Source: an optimization exercise on an open RTL-to-GDS flow (aim: small area). Production flows keep margins and buffers that such runs may drop.
In this exercise RTL edits were held to simulation tests only and were not proved equivalent to the original.
Some runs may be left out. An edit can pass the tests and still lose a function that they never use.
The clock port is modelled as an ideal driver; clocking choices that lean on that would not hold on a real chip.
Power figures rest on the tool's default switching activity, not on a simulated workload.

[flow/design.v]
module gf1
	(
	input MCLK,
	input CLK,  
	input IOW,
	input IOR,
	input CS1,  
	input CS2,  
	input DACK1,  
	input DACK2,  
	input RESET,
	output WAIT,
	output DRQ1,
	output DRQ2,
	output IRQ1,
	output IRQ2,
	output IRQ3,
	input DMA_TC,
	input [15:0] DATA_i,
	output [15:0] DATA_o,
	input IO16,
	input [3:0] ADDRESS,
	output BUSA_LOW,
	output BUSA_HIGH,
	input [7:0] DRAM_DATA_i,
	output [7:0] DRAM_DATA_o,
	output reg DRAM_WE,
	output reg DRAM_RAS,
	output [8:0] DRAM_ADDR,
	output DRAM_CAS0,
	output DRAM_CAS1,
	output DRAM_CAS2,
	output DRAM_CAS3,
	output DAC_DATA,
	output reg DAC_CLK,
	output reg DAC_LR,
	output reg DAC_LR2
	);
	reg clk_sel[0:16];
	reg clk1, clk2, clk3, clk4;
	reg chan_sel_i;
	reg [5:0] chan_cnt[0:1];
	reg chan_cnt_res_l;
	reg chan_c0_l;
	reg [4:0] chan_latch1[0:3];
	reg [4:0] chan_latch2;
	reg [4:0] chan_active_cnt;
	reg [4:0] chan_active_cnt_l;
	reg [4:0] chan_irq;
	reg [4:0] chan_irq_l;
	reg [4:0] chan_cmp_l;
	reg [4:0] chan_cmp_l2;
	reg [4:0] ram_addr_l;
	reg chan_cnt_res;
	reg clk4_chc0;
	reg clk4_chc0n;
	reg voice_ram_update_pipeline;
	reg voice_ram_update;
	reg [4:0] chan_sel;
	reg [15:0] glob_data_bus;
	wire chan_c0 = chan_cnt[1][0];
	wire chan_active_match = chan_cmp_l == chan_active_cnt_l;
	wire chan_irq_match = chan_cmp_l2 == chan_irq_l;
	reg [147:0] voice_ram[0:31];
	reg [147:0] ram_right_bus;
	reg [147:0] ram_left_bus;
	reg [147:0] ram_output_latch;
	reg [147:0] ram_input_latch;
	wire [7:0] wave_params = ram_output_latch[147:140];
	reg [5:0] wave_params_l1[0:2];
	reg [2:0] wave_params_l2[0:2];
	reg wave_roll[0:2];
	reg wave_end_reach;
	wire wave_end_cond = wave_end_reach & (wave_params_l1[2][1] | ~wave_roll[2]);
	wire wave_irq_pend_next = wave_params_l1[2][3] & (wave_params_l1[2][5] | wave_end_reach);
	wire wave_status_next = wave_params_l1[2][0] | (~wave_params_l1[2][0] & (wave_end_cond & ~wave_params_l1[2][1]));
	wire wave_dir_next = wave_params_l1[2][4] ^ (wave_end_cond & (wave_params_l1[2][1] & wave_params_l1[2][2]));
	wire wave_is_stopped = wave_params[1] | wave_params[0];
	reg w1811;
	reg w1856;
	reg w1813;
	reg w1853;
	reg wave_phase1;
	reg wave_phase2;
	reg wave_phase3;
	reg wave_phase4;
	reg wave_of_check_l;
	reg [28:0] wave_mux_lo;
	reg [28:0] wave_mux_hi;
	reg [28:0] wave_inc2;
	reg wave_sel1;  
	reg wave_sel2;  
	reg wave_sel3;  
	wire [28:0] wave_add1 = (wave_sel2 ? wave_inc2 : (wave_sel1 ? wave_mux_lo : wave_mux_hi)) ^ {29{wave_sel3}};
	wire [28:0] wave_add2 = wave_sel1 ? wave_mux_hi : wave_mux_lo;
	wire [29:0] wave_sum = { 1'h0, wave_add1 } + { 1'h0, wave_add2 } + { 29'h0, wave_sel3 };
	reg [28:0] wave_sum_mem;
	reg [28:0] wave_next_l[0:5];
	reg [28:0] wave_addr_l[0:2];
	reg wave_irq_set;
	reg wave_irq_set_l;
	reg wave_irq_clear;
	reg wave_irq_clear_l1;
	reg wave_irq_clear_l2;
	reg wave_irq_clear_l3;
	reg wave_irq_clear_l4;
	reg wave_irq_clear_l5;
	reg wave_irq_set_cond;
	wire [28:0] wave_cur = {
			ram_output_latch[139],
			ram_output_latch[136],
			ram_output_latch[133],
			ram_output_latch[130],
			ram_output_latch[127],
			ram_output_latch[124],
			ram_output_latch[121],
			ram_output_latch[118],
			ram_output_latch[115],
			ram_output_latch[112],
			ram_output_latch[109],
			ram_output_latch[106],
			ram_output_latch[103],
			ram_output_latch[100],
			ram_output_latch[97],
			ram_output_latch[93],
			ram_output_latch[89],
			ram_output_latch[85],
			ram_output_latch[81],
			ram_output_latch[77],
			ram_output_latch[73],
			ram_output_latch[69],
			ram_output_latch[65],
			ram_output_latch[61],
			ram_output_latch[57],
			ram_output_latch[55],
			ram_output_latch[53],
			ram_output_latch[51],
			ram_output_latch[49]
		};
	wire [28:0] wave_start = {
			ram_output_latch[138],
			ram_output_latch[135],
			ram_output_latch[132],
			ram_output_latch[129],
			ram_output_latch[126],
			ram_output_latch[123],
			ram_output_latch[120],
			ram_output_latch[117],
			ram_output_latch[114],
			ram_output_latch[111],
			ram_output_latch[108],
			ram_output_latch[105],
			ram_output_latch[102],
			ram_output_latch[99],
			ram_output_latch[96],
			ram_output_latch[92],
			ram_output_latch[88],
			ram_output_latch[84],
			ram_output_latch[80],
			ram_output_latch[76],
			ram_output_latch[72],
			ram_output_latch[68],
			ram_output_latch[64],
			ram_output_latch[60],
			5'h0
		};
	wire [28:0] wave_end = {
			ram_output_latch[137],
			ram_output_latch[134],
			ram_output_latch[131],
			ram_output_latch[128],
			ram_output_latch[125],
			ram_output_latch[122],
			ram_output_latch[119],
			ram_output_latch[116],
			ram_output_latch[113],
			ram_output_latch[110],
			ram_output_latch[107],
			ram_output_latch[104],
			ram_output_latch[101],
			ram_output_latch[98],
			ram_output_latch[95],
			ram_output_latch[91],
			ram_output_latch[87],
			ram_output_latch[83],
			ram_output_latch[79],
			ram_output_latch[75],
			ram_output_latch[71],
			ram_output_latch[67],
			ram_output_latch[63],
			ram_output_latch[59],
			5'h0
		};
	wire [28:0] wave_inc = {
			14'h0,
			ram_output_latch[94],
			ram_output_latch[90],
			ram_output_latch[86],
			ram_output_latch[82],
			ram_output_latch[78],
			ram_output_latch[74],
			ram_output_latch[70],
			ram_output_latch[66],
			ram_output_latch[62],
			ram_output_latch[58],
			ram_output_latch[56],
			ram_output_latch[54],
			ram_output_latch[52],
			ram_output_latch[50],
			ram_output_latch[48]
		};
	wire [7:0] ramp_params = ram_output_latch[41:34];
	reg [5:0] ramp_params_l1[0:2];
	reg [2:0] ramp_params_l2[0:2];
	reg ramp_end_reach;
	wire ramp_end_cond = ramp_end_reach;
	wire ramp_irq_pend_next = ramp_params_l1[2][3] & (ramp_params_l1[2][5] | ramp_end_reach);
	wire ramp_status_next = ramp_params_l1[2][0] | (~ramp_params_l1[2][0] & (ramp_end_cond & ~ramp_params_l1[2][1]));
	wire ramp_dir_next = ramp_params_l1[2][4] ^ (ramp_end_cond & (ramp_params_l1[2][1] & ramp_params_l1[2][2]));
	wire ramp_is_stopped = ramp_params[1] | ramp_params[0];
	reg w1935;
	reg w1987;
	reg w1989;
	reg w1932;
	reg ramp_phase1;
	reg ramp_phase2;
	reg ramp_phase3;
	reg ramp_phase4;
	reg ramp_of_check_l;
	reg [11:0] ramp_mux_lo;
	reg [11:0] ramp_mux_hi;
	reg ramp_sel1;
	reg ramp_sel2;
	reg ramp_sel3;
	wire [11:0] ramp_add1 = (ramp_sel2 ? 12'h0 : (ramp_sel1 ? ramp_mux_lo : ramp_mux_hi)) ^ {12{ramp_sel3}};
	wire [11:0] ramp_add2 = ramp_sel1 ? ramp_mux_hi : ramp_mux_lo;
	wire [12:0] ramp_sum = { 1'h0, ramp_add1 } + { 1'h0, ramp_add2 } + { 12'h0, ramp_sel3 };
	reg [11:0] ramp_sum_mem;
	reg [11:0] ramp_next_l[0:5];
	reg [11:0] ramp_addr_l[0:2];
	reg [8:0] ramp_cnt[0:1];
	reg [4:0] ramp_ch_l;
	reg w368;
	reg ramp_irq_set;
	reg ramp_irq_set_l;
	reg ramp_irq_clear;
	reg ramp_irq_clear_l1;
	reg ramp_irq_clear_l2;
	reg ramp_irq_clear_l3;
	reg ramp_irq_clear_l4;
	reg ramp_irq_clear_l5;
	reg ramp_irq_set_cond;
	wire [11:0] ramp_cur = {
			ram_output_latch[33],
			ram_output_latch[30],
			ram_output_latch[27],
			ram_output_latch[24],
			ram_output_latch[21],
			ram_output_latch[18],
			ram_output_latch[15],
			ram_output_latch[11],
			ram_output_latch[7],
			ram_output_latch[5],
			ram_output_latch[3],
			ram_output_latch[1]
		};
	wire [11:0] ramp_start = {
			ram_output_latch[32],
			ram_output_latch[29],
			ram_output_latch[26],
			ram_output_latch[23],
			ram_output_latch[20],
			ram_output_latch[17],
			ram_output_latch[14],
			ram_output_latch[10],
			4'h0
		};
	wire [11:0] ramp_end = {
			ram_output_latch[31],
			ram_output_latch[28],
			ram_output_latch[25],
			ram_output_latch[22],
			ram_output_latch[19],
			ram_output_latch[16],
			ram_output_latch[13],
			ram_output_latch[9],
			4'h0
		};
	wire [11:0] ramp_inc = {
			6'h0,
			ram_output_latch[12] & w368,
			ram_output_latch[8] & w368,
			ram_output_latch[6] & w368,
			ram_output_latch[4] & w368,
			ram_output_latch[2] & w368,
			ram_output_latch[0] & w368
		};
	reg voice_irq_read_l;
	reg voice_irq_read_l2;
	reg [15:0] cpu_bus;
	wire rec_dma_chan_width = 0;  
	wire midi_rx_irq = 0;
	wire midi_tx_irq = 0;
	assign DRQ2 = 0;
	assign IRQ3 = 0;
	wire dack_comb = DACK1 | DACK2;
	wire cpu_write = IOW & ~dack_comb;
	wire cpu_read = IOR & ~dack_comb;
	wire cpu_addr_0 = ADDRESS == 4'h0;
	wire cpu_addr_1 = ADDRESS == 4'h1;
	wire cpu_addr_2 = ADDRESS == 4'h2;
	wire cpu_addr_3 = ADDRESS == 4'h3;
	wire cpu_addr_4 = ADDRESS == 4'h4;
	wire cpu_addr_5 = ADDRESS == 4'h5;
	wire cpu_addr_6 = ADDRESS == 4'h6;
	wire cpu_addr_7 = ADDRESS == 4'h7;
	wire cpu_addr_8 = ADDRESS == 4'h8;
	wire cpu_addr_9 = ADDRESS == 4'h9;
	wire cpu_addr_A = ADDRESS == 4'hA;
	wire cpu_addr_C = ADDRESS == 4'hC;
	wire cpu_addr_D = ADDRESS == 4'hD;
	wire cpu_addr_E = ADDRESS == 4'hE;
	wire cpu_input = IOW & (dack_comb |
		(CS1 & (cpu_addr_1 | cpu_addr_2 | cpu_addr_3 | cpu_addr_4 | cpu_addr_5 | cpu_addr_6 | cpu_addr_7
			| cpu_addr_8 | cpu_addr_9 | cpu_addr_A | cpu_addr_C | cpu_addr_D | cpu_addr_E)) |
			(CS2 & (cpu_addr_0 | cpu_addr_1)));
	wire cpu_output = IOR & (dack_comb |
		(CS1 & (cpu_addr_1 | cpu_addr_2 | cpu_addr_3 | cpu_addr_4 | cpu_addr_5 | cpu_addr_6 | cpu_addr_7
			| cpu_addr_8 | cpu_addr_9 | cpu_addr_A | cpu_addr_C | cpu_addr_E)) |
			(CS2 & (cpu_addr_0 | cpu_addr_1)));
	assign DATA_o = cpu_bus;
	reg [7:0] glob_reg;
	reg [7:0] glob_reg_l2;
	reg [15:0] glob_data_read;
	reg [7:0] glob_data_l1;
	reg [15:0] glob_data_l2;
	wire glob_data_exec = cpu_write & CS1 & ((cpu_addr_4 & IO16) | cpu_addr_5);
	reg glob_data_wr1;
	reg glob_data_wr2;
	reg glob_data_rd1;
	reg glob_data_rd2;
	reg glob_data_rd3;
	wire cpu_write_4 = cpu_write & CS1 & cpu_addr_4;
	wire cpu_write_5 = cpu_write & CS1 & cpu_addr_5;
	wire glob_addr_41 = glob_reg_l2[6:0] == 7'h41;
	wire glob_addr_42 = glob_reg_l2[6:0] == 7'h42;
	wire glob_addr_43 = glob_reg_l2[6:0] == 7'h43;
	wire glob_addr_44 = glob_reg_l2[6:0] == 7'h44;
	wire glob_addr_45 = glob_reg_l2[6:0] == 7'h45;
	wire glob_addr_46 = glob_reg_l2[6:0] == 7'h46;
	wire glob_addr_47 = glob_reg_l2[6:0] == 7'h47;
	wire glob_addr_48 = glob_reg_l2[6:0] == 7'h48;
	wire glob_addr_49 = glob_reg_l2[6:0] == 7'h49;
	wire glob_addr_4b = glob_reg_l2[6:0] == 7'h4b;
	wire glob_addr_4c = glob_reg_l2[6:0] == 7'h4c;
	reg [7:0] glob_read_mux;
	reg dram_dma_invert_msb;
	reg dram_dma_data_size;
	reg dram_dma_irq_en_l;
	reg dram_dma_irq_en;
	reg dram_dma_rate1;
	reg dram_dma_rate0;
	reg dram_dma_chan_width;
	reg dram_dma_dir;
	reg dram_dma_en_l;
	reg dram_dma_en;
	reg [19:0] dram_dma_address[0:1];
	reg [19:0] dram_peek_address;
	reg timer_ctrl_b5_l;
	reg timer_ctrl_b5;
	reg timer_ctrl_b4_l;
	reg timer_ctrl_b4;
	reg timer2_irq_en_l;
	reg timer2_irq_en;
	reg timer1_irq_en_l;
	reg timer1_irq_en;
	reg timer_ctrl_b1_l;
	reg timer_ctrl_b1;
	reg timer_ctrl_b0_l;
	reg timer_ctrl_b0;
	reg [7:0] timer1_reg_l;
	reg [7:0] timer1_reg;
	reg [7:0] timer2_reg_l;
	reg [7:0] timer2_reg;
	reg clk_div_reset[0:1];
	reg [3:0] clk_div_cnt[0:1];
	reg clk_div_reset2[0:1];
	reg [6:0] clk_div_cnt2[0:1];
	reg [1:0] clk_div_cnt3[0:1];
	reg clk_div_timer;
	reg clk_div_timer2;
	reg [7:0] timer1_cnt[0:1];
	wire [8:0] timer1_cnt_add = { 1'h0, timer1_cnt[1] } + 9'h1;
	wire timer1_of = timer1_cnt_add[8];
	reg timer1_irq_l;
	reg timer1_irq;
	reg timer1_expire_l;
	reg timer1_expire;
	reg timer1_start_l;
	reg timer1_start;
	reg timer1_mask_l;
	reg timer1_mask;
	reg [7:0] timer2_cnt[0:1];
	wire [8:0] timer2_cnt_add = { 1'h0, timer2_cnt[1] } + 9'h1;
	wire timer2_of = timer2_cnt_add[8];
	reg timer2_irq_l;
	reg timer2_irq;
	reg timer2_expire_l;
	reg timer2_expire;
	reg timer2_start_l;
	reg timer2_start;
	reg timer2_mask_l;
	reg timer2_mask;
	reg timer_irq_res_l;
	reg timer_irq_res;
	reg adlib_io_req_l;
	reg adlib_io_req;
	reg blaster_io_dsp_req_l;
	reg blaster_io_dsp_req;
	reg blaster_io_dsp_reset_req_l;
	reg blaster_io_dsp_reset_req;
	reg voice_write_pending[0:1];
	reg voice_read_pending[0:1];
	wire voice_rw_pending = voice_write_pending[1] | voice_read_pending[1];
	wire cpu_write3 = cpu_write & CS1 & cpu_addr_3;
	reg gf1_irq_enable_l;
	reg gf1_irq_enable;
	reg dac_enable_l;
	reg dac_enable;
	reg reset_reg_not_l;
	reg reset_reg_not;
	wire wave_irq = gf1_irq_enable & wave_irq_set;
	wire ramp_irq = gf1_irq_enable & ramp_irq_set;
	wire reset_reg = ~reset_reg_not;
	reg [7:0] peek_reg;
	reg [7:0] reg_2XA;
	reg [7:0] reg_2XC;
	reg [7:0] reg_2XE;
	reg [7:0] adlib_reg;
	reg [7:0] adlib_data;
	reg adlib_reg_sel_4[0:1];
	reg dram_dma_tc_l;
	reg dram_dma_tc;
	reg dram_dma_irq_pending;
	reg dram_dma_req_wr1;
	reg dram_dma_req_wr2;
	reg dram_dma_req_rd;
	reg cls9_dma_write;
	reg cls9_dma_read;
	reg dram_refresh_slot;
	reg [2:0] dram_dma_clk_cnt[0:1];
	wire dram_dma_rate00 = ~dram_dma_rate0 & ~dram_dma_rate1;
	wire dram_dma_rate01 = ~dram_dma_rate0 & dram_dma_rate1;
	wire dram_dma_rate10 = dram_dma_rate0 & ~dram_dma_rate1;
	wire dram_dma_rate11 = dram_dma_rate0 & dram_dma_rate1;
	wire [3:0] dram_dma_clk_cntc = { dram_dma_clk_cnt[1], ~dram_refresh_slot };
	wire dram_dma_tick = dram_dma_en & (
		(dram_dma_rate00 & 1'h1) |
		(dram_dma_rate01 & dram_dma_clk_cntc[1:0] == 2'h0) |
		(dram_dma_rate10 & dram_dma_clk_cntc[2:0] == 3'h0) |
		(dram_dma_rate11 & dram_dma_clk_cntc[3:0] == 4'h0));
	assign DRQ1 = (~dram_dma_tc & dram_dma_req_wr2) | dram_dma_req_rd;
	reg [15:0] dram_dma_in_data;
	wire [15:0] dram_dma_in_data_sign;
	reg dram_dma_hi_lo_byte_sel[0:1];
	assign dram_dma_in_data_sign = { dram_dma_in_data[15] ^ (dram_dma_chan_width & dram_dma_invert_msb),
		dram_dma_in_data[14:8], 
		dram_dma_in_data[7] ^ (dram_dma_invert_msb &
		(~dram_dma_data_size | (~dram_dma_hi_lo_byte_sel[1] & dram_dma_data_size & ~dram_dma_chan_width))),
		dram_dma_in_data[6:0] };
	reg dram_dma_write_state1;
	reg dram_dma_write_state2;
	wire dram_dma_irq_ack = cpu_read & CS1 & cpu_addr_5 & glob_addr_41;
	reg dram_io_wr_dma_l;
	reg dram_io_wr_dma;
	reg dram_io_rd_dma_l;
	reg dram_io_rd_dma;
	reg dram_io_pp_l;
	reg dram_io_pp;
	wire dram_dma_access = dram_io_wr_dma | dram_io_rd_dma;
	reg [15:0] dram_dma_rd_latch;
	reg dram_dma_read_state1;
	reg dram_dma_read_state2;
	reg dram_dma_read_state3;
	wire dram_cpu_poke = cpu_write & CS1 & cpu_addr_7;
	wire dram_cpu_peek = cpu_read & CS1 & cpu_addr_7;
	wire dram_cpu_pp = dram_cpu_poke | dram_cpu_peek;
	wire dram_pp_enable = dram_io_pp & ~dram_io_wr_dma & (~dram_io_rd_dma | dram_io_wr_dma);
	reg dram_pp_state;
	wire dram_pp_wait = ~reset_reg & (dram_cpu_pp & ~dram_pp_state);
	wire cpu_dram_access = dram_io_pp | dram_io_wr_dma | dram_io_rd_dma;
	wire dram_io_dir = dram_io_wr_dma | (dram_pp_enable & ~dram_cpu_peek);
	wire dram_cpu_access_16 = dram_dma_chan_width & (dram_io_rd_dma | dram_io_wr_dma);
	reg dram_voice_access_16;
	reg dram_access_16;
	reg dram_in_16;
	reg [15:0] dram_bus;
	reg [15:0] dram_in;
	reg dram_subaddr;
	reg dram_hi_sel;
	assign DRAM_DATA_o = ((dram_access_16 & ~dram_subaddr) | ~dram_access_16) ? dram_bus[7:0] : dram_bus[15:8];
	reg dram_addr_cw_sel;
	wire [19:0] dram_cpu_addr = dram_dma_access ? dram_dma_address[1] : dram_peek_address;
	wire [19:0] dram_addr_linear = dram_addr_cw_sel ? dram_cpu_addr : wave_addr_l[2][28:9];
	wire [10:0] dram_addr1 = dram_hi_sel ?
		{ dram_addr_linear[16], dram_addr_linear[15], dram_addr_linear[15], dram_addr_linear[14:7] } :
		{ dram_addr_linear[17], dram_addr_linear[16], dram_addr_linear[7:0], dram_subaddr };
	assign DRAM_ADDR = dram_access_16 ?
		{ dram_addr1[9], dram_addr1[7:0] } :
		{ dram_addr1[10], dram_addr1[8:1] };
	reg dram_cas;
	reg dram_cas_refresh;
	assign DRAM_CAS0 = dram_cas & (dram_addr_linear[19:18] == 2'h0 | dram_cas_refresh);
	assign DRAM_CAS1 = dram_cas & (dram_addr_linear[19:18] == 2'h1 | dram_cas_refresh);
	assign DRAM_CAS2 = dram_cas & (dram_addr_linear[19:18] == 2'h2 | dram_cas_refresh);
	assign DRAM_CAS3 = dram_cas & (dram_addr_linear[19:18] == 2'h3 | dram_cas_refresh);
	reg dram_latch_hi;
	reg dram_latch_lo;
	wire dma_tc_irq = dram_dma_irq_en & dram_dma_tc;  
	reg [4:0] dest_channel;
	reg [4:0] dest_channel_l2;
	reg [5:0] voice_reg_sel;
	wire voice_reg_0 = voice_reg_sel[4:0] == 5'h0;
	wire voice_reg_1 = voice_reg_sel[4:0] == 5'h1;
	wire voice_reg_2 = voice_reg_sel[4:0] == 5'h2;
	wire voice_reg_3 = voice_reg_sel[4:0] == 5'h3;
	wire voice_reg_4 = voice_reg_sel[4:0] == 5'h4;
	wire voice_reg_5 = voice_reg_sel[4:0] == 5'h5;
	wire voice_reg_6 = voice_reg_sel[4:0] == 5'h6;
	wire voice_reg_7 = voice_reg_sel[4:0] == 5'h7;
	wire voice_reg_8 = voice_reg_sel[4:0] == 5'h8;
	wire voice_reg_9 = voice_reg_sel[4:0] == 5'h9;
	wire voice_reg_A = voice_reg_sel[4:0] == 5'ha;
	wire voice_reg_B = voice_reg_sel[4:0] == 5'hb;
	wire voice_reg_C = voice_reg_sel[4:0] == 5'hc;
	wire voice_reg_D = voice_reg_sel[4:0] == 5'hd;
	wire voice_reg_E = voice_reg_sel[3:0] == 4'he;
	wire voice_reg_F = voice_reg_sel[3:0] == 4'hf;
	wire blaster_io_irq = blaster_io_dsp_req | blaster_io_dsp_reset_req | adlib_io_req;
	wire adlib_irq = timer1_expire | timer2_expire;
	wire wait_voice_write = glob_data_exec & glob_data_wr2;
	wire wait_voice_read = (glob_data_rd3 & cpu_read & CS1 & (cpu_addr_4 | cpu_addr_5)) | (glob_data_wr2 & cpu_write3);
	assign WAIT = dram_pp_wait | wait_voice_read | wait_voice_write;
	reg ram_strobe;
	reg ram_wr_strobe;
	reg w1816;
	reg w1822;
	reg w1848;
	reg w1885;
	reg w1823;
	reg w1845;
	reg w192;
	reg w100;
	reg w134;
	reg w1863;
	reg w1982;
	reg w1800;
	reg w1801;
	reg w1944;
	reg w434;
	reg wave_is_stopped_l[0:4];
	reg ramp_is_stopped_l[0:4];
	reg voice_ram_read;
	reg [15:0] mul_val_a_l;
	reg [15:0] mul_val_a;
	reg [8:0] mul_val_b;
	reg [7:0] interp_in;
	reg [8:0] interp_in_mul;
	wire signed [15:0] mul_val_a_s = mul_val_a;
	wire signed [9:0] mul_val_b_s = { 1'h0, mul_val_b };
	reg signed [24:0] mul_result;
	reg [15:0] mul_mem[0:1];
	reg [15:0] mul_interp;
	reg [11:0] atten_l[0:1];
	reg [3:0] pan_l[0:1];
	reg w2048;
	wire [3:0] pan = w2048 ? pan_l[1] : ~pan_l[1];
	reg [8:0] pan_atten;
	wire [12:0] atten1 = { 1'h0, atten_l[1] } + { pan_atten, 4'h0 };
	wire [11:0] atten = ((pan == 4'hf) | atten1[12]) ? 12'h000 : atten1[11:0];
	reg [15:0] val_shifted;
	reg [20:0] accum_l[0:1];
	reg [20:0] accum_add;
	wire [20:0] accum_sum = accum_add + { {5{val_shifted[15]}}, val_shifted }; 
	wire accum_clip1 = ~accum_sum[20] & (accum_sum[19:15] != 5'h0);
	wire accum_clip2 = accum_sum[20] & (accum_sum[19:15] != 5'h1f);
	wire [15:0] accum_clip = accum_clip2 ? 16'h8000 : (accum_clip1 ? 16'h7fff : accum_sum[15:0]);
	reg [15:0] accum_mem;
	reg [15:0] accum_shifter[0:1];
	reg [5:0] dac_counter[0:1];
	reg w2008[0:1];
	reg w2007;
	reg w2003;
	reg w2042;
	reg w2045;
	reg w2043;
	reg w2044;
	reg w2020;
	reg w2029;
	reg w2022;
	reg w2021;
	reg w1999;
	reg w1998;
	reg w2059;
	reg w2031;
	reg w2038;
	reg w2055;
	reg w2040;
	assign DAC_DATA = accum_shifter[1][15];
	assign IRQ1 = dma_tc_irq | ramp_irq | wave_irq;
	assign IRQ2 = blaster_io_irq | timer2_irq | timer1_irq;
	assign BUSA_LOW = cpu_input | cpu_output;
	assign BUSA_HIGH = (cpu_input | cpu_output) & (IO16 | (DACK1 & dram_dma_chan_width) | (DACK2 & rec_dma_chan_width));
	reg w2056;
	reg w33;
	reg w2036;
	reg w2035;
	reg w2415;
	reg w2416;
	reg w1924;
	reg w1923;
	reg w2360;
	reg w2360_l[0:3];
	reg dac_clk1_l[0:1];
	reg dac_clk2_l[0:1];
	reg dac_clk3_l[0:1];
	reg dac_clk4_l[0:1];
	reg w262;
	reg w262_l[0:2];
	always @(posedge MCLK)
	begin
		if (!CLK)
		begin
        clk_sel[1] = clk_sel[0];
        clk_sel[3] = clk_sel[2];
        clk_sel[5] = clk_sel[4];
        clk_sel[7] = clk_sel[6];
        clk_sel[9] = clk_sel[8];
        clk_sel[11] = clk_sel[10];
        clk_sel[13] = clk_sel[12];
        clk_sel[15] = clk_sel[14];
		end
		else
		begin
        clk_sel[2] = clk_sel[1];
        clk_sel[4] = clk_sel[3];
        clk_sel[6] = clk_sel[5];
        clk_sel[8] = clk_sel[7];
        clk_sel[10] = clk_sel[9];
        clk_sel[12] = clk_sel[11];
        clk_sel[14] = clk_sel[13];
        clk_sel[16] = clk_sel[15];
        clk_sel[0] = ~(clk_sel[1] | clk_sel[3] | clk_sel[5] |
            clk_sel[7] | clk_sel[9] | clk_sel[11] | clk_sel[13]);
		end
		if (RESET)
		begin
			clk_sel[0] = 0;
			clk_sel[1] = 0;
			clk_sel[2] = 0;
			clk_sel[3] = 0;
			clk_sel[4] = 0;
			clk_sel[5] = 0;
			clk_sel[6] = 0;
			clk_sel[7] = 0;
			clk_sel[8] = 0;
			clk_sel[9] = 0;
			clk_sel[10] = 0;
			clk_sel[11] = 0;
			clk_sel[12] = 0;
			clk_sel[13] = 0;
			clk_sel[14] = 0;
			clk_sel[15] = 0;
			clk_sel[16] = 0;
		end
		if (clk_sel[13])
			clk1 = 1;
		else if (clk_sel[1])
			clk1 = 0;
		if (clk_sel[1])
			clk2 = 1;
		else if (clk_sel[5])
			clk2 = 0;
		if (clk_sel[5])
			clk3 = 1;
		else if (clk_sel[9])
			clk3 = 0;
		if (clk_sel[9])
			clk4 = 1;
		else if (clk_sel[13])
			clk4 = 0;
		if (RESET)
		begin
			clk1 = 0;
			clk2 = 0;
			clk3 = 0;
			clk4 = 0;
		end
		chan_cnt_res = clk2 & chan_cnt_res_l & chan_c0;
		clk4_chc0 = chan_c0 & clk4;
		clk4_chc0n = ~chan_c0 & clk4;
		if (clk4)
			chan_sel_i <= 1;
		else if (clk2)
			chan_sel_i <= 0;
		if (clk1)
			chan_cnt[0] <= chan_cnt[1] + 6'h1;
		else if (chan_cnt_res)
			chan_cnt[0] <= 0;
		if (clk3)
			chan_cnt[1] <= chan_cnt[0];
		if (clk1)
			chan_c0_l <= chan_c0;
		if (clk3)
		begin
			if (~chan_c0_l)
			begin
				chan_latch1[0] <= chan_cnt[1][5:1];
				chan_latch1[2] <= chan_latch1[1];
				chan_latch2 <= chan_latch1[3];
			end
			else
			begin
				chan_latch1[1] <= chan_latch1[0];
				chan_latch1[3] <= chan_latch1[2];
				chan_latch2 <= chan_cnt[1][5:1];
			end
		end
		if (chan_sel_i)
			chan_sel <= chan_latch2;
		else
			chan_sel <= dest_channel_l2;
		if (clk2)
			chan_active_cnt_l <= chan_active_cnt;
		if (clk4_chc0n)
			chan_cmp_l <= chan_sel;
		if (clk4_chc0)
			chan_cnt_res_l <= chan_active_match | reset_reg;
		if (clk4_chc0)
			chan_cmp_l2 <= chan_cmp_l;
		if (wave_irq_set_cond | ramp_irq_set_cond)
			chan_irq <= chan_cmp_l2;
		if (clk1)
			chan_irq_l <= chan_irq;
		if (RESET)
		begin
			chan_cnt[0] <= 0;
			chan_cnt[1] <= 0;
			chan_cnt_res_l <= 0;
			chan_active_cnt <= 0;
		end
		if (glob_reg_l2[7:6] != 2'h0 | reset_reg | glob_data_wr2)
			glob_data_wr1 <= 0;
		else if (glob_data_exec)
			glob_data_wr1 <= 1;
		if (reset_reg | (clk_sel[9] & voice_rw_pending))
			glob_data_wr2 <= 0;
		else if (~glob_data_exec & glob_data_wr1)
			glob_data_wr2 <= 1;
		if (~glob_data_wr2)
		begin
			dest_channel_l2 <= dest_channel;
			glob_reg_l2 <= glob_reg;
			glob_data_l2[7:0] <= glob_data_l1;
			if (glob_data_exec)
				glob_data_l2[15:8] <= IO16 ? DATA_i[15:8] : DATA_i[7:0];
		end
		w434 = clk3 & voice_read_pending[1] & ~voice_write_pending[1];
		if (glob_reg_l2[7:6] != 2'h2 | reset_reg | glob_data_rd2)
			glob_data_rd1 <= 0;
		else if (cpu_write3)
			glob_data_rd1 <= 1;
		if (reset_reg | w434)
			glob_data_rd2 <= 0;
		else if (~cpu_write3 & glob_data_rd1)
			glob_data_rd2 <= 1;
		if (reset_reg | (~w434 & ~glob_data_rd2))
			glob_data_rd3 <= 0;
		else if (glob_data_rd2)
			glob_data_rd3 <= 1;
		if (clk_sel[14] | reset_reg)
		begin
			voice_write_pending[0] <= 1'h0;
			voice_write_pending[1] <= 1'h0;
			voice_read_pending[0] <= 1'h0;
			voice_read_pending[1] <= 1'h0;
		end
		else if (clk_sel[1])
		begin
			voice_write_pending[1] <= voice_write_pending[0];
			voice_read_pending[1] <= voice_read_pending[0];
		end
		else
		begin
			voice_write_pending[0] <= glob_data_wr2;
			voice_read_pending[0] <= glob_data_rd2;
		end
		ram_strobe = clk_sel[3] | clk_sel[11];
		if (voice_write_pending[1] & clk3)
			ram_wr_strobe = 1'h1;
		else if (clk4)
			ram_wr_strobe = 1'h0;
		if (clk3)
			voice_irq_read_l <= 1'h0;
		if (ram_strobe & clk2 & voice_rw_pending)
		begin
			glob_data_bus <= 16'hffff;  
		end
		else if (ram_wr_strobe)
		begin
			glob_data_bus <= glob_data_bus & ~glob_data_l2;
		end
		else if (w434)
		begin
			if (voice_reg_E)
				glob_data_bus[12:8] <= glob_data_bus[12:8] & chan_active_cnt;
			else if (voice_reg_F)
			begin
				glob_data_bus[15:8] <= glob_data_bus[15:8] & { ~wave_irq_set_l, ~ramp_irq_set_l, 1'h1, chan_irq };
				voice_irq_read_l <= 1'h1;
			end
			else if (voice_reg_0)
				glob_data_bus[15:8] <= glob_data_bus[15:8] & ram_right_bus[147:140];
			else if (voice_reg_1)
			begin
				glob_data_bus[15:1] <= glob_data_bus[15:1] & {
					ram_right_bus[94],
					ram_right_bus[90],
					ram_right_bus[86],
					ram_right_bus[82],
					ram_right_bus[78],
					ram_right_bus[74],
					ram_right_bus[70],
					ram_right_bus[66],
					ram_right_bus[62],
					ram_right_bus[58],
					ram_right_bus[56],
					ram_right_bus[54],
					ram_right_bus[52],
					ram_right_bus[50],
					ram_right_bus[48] };
			end
			else if (voice_reg_2)
			begin
				glob_data_bus[12:0] <= glob_data_bus[12:0] & {
					ram_right_bus[138],
					ram_right_bus[135],
					ram_right_bus[132],
					ram_right_bus[129],
					ram_right_bus[126],
					ram_right_bus[123],
					ram_right_bus[120],
					ram_right_bus[117],
					ram_right_bus[114],
					ram_right_bus[111],
					ram_right_bus[108],
					ram_right_bus[105],
					ram_right_bus[102] };
			end
			else if (voice_reg_3)
			begin
				glob_data_bus[15:5] <= glob_data_bus[15:5] & {
					ram_right_bus[99],
					ram_right_bus[96],
					ram_right_bus[92],
					ram_right_bus[88],
					ram_right_bus[84],
					ram_right_bus[80],
					ram_right_bus[76],
					ram_right_bus[72],
					ram_right_bus[68],
					ram_right_bus[64],
					ram_right_bus[60] };
			end
			else if (voice_reg_4)
			begin
				glob_data_bus[12:0] <= glob_data_bus[12:0] & {
					ram_right_bus[137],
					ram_right_bus[134],
					ram_right_bus[131],
					ram_right_bus[128],
					ram_right_bus[125],
					ram_right_bus[122],
					ram_right_bus[119],
					ram_right_bus[116],
					ram_right_bus[113],
					ram_right_bus[110],
					ram_right_bus[107],
					ram_right_bus[104],
					ram_right_bus[101] };
			end
			else if (voice_reg_5)
			begin
				glob_data_bus[15:5] <= glob_data_bus[15:5] & {
					ram_right_bus[98],
					ram_right_bus[95],
					ram_right_bus[91],
					ram_right_bus[87],
					ram_right_bus[83],
					ram_right_bus[79],
					ram_right_bus[75],
					ram_right_bus[71],
					ram_right_bus[67],
					ram_right_bus[63],
					ram_right_bus[59] };
			end
			else if (voice_reg_6)
			begin
				glob_data_bus[15:8] <= glob_data_bus[15:8] & {
					ram_right_bus[43],
					ram_right_bus[42],
					ram_right_bus[12],
					ram_right_bus[8],
					ram_right_bus[6],
					ram_right_bus[4],
					ram_right_bus[2],
					ram_right_bus[0] };
			end
			else if (voice_reg_7)
			begin
				glob_data_bus[15:8] <= glob_data_bus[15:8] & {
					ram_right_bus[32],
					ram_right_bus[29],
					ram_right_bus[26],
					ram_right_bus[23],
					ram_right_bus[20],
					ram_right_bus[17],
					ram_right_bus[14],
					ram_right_bus[10] };
			end
			else if (voice_reg_8)
			begin
				glob_data_bus[15:8] <= glob_data_bus[15:8] & {
					ram_right_bus[31],
					ram_right_bus[28],
					ram_right_bus[25],
					ram_right_bus[22],
					ram_right_bus[19],
					ram_right_bus[16],
					ram_right_bus[13],
					ram_right_bus[9] };
			end
			else if (voice_reg_9)
			begin
				glob_data_bus[15:4] <= glob_data_bus[15:4] & {
					ram_right_bus[33],
					ram_right_bus[30],
					ram_right_bus[27],
					ram_right_bus[24],
					ram_right_bus[21],
					ram_right_bus[18],
					ram_right_bus[15],
					ram_right_bus[11],
					ram_right_bus[7],
					ram_right_bus[5],
					ram_right_bus[3],
					ram_right_bus[1] };
			end
			else if (voice_reg_A)
			begin
				glob_data_bus[12:0] <= glob_data_bus[12:0] & {
					ram_right_bus[139],
					ram_right_bus[136],
					ram_right_bus[133],
					ram_right_bus[130],
					ram_right_bus[127],
					ram_right_bus[124],
					ram_right_bus[121],
					ram_right_bus[118],
					ram_right_bus[115],
					ram_right_bus[112],
					ram_right_bus[109],
					ram_right_bus[106],
					ram_right_bus[103] };
			end
			else if (voice_reg_B)
			begin
				glob_data_bus <= glob_data_bus & {
					ram_right_bus[100],
					ram_right_bus[97],
					ram_right_bus[93],
					ram_right_bus[89],
					ram_right_bus[85],
					ram_right_bus[81],
					ram_right_bus[77],
					ram_right_bus[73],
					ram_right_bus[69],
					ram_right_bus[65],
					ram_right_bus[61],
					ram_right_bus[57],
					ram_right_bus[55],
					ram_right_bus[53],
					ram_right_bus[51],
					ram_right_bus[49] };
			end
			else if (voice_reg_C)
			begin
				glob_data_bus[11:8] <= glob_data_bus[11:8] & {
					ram_right_bus[47],
					ram_right_bus[46],
					ram_right_bus[45],
					ram_right_bus[44] };
			end
			else if (voice_reg_D)
			begin
				glob_data_bus[15:8] <= glob_data_bus[15:8] & {
					ram_right_bus[41],
					ram_right_bus[40],
					ram_right_bus[39],
					ram_right_bus[38],
					ram_right_bus[37],
					ram_right_bus[36],
					ram_right_bus[35],
					ram_right_bus[34] };
			end
		end
		if (clk_sel[4])
			voice_reg_sel <= glob_reg_l2[5:0];
		voice_ram_update_pipeline = chan_c0 & clk2;
		w1816 = voice_write_pending[1] & clk4;
		voice_ram_update = voice_ram_update_pipeline | w1816;
		w1848 = voice_rw_pending & clk3;
		voice_ram_read = clk1 | w1848;
		if (voice_ram_read)
			ram_addr_l = chan_sel;
		if (voice_ram_read)
			ram_right_bus <= voice_ram[ram_addr_l];
		else if ((clk_sel[4] & ~clk1) | clk_sel[12])
			ram_right_bus <= ~148'h0;
		if (voice_ram_update)
			voice_ram[ram_addr_l] <= ram_left_bus;
		w1823 = voice_rw_pending & clk3;
		w1845 = chan_c0 & clk1;
		w100 = clk4 & voice_write_pending[1];
		if (w100)
		begin
			if (voice_reg_E)
				chan_active_cnt <= ~glob_data_bus[12:8];
			else if (voice_reg_0)
				ram_input_latch[147:140] <= glob_data_bus[15:8];
			else if (voice_reg_1)
			begin
				ram_input_latch[94] <= glob_data_bus[15];
				ram_input_latch[90] <= glob_data_bus[14];
				ram_input_latch[86] <= glob_data_bus[13];
				ram_input_latch[82] <= glob_data_bus[12];
				ram_input_latch[78] <= glob_data_bus[11];
				ram_input_latch[74] <= glob_data_bus[10];
				ram_input_latch[70] <= glob_data_bus[9];
				ram_input_latch[66] <= glob_data_bus[8];
				ram_input_latch[62] <= glob_data_bus[7];
				ram_input_latch[58] <= glob_data_bus[6];
				ram_input_latch[56] <= glob_data_bus[5];
				ram_input_latch[54] <= glob_data_bus[4];
				ram_input_latch[52] <= glob_data_bus[3];
				ram_input_latch[50] <= glob_data_bus[2];
				ram_input_latch[48] <= glob_data_bus[1];
			end
			else if (voice_reg_2)
			begin
				ram_input_latch[138] <= glob_data_bus[12];
				ram_input_latch[135] <= glob_data_bus[11];
				ram_input_latch[132] <= glob_data_bus[10];
				ram_input_latch[129] <= glob_data_bus[9];
				ram_input_latch[126] <= glob_data_bus[8];
				ram_input_latch[123] <= glob_data_bus[7];
				ram_input_latch[120] <= glob_data_bus[6];
				ram_input_latch[117] <= glob_data_bus[5];
				ram_input_latch[114] <= glob_data_bus[4];
				ram_input_latch[111] <= glob_data_bus[3];
				ram_input_latch[108] <= glob_data_bus[2];
				ram_input_latch[105] <= glob_data_bus[1];
				ram_input_latch[102] <= glob_data_bus[0];
			end
			else if (voice_reg_3)
			begin
				ram_input_latch[99] <= glob_data_bus[15];
				ram_input_latch[96] <= glob_data_bus[14];
				ram_input_latch[92] <= glob_data_bus[13];
				ram_input_latch[88] <= glob_data_bus[12];
				ram_input_latch[84] <= glob_data_bus[11];
				ram_input_latch[80] <= glob_data_bus[10];
				ram_input_latch[76] <= glob_data_bus[9];
				ram_input_latch[72] <= glob_data_bus[8];
				ram_input_latch[68] <= glob_data_bus[7];
				ram_input_latch[64] <= glob_data_bus[6];
				ram_input_latch[60] <= glob_data_bus[5];
			end
			else if (voice_reg_4)
			begin
				ram_input_latch[137] <= glob_data_bus[12];
				ram_input_latch[134] <= glob_data_bus[11];
				ram_input_latch[131] <= glob_data_bus[10];
				ram_input_latch[128] <= glob_data_bus[9];
				ram_input_latch[125] <= glob_data_bus[8];
				ram_input_latch[122] <= glob_data_bus[7];
				ram_input_latch[119] <= glob_data_bus[6];
				ram_input_latch[116] <= glob_data_bus[5];
				ram_input_latch[113] <= glob_data_bus[4];
				ram_input_latch[110] <= glob_data_bus[3];
				ram_input_latch[107] <= glob_data_bus[2];
				ram_input_latch[104] <= glob_data_bus[1];
				ram_input_latch[101] <= glob_data_bus[0];
			end
			else if (voice_reg_5)
			begin
				ram_input_latch[98] <= glob_data_bus[15];
				ram_input_latch[95] <= glob_data_bus[14];
				ram_input_latch[91] <= glob_data_bus[13];
				ram_input_latch[87] <= glob_data_bus[12];
				ram_input_latch[83] <= glob_data_bus[11];
				ram_input_latch[79] <= glob_data_bus[10];
				ram_input_latch[75] <= glob_data_bus[9];
				ram_input_latch[71] <= glob_data_bus[8];
				ram_input_latch[67] <= glob_data_bus[7];
				ram_input_latch[63] <= glob_data_bus[6];
				ram_input_latch[59] <= glob_data_bus[5];
			end
			else if (voice_reg_6)
			begin
				ram_input_latch[43] <= glob_data_bus[15];
				ram_input_latch[42] <= glob_data_bus[14];
				ram_input_latch[12] <= glob_data_bus[13];
				ram_input_latch[8] <= glob_data_bus[12];
				ram_input_latch[6] <= glob_data_bus[11];
				ram_input_latch[4] <= glob_data_bus[10];
				ram_input_latch[2] <= glob_data_bus[9];
				ram_input_latch[0] <= glob_data_bus[8];
			end
			else if (voice_reg_7)
			begin
				ram_input_latch[32] <= glob_data_bus[15];
				ram_input_latch[29] <= glob_data_bus[14];
				ram_input_latch[26] <= glob_data_bus[13];
				ram_input_latch[23] <= glob_data_bus[12];
				ram_input_latch[20] <= glob_data_bus[11];
				ram_input_latch[17] <= glob_data_bus[10];
				ram_input_latch[14] <= glob_data_bus[9];
				ram_input_latch[10] <= glob_data_bus[8];
			end
			else if (voice_reg_8)
			begin
				ram_input_latch[31] <= glob_data_bus[15];
				ram_input_latch[28] <= glob_data_bus[14];
				ram_input_latch[25] <= glob_data_bus[13];
				ram_input_latch[22] <= glob_data_bus[12];
				ram_input_latch[19] <= glob_data_bus[11];
				ram_input_latch[16] <= glob_data_bus[10];
				ram_input_latch[13] <= glob_data_bus[9];
				ram_input_latch[9] <= glob_data_bus[8];
			end
			else if (voice_reg_9)
			begin
				ram_input_latch[33] <= glob_data_bus[15];
				ram_input_latch[30] <= glob_data_bus[14];
				ram_input_latch[27] <= glob_data_bus[13];
				ram_input_latch[24] <= glob_data_bus[12];
				ram_input_latch[21] <= glob_data_bus[11];
				ram_input_latch[18] <= glob_data_bus[10];
				ram_input_latch[15] <= glob_data_bus[9];
				ram_input_latch[11] <= glob_data_bus[8];
				ram_input_latch[7] <= glob_data_bus[7];
				ram_input_latch[5] <= glob_data_bus[6];
				ram_input_latch[3] <= glob_data_bus[5];
				ram_input_latch[1] <= glob_data_bus[4];
			end
			else if (voice_reg_A)
			begin
				ram_input_latch[139] <= glob_data_bus[12];
				ram_input_latch[136] <= glob_data_bus[11];
				ram_input_latch[133] <= glob_data_bus[10];
				ram_input_latch[130] <= glob_data_bus[9];
				ram_input_latch[127] <= glob_data_bus[8];
				ram_input_latch[124] <= glob_data_bus[7];
				ram_input_latch[121] <= glob_data_bus[6];
				ram_input_latch[118] <= glob_data_bus[5];
				ram_input_latch[115] <= glob_data_bus[4];
				ram_input_latch[112] <= glob_data_bus[3];
				ram_input_latch[109] <= glob_data_bus[2];
				ram_input_latch[106] <= glob_data_bus[1];
				ram_input_latch[103] <= glob_data_bus[0];
			end
			else if (voice_reg_B)
			begin
				ram_input_latch[100] <= glob_data_bus[15];
				ram_input_latch[97] <= glob_data_bus[14];
				ram_input_latch[93] <= glob_data_bus[13];
				ram_input_latch[89] <= glob_data_bus[12];
				ram_input_latch[85] <= glob_data_bus[11];
				ram_input_latch[81] <= glob_data_bus[10];
				ram_input_latch[77] <= glob_data_bus[9];
				ram_input_latch[73] <= glob_data_bus[8];
				ram_input_latch[69] <= glob_data_bus[7];
				ram_input_latch[65] <= glob_data_bus[6];
				ram_input_latch[61] <= glob_data_bus[5];
				ram_input_latch[57] <= glob_data_bus[4];
				ram_input_latch[55] <= glob_data_bus[3];
				ram_input_latch[53] <= glob_data_bus[2];
				ram_input_latch[51] <= glob_data_bus[1];
				ram_input_latch[49] <= glob_data_bus[0];
			end
			else if (voice_reg_C)
			begin
				ram_input_latch[47] <= glob_data_bus[11];
				ram_input_latch[46] <= glob_data_bus[10];
				ram_input_latch[45] <= glob_data_bus[9];
				ram_input_latch[44] <= glob_data_bus[8];
			end
			else if (voice_reg_D)
			begin
				ram_input_latch[41] <= glob_data_bus[15];
				ram_input_latch[40] <= glob_data_bus[14];
				ram_input_latch[39] <= glob_data_bus[13];
				ram_input_latch[38] <= glob_data_bus[12];
				ram_input_latch[37] <= glob_data_bus[11];
				ram_input_latch[36] <= glob_data_bus[10];
				ram_input_latch[35] <= glob_data_bus[9];
				ram_input_latch[34] <= glob_data_bus[8];
			end
		end
		else if (w1823 | w1845)
		begin
			ram_input_latch <= ~ram_right_bus; 
		end
		w1885 = ~chan_c0 & clk1;
		if (w1885)
			ram_output_latch <= ram_right_bus;
		w134 = chan_c0 & clk2;
		if (clk4)
		begin
			if (chan_c0)
			begin
				wave_is_stopped_l[0] <= wave_is_stopped;
				wave_is_stopped_l[2] <= wave_is_stopped_l[1];
				wave_is_stopped_l[4] <= wave_is_stopped_l[3];
				ramp_is_stopped_l[0] <= ramp_is_stopped;
				ramp_is_stopped_l[2] <= ramp_is_stopped_l[1];
				ramp_is_stopped_l[4] <= ramp_is_stopped_l[3];
			end
			else
			begin
				wave_is_stopped_l[1] <= wave_is_stopped_l[0];
				wave_is_stopped_l[3] <= wave_is_stopped_l[2];
				ramp_is_stopped_l[1] <= ramp_is_stopped_l[0];
				ramp_is_stopped_l[3] <= ramp_is_stopped_l[2];
			end
		end
		w1863 = (chan_c0 & ~wave_is_stopped_l[4]) & clk2;
		w1982 = (chan_c0 & ~ramp_is_stopped_l[4]) & clk2;
		if (w134)
		begin
			ram_left_bus[147] <= wave_params_l2[2][2] & ~wave_irq_clear_l5;
			ram_left_bus[41] <= ramp_params_l2[2][2] & ~ramp_irq_clear_l5;
		end
		if (w1863)
		begin
			ram_left_bus[146] <= wave_params_l2[2][1];
			ram_left_bus[140] <= wave_params_l2[2][0];
			ram_left_bus[139] <= wave_next_l[5][28];
			ram_left_bus[136] <= wave_next_l[5][27];
			ram_left_bus[133] <= wave_next_l[5][26];
			ram_left_bus[130] <= wave_next_l[5][25];
			ram_left_bus[127] <= wave_next_l[5][24];
			ram_left_bus[124] <= wave_next_l[5][23];
			ram_left_bus[121] <= wave_next_l[5][22];
			ram_left_bus[118] <= wave_next_l[5][21];
			ram_left_bus[115] <= wave_next_l[5][20];
			ram_left_bus[112] <= wave_next_l[5][19];
			ram_left_bus[109] <= wave_next_l[5][18];
			ram_left_bus[106] <= wave_next_l[5][17];
			ram_left_bus[103] <= wave_next_l[5][16];
			ram_left_bus[100] <= wave_next_l[5][15];
			ram_left_bus[97] <= wave_next_l[5][14];
			ram_left_bus[93] <= wave_next_l[5][13];
			ram_left_bus[89] <= wave_next_l[5][12];
			ram_left_bus[85] <= wave_next_l[5][11];
			ram_left_bus[81] <= wave_next_l[5][10];
			ram_left_bus[77] <= wave_next_l[5][9];
			ram_left_bus[73] <= wave_next_l[5][8];
			ram_left_bus[69] <= wave_next_l[5][7];
			ram_left_bus[65] <= wave_next_l[5][6];
			ram_left_bus[61] <= wave_next_l[5][5];
			ram_left_bus[57] <= wave_next_l[5][4];
			ram_left_bus[55] <= wave_next_l[5][3];
			ram_left_bus[53] <= wave_next_l[5][2];
			ram_left_bus[51] <= wave_next_l[5][1];
			ram_left_bus[49] <= wave_next_l[5][0];
		end
		if (w1982)
		begin
			ram_left_bus[40] <= ramp_params_l2[2][1];
			ram_left_bus[34] <= ramp_params_l2[2][0];
			ram_left_bus[33] <= ramp_next_l[5][11];
			ram_left_bus[30] <= ramp_next_l[5][10];
			ram_left_bus[27] <= ramp_next_l[5][9];
			ram_left_bus[24] <= ramp_next_l[5][8];
			ram_left_bus[21] <= ramp_next_l[5][7];
			ram_left_bus[18] <= ramp_next_l[5][6];
			ram_left_bus[15] <= ramp_next_l[5][5];
			ram_left_bus[11] <= ramp_next_l[5][4];
			ram_left_bus[7] <= ramp_next_l[5][3];
			ram_left_bus[5] <= ramp_next_l[5][2];
			ram_left_bus[3] <= ramp_next_l[5][1];
			ram_left_bus[1] <= ramp_next_l[5][0];
		end
		w1800 = ram_strobe & w134;
		w1801 = ram_strobe & (w100 | (w134 & ~w1863));
		w1944 = ram_strobe & (w100 | (w134 & ~w1982));
		if (w1800 | w1801)
		begin
			ram_left_bus[145] <= ~ram_input_latch[145];
			ram_left_bus[144] <= ~ram_input_latch[144];
			ram_left_bus[143] <= ~ram_input_latch[143];
			ram_left_bus[142] <= ~ram_input_latch[142];
			ram_left_bus[141] <= ~ram_input_latch[141];
			ram_left_bus[138] <= ~ram_input_latch[138];
			ram_left_bus[137] <= ~ram_input_latch[137];
			ram_left_bus[135] <= ~ram_input_latch[135];
			ram_left_bus[134] <= ~ram_input_latch[134];
			ram_left_bus[132] <= ~ram_input_latch[132];
			ram_left_bus[131] <= ~ram_input_latch[131];
			ram_left_bus[129] <= ~ram_input_latch[129];
			ram_left_bus[128] <= ~ram_input_latch[128];
			ram_left_bus[126] <= ~ram_input_latch[126];
			ram_left_bus[125] <= ~ram_input_latch[125];
			ram_left_bus[123] <= ~ram_input_latch[123];
			ram_left_bus[122] <= ~ram_input_latch[122];
			ram_left_bus[120] <= ~ram_input_latch[120];
			ram_left_bus[119] <= ~ram_input_latch[119];
			ram_left_bus[117] <= ~ram_input_latch[117];
			ram_left_bus[116] <= ~ram_input_latch[116];
			ram_left_bus[114] <= ~ram_input_latch[114];
			ram_left_bus[113] <= ~ram_input_latch[113];
			ram_left_bus[111] <= ~ram_input_latch[111];
			ram_left_bus[110] <= ~ram_input_latch[110];
			ram_left_bus[108] <= ~ram_input_latch[108];
			ram_left_bus[107] <= ~ram_input_latch[107];
			ram_left_bus[105] <= ~ram_input_latch[105];
			ram_left_bus[104] <= ~ram_input_latch[104];
			ram_left_bus[102] <= ~ram_input_latch[102];
			ram_left_bus[101] <= ~ram_input_latch[101];
			ram_left_bus[99] <= ~ram_input_latch[99];
			ram_left_bus[98] <= ~ram_input_latch[98];
			ram_left_bus[96] <= ~ram_input_latch[96];
			ram_left_bus[95] <= ~ram_input_latch[95];
			ram_left_bus[94] <= ~ram_input_latch[94];
			ram_left_bus[92] <= ~ram_input_latch[92];
			ram_left_bus[91] <= ~ram_input_latch[91];
			ram_left_bus[90] <= ~ram_input_latch[90];
			ram_left_bus[88] <= ~ram_input_latch[88];
			ram_left_bus[87] <= ~ram_input_latch[87];
			ram_left_bus[86] <= ~ram_input_latch[86];
			ram_left_bus[84] <= ~ram_input_latch[84];
			ram_left_bus[83] <= ~ram_input_latch[83];
			ram_left_bus[82] <= ~ram_input_latch[82];
			ram_left_bus[80] <= ~ram_input_latch[80];
			ram_left_bus[79] <= ~ram_input_latch[79];
			ram_left_bus[78] <= ~ram_input_latch[78];
			ram_left_bus[76] <= ~ram_input_latch[76];
			ram_left_bus[75] <= ~ram_input_latch[75];
			ram_left_bus[74] <= ~ram_input_latch[74];
			ram_left_bus[72] <= ~ram_input_latch[72];
			ram_left_bus[71] <= ~ram_input_latch[71];
			ram_left_bus[70] <= ~ram_input_latch[70];
			ram_left_bus[68] <= ~ram_input_latch[68];
			ram_left_bus[67] <= ~ram_input_latch[67];
			ram_left_bus[66] <= ~ram_input_latch[66];
			ram_left_bus[64] <= ~ram_input_latch[64];
			ram_left_bus[63] <= ~ram_input_latch[63];
			ram_left_bus[62] <= ~ram_input_latch[62];
			ram_left_bus[60] <= ~ram_input_latch[60];
			ram_left_bus[59] <= ~ram_input_latch[59];
			ram_left_bus[58] <= ~ram_input_latch[58];
			ram_left_bus[56] <= ~ram_input_latch[56];
			ram_left_bus[54] <= ~ram_input_latch[54];
			ram_left_bus[52] <= ~ram_input_latch[52];
			ram_left_bus[50] <= ~ram_input_latch[50];
			ram_left_bus[48] <= ~ram_input_latch[48];
			ram_left_bus[47] <= ~ram_input_latch[47];
			ram_left_bus[46] <= ~ram_input_latch[46];
			ram_left_bus[45] <= ~ram_input_latch[45];
			ram_left_bus[44] <= ~ram_input_latch[44];
			ram_left_bus[43] <= ~ram_input_latch[43];
			ram_left_bus[42] <= ~ram_input_latch[42];
			ram_left_bus[39] <= ~ram_input_latch[39];
			ram_left_bus[38] <= ~ram_input_latch[38];
			ram_left_bus[37] <= ~ram_input_latch[37];
			ram_left_bus[36] <= ~ram_input_latch[36];
			ram_left_bus[35] <= ~ram_input_latch[35];
			ram_left_bus[32] <= ~ram_input_latch[32];
			ram_left_bus[31] <= ~ram_input_latch[31];
			ram_left_bus[29] <= ~ram_input_latch[29];
			ram_left_bus[28] <= ~ram_input_latch[28];
			ram_left_bus[26] <= ~ram_input_latch[26];
			ram_left_bus[25] <= ~ram_input_latch[25];
			ram_left_bus[23] <= ~ram_input_latch[23];
			ram_left_bus[22] <= ~ram_input_latch[22];
			ram_left_bus[20] <= ~ram_input_latch[20];
			ram_left_bus[19] <= ~ram_input_latch[19];
			ram_left_bus[17] <= ~ram_input_latch[17];
			ram_left_bus[16] <= ~ram_input_latch[16];
			ram_left_bus[14] <= ~ram_input_latch[14];
			ram_left_bus[13] <= ~ram_input_latch[13];
			ram_left_bus[12] <= ~ram_input_latch[12];
			ram_left_bus[10] <= ~ram_input_latch[10];
			ram_left_bus[9] <= ~ram_input_latch[9];
			ram_left_bus[8] <= ~ram_input_latch[8];
			ram_left_bus[6] <= ~ram_input_latch[6];
			ram_left_bus[4] <= ~ram_input_latch[4];
			ram_left_bus[2] <= ~ram_input_latch[2];
			ram_left_bus[0] <= ~ram_input_latch[0];
		end
		if (w1801)
		begin
			ram_left_bus[147] <= ~ram_input_latch[147];
			ram_left_bus[146] <= ~ram_input_latch[146];
			ram_left_bus[140] <= ~ram_input_latch[140];
			ram_left_bus[139] <= ~ram_input_latch[139];
			ram_left_bus[136] <= ~ram_input_latch[136];
			ram_left_bus[133] <= ~ram_input_latch[133];
			ram_left_bus[130] <= ~ram_input_latch[130];
			ram_left_bus[127] <= ~ram_input_latch[127];
			ram_left_bus[124] <= ~ram_input_latch[124];
			ram_left_bus[121] <= ~ram_input_latch[121];
			ram_left_bus[118] <= ~ram_input_latch[118];
			ram_left_bus[115] <= ~ram_input_latch[115];
			ram_left_bus[112] <= ~ram_input_latch[112];
			ram_left_bus[109] <= ~ram_input_latch[109];
			ram_left_bus[106] <= ~ram_input_latch[106];
			ram_left_bus[103] <= ~ram_input_latch[103];
			ram_left_bus[100] <= ~ram_input_latch[100];
			ram_left_bus[97] <= ~ram_input_latch[97];
			ram_left_bus[93] <= ~ram_input_latch[93];
			ram_left_bus[89] <= ~ram_input_latch[89];
			ram_left_bus[85] <= ~ram_input_latch[85];
			ram_left_bus[81] <= ~ram_input_latch[81];
			ram_left_bus[77] <= ~ram_input_latch[77];
			ram_left_bus[73] <= ~ram_input_latch[73];
			ram_left_bus[69] <= ~ram_input_latch[69];
			ram_left_bus[65] <= ~ram_input_latch[65];
			ram_left_bus[61] <= ~ram_input_latch[61];
			ram_left_bus[57] <= ~ram_input_latch[57];
			ram_left_bus[55] <= ~ram_input_latch[55];
			ram_left_bus[53] <= ~ram_input_latch[53];
			ram_left_bus[51] <= ~ram_input_latch[51];
			ram_left_bus[49] <= ~ram_input_latch[49];
		end
		if (w1944)
		begin
			ram_left_bus[41] <= ~ram_input_latch[41];
			ram_left_bus[40] <= ~ram_input_latch[40];
			ram_left_bus[34] <= ~ram_input_latch[34];
			ram_left_bus[33] <= ~ram_input_latch[33];
			ram_left_bus[30] <= ~ram_input_latch[30];
			ram_left_bus[27] <= ~ram_input_latch[27];
			ram_left_bus[24] <= ~ram_input_latch[24];
			ram_left_bus[21] <= ~ram_input_latch[21];
			ram_left_bus[18] <= ~ram_input_latch[18];
			ram_left_bus[15] <= ~ram_input_latch[15];
			ram_left_bus[11] <= ~ram_input_latch[11];
			ram_left_bus[7] <= ~ram_input_latch[7];
			ram_left_bus[5] <= ~ram_input_latch[5];
			ram_left_bus[3] <= ~ram_input_latch[3];
			ram_left_bus[1] <= ~ram_input_latch[1];
		end
		if (clk_sel[8] | clk_sel[16])
			ram_left_bus <= 148'h0;
		if (clk3)
		begin
			wave_params_l1[0] <= { wave_params[7], wave_params[6], wave_params[5], wave_params[4], wave_params[3], wave_params[0] };
			wave_roll[0] <= ramp_params[2];
		end
		if (clk1)
		begin
			wave_params_l1[1] <= wave_params_l1[0];
			wave_roll[1] <= wave_roll[0];
		end
		if (clk3)
		begin
			wave_params_l1[2] <= wave_params_l1[1];
			wave_roll[2] <= wave_roll[1];
		end
		if (clk4_chc0)
			wave_params_l2[0] <= { wave_irq_pend_next, wave_dir_next, wave_status_next };
		if (clk3)
			wave_params_l2[1] <= wave_params_l2[0];
		if (clk4_chc0)
			wave_params_l2[2] <= wave_params_l2[1];
		if (clk4)
			w1811 <= chan_c0;
		if (clk2)
			w1856 <= w1811;
		if (clk3)
			w1813 = 1'h1;
		if (clk1)
			w1813 = 1'h0;
		if (clk1)
			w1853 = 1'h1;
		if (clk3)
			w1853 = 1'h0;
		wave_phase1 = w1813 & w1856;
		wave_phase2 = w1813 & ~w1856;
		wave_phase3 = w1853 & w1811;
		wave_phase4 = w1853 & ~w1811;
		if (clk2 | clk4)
		begin
			wave_inc2 <= 29'h0;
			wave_inc2[9] <= wave_phase4;
			wave_sel1 <= 1'h1;
			wave_sel2 <= 1'h0;
			wave_sel3 <= 1'h0;
			if (wave_phase4)
			begin
				wave_sel2 <= 1'h1;
				wave_mux_hi <= wave_cur;
			end
			if (wave_phase2)
			begin
				if (wave_params[6])  
					wave_sel3 <= 1'h1;
				wave_mux_lo <= wave_inc;
				wave_mux_hi <= wave_cur;
			end
			if (wave_phase3)
			begin
				wave_sel3 <= 1'h1;
				if (wave_params[6])  
					wave_mux_lo <= wave_start;
				else
				begin
					wave_sel1 <= 1'h0;
					wave_mux_lo <= wave_end;
				end
				wave_mux_hi <= wave_sum_mem;
			end
			if (wave_phase1)
			begin
				if (~wave_is_stopped)
				begin
					if (wave_end_cond)
					begin
						if (wave_params[3])  
						begin
							if (wave_params[6] ^ wave_params[4])
								wave_mux_lo <= wave_end;
							else
							begin
								wave_mux_lo <= wave_start;
								wave_sel3 <= 1'h1;
							end
							wave_sel1 <= 1'h0;
							wave_mux_hi <= wave_sum_mem;
						end
						else
						begin
							wave_sel2 <= 1'h1;
							wave_mux_hi <= wave_cur;
						end
					end
					else
					begin
						if (wave_params[6])  
							wave_sel3 <= 1'h1;
						wave_mux_lo <= wave_inc;
						wave_mux_hi <= wave_cur;
					end
				end
				else
				begin
					wave_sel2 <= 1'h1;
					wave_mux_hi <= wave_cur;
				end
			end
		end
		if (clk2)
			wave_of_check_l <= chan_c0;
		if (wave_of_check_l & clk3)
			wave_end_reach <= ~wave_sum[29];
		if (clk1 | clk3)
			wave_sum_mem <= wave_sum[28:0];
		if (clk1)
		begin
			wave_next_l[0] <= wave_sum[28:0];
			wave_next_l[2] <= wave_next_l[1];
			wave_next_l[4] <= wave_next_l[3];
		end
		if (clk3)
		begin
			wave_next_l[1] <= wave_next_l[0];
			wave_next_l[3] <= wave_next_l[2];
			wave_next_l[5] <= wave_next_l[4];
		end
		if (clk3)
		begin
			wave_addr_l[0] <= wave_sum[28:0];
			wave_addr_l[2] <= wave_addr_l[1];
		end
		if (clk1 & chan_c0)
			wave_addr_l[1] <= wave_addr_l[0];
		else if (clk2 & ~chan_c0)
			wave_addr_l[1] <= wave_cur;
		if (clk3)
		begin
			ramp_params_l1[0] <= { ramp_params[7], ramp_params[6], ramp_params[5], ramp_params[4], ramp_params[3], ramp_params[0] };
		end
		if (clk1)
		begin
			ramp_params_l1[1] <= ramp_params_l1[0];
		end
		if (clk3)
		begin
			ramp_params_l1[2] <= ramp_params_l1[1];
		end
		if (clk4_chc0)
			ramp_params_l2[0] <= { ramp_irq_pend_next, ramp_dir_next, ramp_status_next };
		if (clk3)
			ramp_params_l2[1] <= ramp_params_l2[0];
		if (clk4_chc0)
			ramp_params_l2[2] <= ramp_params_l2[1];
		if (clk4)
			w1935 <= chan_c0;
		if (clk2)
			w1987 <= w1935;
		if (clk3)
			w1989 = 1'h1;
		if (clk1)
			w1989 = 1'h0;
		if (clk1)
			w1932 = 1'h1;
		if (clk3)
			w1932 = 1'h0;
		ramp_phase1 = w1989 & w1987;
		ramp_phase2 = w1989 & ~w1987;
		ramp_phase3 = w1932 & w1935;
		ramp_phase4 = w1932 & ~w1935;
		if (clk2 | clk4)
		begin
			ramp_sel1 <= 1'h1;
			ramp_sel2 <= 1'h0;
			ramp_sel3 <= 1'h0;
			if (ramp_phase4)
			begin
				ramp_sel2 <= 1'h1;
				ramp_mux_hi <= ramp_cur;
			end
			if (ramp_phase2)
			begin
				if (ramp_params[6])  
					ramp_sel3 <= 1'h1;
				ramp_mux_lo <= ramp_inc;
				ramp_mux_hi <= ramp_cur;
			end
			if (ramp_phase3)
			begin
				ramp_sel3 <= 1'h1;
				if (ramp_params[6])  
					ramp_mux_lo <= ramp_start;
				else
				begin
					ramp_sel1 <= 1'h0;
					ramp_mux_lo <= ramp_end;
				end
				ramp_mux_hi <= ramp_sum_mem;
			end
			if (ramp_phase1)
			begin
				if (~ramp_is_stopped)
				begin
					if (ramp_end_cond)
					begin
						if (ramp_params[3])  
						begin
							if (ramp_params[6] ^ ramp_params[4])
								ramp_mux_lo <= ramp_end;
							else
							begin
								ramp_mux_lo <= ramp_start;
								ramp_sel3 <= 1'h1;
							end
							ramp_sel1 <= 1'h0;
							ramp_mux_hi <= ramp_sum_mem;
						end
						else
						begin
							ramp_sel2 <= 1'h1;
							ramp_mux_hi <= ramp_cur;
						end
					end
					else
					begin
						if (ramp_params[6])  
							ramp_sel3 <= 1'h1;
						ramp_mux_lo <= ramp_inc;
						ramp_mux_hi <= ramp_cur;
					end
				end
				else
				begin
					ramp_sel2 <= 1'h1;
					ramp_mux_hi <= ramp_cur;
				end
			end
		end
		if (clk2)
			ramp_of_check_l <= chan_c0;
		if (ramp_of_check_l & clk3)
			ramp_end_reach <= ~ramp_sum[12];
		if (clk1 | clk3)
			ramp_sum_mem <= ramp_sum[11:0];
		if (clk1)
		begin
			ramp_next_l[0] <= ramp_sum[11:0];
			ramp_next_l[2] <= ramp_next_l[1];
			ramp_next_l[4] <= ramp_next_l[3];
		end
		if (clk3)
		begin
			ramp_next_l[1] <= ramp_next_l[0];
			ramp_next_l[3] <= ramp_next_l[2];
			ramp_next_l[5] <= ramp_next_l[4];
		end
		if (clk3)
		begin
			ramp_addr_l[0] <= ramp_sum[11:0];
			ramp_addr_l[2] <= ramp_addr_l[1];
		end
		if (clk1 & chan_c0)
			ramp_addr_l[1] <= ramp_addr_l[0];
		else if (clk2 & ~chan_c0)
			ramp_addr_l[1] <= ramp_cur;
		if (reset_reg)
		begin
			ramp_cnt[0] <= 9'h0;
			ramp_cnt[1] <= 9'h0;
		end
		else if (~chan_cnt_res)
			ramp_cnt[0] <= ramp_cnt[1] + 9'h1;
		else
			ramp_cnt[1] <= ramp_cnt[0];
		if (w1885)
			ramp_ch_l <= ~chan_sel;
		if (clk3)
		begin
			case ({ram_output_latch[43], ram_output_latch[42]})
				2'h0: w368 <= 1'h1;
				2'h1: w368 <= ramp_ch_l[2:0] == ramp_cnt[1][2:0];
				2'h2: w368 <= ramp_ch_l == ramp_cnt[1][4:0] & ramp_cnt[1][5];
				2'h3: w368 <= ramp_ch_l == ramp_cnt[1][4:0] & ramp_cnt[1][8:5] == 4'hf;
				default: w368 <= 1'h1;
			endcase
		end
		voice_irq_read_l2 = clk4 & voice_irq_read_l;
		wave_irq_set_cond = clk2 & ~chan_c0 & ~wave_irq_clear_l1 & ~wave_irq_set_l & ~ramp_irq_set_l & wave_irq_pend_next;
		if (reset_reg | voice_irq_read_l2)
			wave_irq_set <= 1'h0;
		else if (wave_irq_set_cond)
			wave_irq_set <= 1'h1;
		if (reset_reg | wave_irq_clear_l4)
			wave_irq_clear <= 1'h0;
		else if (voice_irq_read_l2 & wave_irq_set_l)
			wave_irq_clear <= 1'h1;
		if (clk3)
		begin
			wave_irq_set_l <= wave_irq_set;
			wave_irq_clear_l2 <= wave_irq_clear_l1;
			wave_irq_clear_l4 <= wave_irq_clear_l3;
		end
		if (clk4 & chan_c0)
		begin
			wave_irq_clear_l1 <= wave_irq_clear;
			wave_irq_clear_l3 <= wave_irq_clear_l2 & ~wave_irq_set & chan_irq_match;
			wave_irq_clear_l5 <= wave_irq_clear_l4;
		end
		ramp_irq_set_cond = clk2 & ~chan_c0 & ~ramp_irq_clear_l1 & ~wave_irq_set_l & ~ramp_irq_set_l & ramp_irq_pend_next;
		if (reset_reg | voice_irq_read_l2)
			ramp_irq_set <= 1'h0;
		else if (ramp_irq_set_cond)
			ramp_irq_set <= 1'h1;
		if (reset_reg | ramp_irq_clear_l4)
			ramp_irq_clear <= 1'h0;
		else if (voice_irq_read_l2 & ramp_irq_set_l)
			ramp_irq_clear <= 1'h1;
		if (clk3)
		begin
			ramp_irq_set_l <= ramp_irq_set;
			ramp_irq_clear_l2 <= ramp_irq_clear_l1;
			ramp_irq_clear_l4 <= ramp_irq_clear_l3;
		end
		if (clk4 & chan_c0)
		begin
			ramp_irq_clear_l1 <= ramp_irq_clear;
			ramp_irq_clear_l3 <= ramp_irq_clear_l2 & ~ramp_irq_set & chan_irq_match;
			ramp_irq_clear_l5 <= ramp_irq_clear_l4;
		end
		if (cpu_write_5 & glob_addr_41)
		begin
			dram_dma_invert_msb <= glob_data_l2[15];
			dram_dma_data_size <= glob_data_l2[14];
			dram_dma_irq_en_l <= glob_data_l2[13];
			dram_dma_rate1 <= glob_data_l2[12];
			dram_dma_rate0 <= glob_data_l2[11];
			dram_dma_chan_width <= glob_data_l2[10];
			dram_dma_dir <= glob_data_l2[9];
			dram_dma_en_l <= glob_data_l2[8];
		end
		else
		begin
			dram_dma_irq_en <= dram_dma_irq_en_l;
			dram_dma_en <= dram_dma_en_l;
		end
		if (cpu_write_5 & glob_addr_45)
		begin
			timer_ctrl_b5_l <= glob_data_l2[13];
			timer_ctrl_b4_l <= glob_data_l2[12];
			timer2_irq_en_l <= glob_data_l2[11];
			timer1_irq_en_l <= glob_data_l2[10];
			timer_ctrl_b1_l <= glob_data_l2[9];
			timer_ctrl_b0_l <= glob_data_l2[8];
		end
		else
		begin
			timer_ctrl_b5 <= timer_ctrl_b5_l;
			timer_ctrl_b4 <= timer_ctrl_b4_l;
			timer2_irq_en <= timer2_irq_en_l;
			timer1_irq_en <= timer1_irq_en_l;
			timer_ctrl_b1 <= timer_ctrl_b1_l;
			timer_ctrl_b0 <= timer_ctrl_b0_l;
		end
		if (cpu_write_5 & glob_addr_46)
		begin
			timer1_reg_l <= glob_data_l2[15:8];
		end
		else
		begin
			timer1_reg <= timer1_reg_l;
		end
		if (cpu_write_5 & glob_addr_47)
		begin
			timer2_reg_l <= glob_data_l2[15:8];
		end
		else
		begin
			timer2_reg <= timer2_reg_l;
		end
		if (cpu_write_5 & glob_addr_4c)
		begin
			gf1_irq_enable_l <= glob_data_l2[10];
			dac_enable_l <= glob_data_l2[9];
			reset_reg_not_l <= glob_data_l2[8];
		end
		else
		begin
			gf1_irq_enable <= gf1_irq_enable_l;
			dac_enable <= dac_enable_l;
			reset_reg_not <= reset_reg_not_l;
		end
		if (reset_reg)
		begin
			dram_dma_invert_msb <= 1'h0;
			dram_dma_data_size <= 1'h0;
			dram_dma_irq_en_l <= 1'h0;
			dram_dma_irq_en <= 1'h0;
			dram_dma_rate1 <= 1'h0;
			dram_dma_rate0 <= 1'h0;
			dram_dma_chan_width <= 1'h0;
			dram_dma_dir <= 1'h0;
			timer_ctrl_b5_l <= 1'h0;
			timer_ctrl_b5 <= 1'h0;
			timer_ctrl_b4_l <= 1'h0;
			timer_ctrl_b4 <= 1'h0;
			timer2_irq_en_l <= 1'h0;
			timer2_irq_en <= 1'h0;
			timer1_irq_en_l <= 1'h0;
			timer1_irq_en <= 1'h0;
			timer_ctrl_b1_l <= 1'h0;
			timer_ctrl_b1 <= 1'h0;
			timer_ctrl_b0_l <= 1'h0;
			timer_ctrl_b0 <= 1'h0;
			gf1_irq_enable_l <= 1'h0;
			gf1_irq_enable <= 1'h0;
			dac_enable_l <= 1'h0;
			dac_enable <= 1'h0;
		end
		if (reset_reg | (dram_dma_tc & (dram_dma_dir | cls9_dma_write)))
		begin
			dram_dma_en_l <= 1'h0;
			dram_dma_en <= 1'h0;
		end
		if (RESET)
		begin
			reset_reg_not_l <= 1'h0;
			reset_reg_not <= 1'h0;
		end
		if (((cpu_write_4 & IO16) | cpu_write_5) & glob_addr_43)
			dram_peek_address[15:0] <= glob_data_l2;
		if (cpu_write_5 & glob_addr_44)
			dram_peek_address[19:16] <= glob_data_l2[11:8];
		if (glob_addr_41)
		begin
			glob_read_mux = { 
				dram_dma_invert_msb,
				dram_dma_irq_pending,
				dram_dma_irq_en_l,
				dram_dma_rate1,
				dram_dma_rate0,
				dram_dma_chan_width,
				dram_dma_dir,
				dram_dma_en_l
				};
		end
		else if (glob_addr_45)
		begin
			glob_read_mux = { 
				2'h0,
				timer_ctrl_b5,
				timer_ctrl_b4,
				timer2_irq_en,
				timer1_irq_en,
				timer_ctrl_b1,
				timer_ctrl_b0
				};
		end
		else if (glob_addr_49)
		begin
			glob_read_mux = 8'h0;  
		end
		else if (glob_addr_4c)
		begin
			glob_read_mux = { 
				5'h0,
				gf1_irq_enable,
				dac_enable,
				reset_reg_not
				};
		end
		if (w434)
			glob_data_read <= glob_data_bus;
		if (cpu_input)
			cpu_bus <= DATA_i;
		if (cpu_read)
		begin
			if (CS1)  
			begin
				if (cpu_addr_1)  
					cpu_bus[7:0] <= 8'h0;  
				if (glob_reg_l2[7:6] == 2'h2)  
				begin
					if (cpu_addr_4 | cpu_addr_5)
						cpu_bus[15:8] <= glob_data_read[15:8];
					if (cpu_addr_5 & ~IO16)
						cpu_bus[7:0] <= glob_data_read[15:8];
					if (cpu_addr_4 | (cpu_addr_5 & IO16))
						cpu_bus[7:0] <= glob_data_read[7:0];
				end
				if (glob_reg_l2[6] & (cpu_addr_4 | cpu_addr_5))
					cpu_bus <= glob_read_mux;
				if (cpu_addr_6)  
					cpu_bus[7:0] <= { dma_tc_irq, ramp_irq, wave_irq, blaster_io_irq, timer2_irq, timer1_irq, midi_rx_irq, midi_tx_irq };
				if (cpu_addr_7)  
					cpu_bus[7:0] <= peek_reg;
				if (cpu_addr_8)  
				begin
					if (~timer_ctrl_b0)
						cpu_bus[7:0] <= { adlib_irq, timer1_expire, timer2_expire, blaster_io_dsp_req, blaster_io_dsp_reset_req, timer1_irq, timer2_irq, adlib_io_req };
					else
						cpu_bus[7:0] <= reg_2XA;
				end
				if (cpu_addr_9)  
					cpu_bus[7:0] <= adlib_data;
				if (cpu_addr_A)  
					cpu_bus[7:0] <= adlib_reg;
				if (cpu_addr_C)  
					cpu_bus[7:0] <= reg_2XC;
				if (cpu_addr_E)  
					cpu_bus[7:0] <= reg_2XE;
			end
			if (CS2)  
			begin
				if (cpu_addr_0)
					cpu_bus[7:0] <= 8'h0;  
				if (cpu_addr_1)
					cpu_bus[7:0] <= 8'h0;  
			end
		end
		if (cpu_write)
		begin
			if (CS1)
			begin
				if (cpu_addr_2)
					dest_channel <= DATA_i[4:0];
				if (cpu_addr_3)
					glob_reg <= DATA_i[7:0];
				if (cpu_addr_4 | (cpu_addr_5 & IO16))
					glob_data_l1 <= DATA_i[7:0];
				if (cpu_addr_A)
					reg_2XA <= DATA_i[7:0];
				if (cpu_addr_C | cpu_addr_D)
					reg_2XC <= DATA_i[7:0];
				if (cpu_addr_E)
					reg_2XE <= DATA_i[7:0];
			end
			if (CS2)
			begin
			end
		end
		if (cpu_write & CS1 & cpu_addr_8)
		begin
			adlib_reg <= DATA_i[7:0];
			adlib_reg_sel_4[0] <= DATA_i[7:0] == 8'h4;
		end
		else
			adlib_reg_sel_4[1] <= adlib_reg_sel_4[0];
		if (cpu_write & CS1 & cpu_addr_9 & (~adlib_reg_sel_4[1] | timer_ctrl_b0))
		begin
			adlib_data <= DATA_i[7:0];
			adlib_io_req_l <= timer_ctrl_b1;
		end
		else
			adlib_io_req <= adlib_io_req_l;
		if ((cpu_read & CS1 & cpu_addr_9) | reset_reg)
		begin
			adlib_io_req_l <= 1'h0;
			adlib_io_req <= 1'h0;
		end
		if (cpu_write & CS1 & cpu_addr_9 & adlib_reg_sel_4[1] & ~timer_ctrl_b0)
		begin
			timer_irq_res_l <= DATA_i[7];
			timer1_mask_l <= DATA_i[7] ? timer1_mask : DATA_i[6];
			timer2_mask_l <= DATA_i[7] ? timer2_mask : DATA_i[5];
			timer2_start_l <= DATA_i[7] ? timer2_start : DATA_i[1];
			timer1_start_l <= DATA_i[7] ? timer1_start : DATA_i[0];
		end
		else
		begin
			timer_irq_res <= timer_irq_res_l;
			timer1_mask <= timer1_mask_l;
			timer2_mask <= timer2_mask_l;
			timer2_start <= timer2_start_l;
			timer1_start <= timer1_start_l;
		end
		if (reset_reg)
		begin
			timer1_mask_l <= 1'h0;
			timer1_mask <= 1'h0;
			timer2_mask_l <= 1'h0;
			timer2_mask <= 1'h0;
			timer2_start_l <= 1'h0;
			timer2_start <= 1'h0;
			timer1_start_l <= 1'h0;
			timer1_start <= 1'h0;
		end
		if (~adlib_irq)
		begin
			timer_irq_res_l <= 1'h0;
			timer_irq_res <= 1'h0;
		end
		if (cpu_read & CS1 & cpu_addr_C)
			blaster_io_dsp_req_l <= timer_ctrl_b5;
		else
			blaster_io_dsp_req <= blaster_io_dsp_req_l;
		if (cpu_read & CS1 & cpu_addr_6)
			blaster_io_dsp_reset_req_l <= timer_ctrl_b5;
		else
			blaster_io_dsp_reset_req <= blaster_io_dsp_reset_req_l;
		if (reset_reg | ~timer_ctrl_b5)
		begin
			blaster_io_dsp_req_l <= 1'h0;
			blaster_io_dsp_req <= 1'h0;
			blaster_io_dsp_reset_req_l <= 1'h0;
			blaster_io_dsp_reset_req <= 1'h0;
		end
		if (~CLK)
		begin
			clk_div_cnt[0] = clk_div_cnt[1] + 4'h1;
			clk_div_reset[1] = clk_div_reset[0];
		end
		else
		begin
			clk_div_cnt[1] = clk_div_cnt[0];
			clk_div_reset[0] = clk_div_cnt[1][3] & clk_div_cnt[1][1];
		end
		if (RESET | clk_div_reset[1])
		begin
			clk_div_cnt[0] = 4'h0;
			clk_div_cnt[1] = 4'h0;
		end
		if (RESET)
		begin
			clk_div_reset[0] = 1'h0;
			clk_div_reset[1] = 1'h0;
		end
		if (~clk_div_cnt[1][2])
		begin
			clk_div_cnt2[0] = clk_div_cnt2[1] + 7'h1;
			clk_div_reset2[1] = clk_div_reset2[0];
		end
		else
		begin
			clk_div_cnt2[1] = clk_div_cnt2[0];
			clk_div_reset2[0] = clk_div_cnt2[1][6] & clk_div_cnt2[1][3] & clk_div_cnt2[1][2] & clk_div_cnt2[1][1];
		end
		if (reset_reg | clk_div_reset2[1])
		begin
			clk_div_cnt2[0] = 7'h0;
			clk_div_cnt2[1] = 7'h0;
		end
		if (reset_reg)
		begin
			clk_div_reset2[0] = 1'h0;
			clk_div_reset2[1] = 1'h0;
		end
		clk_div_timer = ~((~clk_div_cnt2[1][6] & clk_div_cnt[1][2]) | (~clk_div_cnt2[1][6] & ~timer_ctrl_b4) | (clk_div_cnt[1][2] & timer_ctrl_b4));
		if (~clk_div_timer)
			clk_div_cnt3[0] = clk_div_cnt3[1] + 2'h1;
		else
			clk_div_cnt3[1] = clk_div_cnt3[0];
		if (reset_reg)
		begin
			clk_div_cnt3[0] = 1'h0;
			clk_div_cnt3[1] = 1'h0;
		end
		clk_div_timer2 = clk_div_cnt3[1][1];
		if (~clk_div_timer)
		begin
			if (timer1_start & ~timer1_of)
				timer1_cnt[0] <= timer1_cnt_add[7:0];
			else
				timer1_cnt[0] <= timer1_reg;
			timer1_irq_l <= timer1_irq | (timer1_start & timer1_of);
			timer1_expire_l <= timer1_expire | (~timer1_mask & timer1_start & timer1_of);
		end
		else
		begin
			timer1_cnt[1] <= timer1_cnt[0];
			timer1_irq <= timer1_irq_l;
			timer1_expire <= timer1_expire_l;
		end
		if (~timer1_irq_en)
		begin
			timer1_irq_l <= 1'h0;
			timer1_irq <= 1'h0;
		end
		if (~clk_div_timer2)
		begin
			if (timer2_start & ~timer2_of)
				timer2_cnt[0] <= timer2_cnt_add[7:0];
			else
				timer2_cnt[0] <= timer2_reg;
			timer2_irq_l <= timer2_irq | (timer2_start & timer2_of);
			timer2_expire_l <= timer2_expire | (~timer2_mask & timer2_start & timer2_of);
		end
		else
		begin
			timer2_cnt[1] <= timer2_cnt[0];
			timer2_irq <= timer2_irq_l;
			timer2_expire <= timer2_expire_l;
		end
		if (~timer2_irq_en)
		begin
			timer2_irq_l <= 1'h0;
			timer2_irq <= 1'h0;
		end
		if (reset_reg | timer_irq_res)
		begin
			timer1_expire_l <= 1'h0;
			timer1_expire <= 1'h0;
			timer2_expire_l <= 1'h0;
			timer2_expire <= 1'h0;
		end
		if (clk_sel[1] & chan_c0)
			dram_refresh_slot = 1'h1;
		else if (clk_sel[9])
			dram_refresh_slot = 1'h0;
		if ((IOR | IOW) & DACK1 & dram_dma_en)
			dram_dma_tc_l <= DMA_TC;
		else
			dram_dma_tc <= dram_dma_tc_l;
		if (reset_reg | dram_dma_irq_ack)
		begin
			dram_dma_tc_l <= 1'h0;
			dram_dma_tc <= 1'h0;
		end
		if (dram_dma_tc)
			dram_dma_irq_pending <= 1'h1;
		else if (~dram_dma_tc & ~dram_dma_irq_ack)
			dram_dma_irq_pending <= 1'h0;
		cls9_dma_write = clk_sel[9] & ~dram_dma_dir & dram_dma_access;
		cls9_dma_read = clk_sel[9] & dram_dma_dir & dram_dma_access;
		if (cls9_dma_read)
			dram_dma_req_rd <= 1'h1;
		else if (DACK1 | ~dram_dma_en)
			dram_dma_req_rd <= 1'h0;
		if (~dram_dma_en | cls9_dma_write)
			dram_dma_req_wr1 <= 1'h1;
		else if (dram_dma_req_wr2)
			dram_dma_req_wr1 <= 1'h0;
		if (dram_dma_tick & ~dram_dma_dir & dram_dma_req_wr1)
			dram_dma_req_wr2 <= 1'h1;
		else if (DACK1 | ~dram_dma_en)
			dram_dma_req_wr2 <= 1'h0;
		if (dram_refresh_slot)
			dram_dma_clk_cnt[0] <= dram_dma_clk_cnt[1] + 3'h1;
		else
			dram_dma_clk_cnt[1] <= dram_dma_clk_cnt[0];
		if (reset_reg)
		begin
			dram_dma_clk_cnt[0] <= 0;
			dram_dma_clk_cnt[1] <= 0;
		end
		if (DACK1 & IOW)
			dram_dma_in_data <= DATA_i;
		if (~dram_dma_write_state1)
			dram_dma_hi_lo_byte_sel[0] <= ~dram_dma_hi_lo_byte_sel[1];
		else
			dram_dma_hi_lo_byte_sel[1] <= dram_dma_hi_lo_byte_sel[0];
		if (~dram_dma_en)
		begin
			dram_dma_hi_lo_byte_sel[0] <= 1'h0;
			dram_dma_hi_lo_byte_sel[1] <= 1'h0;
		end
		if (IOW & DACK1)
			dram_dma_write_state1 <= 1'h1;
		else if (dram_dma_dir | ~dram_dma_en | dram_dma_write_state2)
			dram_dma_write_state1 <= 1'h0;
		if (dram_dma_write_state1 & ~IOW)
			dram_dma_write_state2 <= 1'h1;
		else if (cls9_dma_write | ~dram_dma_en)
			dram_dma_write_state2 <= 1'h0;
		if (IOR & DACK1 & dram_dma_en & dram_dma_dir)
			cpu_bus <= dram_dma_rd_latch;
		if (IOR & DACK1)
			dram_dma_read_state1 <= 1'h1;
		else if (~dram_dma_en | dram_dma_read_state2)
			dram_dma_read_state1 <= 1'h0;
		if (dram_dma_en | (IOR & ~dram_dma_read_state1))
			dram_dma_read_state2 <= 1'h1;
		else if (cls9_dma_read)
			dram_dma_read_state2 <= 1'h0;
		if (dram_dma_read_state2 & dram_dma_dir & dram_dma_tick)
			dram_dma_read_state3 <= 1'h1;
		else if (cls9_dma_read | ~dram_dma_en)
			dram_dma_read_state3 <= 1'h0;
		if (((cpu_write_4 & IO16) | cpu_write_5) & glob_addr_42)
		begin
			dram_dma_address[0] <= { glob_data_l2, 4'h0 };
			dram_dma_address[1] <= { glob_data_l2, 4'h0 };
		end
		else if (cls9_dma_read | dram_dma_write_state2)
			dram_dma_address[0] <= dram_dma_address[1] + 20'h1;
		else
			dram_dma_address[1] <= dram_dma_address[0];
		if (~clk_sel[1])
			dram_io_wr_dma_l = dram_dma_write_state2;
		else
			dram_io_wr_dma = dram_io_wr_dma_l;
		if (~clk_sel[1])
			dram_io_rd_dma_l = dram_dma_read_state3;
		else
			dram_io_rd_dma = dram_io_rd_dma_l;
		if (~clk_sel[1])
			dram_io_pp_l = dram_cpu_pp;
		else
			dram_io_pp = dram_io_pp_l;
		if (dram_refresh_slot | clk_sel[14] | reset_reg)
		begin
			dram_io_wr_dma_l = 1'h0;
			dram_io_wr_dma = 1'h0;
			dram_io_rd_dma_l = 1'h0;
			dram_io_rd_dma = 1'h0;
			dram_io_pp_l = 1'h0;
			dram_io_pp = 1'h0;
		end
		if (reset_reg | ~dram_cpu_pp)
			dram_pp_state <= 1'h0;
		else if (clk_sel[9] & dram_pp_enable)
			dram_pp_state <= 1'h1;
		if (dram_cpu_pp & ~dram_pp_state)
			peek_reg <= dram_bus[7:0];
		if (clk3)
			dram_voice_access_16 <= wave_params[2];
		if (dram_cpu_access_16 & clk_sel[1])
			dram_access_16 <= 1'h1;
		if (~dram_cpu_access_16 & clk_sel[1])
			dram_access_16 <= 1'h0;
		if (dram_voice_access_16 & clk_sel[9])
			dram_access_16 <= 1'h1;
		if (~dram_voice_access_16 & clk_sel[9])
			dram_access_16 <= 1'h0;
		if (clk_sel[2] | clk_sel[10])
			dram_in_16 <= dram_access_16;
		if (clk_sel[2] & dram_io_dir)
			DRAM_WE <= 1'h1;
		if (clk_sel[9])
			DRAM_WE <= 1'h0;
		if (clk_sel[6] | clk_sel[14])
			dram_subaddr <= 1'h1;
		if (clk_sel[9] | clk_sel[1])
			dram_subaddr <= 1'h0;
		if (clk_sel[1])
			dram_addr_cw_sel <= 1'h1;
		else if (clk_sel[9])
			dram_addr_cw_sel <= 1'h0;
		if (clk_sel[8] & clk_sel[9])
			dram_hi_sel <= 1'h1;
		if (clk_sel[11])
			dram_hi_sel <= 1'h0;
		if (clk_sel[16] & clk_sel[1])
			dram_hi_sel <= 1'h1;
		if (clk_sel[3])
			dram_hi_sel <= 1'h0;
		if (~dram_io_dir)
		begin
			dram_bus[15:8] <= dram_in[15:8];
			if (dram_in_16)
				dram_bus[7:0] <= dram_in[7:0];
			else
				dram_bus[7:0] <= dram_in[15:8];
		end
		if (dram_io_dir & dram_pp_enable & dram_cpu_poke)
			dram_bus[7:0] <= cpu_bus[7:0];
		if (dram_io_dir & dram_dma_access & ~dram_dma_dir)
			dram_bus <= dram_dma_in_data_sign;
		if (dram_dma_read_state3)
			dram_dma_rd_latch <= dram_bus;
		if (clk_sel[10])
			DRAM_RAS <= 1'h1;
		if (clk_sel[16])
			DRAM_RAS <= 1'h0;
		if (clk_sel[2] & cpu_dram_access)
			DRAM_RAS <= 1'h1;
		if (clk_sel[5] & dram_refresh_slot)
			DRAM_RAS <= 1'h1;
		if (clk_sel[7] & clk_sel[8])
			DRAM_RAS <= 1'h0;
		if (clk_sel[11] & clk_sel[12])
			dram_cas <= 1'h1;
		if (clk_sel[13] & clk_sel[14] & dram_voice_access_16)
			dram_cas <= 1'h0;
		else if (clk_sel[15])
			dram_cas <= 1'h1;
		if (clk_sel[1])
			dram_cas <= 1'h0;
		if (clk_sel[4] & (cpu_dram_access | dram_refresh_slot))
			dram_cas <= 1'h1;
		if (clk_sel[5] & clk_sel[6] & dram_cpu_access_16)
			dram_cas <= 1'h0;
		else if (clk_sel[7])
			dram_cas <= 1'h1;
		if (clk_sel[9])
			dram_cas <= 1'h0;
		if (clk_sel[2] & chan_c0)
			dram_cas_refresh <= 1'h1;
		if (clk_sel[9])
			dram_cas_refresh <= 1'h0;
		if (clk_sel[1] | clk_sel[9])
			dram_latch_hi <= 1'h1;
		if (clk_sel[6] | clk_sel[14])
			dram_latch_hi <= 1'h0;
		if (clk_sel[6] | clk_sel[14])
			dram_latch_lo <= 1'h1;
		if (clk_sel[4] | clk_sel[12])
			dram_latch_lo <= 1'h0;
		if (dram_latch_hi)
			dram_in[15:8] <= DRAM_DATA_i;
		if (dram_latch_lo)
			dram_in[7:0] <= DRAM_DATA_i;
		if (~dram_in_16)
			dram_in[7:0] <= 8'h0;
		if (clk1)
			mul_val_a_l <= dram_in;
		if (clk3)
			mul_val_a <= mul_val_a_l;
		else if (clk1)
			mul_val_a <= mul_interp;
		w2056 = clk2 & chan_c0_l;
		w33 = ~chan_c0_l & clk2;
		w2036 = chan_c0 & clk1;
		w2035 = ~chan_c0 & clk1;
		w2415 = ~chan_c0_l & clk4;
		w2416 = chan_c0_l & clk4;
		w1924 = chan_c0_l & clk3;
		w1923 = ~chan_c0_l & clk3;
		if (w1924)
		begin
			atten_l[0] <= ramp_cur;
			pan_l[0] <= ram_output_latch[47:44];
		end
		if (w1923)
		begin
			atten_l[1] <= atten_l[0];
			pan_l[1] <= pan_l[0];
		end
		if (w33)
			interp_in <= wave_cur[8:1];
		if (w2036)
			interp_in_mul <= 9'h100 - { 1'h0, interp_in };
		if (w2035)
			interp_in_mul <= { 1'h0, interp_in };
		if (clk3)
			mul_val_b <= interp_in_mul;
		else if (clk1)
			mul_val_b <= { 1'h1, atten[7:0] };
		mul_result <= mul_val_a_s * mul_val_b_s;
		if (w2415)
			mul_mem[0] <= mul_result[23:8];
		if (w2416)
			mul_mem[1] <= mul_result[23:8];
		if (w2036)
			mul_interp <= mul_mem[0] + mul_mem[1];
		if (w2415)
			w2048 <= 1'h1;
		else if (w2416)
			w2048 <= 1'h0;
		case (pan)
			4'h0: pan_atten = 9'h000;
			4'h1: pan_atten = 9'h1fe;
			4'h2: pan_atten = 9'h1fc;
			4'h3: pan_atten = 9'h1fa;
			4'h4: pan_atten = 9'h1f8;
			4'h5: pan_atten = 9'h1f7;
			4'h6: pan_atten = 9'h1f4;
			4'h7: pan_atten = 9'h1f2;
			4'h8: pan_atten = 9'h1f0;
			4'h9: pan_atten = 9'h1eb;
			4'ha: pan_atten = 9'h1e7;
			4'hb: pan_atten = 9'h1e2;
			4'hc: pan_atten = 9'h1da;
			4'hd: pan_atten = 9'h1d2;
			4'he: pan_atten = 9'h1c0;
			default: pan_atten = 9'h0;
		endcase
		if (clk2)
		begin
			val_shifted <= {{15{mul_result[24]}}, mul_result[24:9]} >> (~atten[11:8]);
		end
		if (w2416)
			accum_l[0] <= accum_sum;
		if (w2415)
			accum_l[1] <= accum_sum;
		if (w33)
			w2360 <= 1'h0;
		else if (chan_cnt_res)
			w2360 <= 1'h1;
		if (w2416)
		begin
			w2360_l[0] <= w2360;
			w2360_l[2] <= w2360_l[1];
		end
		else if (w2056)
		begin
			w2360_l[1] <= w2360_l[0];
			w2360_l[3] <= w2360_l[2];
		end
		if (w2360_l[3])
			accum_add <= 21'h0;
		else if (w2056)
			accum_add <= accum_l[0];
		else if (w33)
			accum_add <= accum_l[1];
		if (w2360_l[1] & w2415)
			accum_mem <= accum_clip;
		if (CLK)
		begin
			dac_clk1_l[0] = clk1;
			dac_clk2_l[0] = clk2;
			dac_clk3_l[0] = clk3;
			dac_clk4_l[0] = clk4;
		end
		else
		begin
			dac_clk1_l[1] = dac_clk1_l[0];
			dac_clk2_l[1] = dac_clk2_l[0];
			dac_clk3_l[1] = dac_clk3_l[0];
			dac_clk4_l[1] = dac_clk4_l[0];
		end
		w2003 = (clk1 & dac_clk1_l[1])
			| (clk2 & dac_clk2_l[1])
			| (clk3 & dac_clk3_l[1])
			| (clk4 & dac_clk4_l[1]);
		if (clk1)
			w262 = 1'h1;
		else if (chan_cnt_res)
			w262 = 1'h0;
		if (clk3)
		begin
			w262_l[0] <= w262;
			w262_l[2] <= w262_l[1];
		end
		if (clk1)
			w262_l[1] <= w262_l[0];
		if (~w2003)
		begin
			dac_counter[0] = dac_counter[1] + 6'h1;
			w2008[0] = dac_counter[1][5] & dac_counter[1][4] & dac_counter[1][2];
		end
		else
		begin
			dac_counter[1] = dac_counter[0];
			w2008[1] = w2008[0];
		end
		if (~dac_enable | w2008[1])
			w2007 = 1'h1;
		else if (~w262_l[2])
			w2007 = 1'h0;
		if (w2007)
		begin
			dac_counter[0] = 0;
			dac_counter[1] = 0;
		end
		w2042 = ~(dac_counter[1][1] & dac_counter[1][2]);
		w2045 = ~(~dac_counter[1][0] & ~dac_counter[1][1]);
		w2043 = ~(w2042 & dac_counter[1][5] & ~dac_counter[1][4] & ~dac_counter[1][3]);
		w2044 = ~(w2045 & dac_counter[1][4] & dac_counter[1][3] & dac_counter[1][2]);
		w2020 = ~(w2043 & w2044);
		w2029 = ~(~dac_counter[1][3] & dac_counter[1][2] & ~dac_counter[1][1] & dac_counter[1][0]);
		w2022 = ~(~dac_counter[1][4] & ~dac_counter[1][5]);
		w2021 = ~w2022;
		w1999 = ~(w2029 | w2022);
		w1998 = ~(w2020 | w1999);
		w2059 = ~(~dac_counter[1][5] & ~(dac_counter[1][4] & dac_counter[1][3] & dac_counter[1][2]));
		w2031 = ~(~dac_counter[1][3] | ~dac_counter[1][2] | ~dac_counter[1][1]);
		w2038 = ~(~w2003 & (w1999 | w2022 | w2031));
		w2055 = ~(~dac_counter[1][5] | dac_counter[1][4] | ~dac_counter[1][3] | ~dac_counter[1][0]);
		w2040 = ~(dac_counter[1][5] | ~dac_counter[1][4] | dac_counter[1][3] | ~dac_counter[1][0]);
		if (w2038)
			accum_shifter[0] <= w1998 ? { accum_shifter[1][14:0], 1'h0 } : (w2059 ? accum_mem : accum_clip);
		else
			accum_shifter[1] <= accum_shifter[0];
		DAC_CLK <= w2003;
		if (w2021 & ~w2003)
			DAC_LR <= 1'h1;
		if (~dac_enable | (w2020 & ~w2003))
			DAC_LR <= 1'h0;
		if ((w2020 | w2021) & ~w2003)
			DAC_LR2 <= 1'h1;
		if (~dac_enable | ((w2055 | w2040) & ~w2003))
			DAC_LR2 <= 1'h0;
	end
endmodule
[flow/constraint.sdc]
create_clock -name core_clock -period 15.0 [get_ports {MCLK}]
set_input_delay 3.0000 -clock core_clock [delete_from_list [all_inputs] [get_ports {MCLK}]]
set_output_delay 3.0000 -clock core_clock [all_outputs]
set_load 0.01 [all_outputs]
[flow/run.sh]
#!/bin/bash
# synth_recipe.tcl (not shown) runs the flow's synth.tcl, then flattens the netlist and writes it again
# the make line also repeats each setting of config.mk as NAME=value (left out here)
make -C /OpenROAD-flow-scripts/flow DESIGN_CONFIG=/design/flow/config.mk WORK_HOME=/design/flow/orfs CLKGATE_MAP_FILE= SYNTH_SCRIPT=/design/flow/synth_recipe.tcl finish
[flow/config.mk]
export PLATFORM = sky130hd
export DESIGN_NAME = gf1
export DESIGN_NICKNAME = gf1
export VERILOG_FILES = /design/flow/design.v
export SDC_FILE = /design/flow/constraint.sdc
export NUM_CORES = 8
export LEC_CHECK = 0
export CAP_MARGIN = 20
export CORE_MARGIN = 2
export CORE_UTILIZATION = 45
export SLEW_MARGIN = 20
export SYNTH_MEMORY_MAX_BITS = 16384
run_1/pinout.png
Pins as bars across the die edge, other pins in gray.
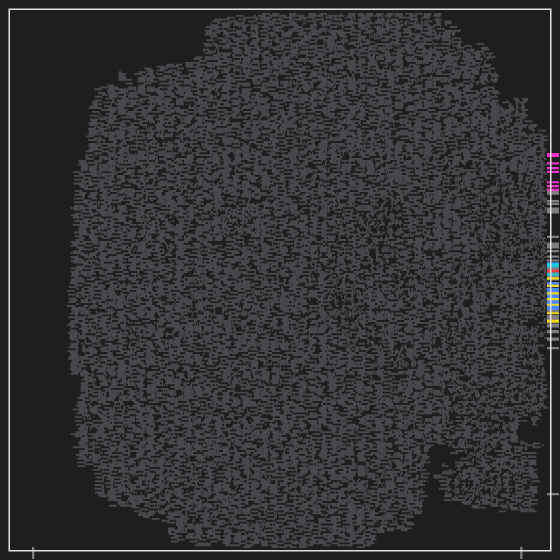
port	color	pins	direction	edge
ADDRESS	cyan	4	input	east
CS2	red	1	input	east
DRAM_DATA_o	yellow	8	output	east
DRAM_ADDR	magenta	9	output	east
DATA_i	blue	16	input	east
all pins by edge	88 east, 2 south
Die Height: 779 um
total of buffers placed on input and output ports: 87
Die Width: 779 um

run_1/layers.png
Scale bar: 200 um.
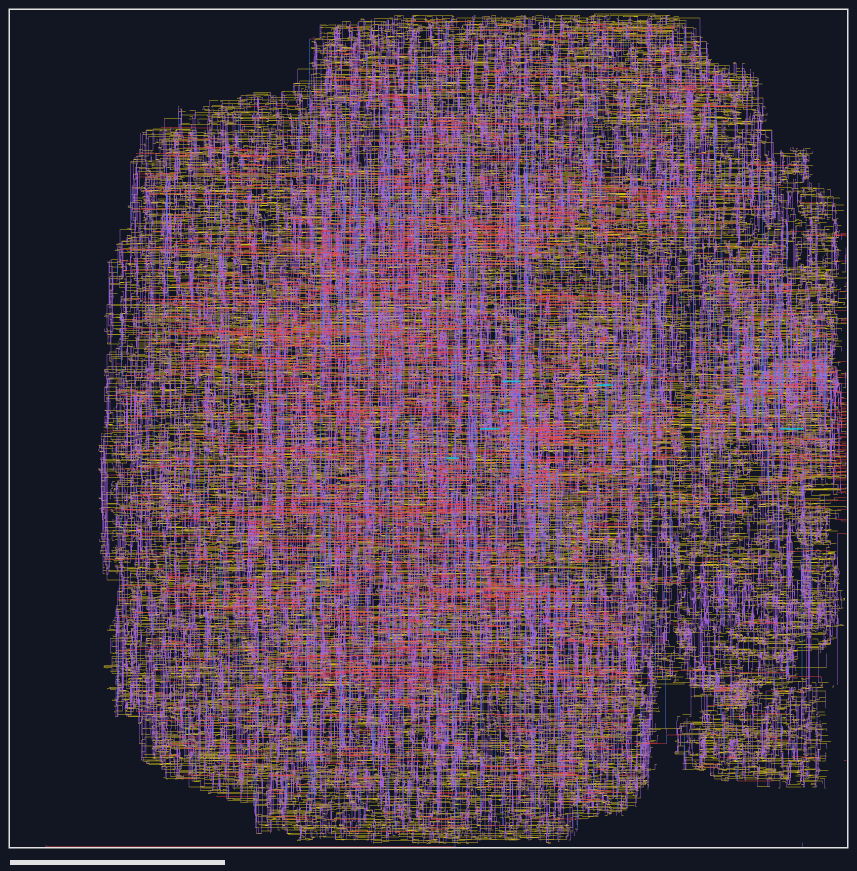
layer	color	wire length
M3	red	77.7 mm
M5	cyan	105 um
M2	purple	371 mm
M4	blue	26.3 mm
M1	yellow	321 mm
routed wirelength normalized by instance count: 30.1 um
total number of vias: 160k

run_1/ff_map.png
Other sequential cells in the stronger gray, the rest of the logic in the fainter gray.
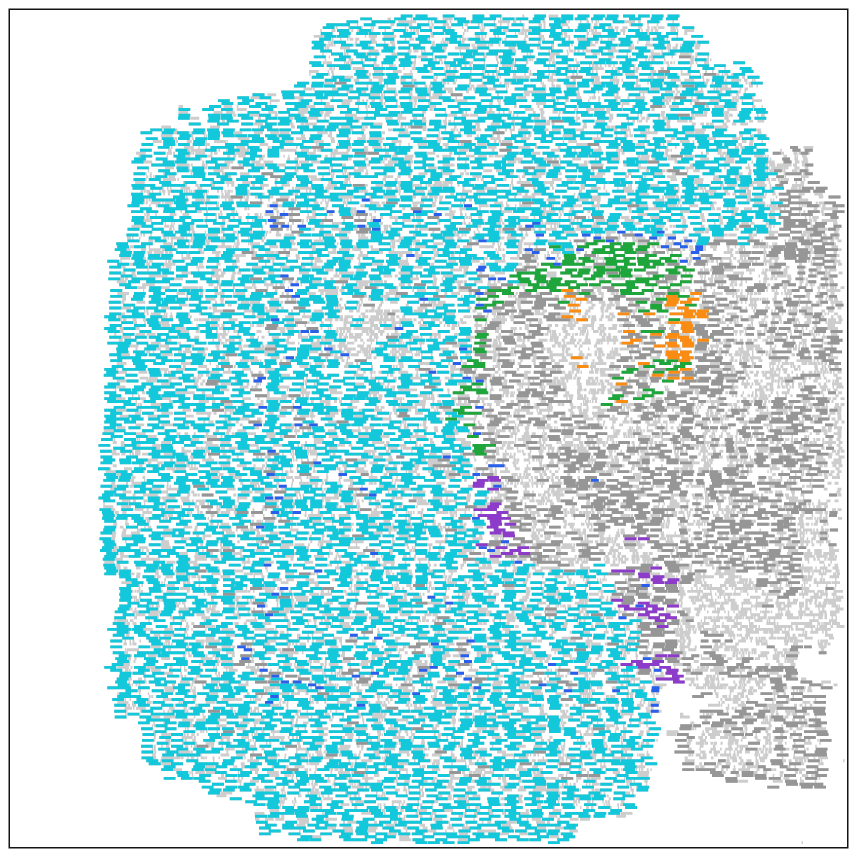
netlist name	color	sequential cells
voice_ram	cyan	4736
ramp_next_l	purple	72
ram_left_bus	blue	148
wave_next_l	green	174
wave_addr_l	orange	60
not colored	1600
final cell utilization of the core: 50.8%
sequential cell area share: 65.5%
register cell area after layout: 0.199 mm^2

run_1/route_heat.png
39 x 39 tiles, from white (low) to dark blue (high), scaled to the fullest tile. Values are wire area over tile area, all layers added.
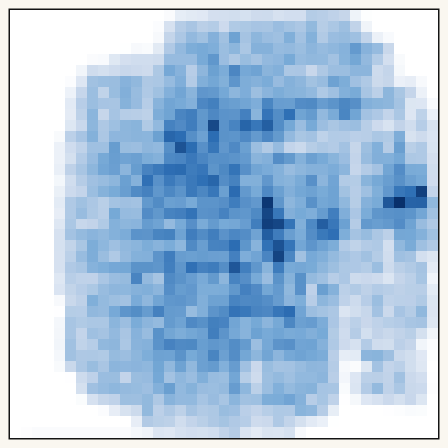
emptiest ninth of the die	north-west
nearly empty tiles	19%
fullest tile	0.64
mean over tiles	0.22
final wirelength: 796000 um
GR Util All Layers: 25.5%

==> flow_summary_export.csv, run 1 <==
group,metric,value,unit
worst_setup_path,crit_fanout,12,
timing,slew_headroom,13.5,%
timing,finalHoldViolCount,0,
global_routing,grt_max_degree,168,
worst_setup_path,worst_setup_path_start_kind,"primary input",
yosys,yosysWarnings,42,
die,count_of_boundary_i_o_pins,90,
timing,max_freq,101,MHz
run_status,status,"no timing/DRC/antenna violations",
yosys,syn_area,0.271,mm^2
yosys,post-synth-top-count-cell,"sky130_fd_sc_hd__edfxtp_1",
clock_network,h-tree-depth,6,
timing,worst_clock_skew,0.0707,ns
worst_setup_path,critPathTopFamily,"simple AND/OR/NAND/NOR gates",
yosys,flops_latches_synth,6790,
clock_network,tritoncts,"yes",
pwr,power.density_cell_area,138,mW/mm^2
worst_setup_path,worstPathRequired,12.00,ns
finish,flow.area_growth_from_synthesis,12.3,%
worst_hold_path,path_type_of_the_worst_min_delay_path,"flop to flop",
timing,rsz0062_at_grt,"no",
worst_setup_path,cp_slowest_stage_delay,0.93,ns
detailed_routing,post-route-drc-count,0,
yosys,synth_commonest_cells,"6307 x sky130_fd_sc_hd__edfxtp_1, 2847 x sky130_fd_sc_hd__nand2_1, 970 x sky130_fd_sc_hd__nand3_1",
timing,fin_crit,9.87,ns
finish,layout-drive-gt1-share,13.0,%
global_routing,vias_in_the_first_global_route,151000,
timing,worst_pin_slew,1.30,ns
global_routing,initial_antenna_violation_count,41,
pwr,peakVddDrop,144,uV
yosys,async_flop_share,0,%
yosys,synth_largest_area_cell,"sky130_fd_sc_hd__edfxtp_1",
-- run 1: worst reg2reg max path: cells and delay by family (launching register included) --
kind | cells | cell delay (ns)
AO/OA/AOI/OAI | 1 | 0.16
buffers and inverters | 6 | 3.86
flip-flops | 1 | 0.61
multiplexers | 1 | 0.59
AND/OR/NAND/NOR | 3 | 1.80
-- run 1: placed cells by master (no fill, tap or decap), drive strengths merged, types with 254 or more instances in the layout --
cell type,count
and3,254
nand3,971
clkinv,257
mux4,536
buf,414
mux2i,678
a21oi,725
dfxtp,483
o21ai,345
edfxtp,6307
nor2,748
inv,277
nand2,2848
clkbuf,883
-- run 1: kinds of logic (layout without fill, tap and decap cells) --
group	count (synthesis)	after routing	synth area share [%]
multiplexers	1414	1414	7.81
other	1	26	0.00139
AND/OR/NAND/NOR	5335	5335	8.61
AO/OA/AOI/OAI	2374	2374	5.82
XOR/XNOR	215	215	0.696
flip-flops	6790	6790	73.6
adder cells (fa/ha/maj)	273	273	1.60
buffers and inverters	1276	1991	1.88
-- run 1: final timing paths --
kind / from / end / slack (ns) / depth (start not counted)
worst max register to register: voice_write_pending[1] / voice_ram[0][130] / 7.50 / 11
worst max-delay path: DACK1 / WAIT / 5.13 / 7
worst min register to register: w262_l[0] / w262_l[1] / 0.37 / 0
worst min-delay path: w262_l[0] / w262_l[1] / 0.37 / 0
-- run 1: cell type report --
class | instances | area (um^2)
antenna | 24 | 60.1
clock inverter | 362 | 3770
inverter | 247 | 972
clock buffer | 883 | 18200
timing repair buffer | 499 | 4540
fill | 49300 | 294000
multi-input combinational | 9613 | 67200
sequential | 6790 | 199000
tap | 8008 | 10000
-- run 1: power breakdown --
group	switching, mW	total [mW]	internal, mW
logic	2.86	4.30	1.45
clock network	7.36	16.9	9.51
registers	0.173	20.9	20.7
-- run 1: metrics by stage --
| stage | setup WS (ns) | cells | hold WS, ns | area, um^2 |
|---|---|---|---|---|
| 3_3_place_gp | 4.44 | 25100 | 0.401 | 282000 |
| 6_report | 5.13 | 26400 | 0.373 | 304000 |
| 5_1_grt | 5.03 | 26400 | 0.396 | 304000 |
| 2_1_floorplan | 1.58 | 17700 | 0.400 | 271000 |
| 4_1_cts | 5.36 | 26400 | 0.371 | 304000 |
| 3_5_place_dp | 4.37 | 25200 | 0.405 | 282000 |
-- run 1: routing by layer --
layer,up-vias,share of wire (%)
li1,67700,-
met1,82500,40
met2,8073,47
met3,1415,9.8
met4,14,3.3
met5,-,0.013
## Run 2: what changed since run 1
--- a/flow/design.v
+++ b/flow/design.v
@@ -61,11 +61,27 @@
 	wire chan_c0 = chan_cnt[1][0];
 	wire chan_active_match = chan_cmp_l == chan_active_cnt_l;
 	wire chan_irq_match = chan_cmp_l2 == chan_irq_l;
-	reg [147:0] voice_ram[0:31];
-	reg [147:0] ram_right_bus;
-	reg [147:0] ram_left_bus;
+	reg [1:0] vr_rot;
 	reg [147:0] ram_output_latch;
-	reg [147:0] ram_input_latch;
+	reg vr_ones;             
+	reg [4:0] vr_raddr;      
+	reg [4:0] vr_waddr;      
+	reg vr_pend;             
+	reg vr_host;             
+	reg [1:0] cl147, clW, cl41, clR, clU;
+	reg [1:0] pc147, pcW, pc41, pcR, pcU;
+	reg vr_phost;
+	reg [4735:0] vr_ring;    
+	reg [4:0] vr_ca;
+	reg vr_slot;
+	reg vr_commit;
+	integer vr_i;
+	wire [1:0] vr_rpos = vr_raddr[1:0] + vr_rot;
+	wire [147:0] vr_ring_rd = vr_ring[{vr_raddr[4:2], vr_rpos} * 148 +: 148];
+	wire [147:0] vr_we;
+	wire [147:0] vr_wd;
+	wire vr_byp = vr_pend & (vr_waddr == vr_raddr);
+	wire [147:0] ram_right_bus = vr_ones ? {148{1'b1}} : vr_byp ? ((vr_ring_rd & ~vr_we) | (vr_wd & vr_we)) : vr_ring_rd;
 	wire [7:0] wave_params = ram_output_latch[147:140];
 	reg [5:0] wave_params_l1[0:2];
 	reg [2:0] wave_params_l2[0:2];
@@ -1023,12 +1039,6 @@
 		voice_ram_read = clk1 | w1848;
 		if (voice_ram_read)
 			ram_addr_l = chan_sel;
-		if (voice_ram_read)
-			ram_right_bus <= voice_ram[ram_addr_l];
-		else if ((clk_sel[4] & ~clk1) | clk_sel[12])
-			ram_right_bus <= ~148'h0;
-		if (voice_ram_update)
-			voice_ram[ram_addr_l] <= ram_left_bus;
 		w1823 = voice_rw_pending & clk3;
 		w1845 = chan_c0 & clk1;
 		w100 = clk4 & voice_write_pending[1];
@@ -1036,191 +1046,6 @@
 		begin
 			if (voice_reg_E)
 				chan_active_cnt <= ~glob_data_bus[12:8];
-			else if (voice_reg_0)
-				ram_input_latch[147:140] <= glob_data_bus[15:8];
-			else if (voice_reg_1)
-			begin
-				ram_input_latch[94] <= glob_data_bus[15];
-				ram_input_latch[90] <= glob_data_bus[14];
-				ram_input_latch[86] <= glob_data_bus[13];
-				ram_input_latch[82] <= glob_data_bus[12];
-				ram_input_latch[78] <= glob_data_bus[11];
-				ram_input_latch[74] <= glob_data_bus[10];
-				ram_input_latch[70] <= glob_data_bus[9];
-				ram_input_latch[66] <= glob_data_bus[8];
-				ram_input_latch[62] <= glob_data_bus[7];
-				ram_input_latch[58] <= glob_data_bus[6];
-				ram_input_latch[56] <= glob_data_bus[5];
-				ram_input_latch[54] <= glob_data_bus[4];
-				ram_input_latch[52] <= glob_data_bus[3];
-				ram_input_latch[50] <= glob_data_bus[2];
-				ram_input_latch[48] <= glob_data_bus[1];
-			end
-			else if (voice_reg_2)
-			begin
-				ram_input_latch[138] <= glob_data_bus[12];
-				ram_input_latch[135] <= glob_data_bus[11];
-				ram_input_latch[132] <= glob_data_bus[10];
-				ram_input_latch[129] <= glob_data_bus[9];
-				ram_input_latch[126] <= glob_data_bus[8];
-				ram_input_latch[123] <= glob_data_bus[7];
-				ram_input_latch[120] <= glob_data_bus[6];
-				ram_input_latch[117] <= glob_data_bus[5];
-				ram_input_latch[114] <= glob_data_bus[4];
-				ram_input_latch[111] <= glob_data_bus[3];
-				ram_input_latch[108] <= glob_data_bus[2];
-				ram_input_latch[105] <= glob_data_bus[1];
-				ram_input_latch[102] <= glob_data_bus[0];
-			end
-			else if (voice_reg_3)
-			begin
-				ram_input_latch[99] <= glob_data_bus[15];
-				ram_input_latch[96] <= glob_data_bus[14];
-				ram_input_latch[92] <= glob_data_bus[13];
-				ram_input_latch[88] <= glob_data_bus[12];
-				ram_input_latch[84] <= glob_data_bus[11];
-				ram_input_latch[80] <= glob_data_bus[10];
-				ram_input_latch[76] <= glob_data_bus[9];
-				ram_input_latch[72] <= glob_data_bus[8];
-				ram_input_latch[68] <= glob_data_bus[7];
-				ram_input_latch[64] <= glob_data_bus[6];
-				ram_input_latch[60] <= glob_data_bus[5];
-			end
-			else if (voice_reg_4)
-			begin
-				ram_input_latch[137] <= glob_data_bus[12];
-				ram_input_latch[134] <= glob_data_bus[11];
-				ram_input_latch[131] <= glob_data_bus[10];
-				ram_input_latch[128] <= glob_data_bus[9];
-				ram_input_latch[125] <= glob_data_bus[8];
-				ram_input_latch[122] <= glob_data_bus[7];
-				ram_input_latch[119] <= glob_data_bus[6];
-				ram_input_latch[116] <= glob_data_bus[5];
-				ram_input_latch[113] <= glob_data_bus[4];
-				ram_input_latch[110] <= glob_data_bus[3];
-				ram_input_latch[107] <= glob_data_bus[2];
-				ram_input_latch[104] <= glob_data_bus[1];
-				ram_input_latch[101] <= glob_data_bus[0];
-			end
-			else if (voice_reg_5)
-			begin
-				ram_input_latch[98] <= glob_data_bus[15];
-				ram_input_latch[95] <= glob_data_bus[14];
-				ram_input_latch[91] <= glob_data_bus[13];
-				ram_input_latch[87] <= glob_data_bus[12];
-				ram_input_latch[83] <= glob_data_bus[11];
-				ram_input_latch[79] <= glob_data_bus[10];
-				ram_input_latch[75] <= glob_data_bus[9];
-				ram_input_latch[71] <= glob_data_bus[8];
-				ram_input_latch[67] <= glob_data_bus[7];
-				ram_input_latch[63] <= glob_data_bus[6];
-				ram_input_latch[59] <= glob_data_bus[5];
-			end
-			else if (voice_reg_6)
-			begin
-				ram_input_latch[43] <= glob_data_bus[15];
-				ram_input_latch[42] <= glob_data_bus[14];
-				ram_input_latch[12] <= glob_data_bus[13];
-				ram_input_latch[8] <= glob_data_bus[12];
-				ram_input_latch[6] <= glob_data_bus[11];
-				ram_input_latch[4] <= glob_data_bus[10];
-				ram_input_latch[2] <= glob_data_bus[9];
-				ram_input_latch[0] <= glob_data_bus[8];
-			end
-			else if (voice_reg_7)
-			begin
-				ram_input_latch[32] <= glob_data_bus[15];
-				ram_input_latch[29] <= glob_data_bus[14];
-				ram_input_latch[26] <= glob_data_bus[13];
-				ram_input_latch[23] <= glob_data_bus[12];
-				ram_input_latch[20] <= glob_data_bus[11];
-				ram_input_latch[17] <= glob_data_bus[10];
-				ram_input_latch[14] <= glob_data_bus[9];
-				ram_input_latch[10] <= glob_data_bus[8];
-			end
-			else if (voice_reg_8)
-			begin
-				ram_input_latch[31] <= glob_data_bus[15];
-				ram_input_latch[28] <= glob_data_bus[14];
-				ram_input_latch[25] <= glob_data_bus[13];
-				ram_input_latch[22] <= glob_data_bus[12];
-				ram_input_latch[19] <= glob_data_bus[11];
-				ram_input_latch[16] <= glob_data_bus[10];
-				ram_input_latch[13] <= glob_data_bus[9];
-				ram_input_latch[9] <= glob_data_bus[8];
-			end
-			else if (voice_reg_9)
-			begin
-				ram_input_latch[33] <= glob_data_bus[15];
-				ram_input_latch[30] <= glob_data_bus[14];
-				ram_input_latch[27] <= glob_data_bus[13];
-				ram_input_latch[24] <= glob_data_bus[12];
-				ram_input_latch[21] <= glob_data_bus[11];
-				ram_input_latch[18] <= glob_data_bus[10];
-				ram_input_latch[15] <= glob_data_bus[9];
-				ram_input_latch[11] <= glob_data_bus[8];
-				ram_input_latch[7] <= glob_data_bus[7];
-				ram_input_latch[5] <= glob_data_bus[6];
-				ram_input_latch[3] <= glob_data_bus[5];
-				ram_input_latch[1] <= glob_data_bus[4];
-			end
-			else if (voice_reg_A)
-			begin
-				ram_input_latch[139] <= glob_data_bus[12];
-				ram_input_latch[136] <= glob_data_bus[11];
-				ram_input_latch[133] <= glob_data_bus[10];
-				ram_input_latch[130] <= glob_data_bus[9];
-				ram_input_latch[127] <= glob_data_bus[8];
-				ram_input_latch[124] <= glob_data_bus[7];
-				ram_input_latch[121] <= glob_data_bus[6];
-				ram_input_latch[118] <= glob_data_bus[5];
-				ram_input_latch[115] <= glob_data_bus[4];
-				ram_input_latch[112] <= glob_data_bus[3];
-				ram_input_latch[109] <= glob_data_bus[2];
-				ram_input_latch[106] <= glob_data_bus[1];
-				ram_input_latch[103] <= glob_data_bus[0];
-			end
-			else if (voice_reg_B)
-			begin
-				ram_input_latch[100] <= glob_data_bus[15];
-				ram_input_latch[97] <= glob_data_bus[14];
-				ram_input_latch[93] <= glob_data_bus[13];
-				ram_input_latch[89] <= glob_data_bus[12];
-				ram_input_latch[85] <= glob_data_bus[11];
-				ram_input_latch[81] <= glob_data_bus[10];
-				ram_input_latch[77] <= glob_data_bus[9];
-				ram_input_latch[73] <= glob_data_bus[8];
-				ram_input_latch[69] <= glob_data_bus[7];
-				ram_input_latch[65] <= glob_data_bus[6];
-				ram_input_latch[61] <= glob_data_bus[5];
-				ram_input_latch[57] <= glob_data_bus[4];
-				ram_input_latch[55] <= glob_data_bus[3];
-				ram_input_latch[53] <= glob_data_bus[2];
-				ram_input_latch[51] <= glob_data_bus[1];
-				ram_input_latch[49] <= glob_data_bus[0];
-			end
-			else if (voice_reg_C)
-			begin
-				ram_input_latch[47] <= glob_data_bus[11];
-				ram_input_latch[46] <= glob_data_bus[10];
-				ram_input_latch[45] <= glob_data_bus[9];
-				ram_input_latch[44] <= glob_data_bus[8];
-			end
-			else if (voice_reg_D)
-			begin
-				ram_input_latch[41] <= glob_data_bus[15];
-				ram_input_latch[40] <= glob_data_bus[14];
-				ram_input_latch[39] <= glob_data_bus[13];
-				ram_input_latch[38] <= glob_data_bus[12];
-				ram_input_latch[37] <= glob_data_bus[11];
-				ram_input_latch[36] <= glob_data_bus[10];
-				ram_input_latch[35] <= glob_data_bus[9];
-				ram_input_latch[34] <= glob_data_bus[8];
-			end
-		end
-		else if (w1823 | w1845)
-		begin
-			ram_input_latch <= ~ram_right_bus; 
 		end
 		w1885 = ~chan_c0 & clk1;
 		if (w1885)
@@ -1247,224 +1072,46 @@
 		end
 		w1863 = (chan_c0 & ~wave_is_stopped_l[4]) & clk2;
 		w1982 = (chan_c0 & ~ramp_is_stopped_l[4]) & clk2;
-		if (w134)
-		begin
-			ram_left_bus[147] <= wave_params_l2[2][2] & ~wave_irq_clear_l5;
-			ram_left_bus[41] <= ramp_params_l2[2][2] & ~ramp_irq_clear_l5;
-		end
-		if (w1863)
-		begin
-			ram_left_bus[146] <= wave_params_l2[2][1];
-			ram_left_bus[140] <= wave_params_l2[2][0];
-			ram_left_bus[139] <= wave_next_l[5][28];
-			ram_left_bus[136] <= wave_next_l[5][27];
-			ram_left_bus[133] <= wave_next_l[5][26];
-			ram_left_bus[130] <= wave_next_l[5][25];
-			ram_left_bus[127] <= wave_next_l[5][24];
-			ram_left_bus[124] <= wave_next_l[5][23];
-			ram_left_bus[121] <= wave_next_l[5][22];
-			ram_left_bus[118] <= wave_next_l[5][21];
-			ram_left_bus[115] <= wave_next_l[5][20];
-			ram_left_bus[112] <= wave_next_l[5][19];
-			ram_left_bus[109] <= wave_next_l[5][18];
-			ram_left_bus[106] <= wave_next_l[5][17];
-			ram_left_bus[103] <= wave_next_l[5][16];
-			ram_left_bus[100] <= wave_next_l[5][15];
-			ram_left_bus[97] <= wave_next_l[5][14];
-			ram_left_bus[93] <= wave_next_l[5][13];
-			ram_left_bus[89] <= wave_next_l[5][12];
-			ram_left_bus[85] <= wave_next_l[5][11];
-			ram_left_bus[81] <= wave_next_l[5][10];
-			ram_left_bus[77] <= wave_next_l[5][9];
-			ram_left_bus[73] <= wave_next_l[5][8];
-			ram_left_bus[69] <= wave_next_l[5][7];
-			ram_left_bus[65] <= wave_next_l[5][6];
-			ram_left_bus[61] <= wave_next_l[5][5];
-			ram_left_bus[57] <= wave_next_l[5][4];
-			ram_left_bus[55] <= wave_next_l[5][3];
-			ram_left_bus[53] <= wave_next_l[5][2];
-			ram_left_bus[51] <= wave_next_l[5][1];
-			ram_left_bus[49] <= wave_next_l[5][0];
-		end
-		if (w1982)
-		begin
-			ram_left_bus[40] <= ramp_params_l2[2][1];
-			ram_left_bus[34] <= ramp_params_l2[2][0];
-			ram_left_bus[33] <= ramp_next_l[5][11];
-			ram_left_bus[30] <= ramp_next_l[5][10];
-			ram_left_bus[27] <= ramp_next_l[5][9];
-			ram_left_bus[24] <= ramp_next_l[5][8];
-			ram_left_bus[21] <= ramp_next_l[5][7];
-			ram_left_bus[18] <= ramp_next_l[5][6];
-			ram_left_bus[15] <= ramp_next_l[5][5];
-			ram_left_bus[11] <= ramp_next_l[5][4];
-			ram_left_bus[7] <= ramp_next_l[5][3];
-			ram_left_bus[5] <= ramp_next_l[5][2];
-			ram_left_bus[3] <= ramp_next_l[5][1];
-			ram_left_bus[1] <= ramp_next_l[5][0];
-		end
 		w1800 = ram_strobe & w134;
 		w1801 = ram_strobe & (w100 | (w134 & ~w1863));
 		w1944 = ram_strobe & (w100 | (w134 & ~w1982));
-		if (w1800 | w1801)
+		if (w134) begin cl147 <= 2'd1; cl41 <= 2'd1; end
+		if (w1863) clW <= 2'd1;
+		if (w1982) clR <= 2'd1;
+		if (w1800 | w1801) clU <= 2'd2;
+		if (w1801) begin cl147 <= 2'd2; clW <= 2'd2; end
+		if (w1944) begin cl41 <= 2'd2; clR <= 2'd2; end
+		if (clk_sel[8] | clk_sel[16]) begin cl147 <= 2'd0; clW <= 2'd0; cl41 <= 2'd0; clR <= 2'd0; clU <= 2'd0; end
+		if (w100) vr_host <= 1'b1;
+		else if (w134) vr_host <= 1'b0;
+		if (voice_ram_read)
 		begin
-			ram_left_bus[145] <= ~ram_input_latch[145];
-			ram_left_bus[144] <= ~ram_input_latch[144];
-			ram_left_bus[143] <= ~ram_input_latch[143];
-			ram_left_bus[142] <= ~ram_input_latch[142];
-			ram_left_bus[141] <= ~ram_input_latch[141];
-			ram_left_bus[138] <= ~ram_input_latch[138];
-			ram_left_bus[137] <= ~ram_input_latch[137];
-			ram_left_bus[135] <= ~ram_input_latch[135];
-			ram_left_bus[134] <= ~ram_input_latch[134];
-			ram_left_bus[132] <= ~ram_input_latch[132];
-			ram_left_bus[131] <= ~ram_input_latch[131];
-			ram_left_bus[129] <= ~ram_input_latch[129];
-			ram_left_bus[128] <= ~ram_input_latch[128];
-			ram_left_bus[126] <= ~ram_input_latch[126];
-			ram_left_bus[125] <= ~ram_input_latch[125];
-			ram_left_bus[123] <= ~ram_input_latch[123];
-			ram_left_bus[122] <= ~ram_input_latch[122];
-			ram_left_bus[120] <= ~ram_input_latch[120];
-			ram_left_bus[119] <= ~ram_input_latch[119];
-			ram_left_bus[117] <= ~ram_input_latch[117];
-			ram_left_bus[116] <= ~ram_input_latch[116];
-			ram_left_bus[114] <= ~ram_input_latch[114];
-			ram_left_bus[113] <= ~ram_input_latch[113];
-			ram_left_bus[111] <= ~ram_input_latch[111];
-			ram_left_bus[110] <= ~ram_input_latch[110];
-			ram_left_bus[108] <= ~ram_input_latch[108];
-			ram_left_bus[107] <= ~ram_input_latch[107];
-			ram_left_bus[105] <= ~ram_input_latch[105];
-			ram_left_bus[104] <= ~ram_input_latch[104];
-			ram_left_bus[102] <= ~ram_input_latch[102];
-			ram_left_bus[101] <= ~ram_input_latch[101];
-			ram_left_bus[99] <= ~ram_input_latch[99];
-			ram_left_bus[98] <= ~ram_input_latch[98];
-			ram_left_bus[96] <= ~ram_input_latch[96];
-			ram_left_bus[95] <= ~ram_input_latch[95];
-			ram_left_bus[94] <= ~ram_input_latch[94];
-			ram_left_bus[92] <= ~ram_input_latch[92];
-			ram_left_bus[91] <= ~ram_input_latch[91];
-			ram_left_bus[90] <= ~ram_input_latch[90];
-			ram_left_bus[88] <= ~ram_input_latch[88];
-			ram_left_bus[87] <= ~ram_input_latch[87];
-			ram_left_bus[86] <= ~ram_input_latch[86];
-			ram_left_bus[84] <= ~ram_input_latch[84];
-			ram_left_bus[83] <= ~ram_input_latch[83];
-			ram_left_bus[82] <= ~ram_input_latch[82];
-			ram_left_bus[80] <= ~ram_input_latch[80];
-			ram_left_bus[79] <= ~ram_input_latch[79];
-			ram_left_bus[78] <= ~ram_input_latch[78];
-			ram_left_bus[76] <= ~ram_input_latch[76];
-			ram_left_bus[75] <= ~ram_input_latch[75];
-			ram_left_bus[74] <= ~ram_input_latch[74];
-			ram_left_bus[72] <= ~ram_input_latch[72];
-			ram_left_bus[71] <= ~ram_input_latch[71];
-			ram_left_bus[70] <= ~ram_input_latch[70];
-			ram_left_bus[68] <= ~ram_input_latch[68];
-			ram_left_bus[67] <= ~ram_input_latch[67];
-			ram_left_bus[66] <= ~ram_input_latch[66];
-			ram_left_bus[64] <= ~ram_input_latch[64];
-			ram_left_bus[63] <= ~ram_input_latch[63];
-			ram_left_bus[62] <= ~ram_input_latch[62];
-			ram_left_bus[60] <= ~ram_input_latch[60];
-			ram_left_bus[59] <= ~ram_input_latch[59];
-			ram_left_bus[58] <= ~ram_input_latch[58];
-			ram_left_bus[56] <= ~ram_input_latch[56];
-			ram_left_bus[54] <= ~ram_input_latch[54];
-			ram_left_bus[52] <= ~ram_input_latch[52];
-			ram_left_bus[50] <= ~ram_input_latch[50];
-			ram_left_bus[48] <= ~ram_input_latch[48];
-			ram_left_bus[47] <= ~ram_input_latch[47];
-			ram_left_bus[46] <= ~ram_input_latch[46];
-			ram_left_bus[45] <= ~ram_input_latch[45];
-			ram_left_bus[44] <= ~ram_input_latch[44];
-			ram_left_bus[43] <= ~ram_input_latch[43];
-			ram_left_bus[42] <= ~ram_input_latch[42];
-			ram_left_bus[39] <= ~ram_input_latch[39];
-			ram_left_bus[38] <= ~ram_input_latch[38];
-			ram_left_bus[37] <= ~ram_input_latch[37];
-			ram_left_bus[36] <= ~ram_input_latch[36];
-			ram_left_bus[35] <= ~ram_input_latch[35];
-			ram_left_bus[32] <= ~ram_input_latch[32];
-			ram_left_bus[31] <= ~ram_input_latch[31];
-			ram_left_bus[29] <= ~ram_input_latch[29];
-			ram_left_bus[28] <= ~ram_input_latch[28];
-			ram_left_bus[26] <= ~ram_input_latch[26];
-			ram_left_bus[25] <= ~ram_input_latch[25];
-			ram_left_bus[23] <= ~ram_input_latch[23];
-			ram_left_bus[22] <= ~ram_input_latch[22];
-			ram_left_bus[20] <= ~ram_input_latch[20];
-			ram_left_bus[19] <= ~ram_input_latch[19];
-			ram_left_bus[17] <= ~ram_input_latch[17];
-			ram_left_bus[16] <= ~ram_input_latch[16];
-			ram_left_bus[14] <= ~ram_input_latch[14];
-			ram_left_bus[13] <= ~ram_input_latch[13];
-			ram_left_bus[12] <= ~ram_input_latch[12];
-			ram_left_bus[10] <= ~ram_input_latch[10];
-			ram_left_bus[9] <= ~ram_input_latch[9];
-			ram_left_bus[8] <= ~ram_input_latch[8];
-			ram_left_bus[6] <= ~ram_input_latch[6];
-			ram_left_bus[4] <= ~ram_input_latch[4];
-			ram_left_bus[2] <= ~ram_input_latch[2];
-			ram_left_bus[0] <= ~ram_input_latch[0];
-		end
-		if (w1801)
-		begin
-			ram_left_bus[147] <= ~ram_input_latch[147];
-			ram_left_bus[146] <= ~ram_input_latch[146];
-			ram_left_bus[140] <= ~ram_input_latch[140];
-			ram_left_bus[139] <= ~ram_input_latch[139];
-			ram_left_bus[136] <= ~ram_input_latch[136];
-			ram_left_bus[133] <= ~ram_input_latch[133];
-			ram_left_bus[130] <= ~ram_input_latch[130];
-			ram_left_bus[127] <= ~ram_input_latch[127];
-			ram_left_bus[124] <= ~ram_input_latch[124];
-			ram_left_bus[121] <= ~ram_input_latch[121];
-			ram_left_bus[118] <= ~ram_input_latch[118];
-			ram_left_bus[115] <= ~ram_input_latch[115];
-			ram_left_bus[112] <= ~ram_input_latch[112];
-			ram_left_bus[109] <= ~ram_input_latch[109];
-			ram_left_bus[106] <= ~ram_input_latch[106];
-			ram_left_bus[103] <= ~ram_input_latch[103];
-			ram_left_bus[100] <= ~ram_input_latch[100];
-			ram_left_bus[97] <= ~ram_input_latch[97];
-			ram_left_bus[93] <= ~ram_input_latch[93];
-			ram_left_bus[89] <= ~ram_input_latch[89];
-			ram_left_bus[85] <= ~ram_input_latch[85];
-			ram_left_bus[81] <= ~ram_input_latch[81];
-			ram_left_bus[77] <= ~ram_input_latch[77];
-			ram_left_bus[73] <= ~ram_input_latch[73];
-			ram_left_bus[69] <= ~ram_input_latch[69];
-			ram_left_bus[65] <= ~ram_input_latch[65];
-			ram_left_bus[61] <= ~ram_input_latch[61];
-			ram_left_bus[57] <= ~ram_input_latch[57];
-			ram_left_bus[55] <= ~ram_input_latch[55];
-			ram_left_bus[53] <= ~ram_input_latch[53];
-			ram_left_bus[51] <= ~ram_input_latch[51];
-			ram_left_bus[49] <= ~ram_input_latch[49];
-		end
-		if (w1944)
-		begin
-			ram_left_bus[41] <= ~ram_input_latch[41];
-			ram_left_bus[40] <= ~ram_input_latch[40];
-			ram_left_bus[34] <= ~ram_input_latch[34];
-			ram_left_bus[33] <= ~ram_input_latch[33];
-			ram_left_bus[30] <= ~ram_input_latch[30];
-			ram_left_bus[27] <= ~ram_input_latch[27];
-			ram_left_bus[24] <= ~ram_input_latch[24];
-			ram_left_bus[21] <= ~ram_input_latch[21];
-			ram_left_bus[18] <= ~ram_input_latch[18];
-			ram_left_bus[15] <= ~ram_input_latch[15];
-			ram_left_bus[11] <= ~ram_input_latch[11];
-			ram_left_bus[7] <= ~ram_input_latch[7];
-			ram_left_bus[5] <= ~ram_input_latch[5];
-			ram_left_bus[3] <= ~ram_input_latch[3];
-			ram_left_bus[1] <= ~ram_input_latch[1];
+			vr_ones <= 1'b0;
+			vr_raddr <= chan_sel;
+		end
+		else if ((clk_sel[4] & ~clk1) | clk_sel[12])
+			vr_ones <= 1'b1;
+		vr_ca = vr_waddr;
+		vr_slot = (vr_ca[1:0] + vr_rot) == 2'd3;
+		vr_commit = vr_pend & ~voice_ram_update & vr_slot;
+		vr_rot <= vr_rot + 2'd1;
+		if (voice_ram_update)
+		begin
+			vr_waddr <= ram_addr_l;
+			pc147 <= cl147; pcW <= clW; pc41 <= cl41; pcR <= clR; pcU <= clU;
+			vr_phost <= vr_host;
+		end
+		vr_pend <= voice_ram_update | (vr_pend & ~vr_commit);
+		for (vr_i = 0; vr_i < 8; vr_i = vr_i + 1)
+		begin
+			vr_ring[(vr_i*4+1)*148 +: 148] <= vr_ring[(vr_i*4+0)*148 +: 148];
+			vr_ring[(vr_i*4+2)*148 +: 148] <= vr_ring[(vr_i*4+1)*148 +: 148];
+			vr_ring[(vr_i*4+3)*148 +: 148] <= vr_ring[(vr_i*4+2)*148 +: 148];
+			if (vr_commit & (vr_ca[4:2] == vr_i))
+				vr_ring[(vr_i*4)*148 +: 148] <= (vr_ring[(vr_i*4+3)*148 +: 148] & ~vr_we) | (vr_wd & vr_we);
+			else
+				vr_ring[(vr_i*4)*148 +: 148] <= vr_ring[(vr_i*4+3)*148 +: 148];
 		end
-		if (clk_sel[8] | clk_sel[16])
-			ram_left_bus <= 148'h0;
 		if (clk3)
 		begin
 			wave_params_l1[0] <= { wave_params[7], wave_params[6], wave_params[5], wave_params[4], wave_params[3], wave_params[0] };
@@ -1588,7 +1235,8 @@
 		begin
 			wave_next_l[1] <= wave_next_l[0];
 			wave_next_l[3] <= wave_next_l[2];
-			wave_next_l[5] <= wave_next_l[4];
+			if (~chan_c0_l)
+				wave_next_l[5] <= wave_next_l[4];
 		end
 		if (clk3)
 		begin
@@ -1717,7 +1365,8 @@
 		begin
 			ramp_next_l[1] <= ramp_next_l[0];
 			ramp_next_l[3] <= ramp_next_l[2];
-			ramp_next_l[5] <= ramp_next_l[4];
+			if (~chan_c0_l)
+				ramp_next_l[5] <= ramp_next_l[4];
 		end
 		if (clk3)
 		begin
@@ -2536,4 +2185,27 @@
 		if (~dac_enable | ((w2055 | w2040) & ~w2003))
 			DAC_LR2 <= 1'h0;
 	end
+	wire [147:0] vr_hd = {~glob_data_bus[15], ~glob_data_bus[14], ~glob_data_bus[13], ~glob_data_bus[12], ~glob_data_bus[11], ~glob_data_bus[10], ~glob_data_bus[9], ~glob_data_bus[8], ~glob_data_bus[12], ~glob_data_bus[12], ~glob_data_bus[12], ~glob_data_bus[11], ~glob_data_bus[11], ~glob_data_bus[11], ~glob_data_bus[10], ~glob_data_bus[10], ~glob_data_bus[10], ~glob_data_bus[9], ~glob_data_bus[9], ~glob_data_bus[9], ~glob_data_bus[8], ~glob_data_bus[8], ~glob_data_bus[8], ~glob_data_bus[7], ~glob_data_bus[7], ~glob_data_bus[7], ~glob_data_bus[6], ~glob_data_bus[6], ~glob_data_bus[6], ~glob_data_bus[5], ~glob_data_bus[5], ~glob_data_bus[5], ~glob_data_bus[4], ~glob_data_bus[4], ~glob_data_bus[4], ~glob_data_bus[3], ~glob_data_bus[3], ~glob_data_bus[3], ~glob_data_bus[2], ~glob_data_bus[2], ~glob_data_bus[2], ~glob_data_bus[1], ~glob_data_bus[1], ~glob_data_bus[1], ~glob_data_bus[0], ~glob_data_bus[0], ~glob_data_bus[0], ~glob_data_bus[15], ~glob_data_bus[15], ~glob_data_bus[15], ~glob_data_bus[14], ~glob_data_bus[14], ~glob_data_bus[14], ~glob_data_bus[15], ~glob_data_bus[13], ~glob_data_bus[13], ~glob_data_bus[13], ~glob_data_bus[14], ~glob_data_bus[12], ~glob_data_bus[12], ~glob_data_bus[12], ~glob_data_bus[13], ~glob_data_bus[11], ~glob_data_bus[11], ~glob_data_bus[11], ~glob_data_bus[12], ~glob_data_bus[10], ~glob_data_bus[10], ~glob_data_bus[10], ~glob_data_bus[11], ~glob_data_bus[9], ~glob_data_bus[9], ~glob_data_bus[9], ~glob_data_bus[10], ~glob_data_bus[8], ~glob_data_bus[8], ~glob_data_bus[8], ~glob_data_bus[9], ~glob_data_bus[7], ~glob_data_bus[7], ~glob_data_bus[7], ~glob_data_bus[8], ~glob_data_bus[6], ~glob_data_bus[6], ~glob_data_bus[6], ~glob_data_bus[7], ~glob_data_bus[5], ~glob_data_bus[5], ~glob_data_bus[5], ~glob_data_bus[6], ~glob_data_bus[4], ~glob_data_bus[5], ~glob_data_bus[3], ~glob_data_bus[4], ~glob_data_bus[2], ~glob_data_bus[3], ~glob_data_bus[1], ~glob_data_bus[2], ~glob_data_bus[0], ~glob_data_bus[1], ~glob_data_bus[11], ~glob_data_bus[10], ~glob_data_bus[9], ~glob_data_bus[8], ~glob_data_bus[15], ~glob_data_bus[14], ~glob_data_bus[15], ~glob_data_bus[14], ~glob_data_bus[13], ~glob_data_bus[12], ~glob_data_bus[11], ~glob_data_bus[10], ~glob_data_bus[9], ~glob_data_bus[8], ~glob_data_bus[15], ~glob_data_bus[15], ~glob_data_bus[15], ~glob_data_bus[14], ~glob_data_bus[14], ~glob_data_bus[14], ~glob_data_bus[13], ~glob_data_bus[13], ~glob_data_bus[13], ~glob_data_bus[12], ~glob_data_bus[12], ~glob_data_bus[12], ~glob_data_bus[11], ~glob_data_bus[11], ~glob_data_bus[11], ~glob_data_bus[10], ~glob_data_bus[10], ~glob_data_bus[10], ~glob_data_bus[9], ~glob_data_bus[9], ~glob_data_bus[9], ~glob_data_bus[13], ~glob_data_bus[8], ~glob_data_bus[8], ~glob_data_bus[8], ~glob_data_bus[12], ~glob_data_bus[7], ~glob_data_bus[11], ~glob_data_bus[6], ~glob_data_bus[10], ~glob_data_bus[5], ~glob_data_bus[9], ~glob_data_bus[4], ~glob_data_bus[8]};
+	wire [147:0] vr_hf = ~vr_phost | voice_reg_E ? 148'h0 :
+		voice_reg_0 ? 148'hff00000000000000000000000000000000000 :
+		voice_reg_1 ? 148'h0000000000000444444444555000000000000 :
+		voice_reg_2 ? 148'h0049249249240000000000000000000000000 :
+		voice_reg_3 ? 148'h0000000000009111111111000000000000000 :
+		voice_reg_4 ? 148'h0024924924920000000000000000000000000 :
+		voice_reg_5 ? 148'h0000000000004888888888800000000000000 :
+		voice_reg_6 ? 148'h00000000000000000000000000c0000001155 :
+		voice_reg_7 ? 148'h0000000000000000000000000000124924400 :
+		voice_reg_8 ? 148'h0000000000000000000000000000092492200 :
+		voice_reg_9 ? 148'h00000000000000000000000000002492488aa :
+		voice_reg_A ? 148'h0092492492480000000000000000000000000 :
+		voice_reg_B ? 148'h00000000000122222222222aa000000000000 :
+		voice_reg_C ? 148'h0000000000000000000000000f00000000000 :
+		voice_reg_D ? 148'h000000000000000000000000003fc00000000 :
+		148'h0;
+	wire [147:0] vr_nd = {wave_params_l2[2][2] & ~wave_irq_clear_l5, wave_params_l2[2][1], 1'b0, 1'b0, 1'b0, 1'b0, 1'b0, wave_params_l2[2][0], wave_next_l[5][28], 1'b0, 1'b0, wave_next_l[5][27], 1'b0, 1'b0, wave_next_l[5][26], 1'b0, 1'b0, wave_next_l[5][25], 1'b0, 1'b0, wave_next_l[5][24], 1'b0, 1'b0, wave_next_l[5][23], 1'b0, 1'b0, wave_next_l[5][22], 1'b0, 1'b0, wave_next_l[5][21], 1'b0, 1'b0, wave_next_l[5][20], 1'b0, 1'b0, wave_next_l[5][19], 1'b0, 1'b0, wave_next_l[5][18], 1'b0, 1'b0, wave_next_l[5][17], 1'b0, 1'b0, wave_next_l[5][16], 1'b0, 1'b0, wave_next_l[5][15], 1'b0, 1'b0, wave_next_l[5][14], 1'b0, 1'b0, 1'b0, wave_next_l[5][13], 1'b0, 1'b0, 1'b0, wave_next_l[5][12], 1'b0, 1'b0, 1'b0, wave_next_l[5][11], 1'b0, 1'b0, 1'b0, wave_next_l[5][10], 1'b0, 1'b0, 1'b0, wave_next_l[5][9], 1'b0, 1'b0, 1'b0, wave_next_l[5][8], 1'b0, 1'b0, 1'b0, wave_next_l[5][7], 1'b0, 1'b0, 1'b0, wave_next_l[5][6], 1'b0, 1'b0, 1'b0, wave_next_l[5][5], 1'b0, 1'b0, 1'b0, wave_next_l[5][4], 1'b0, wave_next_l[5][3], 1'b0, wave_next_l[5][2], 1'b0, wave_next_l[5][1], 1'b0, wave_next_l[5][0], 1'b0, 1'b0, 1'b0, 1'b0, 1'b0, 1'b0, 1'b0, ramp_params_l2[2][2] & ~ramp_irq_clear_l5, ramp_params_l2[2][1], 1'b0, 1'b0, 1'b0, 1'b0, 1'b0, ramp_params_l2[2][0], ramp_next_l[5][11], 1'b0, 1'b0, ramp_next_l[5][10], 1'b0, 1'b0, ramp_next_l[5][9], 1'b0, 1'b0, ramp_next_l[5][8], 1'b0, 1'b0, ramp_next_l[5][7], 1'b0, 1'b0, ramp_next_l[5][6], 1'b0, 1'b0, ramp_next_l[5][5], 1'b0, 1'b0, 1'b0, ramp_next_l[5][4], 1'b0, 1'b0, 1'b0, ramp_next_l[5][3], 1'b0, ramp_next_l[5][2], 1'b0, ramp_next_l[5][1], 1'b0, ramp_next_l[5][0], 1'b0};
+	wire [147:0] vr_mz = (pc147 == 2'd0 ? 148'h8000000000000000000000000000000000000 : 148'h0) | (pcW == 2'd0 ? 148'h41924924924922222222222aa000000000000 : 148'h0) | (pc41 == 2'd0 ? 148'h0000000000000000000000000020000000000 : 148'h0) | (pcR == 2'd0 ? 148'h00000000000000000000000000106492488aa : 148'h0) | (pcU == 2'd0 ? 148'h3e6db6db6db6ddddddddddd55fcf9b6db7755 : 148'h0);
+	wire [147:0] vr_mn = (pc147 == 2'd1 ? 148'h8000000000000000000000000000000000000 : 148'h0) | (pcW == 2'd1 ? 148'h41924924924922222222222aa000000000000 : 148'h0) | (pc41 == 2'd1 ? 148'h0000000000000000000000000020000000000 : 148'h0) | (pcR == 2'd1 ? 148'h00000000000000000000000000106492488aa : 148'h0) | (pcU == 2'd1 ? 148'h3e6db6db6db6ddddddddddd55fcf9b6db7755 : 148'h0);
+	wire [147:0] vr_mo = (pc147 == 2'd2 ? 148'h8000000000000000000000000000000000000 : 148'h0) | (pcW == 2'd2 ? 148'h41924924924922222222222aa000000000000 : 148'h0) | (pc41 == 2'd2 ? 148'h0000000000000000000000000020000000000 : 148'h0) | (pcR == 2'd2 ? 148'h00000000000000000000000000106492488aa : 148'h0) | (pcU == 2'd2 ? 148'h3e6db6db6db6ddddddddddd55fcf9b6db7755 : 148'h0);
+	assign vr_we = vr_mz | vr_mn | (vr_mo & vr_hf);
+	assign vr_wd = (vr_mn & vr_nd) | (vr_mo & vr_hf & vr_hd);
 endmodule
==> flow_summary_export.csv, run 2 <==
group,metric,value,unit
run_status,status,"no timing/DRC/antenna violations",
finish,final_cells,24600,
pwr,power_switching,8.63,mW
pwr,power.share.combinational,6.8,%
pwr,internal_power,28.1,mW
finish,mostFrequentLayoutCell,"sky130_fd_sc_hd__dfxtp_1",
timing,max_freq,108,MHz
global_routing,vias_in_the_first_global_route,139000,
die,count_of_boundary_i_o_pins,90,
timing,layout_setup_ws,5.78,ns
worst_setup_path,cp_slowest_stage_delay,0.61,ns
worst_setup_path,crit_fanout,12,
placed_design,pre_cts_ws,5.60,ns
yosys,syn_area,0.222,mm^2
timing,rsz0062_at_grt,"no",
timing,slew_headroom,11.2,%
finish,flow.area_growth_from_synthesis,13.3,%
clock_network,h-tree-depth,6,
global_routing,grt_max_degree,156,
global_routing,initial_antenna_violation_count,56,
yosys,synth_commonest_cells,"5085 x sky130_fd_sc_hd__dfxtp_1, 2748 x sky130_fd_sc_hd__nand2_1, 1295 x sky130_fd_sc_hd__edfxtp_1",
die,die_width,707,um
yosys,yosysWarnings,42,
worst_hold_path,path_type_of_the_worst_min_delay_path,"flop to flop",
pwr,power.share.switching,23.5,%
yosys,synth_largest_area_cell,"sky130_fd_sc_hd__dfxtp_1",
yosys,async_flop_share,0,%
worst_setup_path,worstPathRequired,12.00,ns
detailed_routing,pre_repair_dr_iteration_count,9,
pwr,power.density_cell_area,146,mW/mm^2
pwr,peakVddDrop,119,uV
finish,layout-drive-gt1-share,15.2,%
placed_design,dp_cells,23400,
timing,worst_clock_skew,0.0974,ns
pwr,power.share.clock,44.2,%
yosys,flops_latches_synth,6380,
worst_setup_path,critPathTopFamily,"buffers and inverters",
detailed_routing,post-route-drc-count,0,
clock_network,tritoncts,"yes",
placed_design,io_buffers,87,
die,die_area,0.499,mm^2
timing,worst_pin_slew,1.33,ns
timing,fin_crit,9.22,ns
detailed_routing,num_vias,145000,
die,die_h,707,um
pwr,power.sequential.fraction,49.1,%
[run 2: cell types whose count changed after synthesis, sizes merged, moves of 220 or more]
| cell | previous run | this run |
|---|---|---|
| a21oi | 725 | 399 |
| dfxtp | 483 | 5085 |
| nand3 | 971 | 507 |
| a22o | 22 | 484 |
| mux4 | 536 | 999 |
| a22oi | 248 | 28 |
| edfxtp | 6307 | 1295 |
| o21ai | 345 | 1144 |
[run 2: final timing paths]
kind                                    from                end  slack, ns  cells past startpoint
worst min-delay path            vr_ring[284]       vr_ring[432]       0.28                      0
worst max register to register   vr_raddr[4]  glob_data_bus[11]       7.91                     18
worst max-delay path                   DACK1               WAIT       5.78                      7
worst min register to register  vr_ring[284]       vr_ring[432]       0.28                      0
[run 2: cell families after synthesis]
family                   after synthesis  share of synthesized area (%)
flip-flops                          6380                           63.3
AND/OR/NAND/NOR                     4632                           8.92
AO/OA/AOI/OAI                       3025                           8.96
multiplexers                        1672                           13.3
buffers and inverters               1319                           2.65
adder cells (fa/ha/maj)              275                           1.96
XOR/XNOR                             226                          0.905
other                                  1                        0.00169
[run 2: per-stage QoR]
step	cell area (um^2)	hold slack, ns	power [mW]
after floorplan	222000	0.323	20.0
after global placement	230000	0.327	20.8
after detailed placement	230000	0.330	20.8
after CTS	251000	0.290	36.9
after global routing	252000	0.300	37.9
final	252000	0.276	36.8
[run 2: area by class of cell]
type | instances | area, um^2
Fill cell | 42000 | 241000
Sequential cell | 6380 | 141000
Multi-Input combinational cell | 9832 | 76100
Clock buffer | 929 | 18500
Tap cell | 6500 | 8130
Timing Repair Buffer | 483 | 4080
Clock inverter | 225 | 3020
Inverter | 256 | 1010
Antenna cell | 34 | 85.1
[run 2: layer usage]
| layer | vias to the layer above | global-route usage, % | part of all wire [%] |
|---|---|---|---|
| met5 | - | 0 | 0.023 |
| met4 | 24 | 12.3 | 5.3 |
| met3 | 1602 | 5.87 | 9.5 |
| met2 | 6984 | 40.3 | 44 |
| met1 | 72700 | 36.7 | 41 |
| li1 | 63500 | - | - |
[run 2: power groups by stage]
stage	clock (mW)	sequential [mW]	combinational, mW
floorplan	0	18.3	1.73
global placement	0	18.4	2.43
detailed placement	0	18.4	2.43
CTS	16.4	18.0	2.48
global route	17.2	18.0	2.74
finish	16.2	18.0	2.48
run_2/layers.png
Scale bar: 200 um.
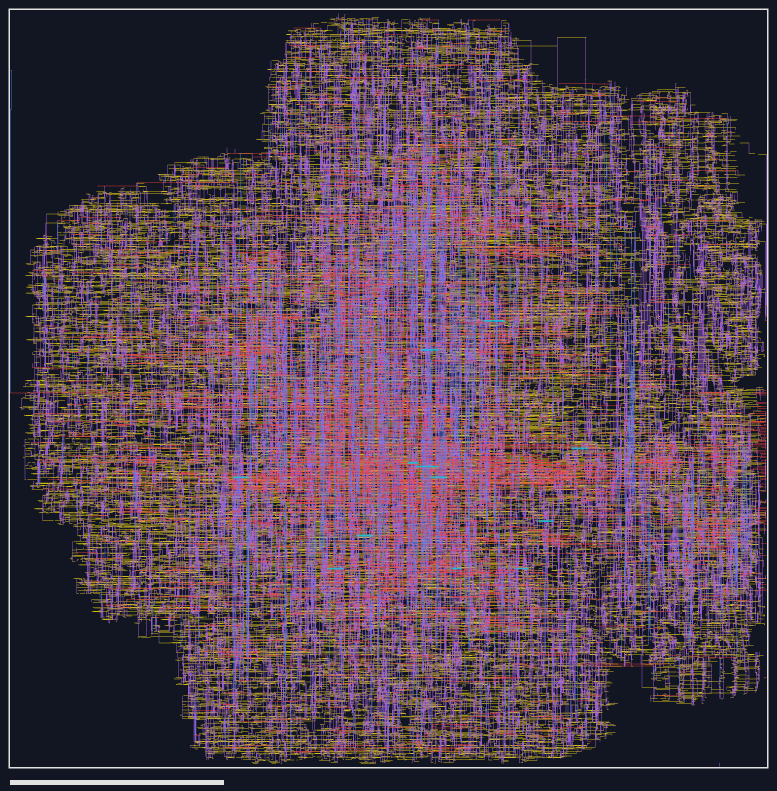
layer	color	wire length
M1	yellow	284 mm
M4	blue	36.3 mm
M2	purple	300 mm
M3	red	65.2 mm
M5	cyan	161 um
GR Util All Layers: 26.7%
final wirelength: 685000 um

run_2/congestion_map.png
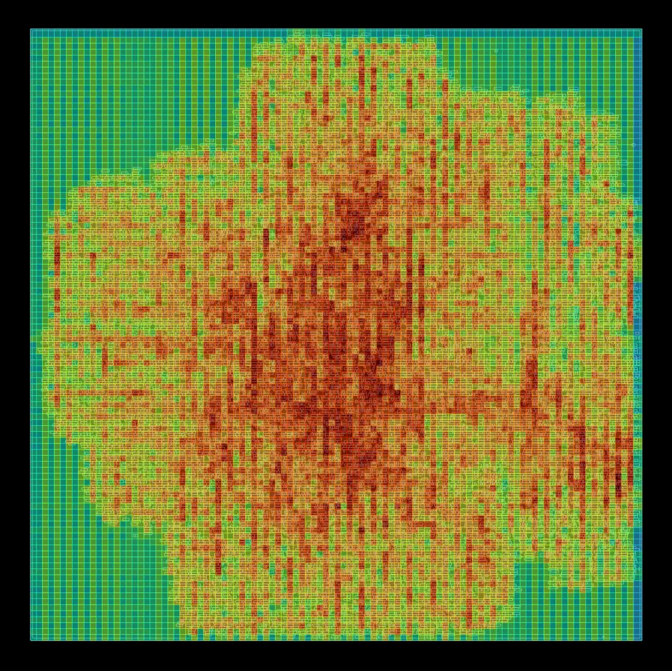
routed wirelength normalized by instance count: 27.8 um
final cell utilization of the core: 51.1%
global-route track usage on met2: 40.3%

## Run 3: what changed since run 2
--- a/flow/design.v
+++ b/flow/design.v
@@ -38,6 +38,7 @@
 	);
 	reg clk_sel[0:16];
 	reg clk1, clk2, clk3, clk4;
+	reg clk1_q, clk4_q;
 	reg chan_sel_i;
 	reg [5:0] chan_cnt[0:1];
 	reg chan_cnt_res_l;
@@ -61,27 +62,54 @@
 	wire chan_c0 = chan_cnt[1][0];
 	wire chan_active_match = chan_cmp_l == chan_active_cnt_l;
 	wire chan_irq_match = chan_cmp_l2 == chan_irq_l;
-	reg [1:0] vr_rot;
+	reg [2:0] vr_rot;
 	reg [147:0] ram_output_latch;
 	reg vr_ones;             
 	reg [4:0] vr_raddr;      
-	reg [4:0] vr_waddr;      
-	reg vr_pend;             
 	reg vr_host;             
 	reg [1:0] cl147, clW, cl41, clR, clU;
+	reg [4:0] vr_waddr;
 	reg [1:0] pc147, pcW, pc41, pcR, pcU;
 	reg vr_phost;
-	reg [4735:0] vr_ring;    
-	reg [4:0] vr_ca;
+	reg [4:0] vr_psel;
+	reg [15:0] vr_pbus;
+	reg [5:0] vr_pnew;
+	reg vr_win;              
+	reg vr_pend;             
+	reg vr_rdy;
 	reg vr_slot;
 	reg vr_commit;
 	integer vr_i;
-	wire [1:0] vr_rpos = vr_raddr[1:0] + vr_rot;
-	wire [147:0] vr_ring_rd = vr_ring[{vr_raddr[4:2], vr_rpos} * 148 +: 148];
+	reg [4735:0] vr_ring;    
+	reg [31:0] vr_oh;        
+	reg [4:0] vr_raddr_n;
+	reg [147:0] vr_ring_rd;
+	integer vr_j;
+	always @*
+	begin
+		vr_ring_rd = 148'h0;
+		for (vr_j = 0; vr_j < 32; vr_j = vr_j + 1)
+			vr_ring_rd = vr_ring_rd | (vr_ring[vr_j*148 +: 148] & {148{vr_oh[vr_j]}});
+	end
 	wire [147:0] vr_we;
 	wire [147:0] vr_wd;
-	wire vr_byp = vr_pend & (vr_waddr == vr_raddr);
+	wire vr_byp = (vr_pend | vr_win) & (vr_waddr == vr_raddr);
 	wire [147:0] ram_right_bus = vr_ones ? {148{1'b1}} : vr_byp ? ((vr_ring_rd & ~vr_we) | (vr_wd & vr_we)) : vr_ring_rd;
+	wire pv_reg_0 = vr_psel[4:0] == 5'h0;
+	wire pv_reg_1 = vr_psel[4:0] == 5'h1;
+	wire pv_reg_2 = vr_psel[4:0] == 5'h2;
+	wire pv_reg_3 = vr_psel[4:0] == 5'h3;
+	wire pv_reg_4 = vr_psel[4:0] == 5'h4;
+	wire pv_reg_5 = vr_psel[4:0] == 5'h5;
+	wire pv_reg_6 = vr_psel[4:0] == 5'h6;
+	wire pv_reg_7 = vr_psel[4:0] == 5'h7;
+	wire pv_reg_8 = vr_psel[4:0] == 5'h8;
+	wire pv_reg_9 = vr_psel[4:0] == 5'h9;
+	wire pv_reg_A = vr_psel[4:0] == 5'ha;
+	wire pv_reg_B = vr_psel[4:0] == 5'hb;
+	wire pv_reg_C = vr_psel[4:0] == 5'hc;
+	wire pv_reg_D = vr_psel[4:0] == 5'hd;
+	wire pv_reg_E = vr_psel[3:0] == 4'he;
 	wire [7:0] wave_params = ram_output_latch[147:140];
 	reg [5:0] wave_params_l1[0:2];
 	reg [2:0] wave_params_l2[0:2];
@@ -111,8 +139,8 @@
 	wire [28:0] wave_add2 = wave_sel1 ? wave_mux_hi : wave_mux_lo;
 	wire [29:0] wave_sum = { 1'h0, wave_add1 } + { 1'h0, wave_add2 } + { 29'h0, wave_sel3 };
 	reg [28:0] wave_sum_mem;
-	reg [28:0] wave_next_l[0:5];
-	reg [28:0] wave_addr_l[0:2];
+	reg [28:0] wave_next_l[0:3];
+	reg [28:0] wave_addr_l[1:2];
 	reg wave_irq_set;
 	reg wave_irq_set_l;
 	reg wave_irq_clear;
@@ -252,8 +280,7 @@
 	wire [11:0] ramp_add2 = ramp_sel1 ? ramp_mux_hi : ramp_mux_lo;
 	wire [12:0] ramp_sum = { 1'h0, ramp_add1 } + { 1'h0, ramp_add2 } + { 12'h0, ramp_sel3 };
 	reg [11:0] ramp_sum_mem;
-	reg [11:0] ramp_next_l[0:5];
-	reg [11:0] ramp_addr_l[0:2];
+	reg [11:0] ramp_next_l[0:3];
 	reg [8:0] ramp_cnt[0:1];
 	reg [4:0] ramp_ch_l;
 	reg w368;
@@ -689,6 +716,8 @@
 			clk_sel[15] = 0;
 			clk_sel[16] = 0;
 		end
+		clk1_q = clk1;
+		clk4_q = clk4;
 		if (clk_sel[13])
 			clk1 = 1;
 		else if (clk_sel[1])
@@ -1084,6 +1113,8 @@
 		if (clk_sel[8] | clk_sel[16]) begin cl147 <= 2'd0; clW <= 2'd0; cl41 <= 2'd0; clR <= 2'd0; clU <= 2'd0; end
 		if (w100) vr_host <= 1'b1;
 		else if (w134) vr_host <= 1'b0;
+		vr_raddr_n = voice_ram_read ? chan_sel : vr_raddr;
+		vr_oh <= 32'd1 << {vr_raddr_n[4:3], vr_raddr_n[2:0] + vr_rot + 3'd1};
 		if (voice_ram_read)
 		begin
 			vr_ones <= 1'b0;
@@ -1091,26 +1122,29 @@
 		end
 		else if ((clk_sel[4] & ~clk1) | clk_sel[12])
 			vr_ones <= 1'b1;
-		vr_ca = vr_waddr;
-		vr_slot = (vr_ca[1:0] + vr_rot) == 2'd3;
-		vr_commit = vr_pend & ~voice_ram_update & vr_slot;
-		vr_rot <= vr_rot + 2'd1;
-		if (voice_ram_update)
+		vr_rdy = vr_pend | (vr_win & ~voice_ram_update);
+		vr_slot = (vr_waddr[2:0] + vr_rot) == 3'd7;
+		vr_commit = vr_rdy & vr_slot;
+		vr_rot <= vr_rot + 3'd1;
+		vr_win <= voice_ram_update;
+		vr_pend <= vr_rdy & ~vr_commit;
+		if (voice_ram_update & (~vr_rdy | vr_commit))
 		begin
 			vr_waddr <= ram_addr_l;
 			pc147 <= cl147; pcW <= clW; pc41 <= cl41; pcR <= clR; pcU <= clU;
 			vr_phost <= vr_host;
-		end
-		vr_pend <= voice_ram_update | (vr_pend & ~vr_commit);
-		for (vr_i = 0; vr_i < 8; vr_i = vr_i + 1)
-		begin
-			vr_ring[(vr_i*4+1)*148 +: 148] <= vr_ring[(vr_i*4+0)*148 +: 148];
-			vr_ring[(vr_i*4+2)*148 +: 148] <= vr_ring[(vr_i*4+1)*148 +: 148];
-			vr_ring[(vr_i*4+3)*148 +: 148] <= vr_ring[(vr_i*4+2)*148 +: 148];
-			if (vr_commit & (vr_ca[4:2] == vr_i))
-				vr_ring[(vr_i*4)*148 +: 148] <= (vr_ring[(vr_i*4+3)*148 +: 148] & ~vr_we) | (vr_wd & vr_we);
+			vr_psel <= voice_reg_sel[4:0];
+			vr_pbus <= glob_data_bus;
+			vr_pnew <= { wave_params_l2[2][2] & ~wave_irq_clear_l5, wave_params_l2[2][1], wave_params_l2[2][0],
+				ramp_params_l2[2][2] & ~ramp_irq_clear_l5, ramp_params_l2[2][1], ramp_params_l2[2][0] };
+		end
+		for (vr_i = 0; vr_i < 4; vr_i = vr_i + 1)
+		begin
+			vr_ring[(vr_i*8+1)*148 +: 148*7] <= vr_ring[(vr_i*8+0)*148 +: 148*7];
+			if (vr_commit & (vr_waddr[4:3] == vr_i))
+				vr_ring[(vr_i*8)*148 +: 148] <= (vr_ring[(vr_i*8+7)*148 +: 148] & ~vr_we) | (vr_wd & vr_we);
 			else
-				vr_ring[(vr_i*4)*148 +: 148] <= vr_ring[(vr_i*4+3)*148 +: 148];
+				vr_ring[(vr_i*8)*148 +: 148] <= vr_ring[(vr_i*8+7)*148 +: 148];
 		end
 		if (clk3)
 		begin
@@ -1226,25 +1260,17 @@
 		if (clk1 | clk3)
 			wave_sum_mem <= wave_sum[28:0];
 		if (clk1)
-		begin
 			wave_next_l[0] <= wave_sum[28:0];
-			wave_next_l[2] <= wave_next_l[1];
-			wave_next_l[4] <= wave_next_l[3];
-		end
-		if (clk3)
+		if (clk1 & ~clk1_q)
 		begin
 			wave_next_l[1] <= wave_next_l[0];
+			wave_next_l[2] <= wave_next_l[1];
 			wave_next_l[3] <= wave_next_l[2];
-			if (~chan_c0_l)
-				wave_next_l[5] <= wave_next_l[4];
 		end
 		if (clk3)
-		begin
-			wave_addr_l[0] <= wave_sum[28:0];
 			wave_addr_l[2] <= wave_addr_l[1];
-		end
-		if (clk1 & chan_c0)
-			wave_addr_l[1] <= wave_addr_l[0];
+		if (clk4 & ~clk4_q & chan_c0)
+			wave_addr_l[1] <= wave_sum[28:0];
 		else if (clk2 & ~chan_c0)
 			wave_addr_l[1] <= wave_cur;
 		if (clk3)
@@ -1356,27 +1382,13 @@
 		if (clk1 | clk3)
 			ramp_sum_mem <= ramp_sum[11:0];
 		if (clk1)
-		begin
 			ramp_next_l[0] <= ramp_sum[11:0];
-			ramp_next_l[2] <= ramp_next_l[1];
-			ramp_next_l[4] <= ramp_next_l[3];
-		end
-		if (clk3)
+		if (clk1 & ~clk1_q)
 		begin
 			ramp_next_l[1] <= ramp_next_l[0];
+			ramp_next_l[2] <= ramp_next_l[1];
 			ramp_next_l[3] <= ramp_next_l[2];
-			if (~chan_c0_l)
-				ramp_next_l[5] <= ramp_next_l[4];
-		end
-		if (clk3)
-		begin
-			ramp_addr_l[0] <= ramp_sum[11:0];
-			ramp_addr_l[2] <= ramp_addr_l[1];
 		end
-		if (clk1 & chan_c0)
-			ramp_addr_l[1] <= ramp_addr_l[0];
-		else if (clk2 & ~chan_c0)
-			ramp_addr_l[1] <= ramp_cur;
 		if (reset_reg)
 		begin
 			ramp_cnt[0] <= 9'h0;
@@ -2185,24 +2197,24 @@
 		if (~dac_enable | ((w2055 | w2040) & ~w2003))
 			DAC_LR2 <= 1'h0;
 	end
-	wire [147:0] vr_hd = {~glob_data_bus[15], ~glob_data_bus[14], ~glob_data_bus[13], ~glob_data_bus[12], ~glob_data_bus[11], ~glob_data_bus[10], ~glob_data_bus[9], ~glob_data_bus[8], ~glob_data_bus[12], ~glob_data_bus[12], ~glob_data_bus[12], ~glob_data_bus[11], ~glob_data_bus[11], ~glob_data_bus[11], ~glob_data_bus[10], ~glob_data_bus[10], ~glob_data_bus[10], ~glob_data_bus[9], ~glob_data_bus[9], ~glob_data_bus[9], ~glob_data_bus[8], ~glob_data_bus[8], ~glob_data_bus[8], ~glob_data_bus[7], ~glob_data_bus[7], ~glob_data_bus[7], ~glob_data_bus[6], ~glob_data_bus[6], ~glob_data_bus[6], ~glob_data_bus[5], ~glob_data_bus[5], ~glob_data_bus[5], ~glob_data_bus[4], ~glob_data_bus[4], ~glob_data_bus[4], ~glob_data_bus[3], ~glob_data_bus[3], ~glob_data_bus[3], ~glob_data_bus[2], ~glob_data_bus[2], ~glob_data_bus[2], ~glob_data_bus[1], ~glob_data_bus[1], ~glob_data_bus[1], ~glob_data_bus[0], ~glob_data_bus[0], ~glob_data_bus[0], ~glob_data_bus[15], ~glob_data_bus[15], ~glob_data_bus[15], ~glob_data_bus[14], ~glob_data_bus[14], ~glob_data_bus[14], ~glob_data_bus[15], ~glob_data_bus[13], ~glob_data_bus[13], ~glob_data_bus[13], ~glob_data_bus[14], ~glob_data_bus[12], ~glob_data_bus[12], ~glob_data_bus[12], ~glob_data_bus[13], ~glob_data_bus[11], ~glob_data_bus[11], ~glob_data_bus[11], ~glob_data_bus[12], ~glob_data_bus[10], ~glob_data_bus[10], ~glob_data_bus[10], ~glob_data_bus[11], ~glob_data_bus[9], ~glob_data_bus[9], ~glob_data_bus[9], ~glob_data_bus[10], ~glob_data_bus[8], ~glob_data_bus[8], ~glob_data_bus[8], ~glob_data_bus[9], ~glob_data_bus[7], ~glob_data_bus[7], ~glob_data_bus[7], ~glob_data_bus[8], ~glob_data_bus[6], ~glob_data_bus[6], ~glob_data_bus[6], ~glob_data_bus[7], ~glob_data_bus[5], ~glob_data_bus[5], ~glob_data_bus[5], ~glob_data_bus[6], ~glob_data_bus[4], ~glob_data_bus[5], ~glob_data_bus[3], ~glob_data_bus[4], ~glob_data_bus[2], ~glob_data_bus[3], ~glob_data_bus[1], ~glob_data_bus[2], ~glob_data_bus[0], ~glob_data_bus[1], ~glob_data_bus[11], ~glob_data_bus[10], ~glob_data_bus[9], ~glob_data_bus[8], ~glob_data_bus[15], ~glob_data_bus[14], ~glob_data_bus[15], ~glob_data_bus[14], ~glob_data_bus[13], ~glob_data_bus[12], ~glob_data_bus[11], ~glob_data_bus[10], ~glob_data_bus[9], ~glob_data_bus[8], ~glob_data_bus[15], ~glob_data_bus[15], ~glob_data_bus[15], ~glob_data_bus[14], ~glob_data_bus[14], ~glob_data_bus[14], ~glob_data_bus[13], ~glob_data_bus[13], ~glob_data_bus[13], ~glob_data_bus[12], ~glob_data_bus[12], ~glob_data_bus[12], ~glob_data_bus[11], ~glob_data_bus[11], ~glob_data_bus[11], ~glob_data_bus[10], ~glob_data_bus[10], ~glob_data_bus[10], ~glob_data_bus[9], ~glob_data_bus[9], ~glob_data_bus[9], ~glob_data_bus[13], ~glob_data_bus[8], ~glob_data_bus[8], ~glob_data_bus[8], ~glob_data_bus[12], ~glob_data_bus[7], ~glob_data_bus[11], ~glob_data_bus[6], ~glob_data_bus[10], ~glob_data_bus[5], ~glob_data_bus[9], ~glob_data_bus[4], ~glob_data_bus[8]};
-	wire [147:0] vr_hf = ~vr_phost | voice_reg_E ? 148'h0 :
-		voice_reg_0 ? 148'hff00000000000000000000000000000000000 :
-		voice_reg_1 ? 148'h0000000000000444444444555000000000000 :
-		voice_reg_2 ? 148'h0049249249240000000000000000000000000 :
-		voice_reg_3 ? 148'h0000000000009111111111000000000000000 :
-		voice_reg_4 ? 148'h0024924924920000000000000000000000000 :
-		voice_reg_5 ? 148'h0000000000004888888888800000000000000 :
-		voice_reg_6 ? 148'h00000000000000000000000000c0000001155 :
-		voice_reg_7 ? 148'h0000000000000000000000000000124924400 :
-		voice_reg_8 ? 148'h0000000000000000000000000000092492200 :
-		voice_reg_9 ? 148'h00000000000000000000000000002492488aa :
-		voice_reg_A ? 148'h0092492492480000000000000000000000000 :
-		voice_reg_B ? 148'h00000000000122222222222aa000000000000 :
-		voice_reg_C ? 148'h0000000000000000000000000f00000000000 :
-		voice_reg_D ? 148'h000000000000000000000000003fc00000000 :
+	wire [147:0] vr_hd = {~vr_pbus[15], ~vr_pbus[14], ~vr_pbus[13], ~vr_pbus[12], ~vr_pbus[11], ~vr_pbus[10], ~vr_pbus[9], ~vr_pbus[8], ~vr_pbus[12], ~vr_pbus[12], ~vr_pbus[12], ~vr_pbus[11], ~vr_pbus[11], ~vr_pbus[11], ~vr_pbus[10], ~vr_pbus[10], ~vr_pbus[10], ~vr_pbus[9], ~vr_pbus[9], ~vr_pbus[9], ~vr_pbus[8], ~vr_pbus[8], ~vr_pbus[8], ~vr_pbus[7], ~vr_pbus[7], ~vr_pbus[7], ~vr_pbus[6], ~vr_pbus[6], ~vr_pbus[6], ~vr_pbus[5], ~vr_pbus[5], ~vr_pbus[5], ~vr_pbus[4], ~vr_pbus[4], ~vr_pbus[4], ~vr_pbus[3], ~vr_pbus[3], ~vr_pbus[3], ~vr_pbus[2], ~vr_pbus[2], ~vr_pbus[2], ~vr_pbus[1], ~vr_pbus[1], ~vr_pbus[1], ~vr_pbus[0], ~vr_pbus[0], ~vr_pbus[0], ~vr_pbus[15], ~vr_pbus[15], ~vr_pbus[15], ~vr_pbus[14], ~vr_pbus[14], ~vr_pbus[14], ~vr_pbus[15], ~vr_pbus[13], ~vr_pbus[13], ~vr_pbus[13], ~vr_pbus[14], ~vr_pbus[12], ~vr_pbus[12], ~vr_pbus[12], ~vr_pbus[13], ~vr_pbus[11], ~vr_pbus[11], ~vr_pbus[11], ~vr_pbus[12], ~vr_pbus[10], ~vr_pbus[10], ~vr_pbus[10], ~vr_pbus[11], ~vr_pbus[9], ~vr_pbus[9], ~vr_pbus[9], ~vr_pbus[10], ~vr_pbus[8], ~vr_pbus[8], ~vr_pbus[8], ~vr_pbus[9], ~vr_pbus[7], ~vr_pbus[7], ~vr_pbus[7], ~vr_pbus[8], ~vr_pbus[6], ~vr_pbus[6], ~vr_pbus[6], ~vr_pbus[7], ~vr_pbus[5], ~vr_pbus[5], ~vr_pbus[5], ~vr_pbus[6], ~vr_pbus[4], ~vr_pbus[5], ~vr_pbus[3], ~vr_pbus[4], ~vr_pbus[2], ~vr_pbus[3], ~vr_pbus[1], ~vr_pbus[2], ~vr_pbus[0], ~vr_pbus[1], ~vr_pbus[11], ~vr_pbus[10], ~vr_pbus[9], ~vr_pbus[8], ~vr_pbus[15], ~vr_pbus[14], ~vr_pbus[15], ~vr_pbus[14], ~vr_pbus[13], ~vr_pbus[12], ~vr_pbus[11], ~vr_pbus[10], ~vr_pbus[9], ~vr_pbus[8], ~vr_pbus[15], ~vr_pbus[15], ~vr_pbus[15], ~vr_pbus[14], ~vr_pbus[14], ~vr_pbus[14], ~vr_pbus[13], ~vr_pbus[13], ~vr_pbus[13], ~vr_pbus[12], ~vr_pbus[12], ~vr_pbus[12], ~vr_pbus[11], ~vr_pbus[11], ~vr_pbus[11], ~vr_pbus[10], ~vr_pbus[10], ~vr_pbus[10], ~vr_pbus[9], ~vr_pbus[9], ~vr_pbus[9], ~vr_pbus[13], ~vr_pbus[8], ~vr_pbus[8], ~vr_pbus[8], ~vr_pbus[12], ~vr_pbus[7], ~vr_pbus[11], ~vr_pbus[6], ~vr_pbus[10], ~vr_pbus[5], ~vr_pbus[9], ~vr_pbus[4], ~vr_pbus[8]};
+	wire [147:0] vr_hf = ~vr_phost | pv_reg_E ? 148'h0 :
+		pv_reg_0 ? 148'hff00000000000000000000000000000000000 :
+		pv_reg_1 ? 148'h0000000000000444444444555000000000000 :
+		pv_reg_2 ? 148'h0049249249240000000000000000000000000 :
+		pv_reg_3 ? 148'h0000000000009111111111000000000000000 :
+		pv_reg_4 ? 148'h0024924924920000000000000000000000000 :
+		pv_reg_5 ? 148'h0000000000004888888888800000000000000 :
+		pv_reg_6 ? 148'h00000000000000000000000000c0000001155 :
+		pv_reg_7 ? 148'h0000000000000000000000000000124924400 :
+		pv_reg_8 ? 148'h0000000000000000000000000000092492200 :
+		pv_reg_9 ? 148'h00000000000000000000000000002492488aa :
+		pv_reg_A ? 148'h0092492492480000000000000000000000000 :
+		pv_reg_B ? 148'h00000000000122222222222aa000000000000 :
+		pv_reg_C ? 148'h0000000000000000000000000f00000000000 :
+		pv_reg_D ? 148'h000000000000000000000000003fc00000000 :
 		148'h0;
-	wire [147:0] vr_nd = {wave_params_l2[2][2] & ~wave_irq_clear_l5, wave_params_l2[2][1], 1'b0, 1'b0, 1'b0, 1'b0, 1'b0, wave_params_l2[2][0], wave_next_l[5][28], 1'b0, 1'b0, wave_next_l[5][27], 1'b0, 1'b0, wave_next_l[5][26], 1'b0, 1'b0, wave_next_l[5][25], 1'b0, 1'b0, wave_next_l[5][24], 1'b0, 1'b0, wave_next_l[5][23], 1'b0, 1'b0, wave_next_l[5][22], 1'b0, 1'b0, wave_next_l[5][21], 1'b0, 1'b0, wave_next_l[5][20], 1'b0, 1'b0, wave_next_l[5][19], 1'b0, 1'b0, wave_next_l[5][18], 1'b0, 1'b0, wave_next_l[5][17], 1'b0, 1'b0, wave_next_l[5][16], 1'b0, 1'b0, wave_next_l[5][15], 1'b0, 1'b0, wave_next_l[5][14], 1'b0, 1'b0, 1'b0, wave_next_l[5][13], 1'b0, 1'b0, 1'b0, wave_next_l[5][12], 1'b0, 1'b0, 1'b0, wave_next_l[5][11], 1'b0, 1'b0, 1'b0, wave_next_l[5][10], 1'b0, 1'b0, 1'b0, wave_next_l[5][9], 1'b0, 1'b0, 1'b0, wave_next_l[5][8], 1'b0, 1'b0, 1'b0, wave_next_l[5][7], 1'b0, 1'b0, 1'b0, wave_next_l[5][6], 1'b0, 1'b0, 1'b0, wave_next_l[5][5], 1'b0, 1'b0, 1'b0, wave_next_l[5][4], 1'b0, wave_next_l[5][3], 1'b0, wave_next_l[5][2], 1'b0, wave_next_l[5][1], 1'b0, wave_next_l[5][0], 1'b0, 1'b0, 1'b0, 1'b0, 1'b0, 1'b0, 1'b0, ramp_params_l2[2][2] & ~ramp_irq_clear_l5, ramp_params_l2[2][1], 1'b0, 1'b0, 1'b0, 1'b0, 1'b0, ramp_params_l2[2][0], ramp_next_l[5][11], 1'b0, 1'b0, ramp_next_l[5][10], 1'b0, 1'b0, ramp_next_l[5][9], 1'b0, 1'b0, ramp_next_l[5][8], 1'b0, 1'b0, ramp_next_l[5][7], 1'b0, 1'b0, ramp_next_l[5][6], 1'b0, 1'b0, ramp_next_l[5][5], 1'b0, 1'b0, 1'b0, ramp_next_l[5][4], 1'b0, 1'b0, 1'b0, ramp_next_l[5][3], 1'b0, ramp_next_l[5][2], 1'b0, ramp_next_l[5][1], 1'b0, ramp_next_l[5][0], 1'b0};
+	wire [147:0] vr_nd = {vr_pnew[5], vr_pnew[4], 1'b0, 1'b0, 1'b0, 1'b0, 1'b0, vr_pnew[3], wave_next_l[3][28], 1'b0, 1'b0, wave_next_l[3][27], 1'b0, 1'b0, wave_next_l[3][26], 1'b0, 1'b0, wave_next_l[3][25], 1'b0, 1'b0, wave_next_l[3][24], 1'b0, 1'b0, wave_next_l[3][23], 1'b0, 1'b0, wave_next_l[3][22], 1'b0, 1'b0, wave_next_l[3][21], 1'b0, 1'b0, wave_next_l[3][20], 1'b0, 1'b0, wave_next_l[3][19], 1'b0, 1'b0, wave_next_l[3][18], 1'b0, 1'b0, wave_next_l[3][17], 1'b0, 1'b0, wave_next_l[3][16], 1'b0, 1'b0, wave_next_l[3][15], 1'b0, 1'b0, wave_next_l[3][14], 1'b0, 1'b0, 1'b0, wave_next_l[3][13], 1'b0, 1'b0, 1'b0, wave_next_l[3][12], 1'b0, 1'b0, 1'b0, wave_next_l[3][11], 1'b0, 1'b0, 1'b0, wave_next_l[3][10], 1'b0, 1'b0, 1'b0, wave_next_l[3][9], 1'b0, 1'b0, 1'b0, wave_next_l[3][8], 1'b0, 1'b0, 1'b0, wave_next_l[3][7], 1'b0, 1'b0, 1'b0, wave_next_l[3][6], 1'b0, 1'b0, 1'b0, wave_next_l[3][5], 1'b0, 1'b0, 1'b0, wave_next_l[3][4], 1'b0, wave_next_l[3][3], 1'b0, wave_next_l[3][2], 1'b0, wave_next_l[3][1], 1'b0, wave_next_l[3][0], 1'b0, 1'b0, 1'b0, 1'b0, 1'b0, 1'b0, 1'b0, vr_pnew[2], vr_pnew[1], 1'b0, 1'b0, 1'b0, 1'b0, 1'b0, vr_pnew[0], ramp_next_l[3][11], 1'b0, 1'b0, ramp_next_l[3][10], 1'b0, 1'b0, ramp_next_l[3][9], 1'b0, 1'b0, ramp_next_l[3][8], 1'b0, 1'b0, ramp_next_l[3][7], 1'b0, 1'b0, ramp_next_l[3][6], 1'b0, 1'b0, ramp_next_l[3][5], 1'b0, 1'b0, 1'b0, ramp_next_l[3][4], 1'b0, 1'b0, 1'b0, ramp_next_l[3][3], 1'b0, ramp_next_l[3][2], 1'b0, ramp_next_l[3][1], 1'b0, ramp_next_l[3][0], 1'b0};
 	wire [147:0] vr_mz = (pc147 == 2'd0 ? 148'h8000000000000000000000000000000000000 : 148'h0) | (pcW == 2'd0 ? 148'h41924924924922222222222aa000000000000 : 148'h0) | (pc41 == 2'd0 ? 148'h0000000000000000000000000020000000000 : 148'h0) | (pcR == 2'd0 ? 148'h00000000000000000000000000106492488aa : 148'h0) | (pcU == 2'd0 ? 148'h3e6db6db6db6ddddddddddd55fcf9b6db7755 : 148'h0);
 	wire [147:0] vr_mn = (pc147 == 2'd1 ? 148'h8000000000000000000000000000000000000 : 148'h0) | (pcW == 2'd1 ? 148'h41924924924922222222222aa000000000000 : 148'h0) | (pc41 == 2'd1 ? 148'h0000000000000000000000000020000000000 : 148'h0) | (pcR == 2'd1 ? 148'h00000000000000000000000000106492488aa : 148'h0) | (pcU == 2'd1 ? 148'h3e6db6db6db6ddddddddddd55fcf9b6db7755 : 148'h0);
 	wire [147:0] vr_mo = (pc147 == 2'd2 ? 148'h8000000000000000000000000000000000000 : 148'h0) | (pcW == 2'd2 ? 148'h41924924924922222222222aa000000000000 : 148'h0) | (pc41 == 2'd2 ? 148'h0000000000000000000000000020000000000 : 148'h0) | (pcR == 2'd2 ? 148'h00000000000000000000000000106492488aa : 148'h0) | (pcU == 2'd2 ? 148'h3e6db6db6db6ddddddddddd55fcf9b6db7755 : 148'h0);
--- a/flow/config.mk
+++ b/flow/config.mk
@@ -8,5 +8,7 @@
 export CAP_MARGIN = 20
 export CORE_MARGIN = 2
 export CORE_UTILIZATION = 45
+export CTS_CLUSTER_DIAMETER = 100
+export CTS_CLUSTER_SIZE = 24
 export SLEW_MARGIN = 20
 export SYNTH_MEMORY_MAX_BITS = 16384
==> flow_summary_export.csv, run 3 <==
group,metric,value,unit
run_status,status,"no timing/DRC/antenna violations",
pwr,power.share.switching,24.9,%
detailed_routing,final_wirelength,698000,um
clock_network,tritoncts,"yes",
finish,final-seq-area,0.139,mm^2
finish,mostFrequentLayoutCell,"sky130_fd_sc_hd__dfxtp_1",
yosys,flops_latches_synth,6339,
global_routing,grt_max_degree,80,
detailed_routing,pre_repair_dr_iteration_count,8,
worst_setup_path,critPathTopFamily,"simple AND/OR/NAND/NOR gates",
worst_setup_path,worstPathRequired,12.00,ns
placed_design,io_buffers,87,
detailed_routing,post-route-drc-count,0,
global_routing,vias_in_the_first_global_route,131000,
die,die_width,675,um
worst_setup_path,cp_slowest_stage_delay,0.73,ns
pwr,power_switching,7.42,mW
pwr,internal_power,22.4,mW
finish,flow.area_growth_from_synthesis,8.10,%
pwr,peakVddDrop,99.1,uV
detailed_routing,wl_met1,288000,um
die,count_of_boundary_i_o_pins,90,
finish,final.fill_count,39400,
timing,worst_clock_skew,0.0705,ns
yosys,async_flop_share,0,%
placed_design,routabilityCongestion,0.974,
pwr,power.sequential.fraction,60.0,%
detailed_routing,met2RoutedLength,308000,um
die,die_h,675,um
timing,fin_crit,9.65,ns
timing,worst_hold_slack,0.324,ns
pwr,power.share.combinational,8.7,%
finish,layout-drive-gt1-share,6.48,%
yosys,synth_largest_area_cell,"sky130_fd_sc_hd__dfxtp_1",
detailed_routing,met3_wirelength,70100,um
worst_hold_path,path_type_of_the_worst_min_delay_path,"flop to flop",
timing,worst_pin_slew,1.28,ns
timing,rsz0062_at_grt,"no",
detailed_routing,topRoutingLayerUsed,"met5",
pwr,power.density_cell_area,136,mW/mm^2
clock_network,h-tree-depth,5,
## run 3: cell types whose count changed in the layout (fill, tap and decap cells not counted), sizes merged, moves of 195 or more
cell    before   now
a22o       484   679
o21ai     1144   686
mux2i      495   233
nand4      111   426
a22oi       28  1506
mux4       999     7
a221oi      31   460
nand3      507   208
clkbuf     929   387
nand2     2748  1253
## run 3: path summary, 6_finish.rpt
check | from | endpoint | slack, ns | depth (start not counted)
setup / recovery | ADDRESS[2] | WAIT | 5.35 | 8
hold / removal | vr_ring[4581] | vr_ring[4729] | 0.32 | 0
setup reg to reg | mul_val_b[1] | mul_result[24] | 8.59 | 20
hold reg to reg | vr_ring[4581] | vr_ring[4729] | 0.32 | 0
## run 3: metal layers
layer | up-vias | track usage (%)
li1 | 59100 | -
met3 | 1465 | 5.36
met1 | 69500 | 41.0
met2 | 7669 | 45.8
met4 | 14 | 12.1
met5 | - | 0
## run 3: final cells by class
cell class                 count  area share, %
timing repair buffer         424           1.73
inverter                     264          0.459
multi-input combinational   8566           27.0
antenna                       19         0.0217
clock inverter                32          0.219
clock buffer                 387           3.69
sequential                  6339           63.5
tap                         5952           3.40
## run 3: cell families (layout without fill, tap and decap cells)
logic type	after synthesis	count (layout)	share of synthesized area, %
other	1	21	0.00185
muxes	416	416	2.21
adders and majority gates	278	278	2.18
and+or+nand+nor	3099	3099	7.20
DFF	6339	6339	68.6
AOI/OAI and AO/OA	4545	4545	16.5
buffers and inverters	1243	1107	2.38
xor gates and xnor gates	226	226	0.977
## run 3: metrics by stage
| step | utilization [%] | power, mW | cell area (um^2) | cells | setup slack, ns |
|---|---|---|---|---|---|
| global placement | 46.9 | 20.8 | 210000 | 21500 | 5.42 |
| global route | 48.8 | 30.6 | 219000 | 22000 | 5.14 |
| detailed placement | 46.9 | 20.8 | 210000 | 21500 | 5.36 |
| CTS | 48.8 | 29.8 | 219000 | 22000 | 5.37 |
| finish | 48.8 | 29.8 | 219000 | 22000 | 5.35 |
| floorplan | - | 19.7 | 203000 | 16100 | 2.53 |
## run 3: worst register-to-register path, delay by kind of cell (launching register included)
| kind | cells | cell delay (ns) |
|---|---|---|
| adder cells (fa/ha/maj) | 6 | 2.87 |
| AO/OA/AOI/OAI | 9 | 2.12 |
| flip-flops | 1 | 0.85 |
| AND/OR/NAND/NOR | 1 | 0.18 |
| buffers and inverters | 3 | 0.17 |
| XOR/XNOR | 1 | 0.12 |
## run 3: power by group through the flow
stage / sequential [mW] / clock (mW) / combinational (mW)
floorplan: 18.1 / 0 / 1.66
global placement: 18.2 / 0 / 2.52
detailed placement: 18.3 / 0 / 2.52
CTS: 17.9 / 9.39 / 2.56
global route: 17.9 / 9.98 / 2.79
finish: 17.9 / 9.34 / 2.58
run_3/layers.png
Scale bar: 200 um.
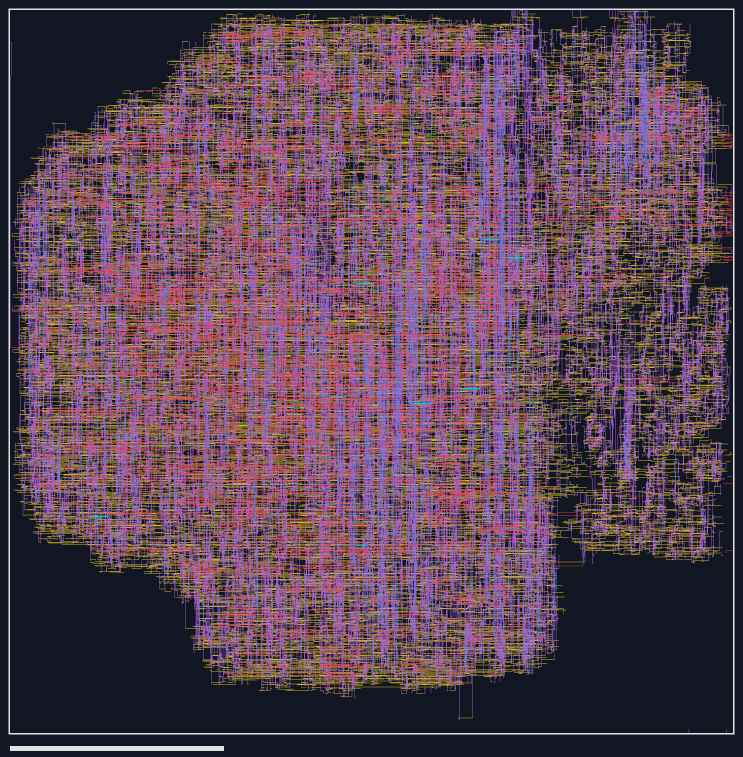
layer	color	wire length
M5	cyan	97.5 um
M2	purple	308 mm
M4	blue	32.7 mm
M1	yellow	288 mm
M3	red	70.1 mm
routed wirelength normalized by instance count: 31.8 um
total number of vias: 138k
GR Util All Layers: 29.6%

run_3/ff_map.png
Other sequential cells in the stronger gray, the rest of the logic in the fainter gray.
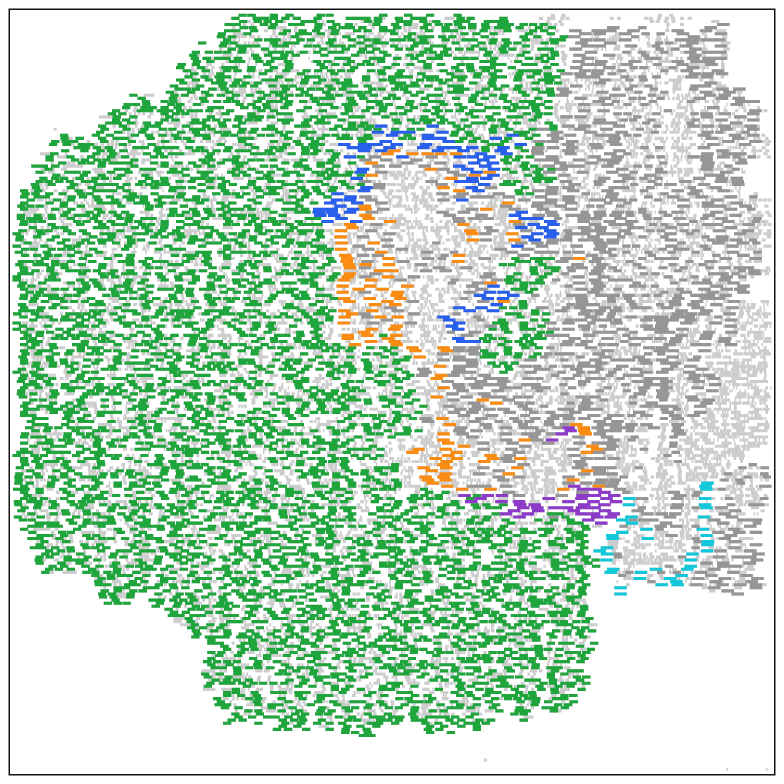
netlist name	color	sequential cells
accum_l	cyan	42
wave_next_l	blue	116
vr_ring	green	4736
ram_output_latch	orange	148
ramp_next_l	purple	48
not colored	1249
final cell utilization of the core: 48.8%
sequential cell area share: 63.5%

## Run 4: what changed since run 3
==> flow/flow/run.sh (new file) <==
#!/bin/bash
# Own layout flow: the standard synthesis, its combinational logic re-mapped
# for area (registers untouched), then the standard layout with its own
# clock tree settings. Each tool's output goes to a log file here.
set -euo pipefail
HERE=$(pwd)
RES=$HERE/orfs/results/$FLOW_PLATFORM/gf1/base
LIB=$FLOW_HOME/platforms/$FLOW_PLATFORM/lib/sky130_fd_sc_hd__tt_025C_1v80.lib
CFG=$FLOW_HOME/platforms/$FLOW_PLATFORM/config.mk

# 1. standard synthesis
bash standard.sh "$RES/1_2_yosys.v" > "$HERE/log_1_synth.txt" 2>&1
cp "$RES/1_2_yosys.v" "$HERE/synth_standard.v"

# 2. re-map the combinational logic
SEQ=$(grep -oE 'sky130_fd_sc_hd__[a-z0-9_]+' "$RES/1_2_yosys.v" | sort -u | grep -E '__(e|s|se)?df|__dl' | tr '\n' ' ')
DU=$(sed -n '/DONT_USE_CELLS += /,/^#/p' "$CFG" | grep -oE 'sky130_fd_sc_hd__[a-z0-9_]+' | sed 's/^/-dont_use /' | tr '\n' ' ')
sed -e "s#{LIB}#$LIB#g" -e "s#{NETLIST}#$RES/1_2_yosys.v#g" -e "s#{TOP}#$FLOW_TOP#g" \
    -e "s#{SEQ}#$SEQ#g" -e "s#{DONTUSE}#$DU#g" -e "s#{ABCSCRIPT}#$HERE/flow/area.abc#g" \
    flow/remap.ys > "$HERE/remap_run.ys"
yosys -l "$HERE/log_2_remap.txt" -q "$HERE/remap_run.ys" > /dev/null 2>&1

# 3. the rest of the standard layout, with the clock tree settings below
CTS="-sink_clustering_enable -repair_clock_nets -dont_use_dummy_load -sink_clustering_size ${CTS_SIZE:-24} -sink_clustering_max_diameter ${CTS_DIAM:-100}"
bash standard.sh "CTS_ARGS=$CTS" finish > "$HERE/log_3_layout.txt" 2>&1
==> flow/flow/area.abc (new file) <==
&get -n
&st
&dc2
&dch -f
&nf -R 1000
&st
&dc2
&dch -f
&nf -R 1000
&put
==> flow/flow/remap.ys (new file) <==
# Re-maps the combinational logic of the standard synthesis netlist for area.
# The flip-flops (dfxtp/edfxtp and any other sequential cell) are kept as they are.
read_liberty -ignore_miss_func {LIB}
read_verilog {NETLIST}
hierarchy -top {TOP}
blackbox {SEQ}
flatten
opt_clean
abc -liberty {LIB} {DONTUSE} -script {ABCSCRIPT}
opt_clean -purge
hilomap -singleton -hicell sky130_fd_sc_hd__conb_1 HI -locell sky130_fd_sc_hd__conb_1 LO
insbuf -buf sky130_fd_sc_hd__buf_4 A X
splitnets
opt_clean -purge
stat -liberty {LIB}
write_verilog -noattr -noexpr -nohex -nodec {NETLIST}
==> flow/standard.sh (new file) <==
#!/bin/bash
# synth_recipe.tcl (not shown) runs the flow's synth.tcl, then flattens the netlist and writes it again
# the make line also repeats each setting of config.mk as NAME=value (left out here)
make -C /OpenROAD-flow-scripts/flow DESIGN_CONFIG=/design/flow/config.mk WORK_HOME=/design/flow/orfs CLKGATE_MAP_FILE= SYNTH_SCRIPT=/design/flow/synth_recipe.tcl "${@:-finish}"
--- a/flow/config.mk
+++ b/flow/config.mk
@@ -8,7 +8,5 @@
 export CAP_MARGIN = 20
 export CORE_MARGIN = 2
 export CORE_UTILIZATION = 45
-export CTS_CLUSTER_DIAMETER = 100
-export CTS_CLUSTER_SIZE = 24
 export SLEW_MARGIN = 20
 export SYNTH_MEMORY_MAX_BITS = 16384
removed: flow/run.sh
==> flow_summary_export.csv, run 4 <==
group,metric,value,unit
timing,rsz0062_at_grt,"no",
die,floorplan.initialDensity,45.3,%
finish,mostFrequentLayoutCell,"sky130_fd_sc_hd__dfxtp_1",
timing,layout_setup_ws,5.30,ns
clock_network,post_cts_resize_count,0,
placed_design,routabilityCongestion,0.936,
global_routing,vias_in_the_first_global_route,127000,
worst_setup_path,worst_setup_path_end_kind,"output pin",
timing,aggregate_negative_setup_slack,0,ns
clock_network,cts_setup_buffers,0,
pwr,finalPower,29.2,mW
worst_setup_path,worstPathRequired,12.00,ns
finish,top_register,"vr_ring",
detailed_routing,pre_repair_dr_iteration_count,15,
die,die_h,657,um
placed_design,pre_cts_ws,4.47,ns
clock_network,worstSkewPairLatency,1.03,ns
timing,fin_crit,9.70,ns
finish,final-seq-area,0.139,mm^2
detailed_routing,post-route-drc-count,0,
timing,worst_hold_slack,0.267,ns
clock_network,h-tree-depth,5,
finish,final_cells,21100,
finish,layout_common_cells,"5091 x sky130_fd_sc_hd__dfxtp_1, 1642 x sky130_fd_sc_hd__nand2_1, 1215 x sky130_fd_sc_hd__edfxtp_1, 963 x sky130_fd_sc_hd__a222oi_1, 732 x sky130_fd_sc_hd__o21ai_0",
run_status,status,"no timing/DRC/antenna violations",
run,max-cap-violations,0,
finish,layout-drive-gt1-share,5.20,%
finish,flow.area_growth_from_synthesis,9.99,%
timing,slew_headroom,8.37,%
die,count_of_boundary_i_o_pins,90,
placed_design,dp_cells,20800,
pwr,peakVddDrop,113,uV
finish,final.fill_count,36900,
placed_design,hpwlAfterDp,427000,um
clock_network,tritoncts,"yes",
pwr,total_leakage_power,75.4,nW
worst_hold_path,path_type_of_the_worst_min_delay_path,"flop to flop",
worst_setup_path,cp_slowest_stage_delay,0.69,ns
pwr,power.density_cell_area,138,mW/mm^2
timing,worst_clock_skew,0.103,ns
timing,worst_pin_slew,1.37,ns
finish,largest_register_ff_count,4736,
die,die_width,657,um
global_routing,grt_max_degree,155,
placed_design,io_buffers,87,
global_routing,first_pass_grt_wire_length,948000,um
clock_network,hold_fix_buffer_count_after_cts,0,
worst_setup_path,cp.arrival,6.70,ns
global_routing,initial_antenna_violation_count,39,
yosys,postSynthAreaPerCell,13.1,um^2
==> run 4: layout make-up <==
type                    count  area share [%]
clock buffers             305            3.61
diodes                     16          0.0189
inverters                 171           0.307
well taps                5663            3.35
repair buffers            470            1.90
multi-input cells        8148            24.9
flip-flops and latches   6339            65.9
==> run 4: layer usage <==
metal	vias to the layer above	wire length, um	track usage (%)
met5	-	105	0.0222
met3	1494	73100	5.98
met1	65900	272000	41.1
met2	7844	293000	46.2
met4	18	34600	13.3
li1	57500	-	-
==> run 4: final timing paths <==
kind                 start            endpoint  slack, ns  cells past startpoint
max             ADDRESS[3]                WAIT       5.30                      9
min          vr_ring[2503]       vr_ring[2651]       0.27                      0
max reg2reg      wave_sel1  wave_addr_l[1][28]       7.18                     28
min reg2reg  vr_ring[2503]       vr_ring[2651]       0.27                      0
==> run 4: power by group <==
| group | switching [mW] | internal, mW |
|---|---|---|
| combinational | 1.68 | 0.857 |
| sequential | 0.247 | 17.6 |
| clock | 5.21 | 3.65 |
==> run 4: worst max-delay path, delay by kind of cell <==
kind                   cells  cell delay, ns
and+or+nand+nor            5            1.98
buffers and inverters      2            1.35
AOI/OAI and AO/OA          2            0.36
==> run 4: through the flow <==
step / area [um^2] / util, %
global placement: 204000 / 48.0
finish: 211000 / 49.8
global route: 211000 / 49.8
floorplan: 192000 / -
CTS: 211000 / 49.8
detailed placement: 204000 / 48.0
run_4/congestion_map.png
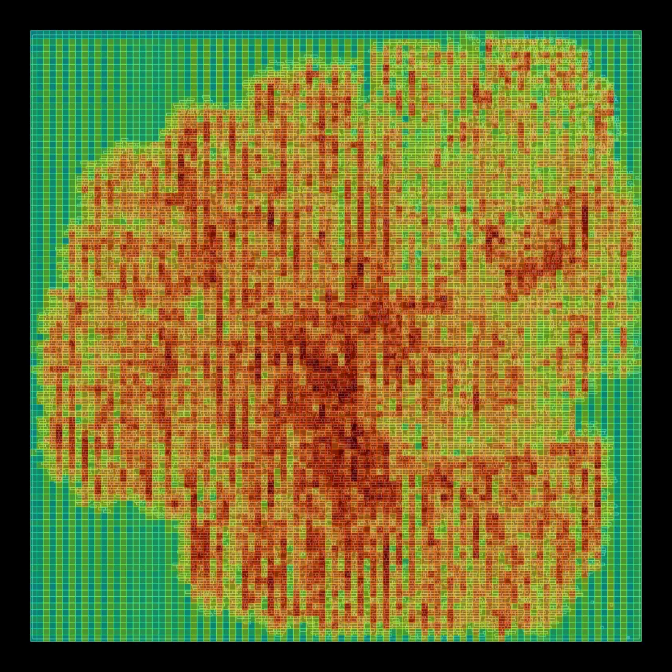
GR Util All Layers: 30.0%
Most Crowded Layer GR: met2
final cell utilization of the core: 49.8%
routed wirelength normalized by instance count: 31.9 um
GR Util met1: 41.1%

run_4/layers.png
Scale bar: 200 um.
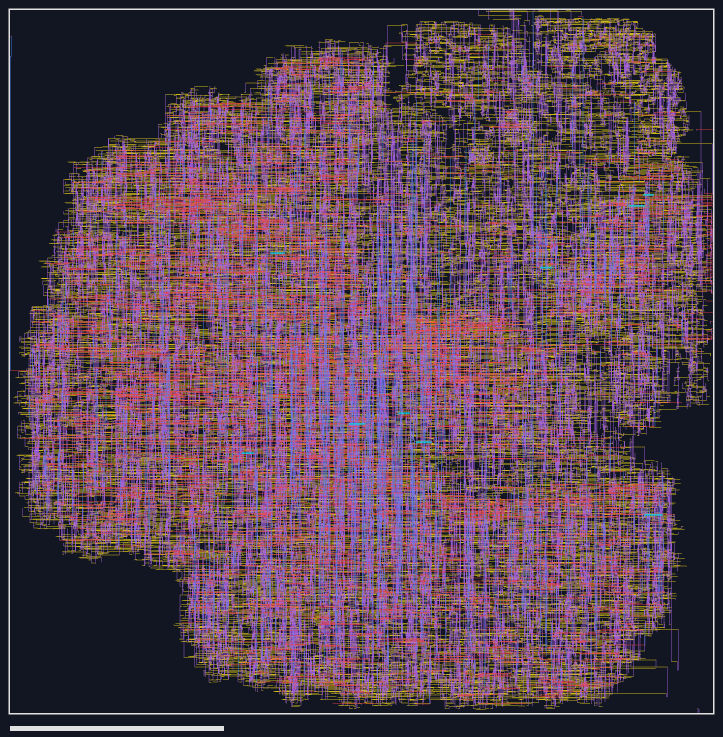
layer	color	wire length
M4	blue	34.6 mm
M1	yellow	272 mm
M3	red	73.1 mm
M2	purple	293 mm
M5	cyan	106 um
final wirelength: 673000 um
total number of vias: 133k

## Run 5: large edit since run 4, in outline
flow/design.v: 2223 -> 2240 lines; modules unchanged: 0
  gf1: edited, 2223 -> 2240 lines
--- a/flow/flow/run.sh
+++ b/flow/flow/run.sh
@@ -23,3 +23,3 @@
 # 3. the rest of the standard layout, with the clock tree settings below
 CTS="-sink_clustering_enable -repair_clock_nets -dont_use_dummy_load -sink_clustering_size ${CTS_SIZE:-24} -sink_clustering_max_diameter ${CTS_DIAM:-100}"
-bash standard.sh "CTS_ARGS=$CTS" finish > "$HERE/log_3_layout.txt" 2>&1
+bash standard.sh "CTS_ARGS=$CTS" "BUFFER_PORTS_ARGS=-buffer_cell sky130_fd_sc_hd__buf_1" finish > "$HERE/log_3_layout.txt" 2>&1
==> flow/flow/area.abc (replaced) <==
&get -n
&st
&dc2
&dch -f
&nf -R 1000
&put
mfs2 -W 4 -M 5000
&get -n
&st
&dch -f
&nf -R 1000
&put
--- a/flow/config.mk
+++ b/flow/config.mk
@@ -8,5 +8,6 @@
 export CAP_MARGIN = 20
 export CORE_MARGIN = 2
-export CORE_UTILIZATION = 45
+export CORE_UTILIZATION = 60
+export PLACE_DENSITY = 0.7
 export SLEW_MARGIN = 20
 export SYNTH_MEMORY_MAX_BITS = 16384
==> flow_summary_export.csv, run 5 <==
group,metric,value,unit
timing,aggregate_negative_setup_slack,0,ns
pwr,power.density_cell_area,149,mW/mm^2
clock_network,cts_setup_buffers,0,
finish,final.fill_count,23300,
finish,layout_common_cells,"5059 x sky130_fd_sc_hd__dfxtp_1, 1675 x sky130_fd_sc_hd__nand2_1, 1146 x sky130_fd_sc_hd__edfxtp_1, 1101 x sky130_fd_sc_hd__a222oi_1, 974 x sky130_fd_sc_hd__o21ai_0",
pwr,total_leakage_power,73.0,nW
timing,rsz0062_at_grt,"no",
finish,flow.area_growth_from_synthesis,8.73,%
pwr,power.sequential.fraction,58.8,%
pwr,peakVddDrop,124,uV
detailed_routing,wl_met1,243000,um
detailed_routing,num_vias,136000,
timing,worst_pin_slew,1.29,ns
global_routing,initial_antenna_violation_count,54,
detailed_routing,pre_repair_dr_iteration_count,15,
run_status,status,"no timing/DRC/antenna violations",
die,floorplan.initialDensity,60.3,%
global_routing,grt_max_degree,90,
pwr,power.share.clock,28.3,%
clock_network,h-tree-depth,5,
run,max-cap-violations,0,
finish,largest_register_ff_count,4736,
clock_network,post_cts_resize_count,0,
timing,fin_crit,8.83,ns
clock_network,tritoncts,"yes",
==> run 5: routing by layer <==
layer | vias up | global-route usage, %
li1 | 56700 | -
met4 | 40 | 23.3
met1 | 66100 | 53.3
met3 | 2370 | 12.0
met2 | 10700 | 59.2
met5 | - | 0.268
==> run 5: path summary, 6_finish.rpt <==
check	startpoint	endpoint	slack [ns]	cells after the start
worst max register to register	val_shifted[0]	accum_shifter[0][10]	6.17	28
worst min-delay path	vr_ring[3184]	vr_ring[3332]	0.31	0
worst min register to register	vr_ring[3184]	vr_ring[3332]	0.31	0
worst max-delay path	val_shifted[0]	accum_shifter[0][10]	6.17	28
==> run 5: cell type report <==
type | instances | area (um^2) | share of cell area [%]
tap | 4140 | 5180 | 2.53
sequential | 6239 | 136000 | 66.8
clock buffer | 299 | 7480 | 3.66
inverter | 138 | 527 | 0.258
antenna | 71 | 178 | 0.0869
multi-input combinational | 8122 | 51200 | 25.0
timing repair buffer | 436 | 3340 | 1.63
==> run 5: worst max-delay path, delay by kind of cell (launching register included) <==
family / cells / cell delay, ns
AO/OA/AOI/OAI: 15 / 3.31
XOR/XNOR: 2 / 0.73
adder cells (fa/ha/maj): 6 / 2.54
flip-flops: 1 / 0.41
AND/OR/NAND/NOR: 5 / 1.51
==> run 5: through the flow <==
| step | hold slack (ns) | utilization [%] | cell area [um^2] | cells | setup WS, ns |
|---|---|---|---|---|---|
| after CTS | 0.309 | 65.4 | 204000 | 19400 | 6.23 |
| after floorplan | 0.326 | - | 188000 | 14500 | 2.75 |
| after global routing | 0.314 | 65.5 | 204000 | 19400 | 5.51 |
| final | 0.308 | 65.5 | 204000 | 19400 | 6.17 |
| after detailed placement | 0.332 | 63.0 | 197000 | 19100 | 6.04 |
| after global placement | 0.332 | 63.0 | 197000 | 19100 | 6.07 |
==> run 5: power groups by stage <==
stage	logic (mW)	registers, mW	clock network, mW
floorplan	1.71	18.3	0
global placement	3.65	18.3	0
detailed placement	3.70	18.3	0
CTS	3.73	17.9	8.58
global route	4.00	17.9	9.14
finish	3.91	17.9	8.63
run_5/route_heat.png
28 x 28 tiles, from white (low) to dark blue (high), scaled to the fullest tile. Values are wire area over tile area, all layers added.
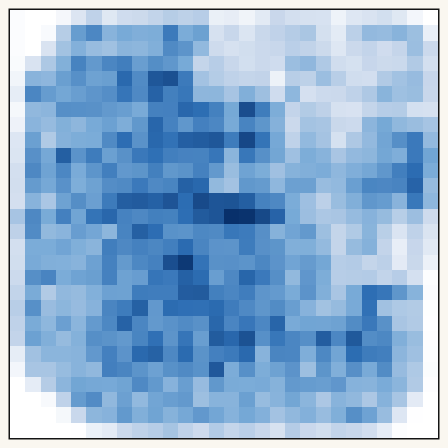
emptiest ninth of the die	north-east
tiles over half the peak	46%
fullest tile	0.81
mean over tiles	0.38
nearly empty tiles	4.0%
GR Util All Layers: 40.4%
final wirelength: 661000 um
routed wirelength normalized by instance count: 34.0 um

run_5/ff_map.png
Other sequential cells in the stronger gray, the rest of the logic in the fainter gray.
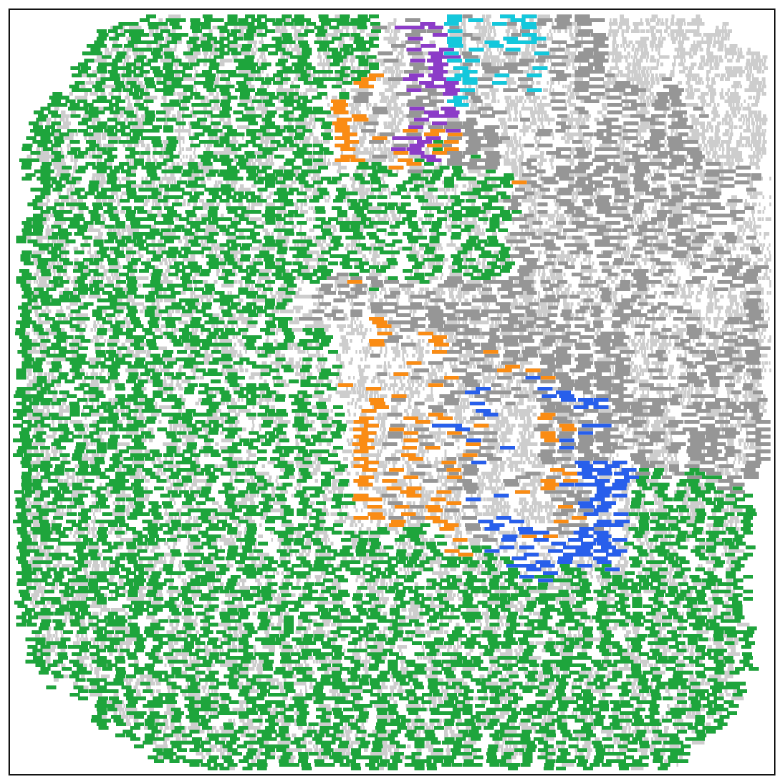
netlist name	color	sequential cells
ram_output_latch	orange	148
accum_l	cyan	42
wave_next_l	blue	116
ramp_next_l	purple	48
vr_ring	green	4736
final cell utilization of the core: 65.5%
Seq power: 17.9 mW

## Run 6: what changed since run 5
--- a/flow/flow/run.sh
+++ b/flow/flow/run.sh
@@ -21,5 +21,5 @@
 yosys -l "$HERE/log_2_remap.txt" -q "$HERE/remap_run.ys" > /dev/null 2>&1
 
 # 3. the rest of the standard layout, with the clock tree settings below
-CTS="-sink_clustering_enable -repair_clock_nets -dont_use_dummy_load -sink_clustering_size ${CTS_SIZE:-24} -sink_clustering_max_diameter ${CTS_DIAM:-100}"
+CTS="-sink_clustering_enable -repair_clock_nets -dont_use_dummy_load -sink_clustering_size ${CTS_SIZE:-26} -sink_clustering_max_diameter ${CTS_DIAM:-80}"
 bash standard.sh "CTS_ARGS=$CTS" "BUFFER_PORTS_ARGS=-buffer_cell sky130_fd_sc_hd__buf_1" finish > "$HERE/log_3_layout.txt" 2>&1
==> flow/flow/area.abc (replaced) <==
&get -n
&st
&dc2
&dch -f
&nf -R 1000
&put
mfs2 -W 4 -M 5000
&get -n
&st
&dch -f
&nf -R 1000
&put
mfs2 -W 4 -M 5000
&get -n
&st
&dch -f
&nf -R 1000
&put
==> flow_summary_export.csv, run 6 <==
group,metric,value,unit
run_status,status,"no timing/DRC/antenna violations",
worst_setup_path,regToRegSetupSlack,6.17,ns
finish,final_cells,19300,
die,count_of_boundary_i_o_pins,90,
timing,worst_pin_slew,1.34,ns
clock_network,tritoncts,"yes",
finish,layout_common_cells,"5059 x sky130_fd_sc_hd__dfxtp_1, 1551 x sky130_fd_sc_hd__nand2_1, 1146 x sky130_fd_sc_hd__edfxtp_1, 1137 x sky130_fd_sc_hd__a222oi_1, 959 x sky130_fd_sc_hd__o21ai_0",
detailed_routing,pre_repair_dr_iteration_count,13,
detailed_routing,final_wirelength,662000,um
timing,fin_crit,8.83,ns
worst_hold_path,path_type_of_the_worst_min_delay_path,"flop to flop",
pwr,total_leakage_power,72.7,nW
worst_setup_path,crit_buf_inv,0,
clock_network,hold_fix_buffer_count_after_cts,0,
timing,worst_hold_slack,0.291,ns
die,floorplan.initialDensity,60.2,%
run,max-cap-violations,0,
timing,slew_headroom,9.54,%
finish,postLayoutCoreUtil,65.4,%
detailed_routing,post-route-drc-count,0,
finish,flow.area_growth_from_synthesis,8.57,%
yosys,yosysWarnings,41,
clock_network,h-tree-depth,5,
finish,largest_register_ff_count,4736,
finish,final_nets,15200,
global_routing,grt_max_degree,79,
global_routing,initial_antenna_violation_count,48,
die,core_area,0.311,mm^2
timing,aggregate_negative_setup_slack,0,ns
timing,rsz0062_at_grt,"no",
timing,min_period_over_period,58.9,%
placed_design,dp_cells,19000,
pwr,peakVddDrop,115,uV
placed_design,pre_cts_ws,5.09,ns
finish,final.fill_count,23100,
clock_network,post_cts_resize_count,0,
die,die_area,0.317,mm^2
yosys,syn_area,0.188,mm^2
clock_network,cts_setup_buffers,0,
worst_setup_path,cp_slowest_stage_delay,0.81,ns
pwr,power.density_cell_area,150,mW/mm^2
worst_setup_path,critPathTopFamily,"adder cells",
timing,layout_setup_ws,6.17,ns
## run 6: path summary, 6_finish.rpt
check	start	to	cells after the start
max	val_shifted[0]	accum_shifter[0][4]	29
min	vr_ring[4135]	vr_ring[4283]	0
max reg2reg	val_shifted[0]	accum_shifter[0][4]	29
min reg2reg	vr_ring[4135]	vr_ring[4283]	0
## run 6: stage by stage
step           power (mW)  instance area [um^2]
2_1_floorplan        20.2                188000
3_3_place_gp         22.2                196000
3_5_place_dp         22.2                196000
4_1_cts              30.3                203000
5_1_grt              31.2                204000
6_report             30.6                204000
## run 6: final cells by class
class	instances	area [um^2]	area share (%)
multi-input cells	8012	50800	25.0
repair buffers	445	3310	1.63
diodes	41	103	0.0504
clock buffers	287	7180	3.53
inverters	138	520	0.256
well taps	4140	5180	2.54
flip-flops and latches	6239	136000	67.0
## run 6: report_power, final
part           internal, mW  switching (mW)
registers              17.5           0.483
clock network          3.45            5.03
logic                  1.06            3.05
## run 6: worst register-to-register path, delay by kind of cell (launching register included)
kind | cells | cell delay [ns]
adder cells (fa/ha/maj) | 7 | 2.85
AO/OA/AOI/OAI | 14 | 2.72
AND/OR/NAND/NOR | 5 | 1.77
flip-flops | 1 | 0.42
multiplexers | 1 | 0.27
XOR/XNOR | 2 | 0.52
## run 6: layer usage
metal	track usage, %	share of wire (%)	vias up	wire, um
met5	0	0.027	-	176
met4	22.9	6.7	24	44200
met3	10.7	14	2131	90500
met2	60.7	43	10500	284000
met1	53.6	37	66000	242000
li1	-	-	56400	-
run_6/pinout.png
Pins as bars across the die edge, other pins in gray.
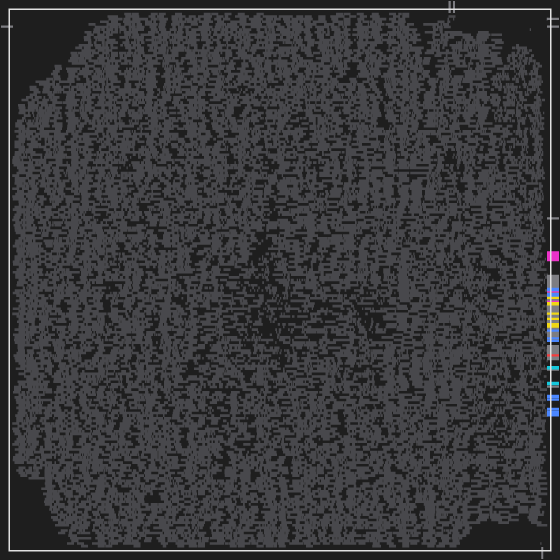
port	color	pins	direction	edge
CS2	red	1	input	east
DRAM_ADDR	magenta	9	output	east
DRAM_DATA_o	yellow	8	output	east
ADDRESS	cyan	4	input	east
DATA_i	blue	16	input	east
Die Width: 563 um
Die Height: 563 um

run_6/route_heat.png
28 x 28 tiles, from white (low) to dark blue (high), scaled to the fullest tile. Values are wire area over tile area, all layers added.
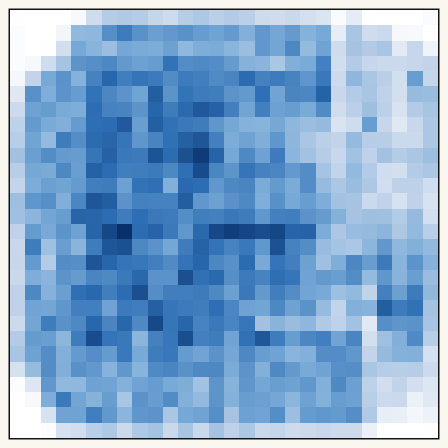
mean over tiles	0.37
densest ninth of the die	center
fullest tile	0.75
tiles over half the peak	56%
emptiest ninth of the die	north-east
routed wirelength normalized by instance count: 34.3 um
total number of vias: 135k
GR Util All Layers: 40.6%

## Run 7: what changed since run 6
--- a/flow/design.v
+++ b/flow/design.v
@@ -75,6 +75,11 @@
 	reg vr_phost;
 	reg [5:0] vr_pnew;
 	reg vr_win;              
+	reg vr_lost;             
+	reg vr_xfer;
+	reg [4:0] vr_waddr2;
+	reg [1:0] qc147, qcW, qc41, qcR, qcU;
+	reg vr_qhost;
 	reg vr_pend;             
 	reg vr_rdy;
 	reg vr_slot;
@@ -1145,7 +1150,8 @@
 		vr_commit = vr_rdy & vr_slot;
 		vr_rot <= vr_rot + 3'd1;
 		vr_win <= voice_ram_update;
-		vr_pend <= vr_rdy & ~vr_commit;
+		vr_xfer = vr_lost & ~voice_ram_update & (~vr_rdy | vr_commit);
+		vr_pend <= (vr_rdy & ~vr_commit) | vr_xfer;
 		if (voice_ram_update & (~vr_rdy | vr_commit))
 		begin
 			vr_waddr <= ram_addr_l;
@@ -1153,6 +1159,23 @@
 			vr_phost <= vr_host;
 			vr_pnew <= { wave_params_l2[2][2] & ~wave_irq_clear_l5, wave_params_l2[2][1], wave_params_l2[2][0],
 				ramp_params_l2[2][2] & ~ramp_irq_clear_l5, ramp_params_l2[2][1], ramp_params_l2[2][0] };
+			vr_lost <= 1'b0;
+		end
+		else if (voice_ram_update)
+		begin
+			vr_waddr2 <= ram_addr_l;
+			qc147 <= cl147; qcW <= clW; qc41 <= cl41; qcR <= clR; qcU <= clU;
+			vr_qhost <= vr_host;
+			vr_lost <= 1'b1;
+		end
+		else if (vr_xfer)
+		begin
+			vr_waddr <= vr_waddr2;
+			pc147 <= qc147; pcW <= qcW; pc41 <= qc41; pcR <= qcR; pcU <= qcU;
+			vr_phost <= vr_qhost;
+			vr_pnew <= { wave_params_l2[2][2] & ~wave_irq_clear_l5, wave_params_l2[2][1], wave_params_l2[2][0],
+				ramp_params_l2[2][2] & ~ramp_irq_clear_l5, ramp_params_l2[2][1], ramp_params_l2[2][0] };
+			vr_lost <= 1'b0;
 		end
 		for (vr_i = 0; vr_i < 4; vr_i = vr_i + 1)
 		begin
==> flow_summary_export.csv, run 7 <==
group,metric,value,unit
die,count_of_boundary_i_o_pins,90,
run_status,status,"no timing/DRC/antenna violations",
clock_network,post_cts_resize_count,0,
worst_hold_path,path_type_of_the_worst_min_delay_path,"flop to flop",
yosys,yosysWarnings,41,
pwr,power.density_cell_area,147,mW/mm^2
finish,post-route-cell-area,0.204,mm^2
worst_setup_path,crit_buf_inv,7,
worst_setup_path,critPathTopFamily,"simple AND/OR/NAND/NOR gates",
worst_setup_path,cp_slowest_stage_delay,0.68,ns
timing,min_period_over_period,60.7,%
clock_network,tritoncts,"yes",
detailed_routing,post-route-drc-count,0,
detailed_routing,pre_repair_dr_iteration_count,12,
global_routing,grt.total_usage,39.5,%
detailed_routing,vias_per_cell,6.98,
global_routing,initial_antenna_violation_count,31,
clock_network,numClockSinks,6255,
finish,final.fill_count,23200,
timing,fin_crit,9.10,ns
pwr,peakVddDrop,112,uV
timing,slew_headroom,9.09,%
placed_design,io_buffers,87,
placed_design,dp_cells,19000,
finish,flow.area_growth_from_synthesis,8.49,%
pwr,total_leakage_power,72.9,nW
finish,largest_register_ff_count,4736,
die,core_area,0.312,mm^2
finish,final_nets,15200,
timing,worst_pin_slew,1.35,ns
placed_design,post_dp_cell_area,0.197,mm^2
timing,worst_hold_slack,0.309,ns
finish,layout_common_cells,"5061 x sky130_fd_sc_hd__dfxtp_1, 1503 x sky130_fd_sc_hd__nand2_1, 1161 x sky130_fd_sc_hd__edfxtp_1, 1141 x sky130_fd_sc_hd__a222oi_1, 953 x sky130_fd_sc_hd__o21ai_0",
placed_design,pre_cts_ws,5.29,ns
yosys,postSynthAreaPerCell,13.1,um^2
timing,aggregate_negative_setup_slack,0,ns
clock_network,h-tree-depth,5,
finish,final_cells,19300,
timing,rsz0062_at_grt,"no",
global_routing,grt_max_degree,69,
clock_network,hold_fix_buffer_count_after_cts,0,
run,max-cap-violations,0,
timing,layout_setup_ws,5.90,ns
yosys,syn_area,0.188,mm^2
detailed_routing,final_wirelength,646000,um
die,die_area,0.318,mm^2
clock_network,cts_setup_buffers,0,
run 7: per-stage QoR:
step | total power, mW | utilization [%]
after floorplan | 20.3 | -
after global placement | 21.8 | 63.1
after detailed placement | 21.9 | 63.1
after CTS | 29.9 | 65.4
after global routing | 30.8 | 65.5
final | 30.1 | 65.5
run 7: cell type report:
class                           count  area (um^2)  area share (%)
Antenna cell                       23         57.6          0.0282
Tap cell                         4140         5180            2.54
Inverter                          155          589           0.289
Multi-Input combinational cell   7993        50900            24.9
Clock buffer                      284         7110            3.48
Timing Repair Buffer              448         3410            1.67
Sequential cell                  6255       137000            67.1
run 7: per-layer routing:
| metal | wire length [um] | share of wire (%) | track usage [%] |
|---|---|---|---|
| met5 | 140 | 0.022 | 0 |
| met3 | 90700 | 14 | 10.1 |
| met1 | 241000 | 37 | 53.5 |
| met2 | 276000 | 43 | 59.2 |
| met4 | 38800 | 6.0 | 19.5 |
run 7: report_power, final:
part / switching [mW] / total (mW) / internal, mW
registers: 0.386 / 17.9 / 17.5
logic: 2.63 / 3.73 / 1.10
clock network: 5.02 / 8.43 / 3.41
run 7: path summary, 6_finish.rpt:
check	slack [ns]	from	to	cells past startpoint
hold / removal	0.31	vr_ring[3230]	vr_ring[3378]	0
setup / recovery	5.90	RESET	vr_ring[3646]	17
hold reg to reg	0.31	vr_ring[3230]	vr_ring[3378]	0
setup reg to reg	6.03	wave_sel1	wave_addr_l[1][28]	32
run_7/pinout.png
Pins as bars across the die edge, other pins in gray.
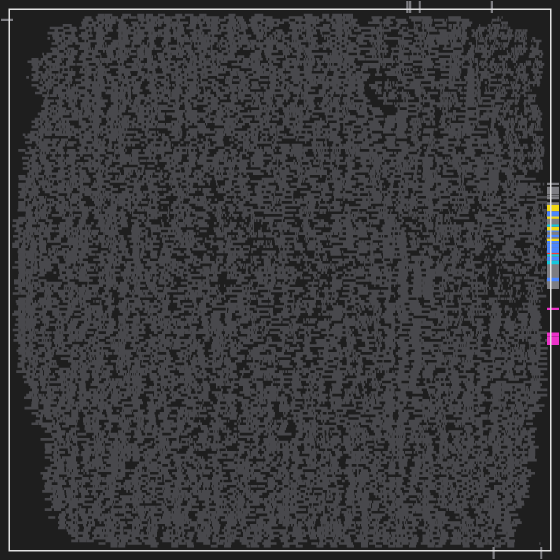
port	color	pins	direction	edge
DRAM_ADDR	magenta	9	output	east
DATA_i	blue	16	input	east
CS2	red	1	input	east
DRAM_DATA_o	yellow	8	output	east
ADDRESS	cyan	4	input	east
all pins by edge	83 east, 4 north, 2 south, 1 west
Die Width: 564 um
Die Height: 564 um

run_7/route_heat.png
28 x 28 tiles, from white (low) to dark blue (high), scaled to the fullest tile. Values are wire area over tile area, all layers added.
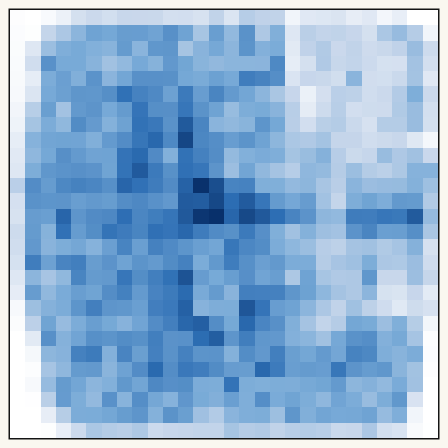
densest ninth of the die	center
tiles over half the peak	46%
mean over tiles	0.36
fullest tile	0.80
nearly empty tiles	3.3%
emptiest ninth of the die	north-east
total number of vias: 135k
routed wirelength normalized by instance count: 33.5 um

## Run 8: what changed since run 7
--- a/flow/design.v
+++ b/flow/design.v
@@ -624,6 +624,26 @@
 	wire signed [15:0] mul_val_a_s = mul_val_a;
 	wire signed [9:0] mul_val_b_s = { 1'h0, mul_val_b };
 	reg signed [24:0] mul_result;
+	reg [24:0] mul_booth;
+	reg [2:0] mb_g;
+	reg mb_one, mb_two, mb_neg;
+	reg [16:0] mb_p;
+	integer mb_i;
+	wire [10:0] mb_b = {1'b0, mul_val_b, 1'b0};
+	always @*
+	begin
+		mul_booth = 25'h0;
+		for (mb_i = 0; mb_i < 5; mb_i = mb_i + 1)
+		begin
+			mb_g = mb_b[2*mb_i +: 3];
+			mb_one = mb_g[0] ^ mb_g[1];
+			mb_two = (mb_g == 3'b011) | (mb_g == 3'b100);
+			mb_neg = mb_g[2] & ~(mb_g[1] & mb_g[0]);
+			mb_p = (mb_one ? {mul_val_a[15], mul_val_a} : (mb_two ? {mul_val_a, 1'b0} : 17'h0)) ^ {17{mb_neg}};
+			mul_booth = mul_booth + ({~mb_p[16], mb_p} << (2*mb_i)) + ({24'h0, mb_neg} << (2*mb_i));
+		end
+		mul_booth = mul_booth - 25'h0aa0000;
+	end
 	reg [15:0] mul_mem[0:1];
 	reg [15:0] mul_interp;
 	reg [11:0] atten_l[0:1];
@@ -2100,7 +2120,7 @@
 			mul_val_b <= interp_in_mul;
 		else if (clk1)
 			mul_val_b <= { 1'h1, atten[7:0] };
-		mul_result <= mul_val_a_s * mul_val_b_s;
+		mul_result <= mul_booth;
 		if (w2415)
 			mul_mem[0] <= mul_result[23:8];
 		if (w2416)
==> flow_summary_export.csv, run 8 <==
group,metric,value,unit
pwr,power.share.switching,23.8,%
worst_setup_path,worstSetupStartpoint,"wave_sel1",
timing,min_period_over_period,59.7,%
die,die_area,0.316,mm^2
timing,worst_pin_slew,1.28,ns
clock_network,tritoncts,"yes",
detailed_routing,post-route-drc-count,0,
worst_hold_path,timing.hold.worst_path_depth,0,
finish,final-seq-area,0.137,mm^2
global_routing,grt_max_degree,87,
die,die_h,563,um
clock_network,h-tree-depth,5,
yosys,postSynthAreaPerCell,13.2,um^2
pwr,internal_power,21.6,mW
finish,multiInputGateArea,0.0498,mm^2
timing,fin_crit,8.95,ns
yosys,syn_area,0.187,mm^2
die,die_width,563,um
pwr,power.share.clock,29.9,%
pwr,power.sequential.fraction,62.2,%
clock_network,cts_setup_buffers,0,
finish,final_nets,15000,
pwr,power.share.combinational,7.9,%
clock_network,numClockSinks,6255,
die,core_area,0.311,mm^2
finish,layout_common_cells,"5060 x sky130_fd_sc_hd__dfxtp_1, 1303 x sky130_fd_sc_hd__nand2_1, 1161 x sky130_fd_sc_hd__edfxtp_1, 1147 x sky130_fd_sc_hd__a222oi_1, 934 x sky130_fd_sc_hd__o21ai_0",
run,max-cap-violations,0,
global_routing,use_met2,60.6,%
global_routing,met1_usage,53.9,%
timing,layout_setup_ws,6.05,ns
worst_setup_path,cp_slowest_stage_delay,0.72,ns
pwr,power_switching,6.71,mW
timing,aggregate_negative_setup_slack,0,ns
worst_setup_path,regToRegSetupSlack,6.05,ns
detailed_routing,vias_per_cell,7.03,
worst_setup_path,timing.critical_path.to,"wave_addr_l[1][28]",
global_routing,initial_antenna_violation_count,49,
clock_network,hold_fix_buffer_count_after_cts,0,
placed_design,pre_cts_ws,6.14,ns
pwr,total_leakage_power,73.0,nW
run_status,status,"no timing/DRC/antenna violations",
worst_setup_path,critical_path.reg2reg.endpoint,"wave_addr_l[1][28]",
worst_hold_path,path_type_of_the_worst_min_delay_path,"flop to flop",
yosys,yosysWarnings,41,
timing,slew_headroom,13.9,%
worst_setup_path,r2r-start,"wave_sel1",
finish,flow.area_growth_from_synthesis,8.62,%
timing,rsz0062_at_grt,"no",
global_routing,groute.layer.met3.usage,10.2,%
pwr,power.density_cell_area,139,mW/mm^2
global_routing,grt.busiest_layer,"met2",
clock_network,post_cts_resize_count,0,
finish,final.fill_count,22900,
worst_setup_path,worstRegToRegCells,40,
finish,largest_register_ff_count,4736,
-- run 8: critical path, delay by kind of cell (launching register included) --
| family | cells | cell delay (ns) |
|---|---|---|
| and+or+nand+nor | 12 | 1.23 |
| AOI/OAI and AO/OA | 16 | 2.86 |
| buffers and inverters | 2 | 0.79 |
| muxes | 2 | 0.60 |
| adders and majority gates | 6 | 2.45 |
| DFF | 1 | 0.33 |
| xor gates and xnor gates | 2 | 0.35 |
-- run 8: area by class of cell --
| cell class | instances | area share (%) |
|---|---|---|
| sequential | 6255 | 67.4 |
| multi-input combinational | 7751 | 24.5 |
| clock buffer | 285 | 3.51 |
| tap | 4140 | 2.55 |
| timing repair buffer | 467 | 1.72 |
| inverter | 173 | 0.323 |
| antenna | 30 | 0.0369 |
-- run 8: per-stage QoR --
| step | utilization, % | std cells | hold WS [ns] | area [um^2] | power [mW] |
|---|---|---|---|---|---|
| floorplan | - | 14200 | 0.326 | 187000 | 19.4 |
| global placement | 63.0 | 18800 | 0.331 | 196000 | 20.1 |
| global route | 65.3 | 19100 | 0.311 | 203000 | 29.0 |
| finish | 65.3 | 19100 | 0.306 | 203000 | 28.3 |
| detailed placement | 63.0 | 18800 | 0.334 | 196000 | 20.1 |
| CTS | 65.3 | 19100 | 0.297 | 203000 | 28.2 |
-- run 8: worst min path at each step --
stage | startpoint | slack (ns) | end
floorplan | vr_ring[1349] | 0.33 | vr_ring[1497]
global placement | vr_ring[2886] | 0.33 | vr_ring[3034]
detailed placement | vr_ring[3028] | 0.33 | vr_ring[3176]
CTS | vr_ring[2043] | 0.30 | vr_ring[2191]
global route | vr_ring[4249] | 0.31 | vr_ring[4397]
finish | vr_ring[371] | 0.31 | vr_ring[519]
-- run 8: per-layer routing --
metal | vias to the layer above | wire [um]
met5 | - | 293
met4 | 36 | 48900
met3 | 2314 | 90100
met2 | 10300 | 283000
met1 | 65700 | 242000
li1 | 55900 | -
-- run 8: power by group through the flow --
stage               Clock, mW  Combinational [mW]  Sequential, mW
floorplan                   0                1.48            17.9
global placement            0                2.15            18.0
detailed placement          0                2.17            18.0
CTS                      8.40                2.20            17.6
global route             8.97                2.43            17.6
finish                   8.45                2.24            17.6
run_8/route_heat.png
28 x 28 tiles, from white (low) to dark blue (high), scaled to the fullest tile. Values are wire area over tile area, all layers added.
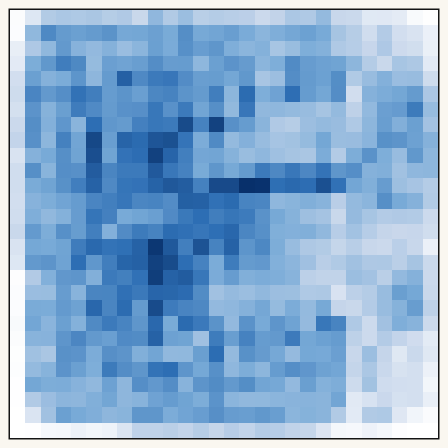
tiles over half the peak	48%
emptiest ninth of the die	south-east
mean over tiles	0.38
densest ninth of the die	center
total number of vias: 134k
routed wirelength normalized by instance count: 34.8 um
GR Util All Layers: 40.8%
final wirelength: 665000 um

run_8/layers.png
Scale bar: 200 um.
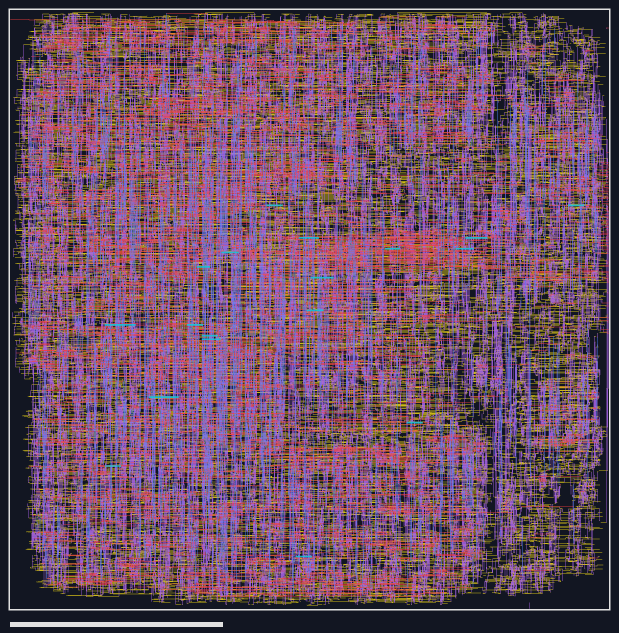
layer	color	wire length
M4	blue	48.9 mm
M5	cyan	294 um
M2	purple	283 mm
M3	red	90.1 mm
M1	yellow	242 mm

## Run 9: what changed since run 8
--- a/flow/flow/run.sh
+++ b/flow/flow/run.sh
@@ -21,5 +21,5 @@
 yosys -l "$HERE/log_2_remap.txt" -q "$HERE/remap_run.ys" > /dev/null 2>&1
 
 # 3. the rest of the standard layout, with the clock tree settings below
-CTS="-sink_clustering_enable -repair_clock_nets -dont_use_dummy_load -sink_clustering_size ${CTS_SIZE:-26} -sink_clustering_max_diameter ${CTS_DIAM:-80}"
+CTS="-sink_clustering_enable -repair_clock_nets -dont_use_dummy_load -sink_clustering_size ${CTS_SIZE:-28} -sink_clustering_max_diameter ${CTS_DIAM:-100}"
 bash standard.sh "CTS_ARGS=$CTS" "BUFFER_PORTS_ARGS=-buffer_cell sky130_fd_sc_hd__buf_1" finish > "$HERE/log_3_layout.txt" 2>&1
==> flow_summary_export.csv, run 9 <==
group,metric,value,unit
worst_setup_path,worst_setup_path_end_kind,"flop",
placed_design,pre_cts_ws,6.14,ns
clock_network,post_cts_resize_count,0,
pwr,internal_power,21.3,mW
pwr,total_leakage_power,72.7,nW
finish,postLayoutCoreUtil,65.2,%
timing,slew_headroom,7.05,%
detailed_routing,vias_per_cell,7.02,
timing,worst_hold_slack,0.287,ns
worst_setup_path,worstRegToRegCells,40,
timing,setup_viol,0,
timing,min_period_over_period,59.2,%
worst_hold_path,hp-start,"vr_ring[754]",
die,die_area,0.316,mm^2
global_routing,grt_max_degree,87,
yosys,yosysWarnings,41,
timing,aggregate_negative_setup_slack,0,ns
global_routing,use_met2,60.6,%
worst_setup_path,cp_slowest_stage_delay,0.72,ns
die,core_area,0.311,mm^2
global_routing,initial_antenna_violation_count,42,
worst_setup_path,regToRegSetupSlack,6.12,ns
pwr,power.sequential.fraction,62.9,%
global_routing,grt.busiest_layer,"met2",
timing,layout_setup_ws,6.12,ns
timing,worst_pin_slew,1.38,ns
yosys,syn_area,0.187,mm^2
clock_network,tritoncts,"yes",
pwr,power.share.switching,23.8,%
run_status,status,"no timing/DRC/antenna violations",
global_routing,groute.layer.met3.usage,10.0,%
worst_setup_path,worstSetupStartpoint,"wave_sel1",
worst_setup_path,critical_path.reg2reg.endpoint,"wave_addr_l[1][28]",
yosys,postSynthAreaPerCell,13.2,um^2
pwr,power.density_cell_area,138,mW/mm^2
pwr,power_switching,6.65,mW
clock_network,numClockSinks,6255,
finish,flow.area_growth_from_synthesis,8.32,%
clock_network,cts_setup_buffers,0,
clock_network,hold_fix_buffer_count_after_cts,0,
finish,layout_common_cells,"5060 x sky130_fd_sc_hd__dfxtp_1, 1303 x sky130_fd_sc_hd__nand2_1, 1161 x sky130_fd_sc_hd__edfxtp_1, 1147 x sky130_fd_sc_hd__a222oi_1, 936 x sky130_fd_sc_hd__o21ai_0",
detailed_routing,final_wirelength,665000,um
clock_network,h-tree-depth,5,
pwr,power.share.clock,29.1,%
finish,largest_register_ff_count,4736,
detailed_routing,num_vias,134000,
==> run 9: worst max path at each step <==
stage	endpoint	slack, ns	cells past startpoint
3_5_place_dp	vr_ring[1311]	6.14	19
5_1_grt	wave_addr_l[1][28]	5.36	40
2_1_floorplan	ramp_next_l[1][0]	2.70	3
4_1_cts	wave_addr_l[1][28]	6.24	40
6_report	wave_addr_l[1][28]	6.12	40
3_3_place_gp	wave_addr_l[1][28]	6.23	40
==> run 9: per-layer routing <==
| metal | wire, um | up-vias |
|---|---|---|
| met3 | 90400 | 2238 |
| li1 | - | 55900 |
| met4 | 47800 | 34 |
| met1 | 243000 | 65700 |
| met2 | 283000 | 10100 |
| met5 | 226 | - |
==> run 9: power groups by stage <==
stage / clock network [mW] / registers, mW / logic (mW)
global route: 8.68 / 17.6 / 2.43
global placement: 0 / 18.0 / 2.15
floorplan: 0 / 17.9 / 1.48
detailed placement: 0 / 18.0 / 2.17
CTS: 8.10 / 17.6 / 2.20
finish: 8.13 / 17.6 / 2.24
==> run 9: final cells by class <==
type | instances | area [um^2]
antenna | 27 | 67.6
sequential | 6255 | 137000
clock buffer | 263 | 6580
inverter | 173 | 656
tap | 4140 | 5180
fill | 23000 | 108000
timing repair buffer | 467 | 3500
multi-input combinational | 7751 | 49800
==> run 9: critical path, delay by kind of cell (launching register included) <==
family                     cells  cell delay (ns)
AOI/OAI and AO/OA             19             3.40
xor gates and xnor gates       1             0.17
adders and majority gates      6             2.43
buffers and inverters          2             0.78
DFF                            1             0.34
muxes                          1             0.32
and+or+nand+nor               11             1.18
==> run 9: stage by stage <==
stage          cell area (um^2)  std cells
2_1_floorplan            187000      14200
5_1_grt                  203000      19100
3_5_place_dp             196000      18800
6_report                 203000      19100
3_3_place_gp             196000      18800
4_1_cts                  203000      19000
run_9/pinout.png
Pins as bars across the die edge, other pins in gray.
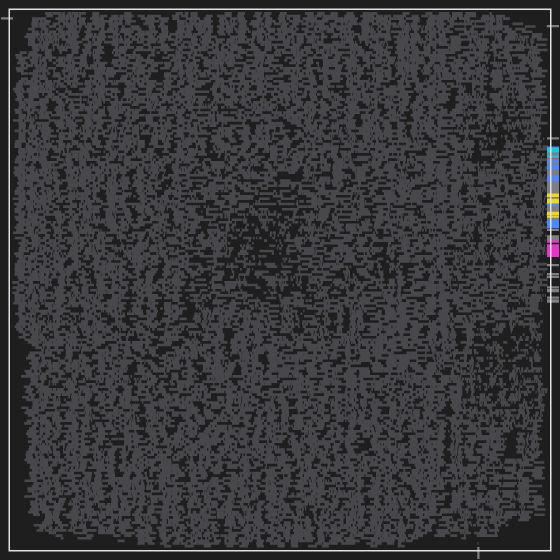
port	color	pins	direction	edge
CS2	red	1	input	east
ADDRESS	cyan	4	input	east
DRAM_DATA_o	yellow	8	output	east
DRAM_ADDR	magenta	9	output	east
DATA_i	blue	16	input	east
all pins by edge	88 east, 1 south, 1 west
Die Height: 563 um
Die Width: 563 um

run_9/congestion_map.png
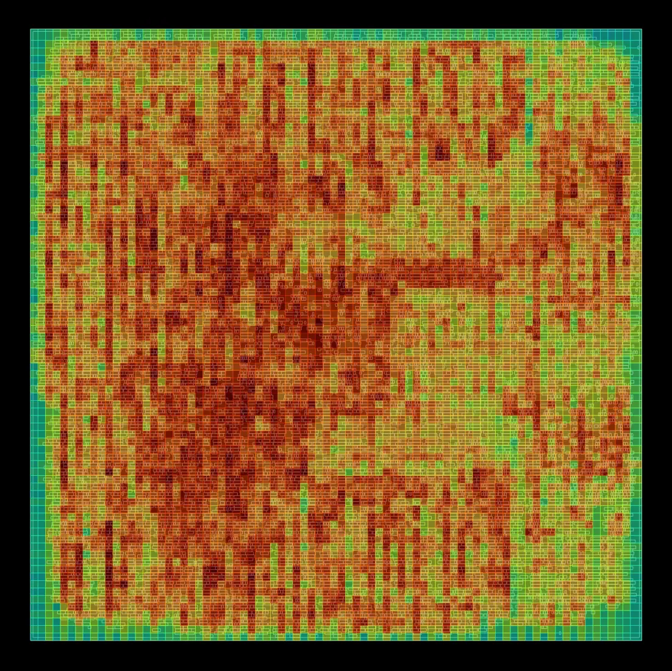
GR Util met1: 54.3%
routed wirelength normalized by instance count: 34.8 um

## Run 10: what changed since run 9
--- a/flow/flow/area.abc
+++ b/flow/flow/area.abc
@@ -16,3 +16,9 @@
 &dch -f
 &nf -R 1000
 &put
+mfs2 -W 4 -M 5000
+&get -n
+&st
+&dch -f
+&nf -R 1000
+&put
--- a/flow/config.mk
+++ b/flow/config.mk
@@ -7,7 +7,7 @@
 export LEC_CHECK = 0
 export CAP_MARGIN = 20
 export CORE_MARGIN = 2
-export CORE_UTILIZATION = 60
-export PLACE_DENSITY = 0.7
+export CORE_UTILIZATION = 65
+export PLACE_DENSITY = 0.75
 export SLEW_MARGIN = 20
 export SYNTH_MEMORY_MAX_BITS = 16384
==> flow_summary_export.csv, run 10 <==
group,metric,value,unit
finish,post-route-cell-area,0.202,mm^2
die,die_area,0.292,mm^2
global_routing,initial_antenna_violation_count,52,
timing,slew_headroom,16.5,%
yosys,syn_area,0.187,mm^2
timing,worst_pin_slew,1.24,ns
detailed_routing,topRoutingLayerUsed,"met5",
finish,largest_register_ff_count,4736,
global_routing,first_pass_grt_wire_length,924000,um
finish,layout_common_cells,"5058 x sky130_fd_sc_hd__dfxtp_1, 1348 x sky130_fd_sc_hd__nand2_1, 1161 x sky130_fd_sc_hd__edfxtp_1, 1154 x sky130_fd_sc_hd__a222oi_1, 1006 x sky130_fd_sc_hd__o21ai_0",
clock_network,post_cts_resize_count,0,
worst_setup_path,worstRegToRegCells,40,
worst_setup_path,critical_path.reg2reg.endpoint,"wave_addr_l[1][28]",
detailed_routing,routedWlPerCell,34.8,um
yosys,yosysWarnings,41,
clock_network,h-tree-depth,5,
worst_setup_path,regToRegSetupSlack,4.97,ns
placed_design,post_dp_cell_area,0.195,mm^2
timing,layout_setup_ws,4.97,ns
detailed_routing,vias_per_cell,7.21,
global_routing,grt_max_degree,72,
finish,flow.area_growth_from_synthesis,7.96,%
run_status,status,"no timing/DRC/antenna violations",
clock_network,hold_fix_buffer_count_after_cts,0,
clock_network,tritoncts,"yes",
worst_hold_path,holdPathEnd,"vr_ring[4078]",
timing,aggregate_negative_setup_slack,0,ns
clock_network,cts_setup_buffers,0,
worst_setup_path,crit_buf_inv,1,
detailed_routing,num_vias,135000,
placed_design,pre_cts_ws,5.16,ns
pwr,power.density_cell_area,140,mW/mm^2
pwr,total_leakage_power,72.1,nW
placed_design,dp_cells,18400,
yosys,postSynthAreaPerCell,13.1,um^2
timing,min_period_over_period,66.8,%
worst_setup_path,critPathTopFamily,"compound AO/OA/AOI/OAI gates",
finish,final_cells,18700,
clock_network,worst_setup_hold_path_clk_slew,0.11,ns
die,core_area,0.286,mm^2
worst_hold_path,hp-start,"vr_ring[3930]",
clock_network,numClockSinks,6255,
timing,setup_viol,0,
run 10: power by group:
| part | internal (mW) | switching [mW] | leakage, nW |
|---|---|---|---|
| sequential | 17.3 | 0.276 | 52.0 |
| clock | 3.16 | 4.94 | 3.23 |
| combinational | 0.879 | 1.73 | 16.9 |
run 10: stage by stage:
step	total power, mW	util [%]
floorplan	19.5	-
global placement	20.5	68.3
detailed placement	20.5	68.3
CTS	28.2	70.6
global route	29.0	70.6
finish	28.3	70.7
run 10: area by class of cell:
class,instances,area (um^2)
multi-input cells,7765,49600
well taps,3762,4710
diodes,48,120
fillers,19800,83800
repair buffers,451,3270
inverters,185,697
clock buffers,262,6560
flip-flops and latches,6255,137000
run 10: worst max-delay path by stage:
stage	depth (start not counted)	slack (ns)	to	start
after floorplan	3	2.70	ramp_next_l[1][0]	CLK
after global placement	40	5.08	wave_addr_l[1][28]	wave_sel1
after detailed placement	40	5.16	wave_addr_l[1][28]	wave_sel1
after CTS	40	5.11	wave_addr_l[1][28]	wave_sel1
after global routing	40	4.28	wave_addr_l[1][28]	wave_sel1
final	40	4.97	wave_addr_l[1][28]	wave_sel1
run 10: worst register-to-register path, delay by kind of cell, from the launching register on:
| family | cells | cell delay [ns] |
|---|---|---|
| muxes | 1 | 0.31 |
| adders and majority gates | 5 | 2.05 |
| AOI/OAI and AO/OA | 27 | 5.13 |
| buffers and inverters | 1 | 0.75 |
| and+or+nand+nor | 4 | 0.38 |
| xor gates and xnor gates | 2 | 0.38 |
| DFF | 1 | 0.74 |
run 10: metal layers:
layer	vias to the layer above	GRT usage, %
met5	-	0
met4	26	25.1
met3	2585	11.8
met2	11300	63.8
met1	65200	58.3
li1	55800	-
run_10/route_heat.png
27 x 27 tiles, from white (low) to dark blue (high), scaled to the fullest tile. Values are wire area over tile area, all layers added.
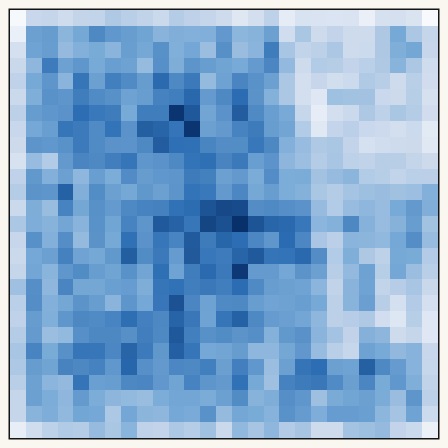
densest ninth of the die	center
emptiest ninth of the die	north-east
tiles over half the peak	54%
final wirelength: 653000 um
GR Util All Layers: 43.5%

run_10/pinout.png
Pins as bars across the die edge, other pins in gray.
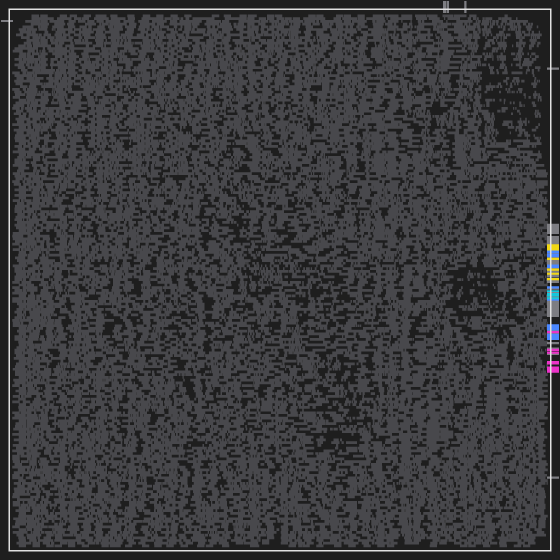
port	color	pins	direction	edge
DATA_i	blue	16	input	east
CS2	red	1	input	east
DRAM_ADDR	magenta	9	output	east
DRAM_DATA_o	yellow	8	output	east
ADDRESS	cyan	4	input	east
all pins by edge	85 east, 4 north, 1 west
Die Width: 540 um
Die Height: 540 um

## Run 11: what changed since run 10
--- a/flow/flow/run.sh
+++ b/flow/flow/run.sh
@@ -7,6 +7,7 @@
 RES=$HERE/orfs/results/$FLOW_PLATFORM/gf1/base
 LIB=$FLOW_HOME/platforms/$FLOW_PLATFORM/lib/sky130_fd_sc_hd__tt_025C_1v80.lib
 CFG=$FLOW_HOME/platforms/$FLOW_PLATFORM/config.mk
+PORTS="BUFFER_PORTS_ARGS=-buffer_cell sky130_fd_sc_hd__buf_1"
 
 # 1. standard synthesis
 bash standard.sh "$RES/1_2_yosys.v" > "$HERE/log_1_synth.txt" 2>&1
@@ -20,6 +21,22 @@
     flow/remap.ys > "$HERE/remap_run.ys"
 yosys -l "$HERE/log_2_remap.txt" -q "$HERE/remap_run.ys" > /dev/null 2>&1
 
-# 3. the rest of the standard layout, with the clock tree settings below
-CTS="-sink_clustering_enable -repair_clock_nets -dont_use_dummy_load -sink_clustering_size ${CTS_SIZE:-28} -sink_clustering_max_diameter ${CTS_DIAM:-100}"
-bash standard.sh "CTS_ARGS=$CTS" "BUFFER_PORTS_ARGS=-buffer_cell sky130_fd_sc_hd__buf_1" finish > "$HERE/log_3_layout.txt" 2>&1
+BASE_CTS="-sink_clustering_enable -repair_clock_nets -dont_use_dummy_load"
+CHOSEN=""
+i=0
+for cfg in "32 100" "30 100 -clustering_exponent 2" "30 90" "29 100" "28 100" "26 80"; do
+  i=$((i+1))
+  set -- $cfg
+  ARGS="$BASE_CTS -sink_clustering_size $1 -sink_clustering_max_diameter $2 ${*:3}"
+  rm -f "$RES/4_1_cts.odb" "$RES/4_cts.odb" "$RES/4_cts.sdc"
+  bash standard.sh "CTS_ARGS=$ARGS" "$PORTS" cts > "$HERE/log_3_cts_try$i.txt" 2>&1
+  ODB="$RES/4_1_cts.odb" SDC="$RES/4_cts.sdc" openroad -no_init -exit flow/clkslew.tcl > "$HERE/log_3_slew_try$i.txt" 2>&1 || true
+  S=$(awk '/^CLKSLEW/{print $2}' "$HERE/log_3_slew_try$i.txt")
+  CHOSEN="$ARGS"
+  echo "try $i: $ARGS: slew $S" >> "$HERE/log_3_cts_chosen.txt"
+  if awk -v s="$S" 'BEGIN{exit !(s != "" && s <= 0.112)}'; then break; fi
+done
+echo "chosen: $CHOSEN" >> "$HERE/log_3_cts_chosen.txt"
+
+# 4. the rest of the standard layout
+bash standard.sh "CTS_ARGS=$CHOSEN" "$PORTS" finish > "$HERE/log_4_layout.txt" 2>&1
==> flow/flow/clkslew.tcl (new file) <==
# Largest flip-flop clock-pin slew after clock tree synthesis, with placement parasitics.
set plat $::env(FLOW_HOME)/platforms/$::env(FLOW_PLATFORM)
read_lef $plat/lef/sky130_fd_sc_hd.tlef
read_lef $plat/lef/sky130_fd_sc_hd_merged.lef
read_liberty $plat/lib/sky130_fd_sc_hd__tt_025C_1v80.lib
read_db $::env(ODB)
read_sdc $::env(SDC)
source $plat/setRC.tcl
estimate_parasitics -placement
set mx 0
foreach p [get_pins -hierarchical */CLK] {
  set s [get_property $p slew_max]
  if {$s > $mx} { set mx $s }
}
puts "CLKSLEW $mx"
==> flow_summary_export.csv, run 11 <==
group,metric,value,unit
clock_network,h-tree-depth,5,
pwr,total_leakage_power,72.1,nW
clock_network,tritoncts,"yes",
global_routing,grt_max_degree,72,
detailed_routing,vias_per_cell,7.21,
placed_design,routabilityCongestion,1.01,
clock_network,hold_fix_buffer_count_after_cts,0,
worst_setup_path,worstSetupStartpoint,"wave_sel1",
global_routing,initial_antenna_violation_count,52,
die,die_width,540,um
detailed_routing,final_wirelength,653000,um
timing,worst_pin_slew,1.24,ns
finish,layout_common_cells,"5058 x sky130_fd_sc_hd__dfxtp_1, 1348 x sky130_fd_sc_hd__nand2_1, 1161 x sky130_fd_sc_hd__edfxtp_1, 1154 x sky130_fd_sc_hd__a222oi_1, 1006 x sky130_fd_sc_hd__o21ai_0",
worst_setup_path,worst_setup_path_end_kind,"flop",
run_status,status,"no timing/DRC/antenna violations",
timing,setup_viol,0,
die,die_h,540,um
placed_design,post_dp_cell_area,0.195,mm^2
detailed_routing,num_vias,135000,
pwr,power.share.combinational,9.2,%
timing,aggregate_negative_setup_slack,0,ns
pwr,power_switching,6.94,mW
die,die_area,0.292,mm^2
finish,final.fill_count,19800,
clock_network,post_cts_resize_count,0,
pwr,power.density_cell_area,140,mW/mm^2
pwr,internal_power,21.4,mW
clock_network,clock-root-buffer,"sky130_fd_sc_hd__clkbuf_16",
die,core_area,0.286,mm^2
worst_hold_path,hp-start,"vr_ring[3930]",
clock_network,worst_setup_hold_path_clk_slew,0.11,ns
finish,flow.area_growth_from_synthesis,7.96,%
global_routing,first_pass_grt_wire_length,924000,um
timing,min_period_over_period,66.8,%
yosys,postSynthAreaPerCell,13.1,um^2
timing,slew_headroom,16.5,%
yosys,syn_area,0.187,mm^2
finish,largest_register_ff_count,4736,
finish,post-route-cell-area,0.202,mm^2
run 11: cell type report:
class / count / area share (%)
clock buffer: 262 / 3.25
multi-input combinational: 7765 / 24.6
inverter: 185 / 0.345
antenna: 48 / 0.0595
sequential: 6255 / 67.8
tap: 3762 / 2.33
timing repair buffer: 451 / 1.62
run 11: layer usage:
metal	track usage, %	vias up	wire length (um)
li1	-	55800	-
met4	25.1	26	45400
met5	0	-	255
met3	11.8	2585	98000
met1	58.3	65200	233000
met2	63.8	11300	276000
run 11: worst max-delay path: cells and delay by family (launching register included):
kind	cells	cell delay [ns]
multiplexers	1	0.31
adder cells (fa/ha/maj)	5	2.05
flip-flops	1	0.74
buffers and inverters	1	0.75
XOR/XNOR	2	0.38
AO/OA/AOI/OAI	27	5.12
AND/OR/NAND/NOR	4	0.38
run 11: power groups by stage:
stage / registers (mW) / logic (mW) / clock network [mW]
after floorplan: 18.0 / 1.57 / 0
after global placement: 18.0 / 2.50 / 0
after detailed placement: 18.0 / 2.51 / 0
after CTS: 17.6 / 2.54 / 8.06
after global routing: 17.6 / 2.77 / 8.61
final: 17.6 / 2.61 / 8.10
run 11: through the flow:
step	hold slack [ns]	instances	util (%)	worst slack [ns]
global route	0.315	18700	70.6	4.28
CTS	0.306	18700	70.6	5.11
global placement	0.332	18400	68.3	5.08
floorplan	0.326	14200	-	2.70
finish	0.303	18700	70.7	4.97
detailed placement	0.334	18400	68.3	5.16
run 11: worst paths after layout:
| kind | cells after the start | end | slack [ns] |
|---|---|---|---|
| max | 40 | wave_addr_l[1][28] | 4.97 |
| min | 0 | vr_ring[4078] | 0.30 |
| max reg2reg | 40 | wave_addr_l[1][28] | 4.97 |
| min reg2reg | 0 | vr_ring[4078] | 0.30 |
run_11/congestion_map.png
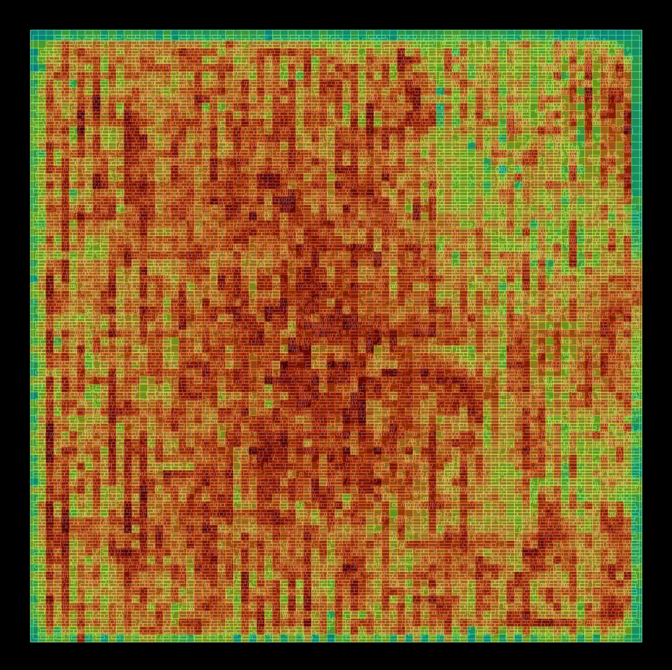
GR Util met1: 58.3%
final cell utilization of the core: 70.7%
routed wirelength normalized by instance count: 34.8 um
global-route met3 utilization: 11.8%
global-route track usage on met2: 63.8%

run_11/ff_map.png
Other sequential cells in the stronger gray, the rest of the logic in the fainter gray.
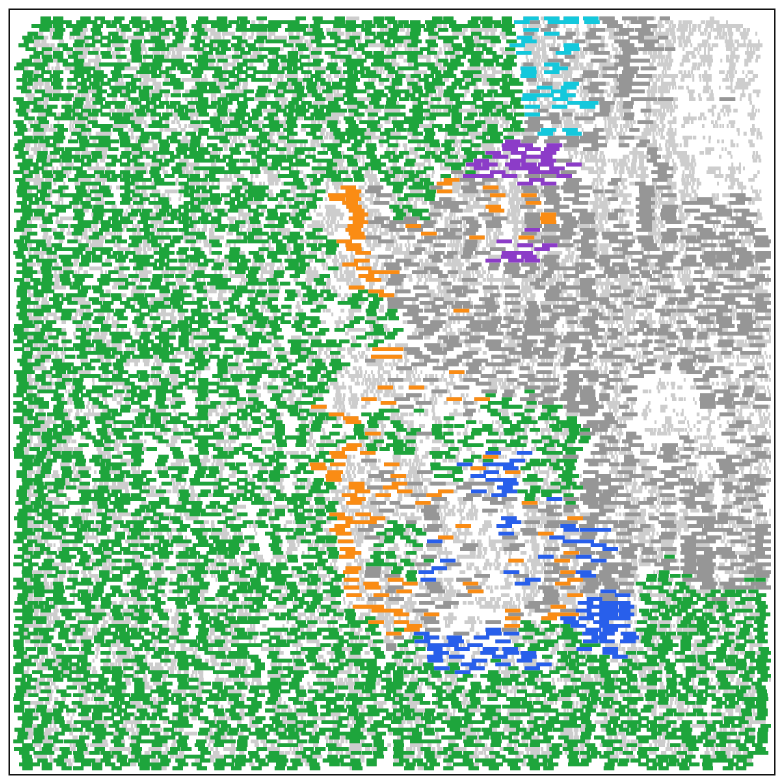
netlist name	color	sequential cells
ram_output_latch	orange	148
wave_next_l	blue	116
vr_ring	green	4736
ramp_next_l	purple	48
accum_l	cyan	42
not colored	1165
register cell area after layout: 0.137 mm^2
Seq power: 17.6 mW
sequential cell area share: 67.8%

==> run 12: too many edits to list; what changed since run 11 <==
flow/design.v: 2283 -> 2320 lines; modules unchanged: 0
  gf1: edited, 2283 -> 2320 lines
==> flow_summary_export.csv, run 12 <==
group,metric,value,unit
die,die_area,0.292,mm^2
finish,layout_common_cells,"5062 x sky130_fd_sc_hd__dfxtp_1, 1254 x sky130_fd_sc_hd__nand2_1, 1164 x sky130_fd_sc_hd__a222oi_1, 1123 x sky130_fd_sc_hd__edfxtp_1, 991 x sky130_fd_sc_hd__o21ai_0",
global_routing,grt_max_degree,92,
die,die_h,540,um
finish,flow.area_growth_from_synthesis,8.25,%
timing,worst_pin_slew,1.25,ns
timing,aggregate_negative_setup_slack,0,ns
timing,setup_viol,0,
die,core_area,0.285,mm^2
clock_network,clock-root-buffer,"sky130_fd_sc_hd__clkbuf_16",
global_routing,grt.busiest_layer,"met2",
finish,largest_register_ff_count,4736,
run_status,status,"no timing/DRC/antenna violations",
clock_network,worstSkewPairLatency,1.00,ns
yosys,postSynthAreaPerCell,13.0,um^2
clock_network,h-tree-depth,5,
detailed_routing,final_wirelength,634000,um
worst_setup_path,worst_setup_path_end_kind,"flop",
pwr,total_leakage_power,71.9,nW
pwr,power.density_cell_area,137,mW/mm^2
clock_network,post_cts_resize_count,0,
timing,slew_headroom,15.5,%
placed_design,routabilityCongestion,1.00,
clock_network,worst_setup_hold_path_clk_slew,0.11,ns
clock_network,hold_fix_buffer_count_after_cts,0,
timing,min_period_over_period,60.5,%
global_routing,groute.layer.met3.usage,11.7,%
yosys,syn_area,0.187,mm^2
-- run 12: report_power, final --
part           internal (mW)  switching (mW)
sequential              17.2           0.191
clock                   3.40            4.96
combinational          0.701            1.23
total                   21.3            6.39
-- run 12: per-stage QoR --
step | setup slack, ns | area [um^2] | cells | hold slack (ns)
6_report | 5.93 | 202000 | 18800 | 0.303
5_1_grt | 5.24 | 202000 | 18800 | 0.313
3_5_place_dp | 5.75 | 195000 | 18500 | 0.335
2_1_floorplan | 4.61 | 187000 | 14300 | 0.327
4_1_cts | 6.08 | 202000 | 18800 | 0.309
3_3_place_gp | 5.96 | 195000 | 18500 | 0.331
-- run 12: final cells by class --
type                    instances  area (um^2)
diodes                         31         77.6
repair buffers                440         3250
flip-flops and latches       6219       136000
clock buffers                 283         7080
inverters                     168          641
fillers                     19600        83300
well taps                    3762         4710
multi-input cells            7925        50500
-- run 12: layer usage --
layer  wire length (um)  part of all wire, %  up-vias
met3              94300                   15     2608
met1             224000                   35    65200
met2             269000                   42    11200
li1                   -                    -    56300
met4              46600                  7.4       36
met5                231                0.036        -
-- run 12: final timing paths --
kind	from	endpoint	slack, ns	cells past startpoint
setup / recovery	wave_sel1	wave_addr_l[1][28]	5.93	41
hold / removal	vr_ring[3279]	vr_ring[3427]	0.30	0
setup reg to reg	wave_sel1	wave_addr_l[1][28]	5.93	41
hold reg to reg	vr_ring[3279]	vr_ring[3427]	0.30	0
-- run 12: critical path, delay by kind of cell, from the launching register on --
| kind | cells | cell delay [ns] |
|---|---|---|
| buffers and inverters | 2 | 0.83 |
| adder cells (fa/ha/maj) | 6 | 1.96 |
| AND/OR/NAND/NOR | 18 | 2.48 |
| AO/OA/AOI/OAI | 14 | 2.89 |
| multiplexers | 1 | 0.33 |
| flip-flops | 1 | 0.33 |
run_12/congestion_map.png
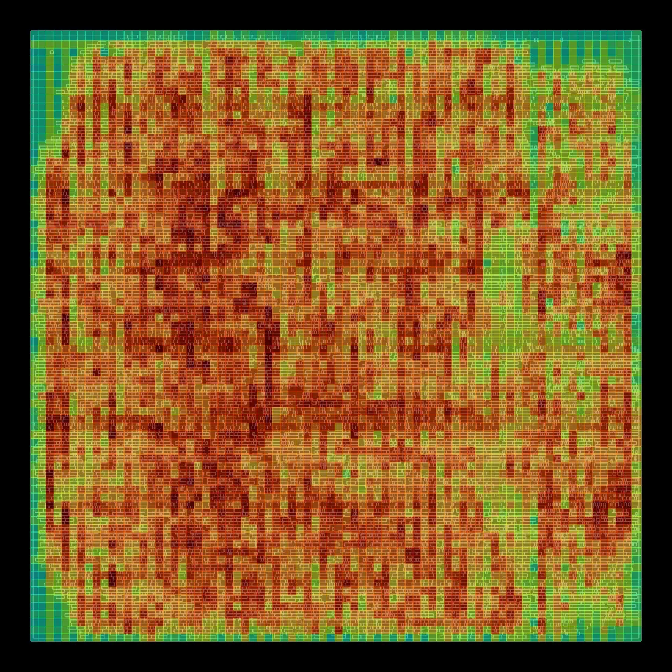
global-route track usage on met2: 62.5%
GR Util met1: 55.6%
routed wirelength normalized by instance count: 33.7 um
final cell utilization of the core: 70.8%

run_12/ff_map.png
Other sequential cells in the stronger gray, the rest of the logic in the fainter gray.
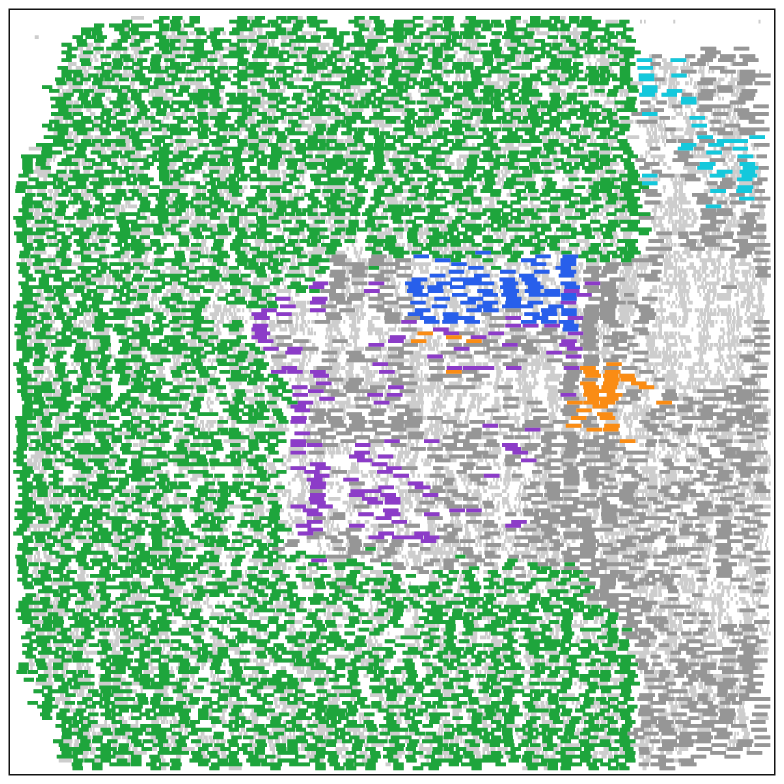
netlist name	color	sequential cells
vr_ring	green	4736
ram_output_latch	purple	148
wave_addr_l	orange	40
accum_l	cyan	42
wave_next_l	blue	87
not colored	1166
Seq power: 17.4 mW
register cell area after layout: 0.136 mm^2

## Run 13: what changed since run 12
--- a/flow/flow/run.sh
+++ b/flow/flow/run.sh
@@ -34,7 +34,7 @@
   S=$(awk '/^CLKSLEW/{print $2}' "$HERE/log_3_slew_try$i.txt")
   CHOSEN="$ARGS"
   echo "try $i: $ARGS: slew $S" >> "$HERE/log_3_cts_chosen.txt"
-  if awk -v s="$S" 'BEGIN{exit !(s != "" && s <= 0.112)}'; then break; fi
+  if awk -v s="$S" 'BEGIN{exit !(s != "" && s <= 0.1135)}'; then break; fi
 done
 echo "chosen: $CHOSEN" >> "$HERE/log_3_cts_chosen.txt"
 
==> flow_summary_export.csv, run 13 <==
group,metric,value,unit
finish,largest_register_ff_count,4736,
placed_design,hpwlAfterDp,397000,um
worst_setup_path,worst_setup_path_end_kind,"flop",
finish,mostFrequentLayoutCell,"sky130_fd_sc_hd__dfxtp_1",
pwr,total_leakage_power,71.6,nW
clock_network,cts_setup_buffers,0,
clock_network,post_cts_resize_count,0,
timing,slew_headroom,8.61,%
timing,worst_clock_skew,0.117,ns
timing,max_freq,109,MHz
timing,setup_viol,0,
yosys,syn_area,0.187,mm^2
die,core_area,0.285,mm^2
clock_network,h-tree-depth,5,
worst_setup_path,cp_slowest_stage_delay,0.74,ns
worst_setup_path,cp.arrival,9.86,ns
timing,layout_setup_ws,5.86,ns
worst_setup_path,cp_common_cell,"sky130_fd_sc_hd__nor2_1",
clock_network,cts-buffers-inserted,262,
finish,flow.area_growth_from_synthesis,7.95,%
timing,min_period_over_period,60.9,%
timing,aggregate_negative_setup_slack,0,ns
timing,worst_pin_slew,1.36,ns
global_routing,vias_in_the_first_global_route,132000,
run_status,status,"no timing/DRC/antenna violations",
worst_setup_path,worstPathRequired,15.73,ns
worst_setup_path,cpMaxStageDelayCell,"sky130_fd_sc_hd__buf_4",
pwr,power.density_cell_area,136,mW/mm^2
clock_network,worstSkewPairLatency,1.00,ns
yosys,postSynthAreaPerCell,13.0,um^2
detailed_routing,num_vias,135000,
run,max-cap-violations,0,
yosys,synthCells,14300,
finish,final.fill_count,19600,
clock_network,clock-root-buffer,"sky130_fd_sc_hd__clkbuf_16",
detailed_routing,pre_repair_dr_iteration_count,13,
clock_network,hold_fix_buffer_count_after_cts,0,
clock_network,worst_setup_hold_path_clk_slew,0.11,ns
global_routing,grt_max_degree,92,
placed_design,pre_cts_ws,5.75,ns
detailed_routing,vias_per_cell,7.17,
clock_network,clockBufferDepth,4,
die,core.rowCount,196,
finish,layout_common_cells,"5062 x sky130_fd_sc_hd__dfxtp_1, 1254 x sky130_fd_sc_hd__nand2_1, 1164 x sky130_fd_sc_hd__a222oi_1, 1123 x sky130_fd_sc_hd__edfxtp_1, 991 x sky130_fd_sc_hd__o21ai_0",
timing,fin_crit,9.14,ns
die,die_h,540,um
timing,slew_violations,0,
finish,final_cells,18800,
die,die_area,0.292,mm^2
worst_setup_path,crit_fanout,87,
placed_design,routabilityCongestion,1.00,
placed_design,dp_cells,18500,
timing,rsz0062_at_grt,"no",
==> run 13: where the power goes <==
group          switching, mW  internal (mW)
combinational           1.23          0.701
clock                   4.91           3.16
sequential             0.191           17.2
total                   6.34           21.1
==> run 13: critical path, delay by kind of cell, from the launching register on <==
family	cells	cell delay [ns]
muxes	1	0.34
AOI/OAI and AO/OA	14	2.91
and+or+nand+nor	18	2.49
buffers and inverters	2	0.84
DFF	1	0.33
adders and majority gates	6	1.96
==> run 13: path summary, 6_finish.rpt <==
check | start | endpoint | slack [ns] | cells after the start
worst min register to register | vr_ring[4426] | vr_ring[4574] | 0.28 | 0
worst max-delay path | wave_sel1 | wave_addr_l[1][28] | 5.86 | 41
worst max register to register | wave_sel1 | wave_addr_l[1][28] | 5.86 | 41
worst min-delay path | vr_ring[4426] | vr_ring[4574] | 0.28 | 0
==> run 13: final cells by class <==
| class | instances | area (um^2) | area share [%] |
|---|---|---|---|
| multi-input cells | 7925 | 50500 | 25.1 |
| clock buffers | 262 | 6560 | 3.25 |
| inverters | 168 | 641 | 0.318 |
| diodes | 28 | 70.1 | 0.0348 |
| well taps | 3762 | 4710 | 2.33 |
| repair buffers | 440 | 3250 | 1.61 |
| flip-flops and latches | 6219 | 136000 | 67.4 |
==> run 13: layer usage <==
layer	routed length (um)	global-route usage, %
met1	223000	55.5
met3	95600	11.8
met5	320	0
met4	46400	25.6
met2	268000	62.1
==> run 13: through the flow <==
| stage | total power [mW] | utilization, % | hold slack [ns] | cell area, um^2 |
|---|---|---|---|---|
| 2_1_floorplan | 19.1 | - | 0.327 | 187000 |
| 3_5_place_dp | 19.7 | 68.3 | 0.335 | 195000 |
| 6_report | 27.4 | 70.6 | 0.278 | 202000 |
| 4_1_cts | 27.3 | 70.6 | 0.280 | 201000 |
| 3_3_place_gp | 19.7 | 68.3 | 0.331 | 195000 |
| 5_1_grt | 28.1 | 70.6 | 0.271 | 202000 |
run_13/congestion_map.png
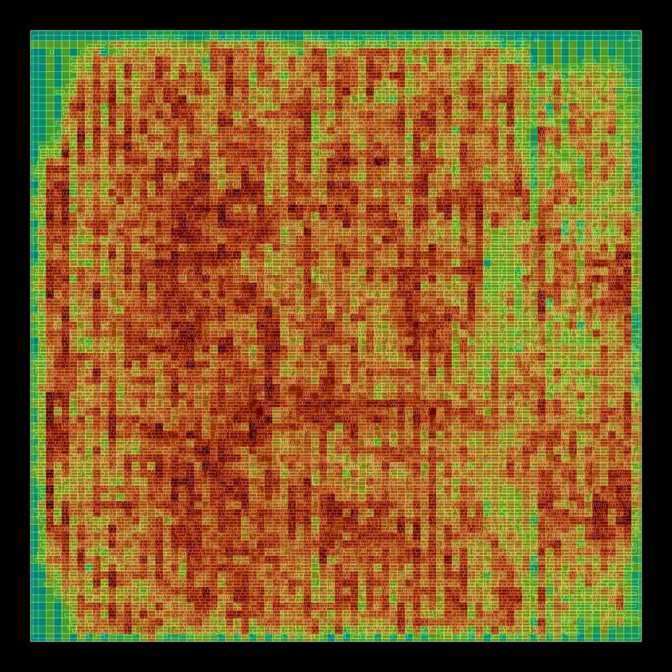
final cell utilization of the core: 70.6%
GR Util met1: 55.5%
global-route track usage on met2: 62.1%
GR Util All Layers: 42.2%

run_13/route_heat.png
27 x 27 tiles, from white (low) to dark blue (high), scaled to the fullest tile. Values are wire area over tile area, all layers added.
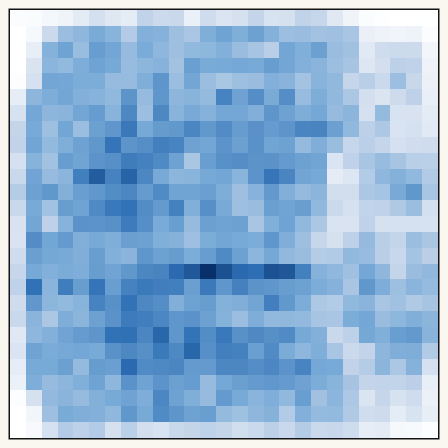
emptiest ninth of the die	north-east
tiles over half the peak	38%
fullest tile	0.92
nearly empty tiles	2.1%
mean over tiles	0.40
routed wirelength normalized by instance count: 33.7 um
final wirelength: 633000 um


==> layout pictures side by side <==
Register map, names as in the netlist.
Other sequential cells in the stronger gray, the rest of the logic in the fainter gray.
image #1
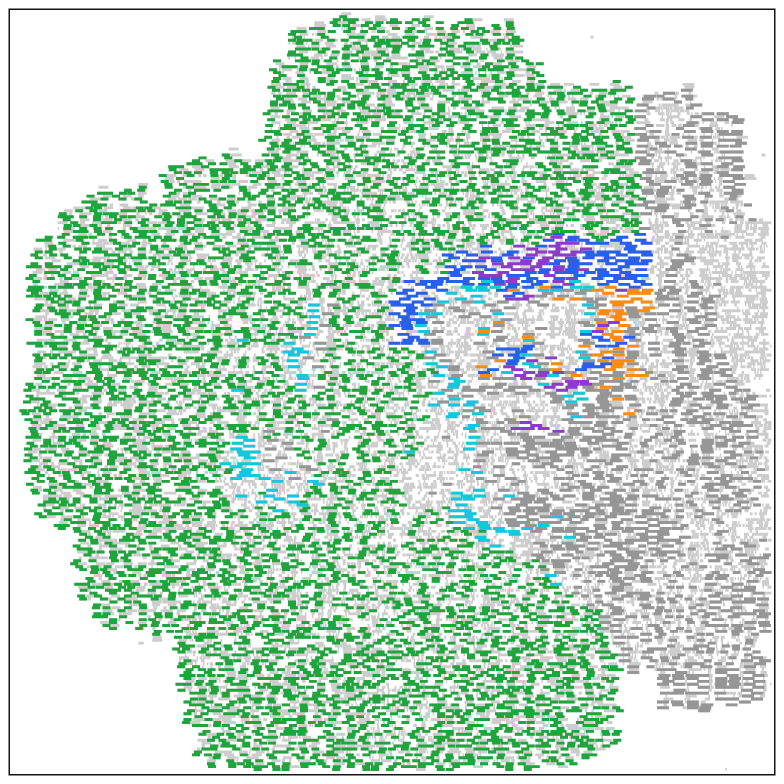
image #2
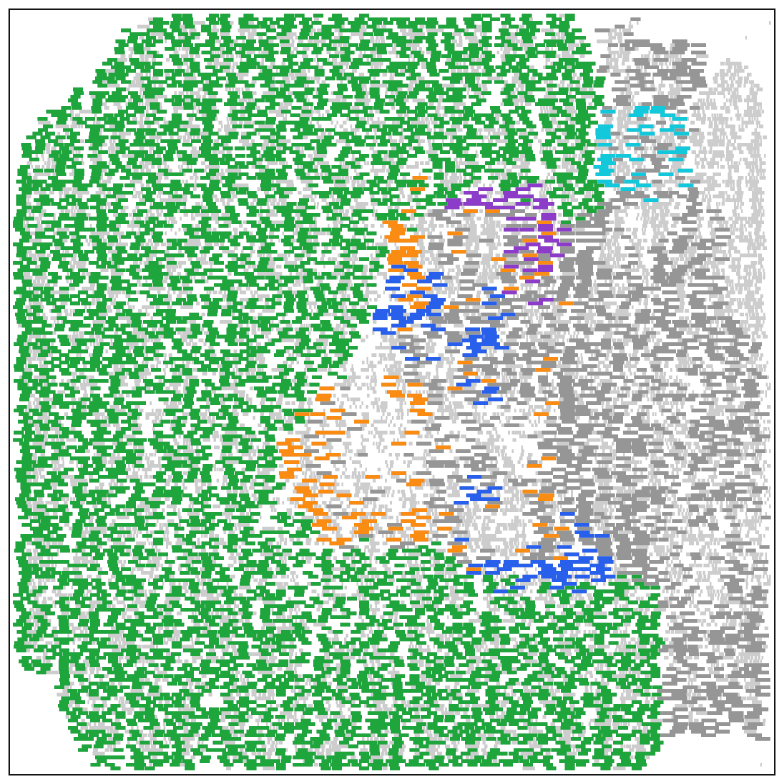
image #3
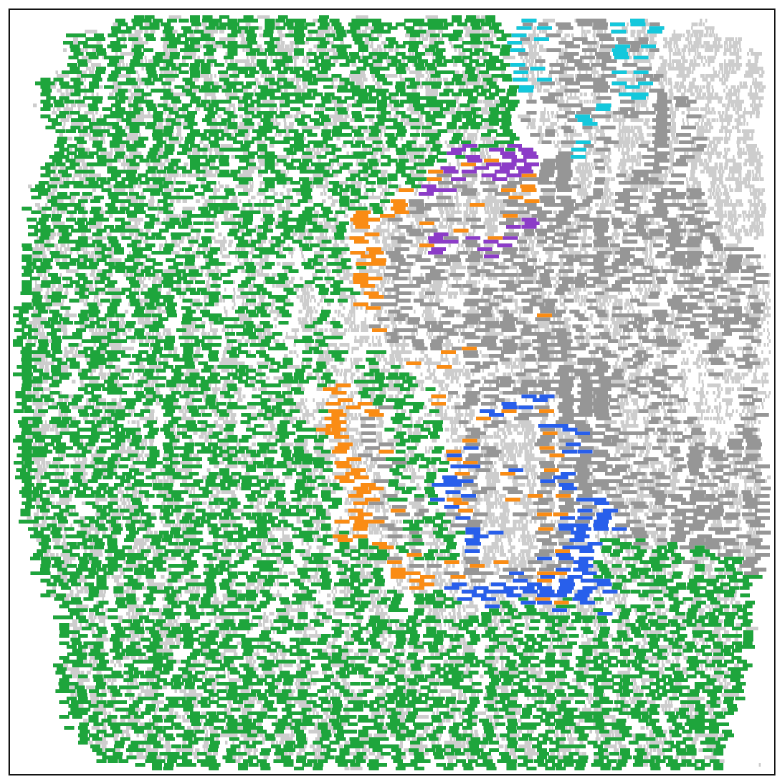
image #4
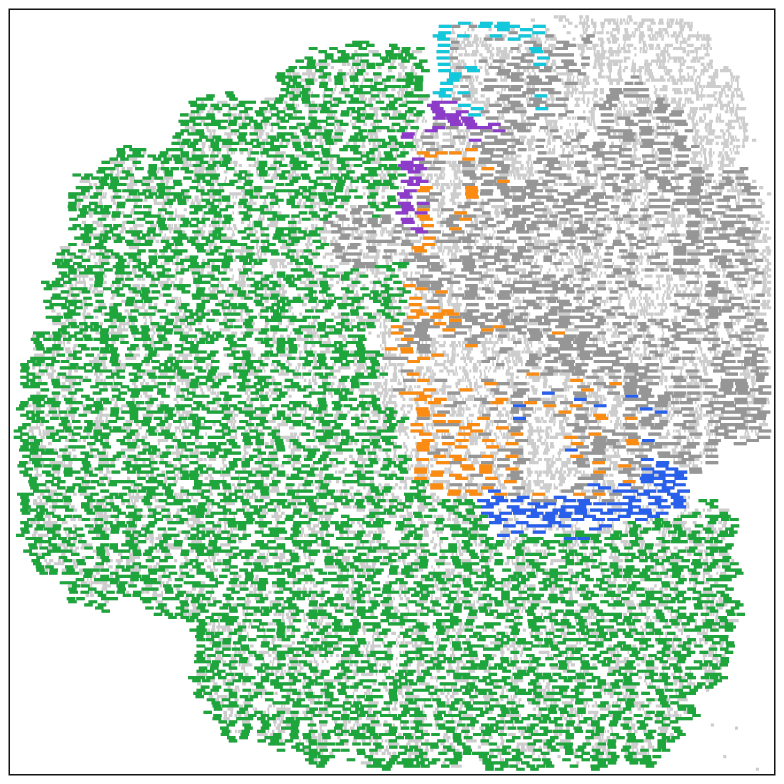
image #5
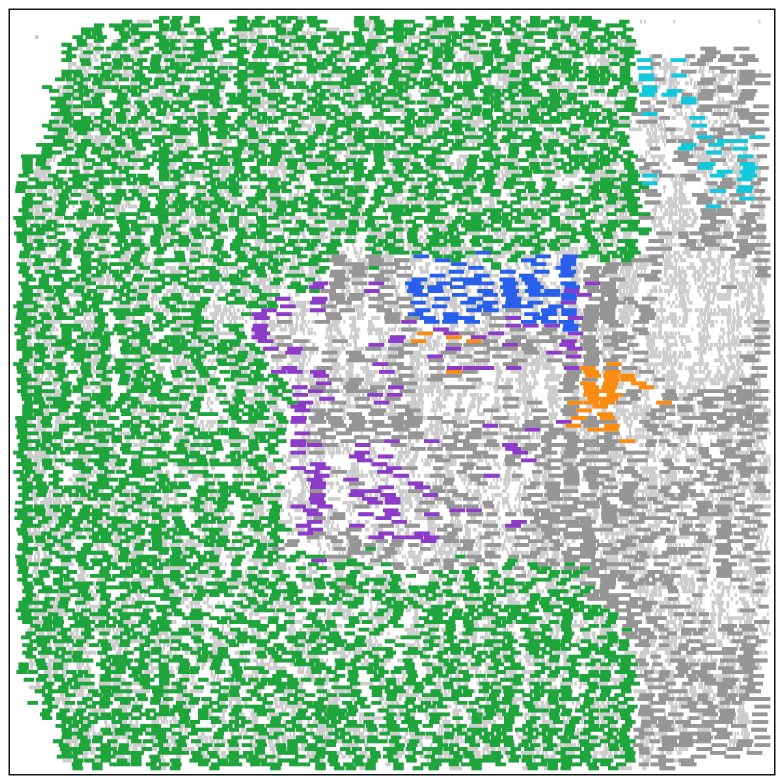
image #6
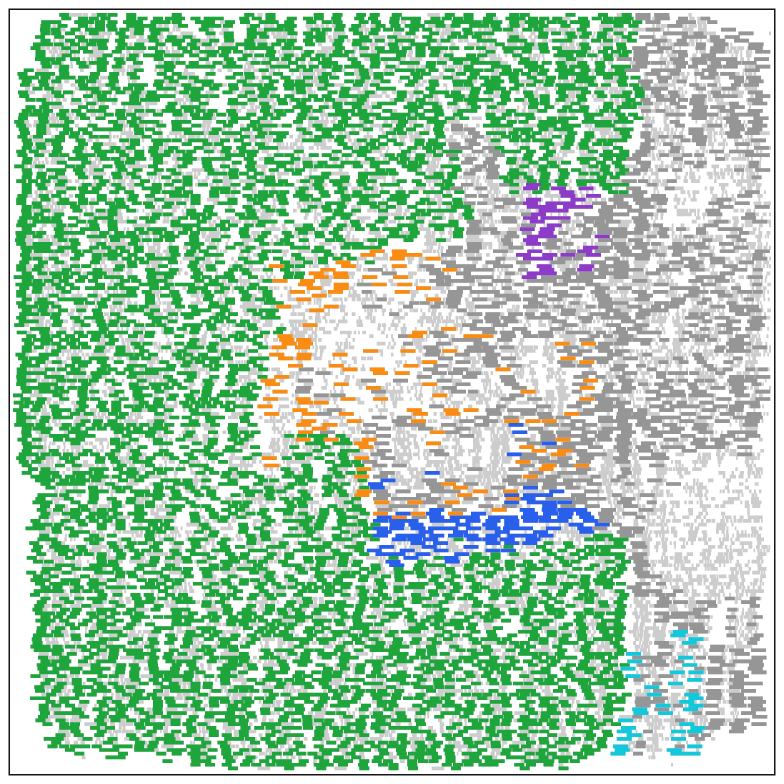
Of these, most cells: image #1
run 2 -> image #1
run 4 -> image #4
run 6 -> image #2
run 7 -> image #3
run 9 -> image #6
run 13 -> image #5

## port drivers added, routing unchanged
In the flow no input, the clock included, has a driving cell. The finished layouts below were timed again as built, in two steps. Step 1, drivers: a clkbuf_16 drives MCLK and a buf_2 each remaining input, both assumed. Step 2 times the ports against the registers' clock, not the clock port: input delays grow and output delays shrink by t, the midpoint of the rising clock arrivals with the driver on. Slacks: no drivers / after step 1 / after step 2; pairs: no drivers / after step 1.
run | t (ns) | slack for setup (ns) | worst data-port slew with drivers (ns)
run 1 | 1.254 | 5.135 / 5.111 / 4.247 | 0.04
run 2 | 1.198 | 5.779 / 5.751 / 5.300 | 0.04
run 3 | 1.113 | 5.353 / 5.307 / 5.307 | 0.06
run 4 | 1.069 | 5.300 / 5.186 / 4.371 | 0.18
run 5 | 1.038 | 6.173 / 6.173 / 5.780 | 0.21
run 6 | 1.017 | 6.168 / 6.168 / 5.247 | 0.08
run 7 | 1.024 | 5.902 / 5.979 / 4.955 | 0.04
run 8 | 1.046 | 6.050 / 6.050 / 5.793 | 0.04
run 9 | 1.034 | 6.121 / 6.121 / 5.733 | 0.04
run 10 | 1.034 | 4.973 / 4.973 / 4.973 | 0.05
run 11 | 1.034 | 4.973 / 4.973 / 4.973 | 0.05
run 12 | 1.038 | 5.932 / 5.932 / 5.657 | 0.05
run 13 | 1.034 | 5.862 / 5.862 / 5.691 | 0.05
After both steps setup and hold are still met in every run listed. The setup slack of run 7, which loses most, moves by +0.077 ns with the drivers and by -0.947 ns with both steps.
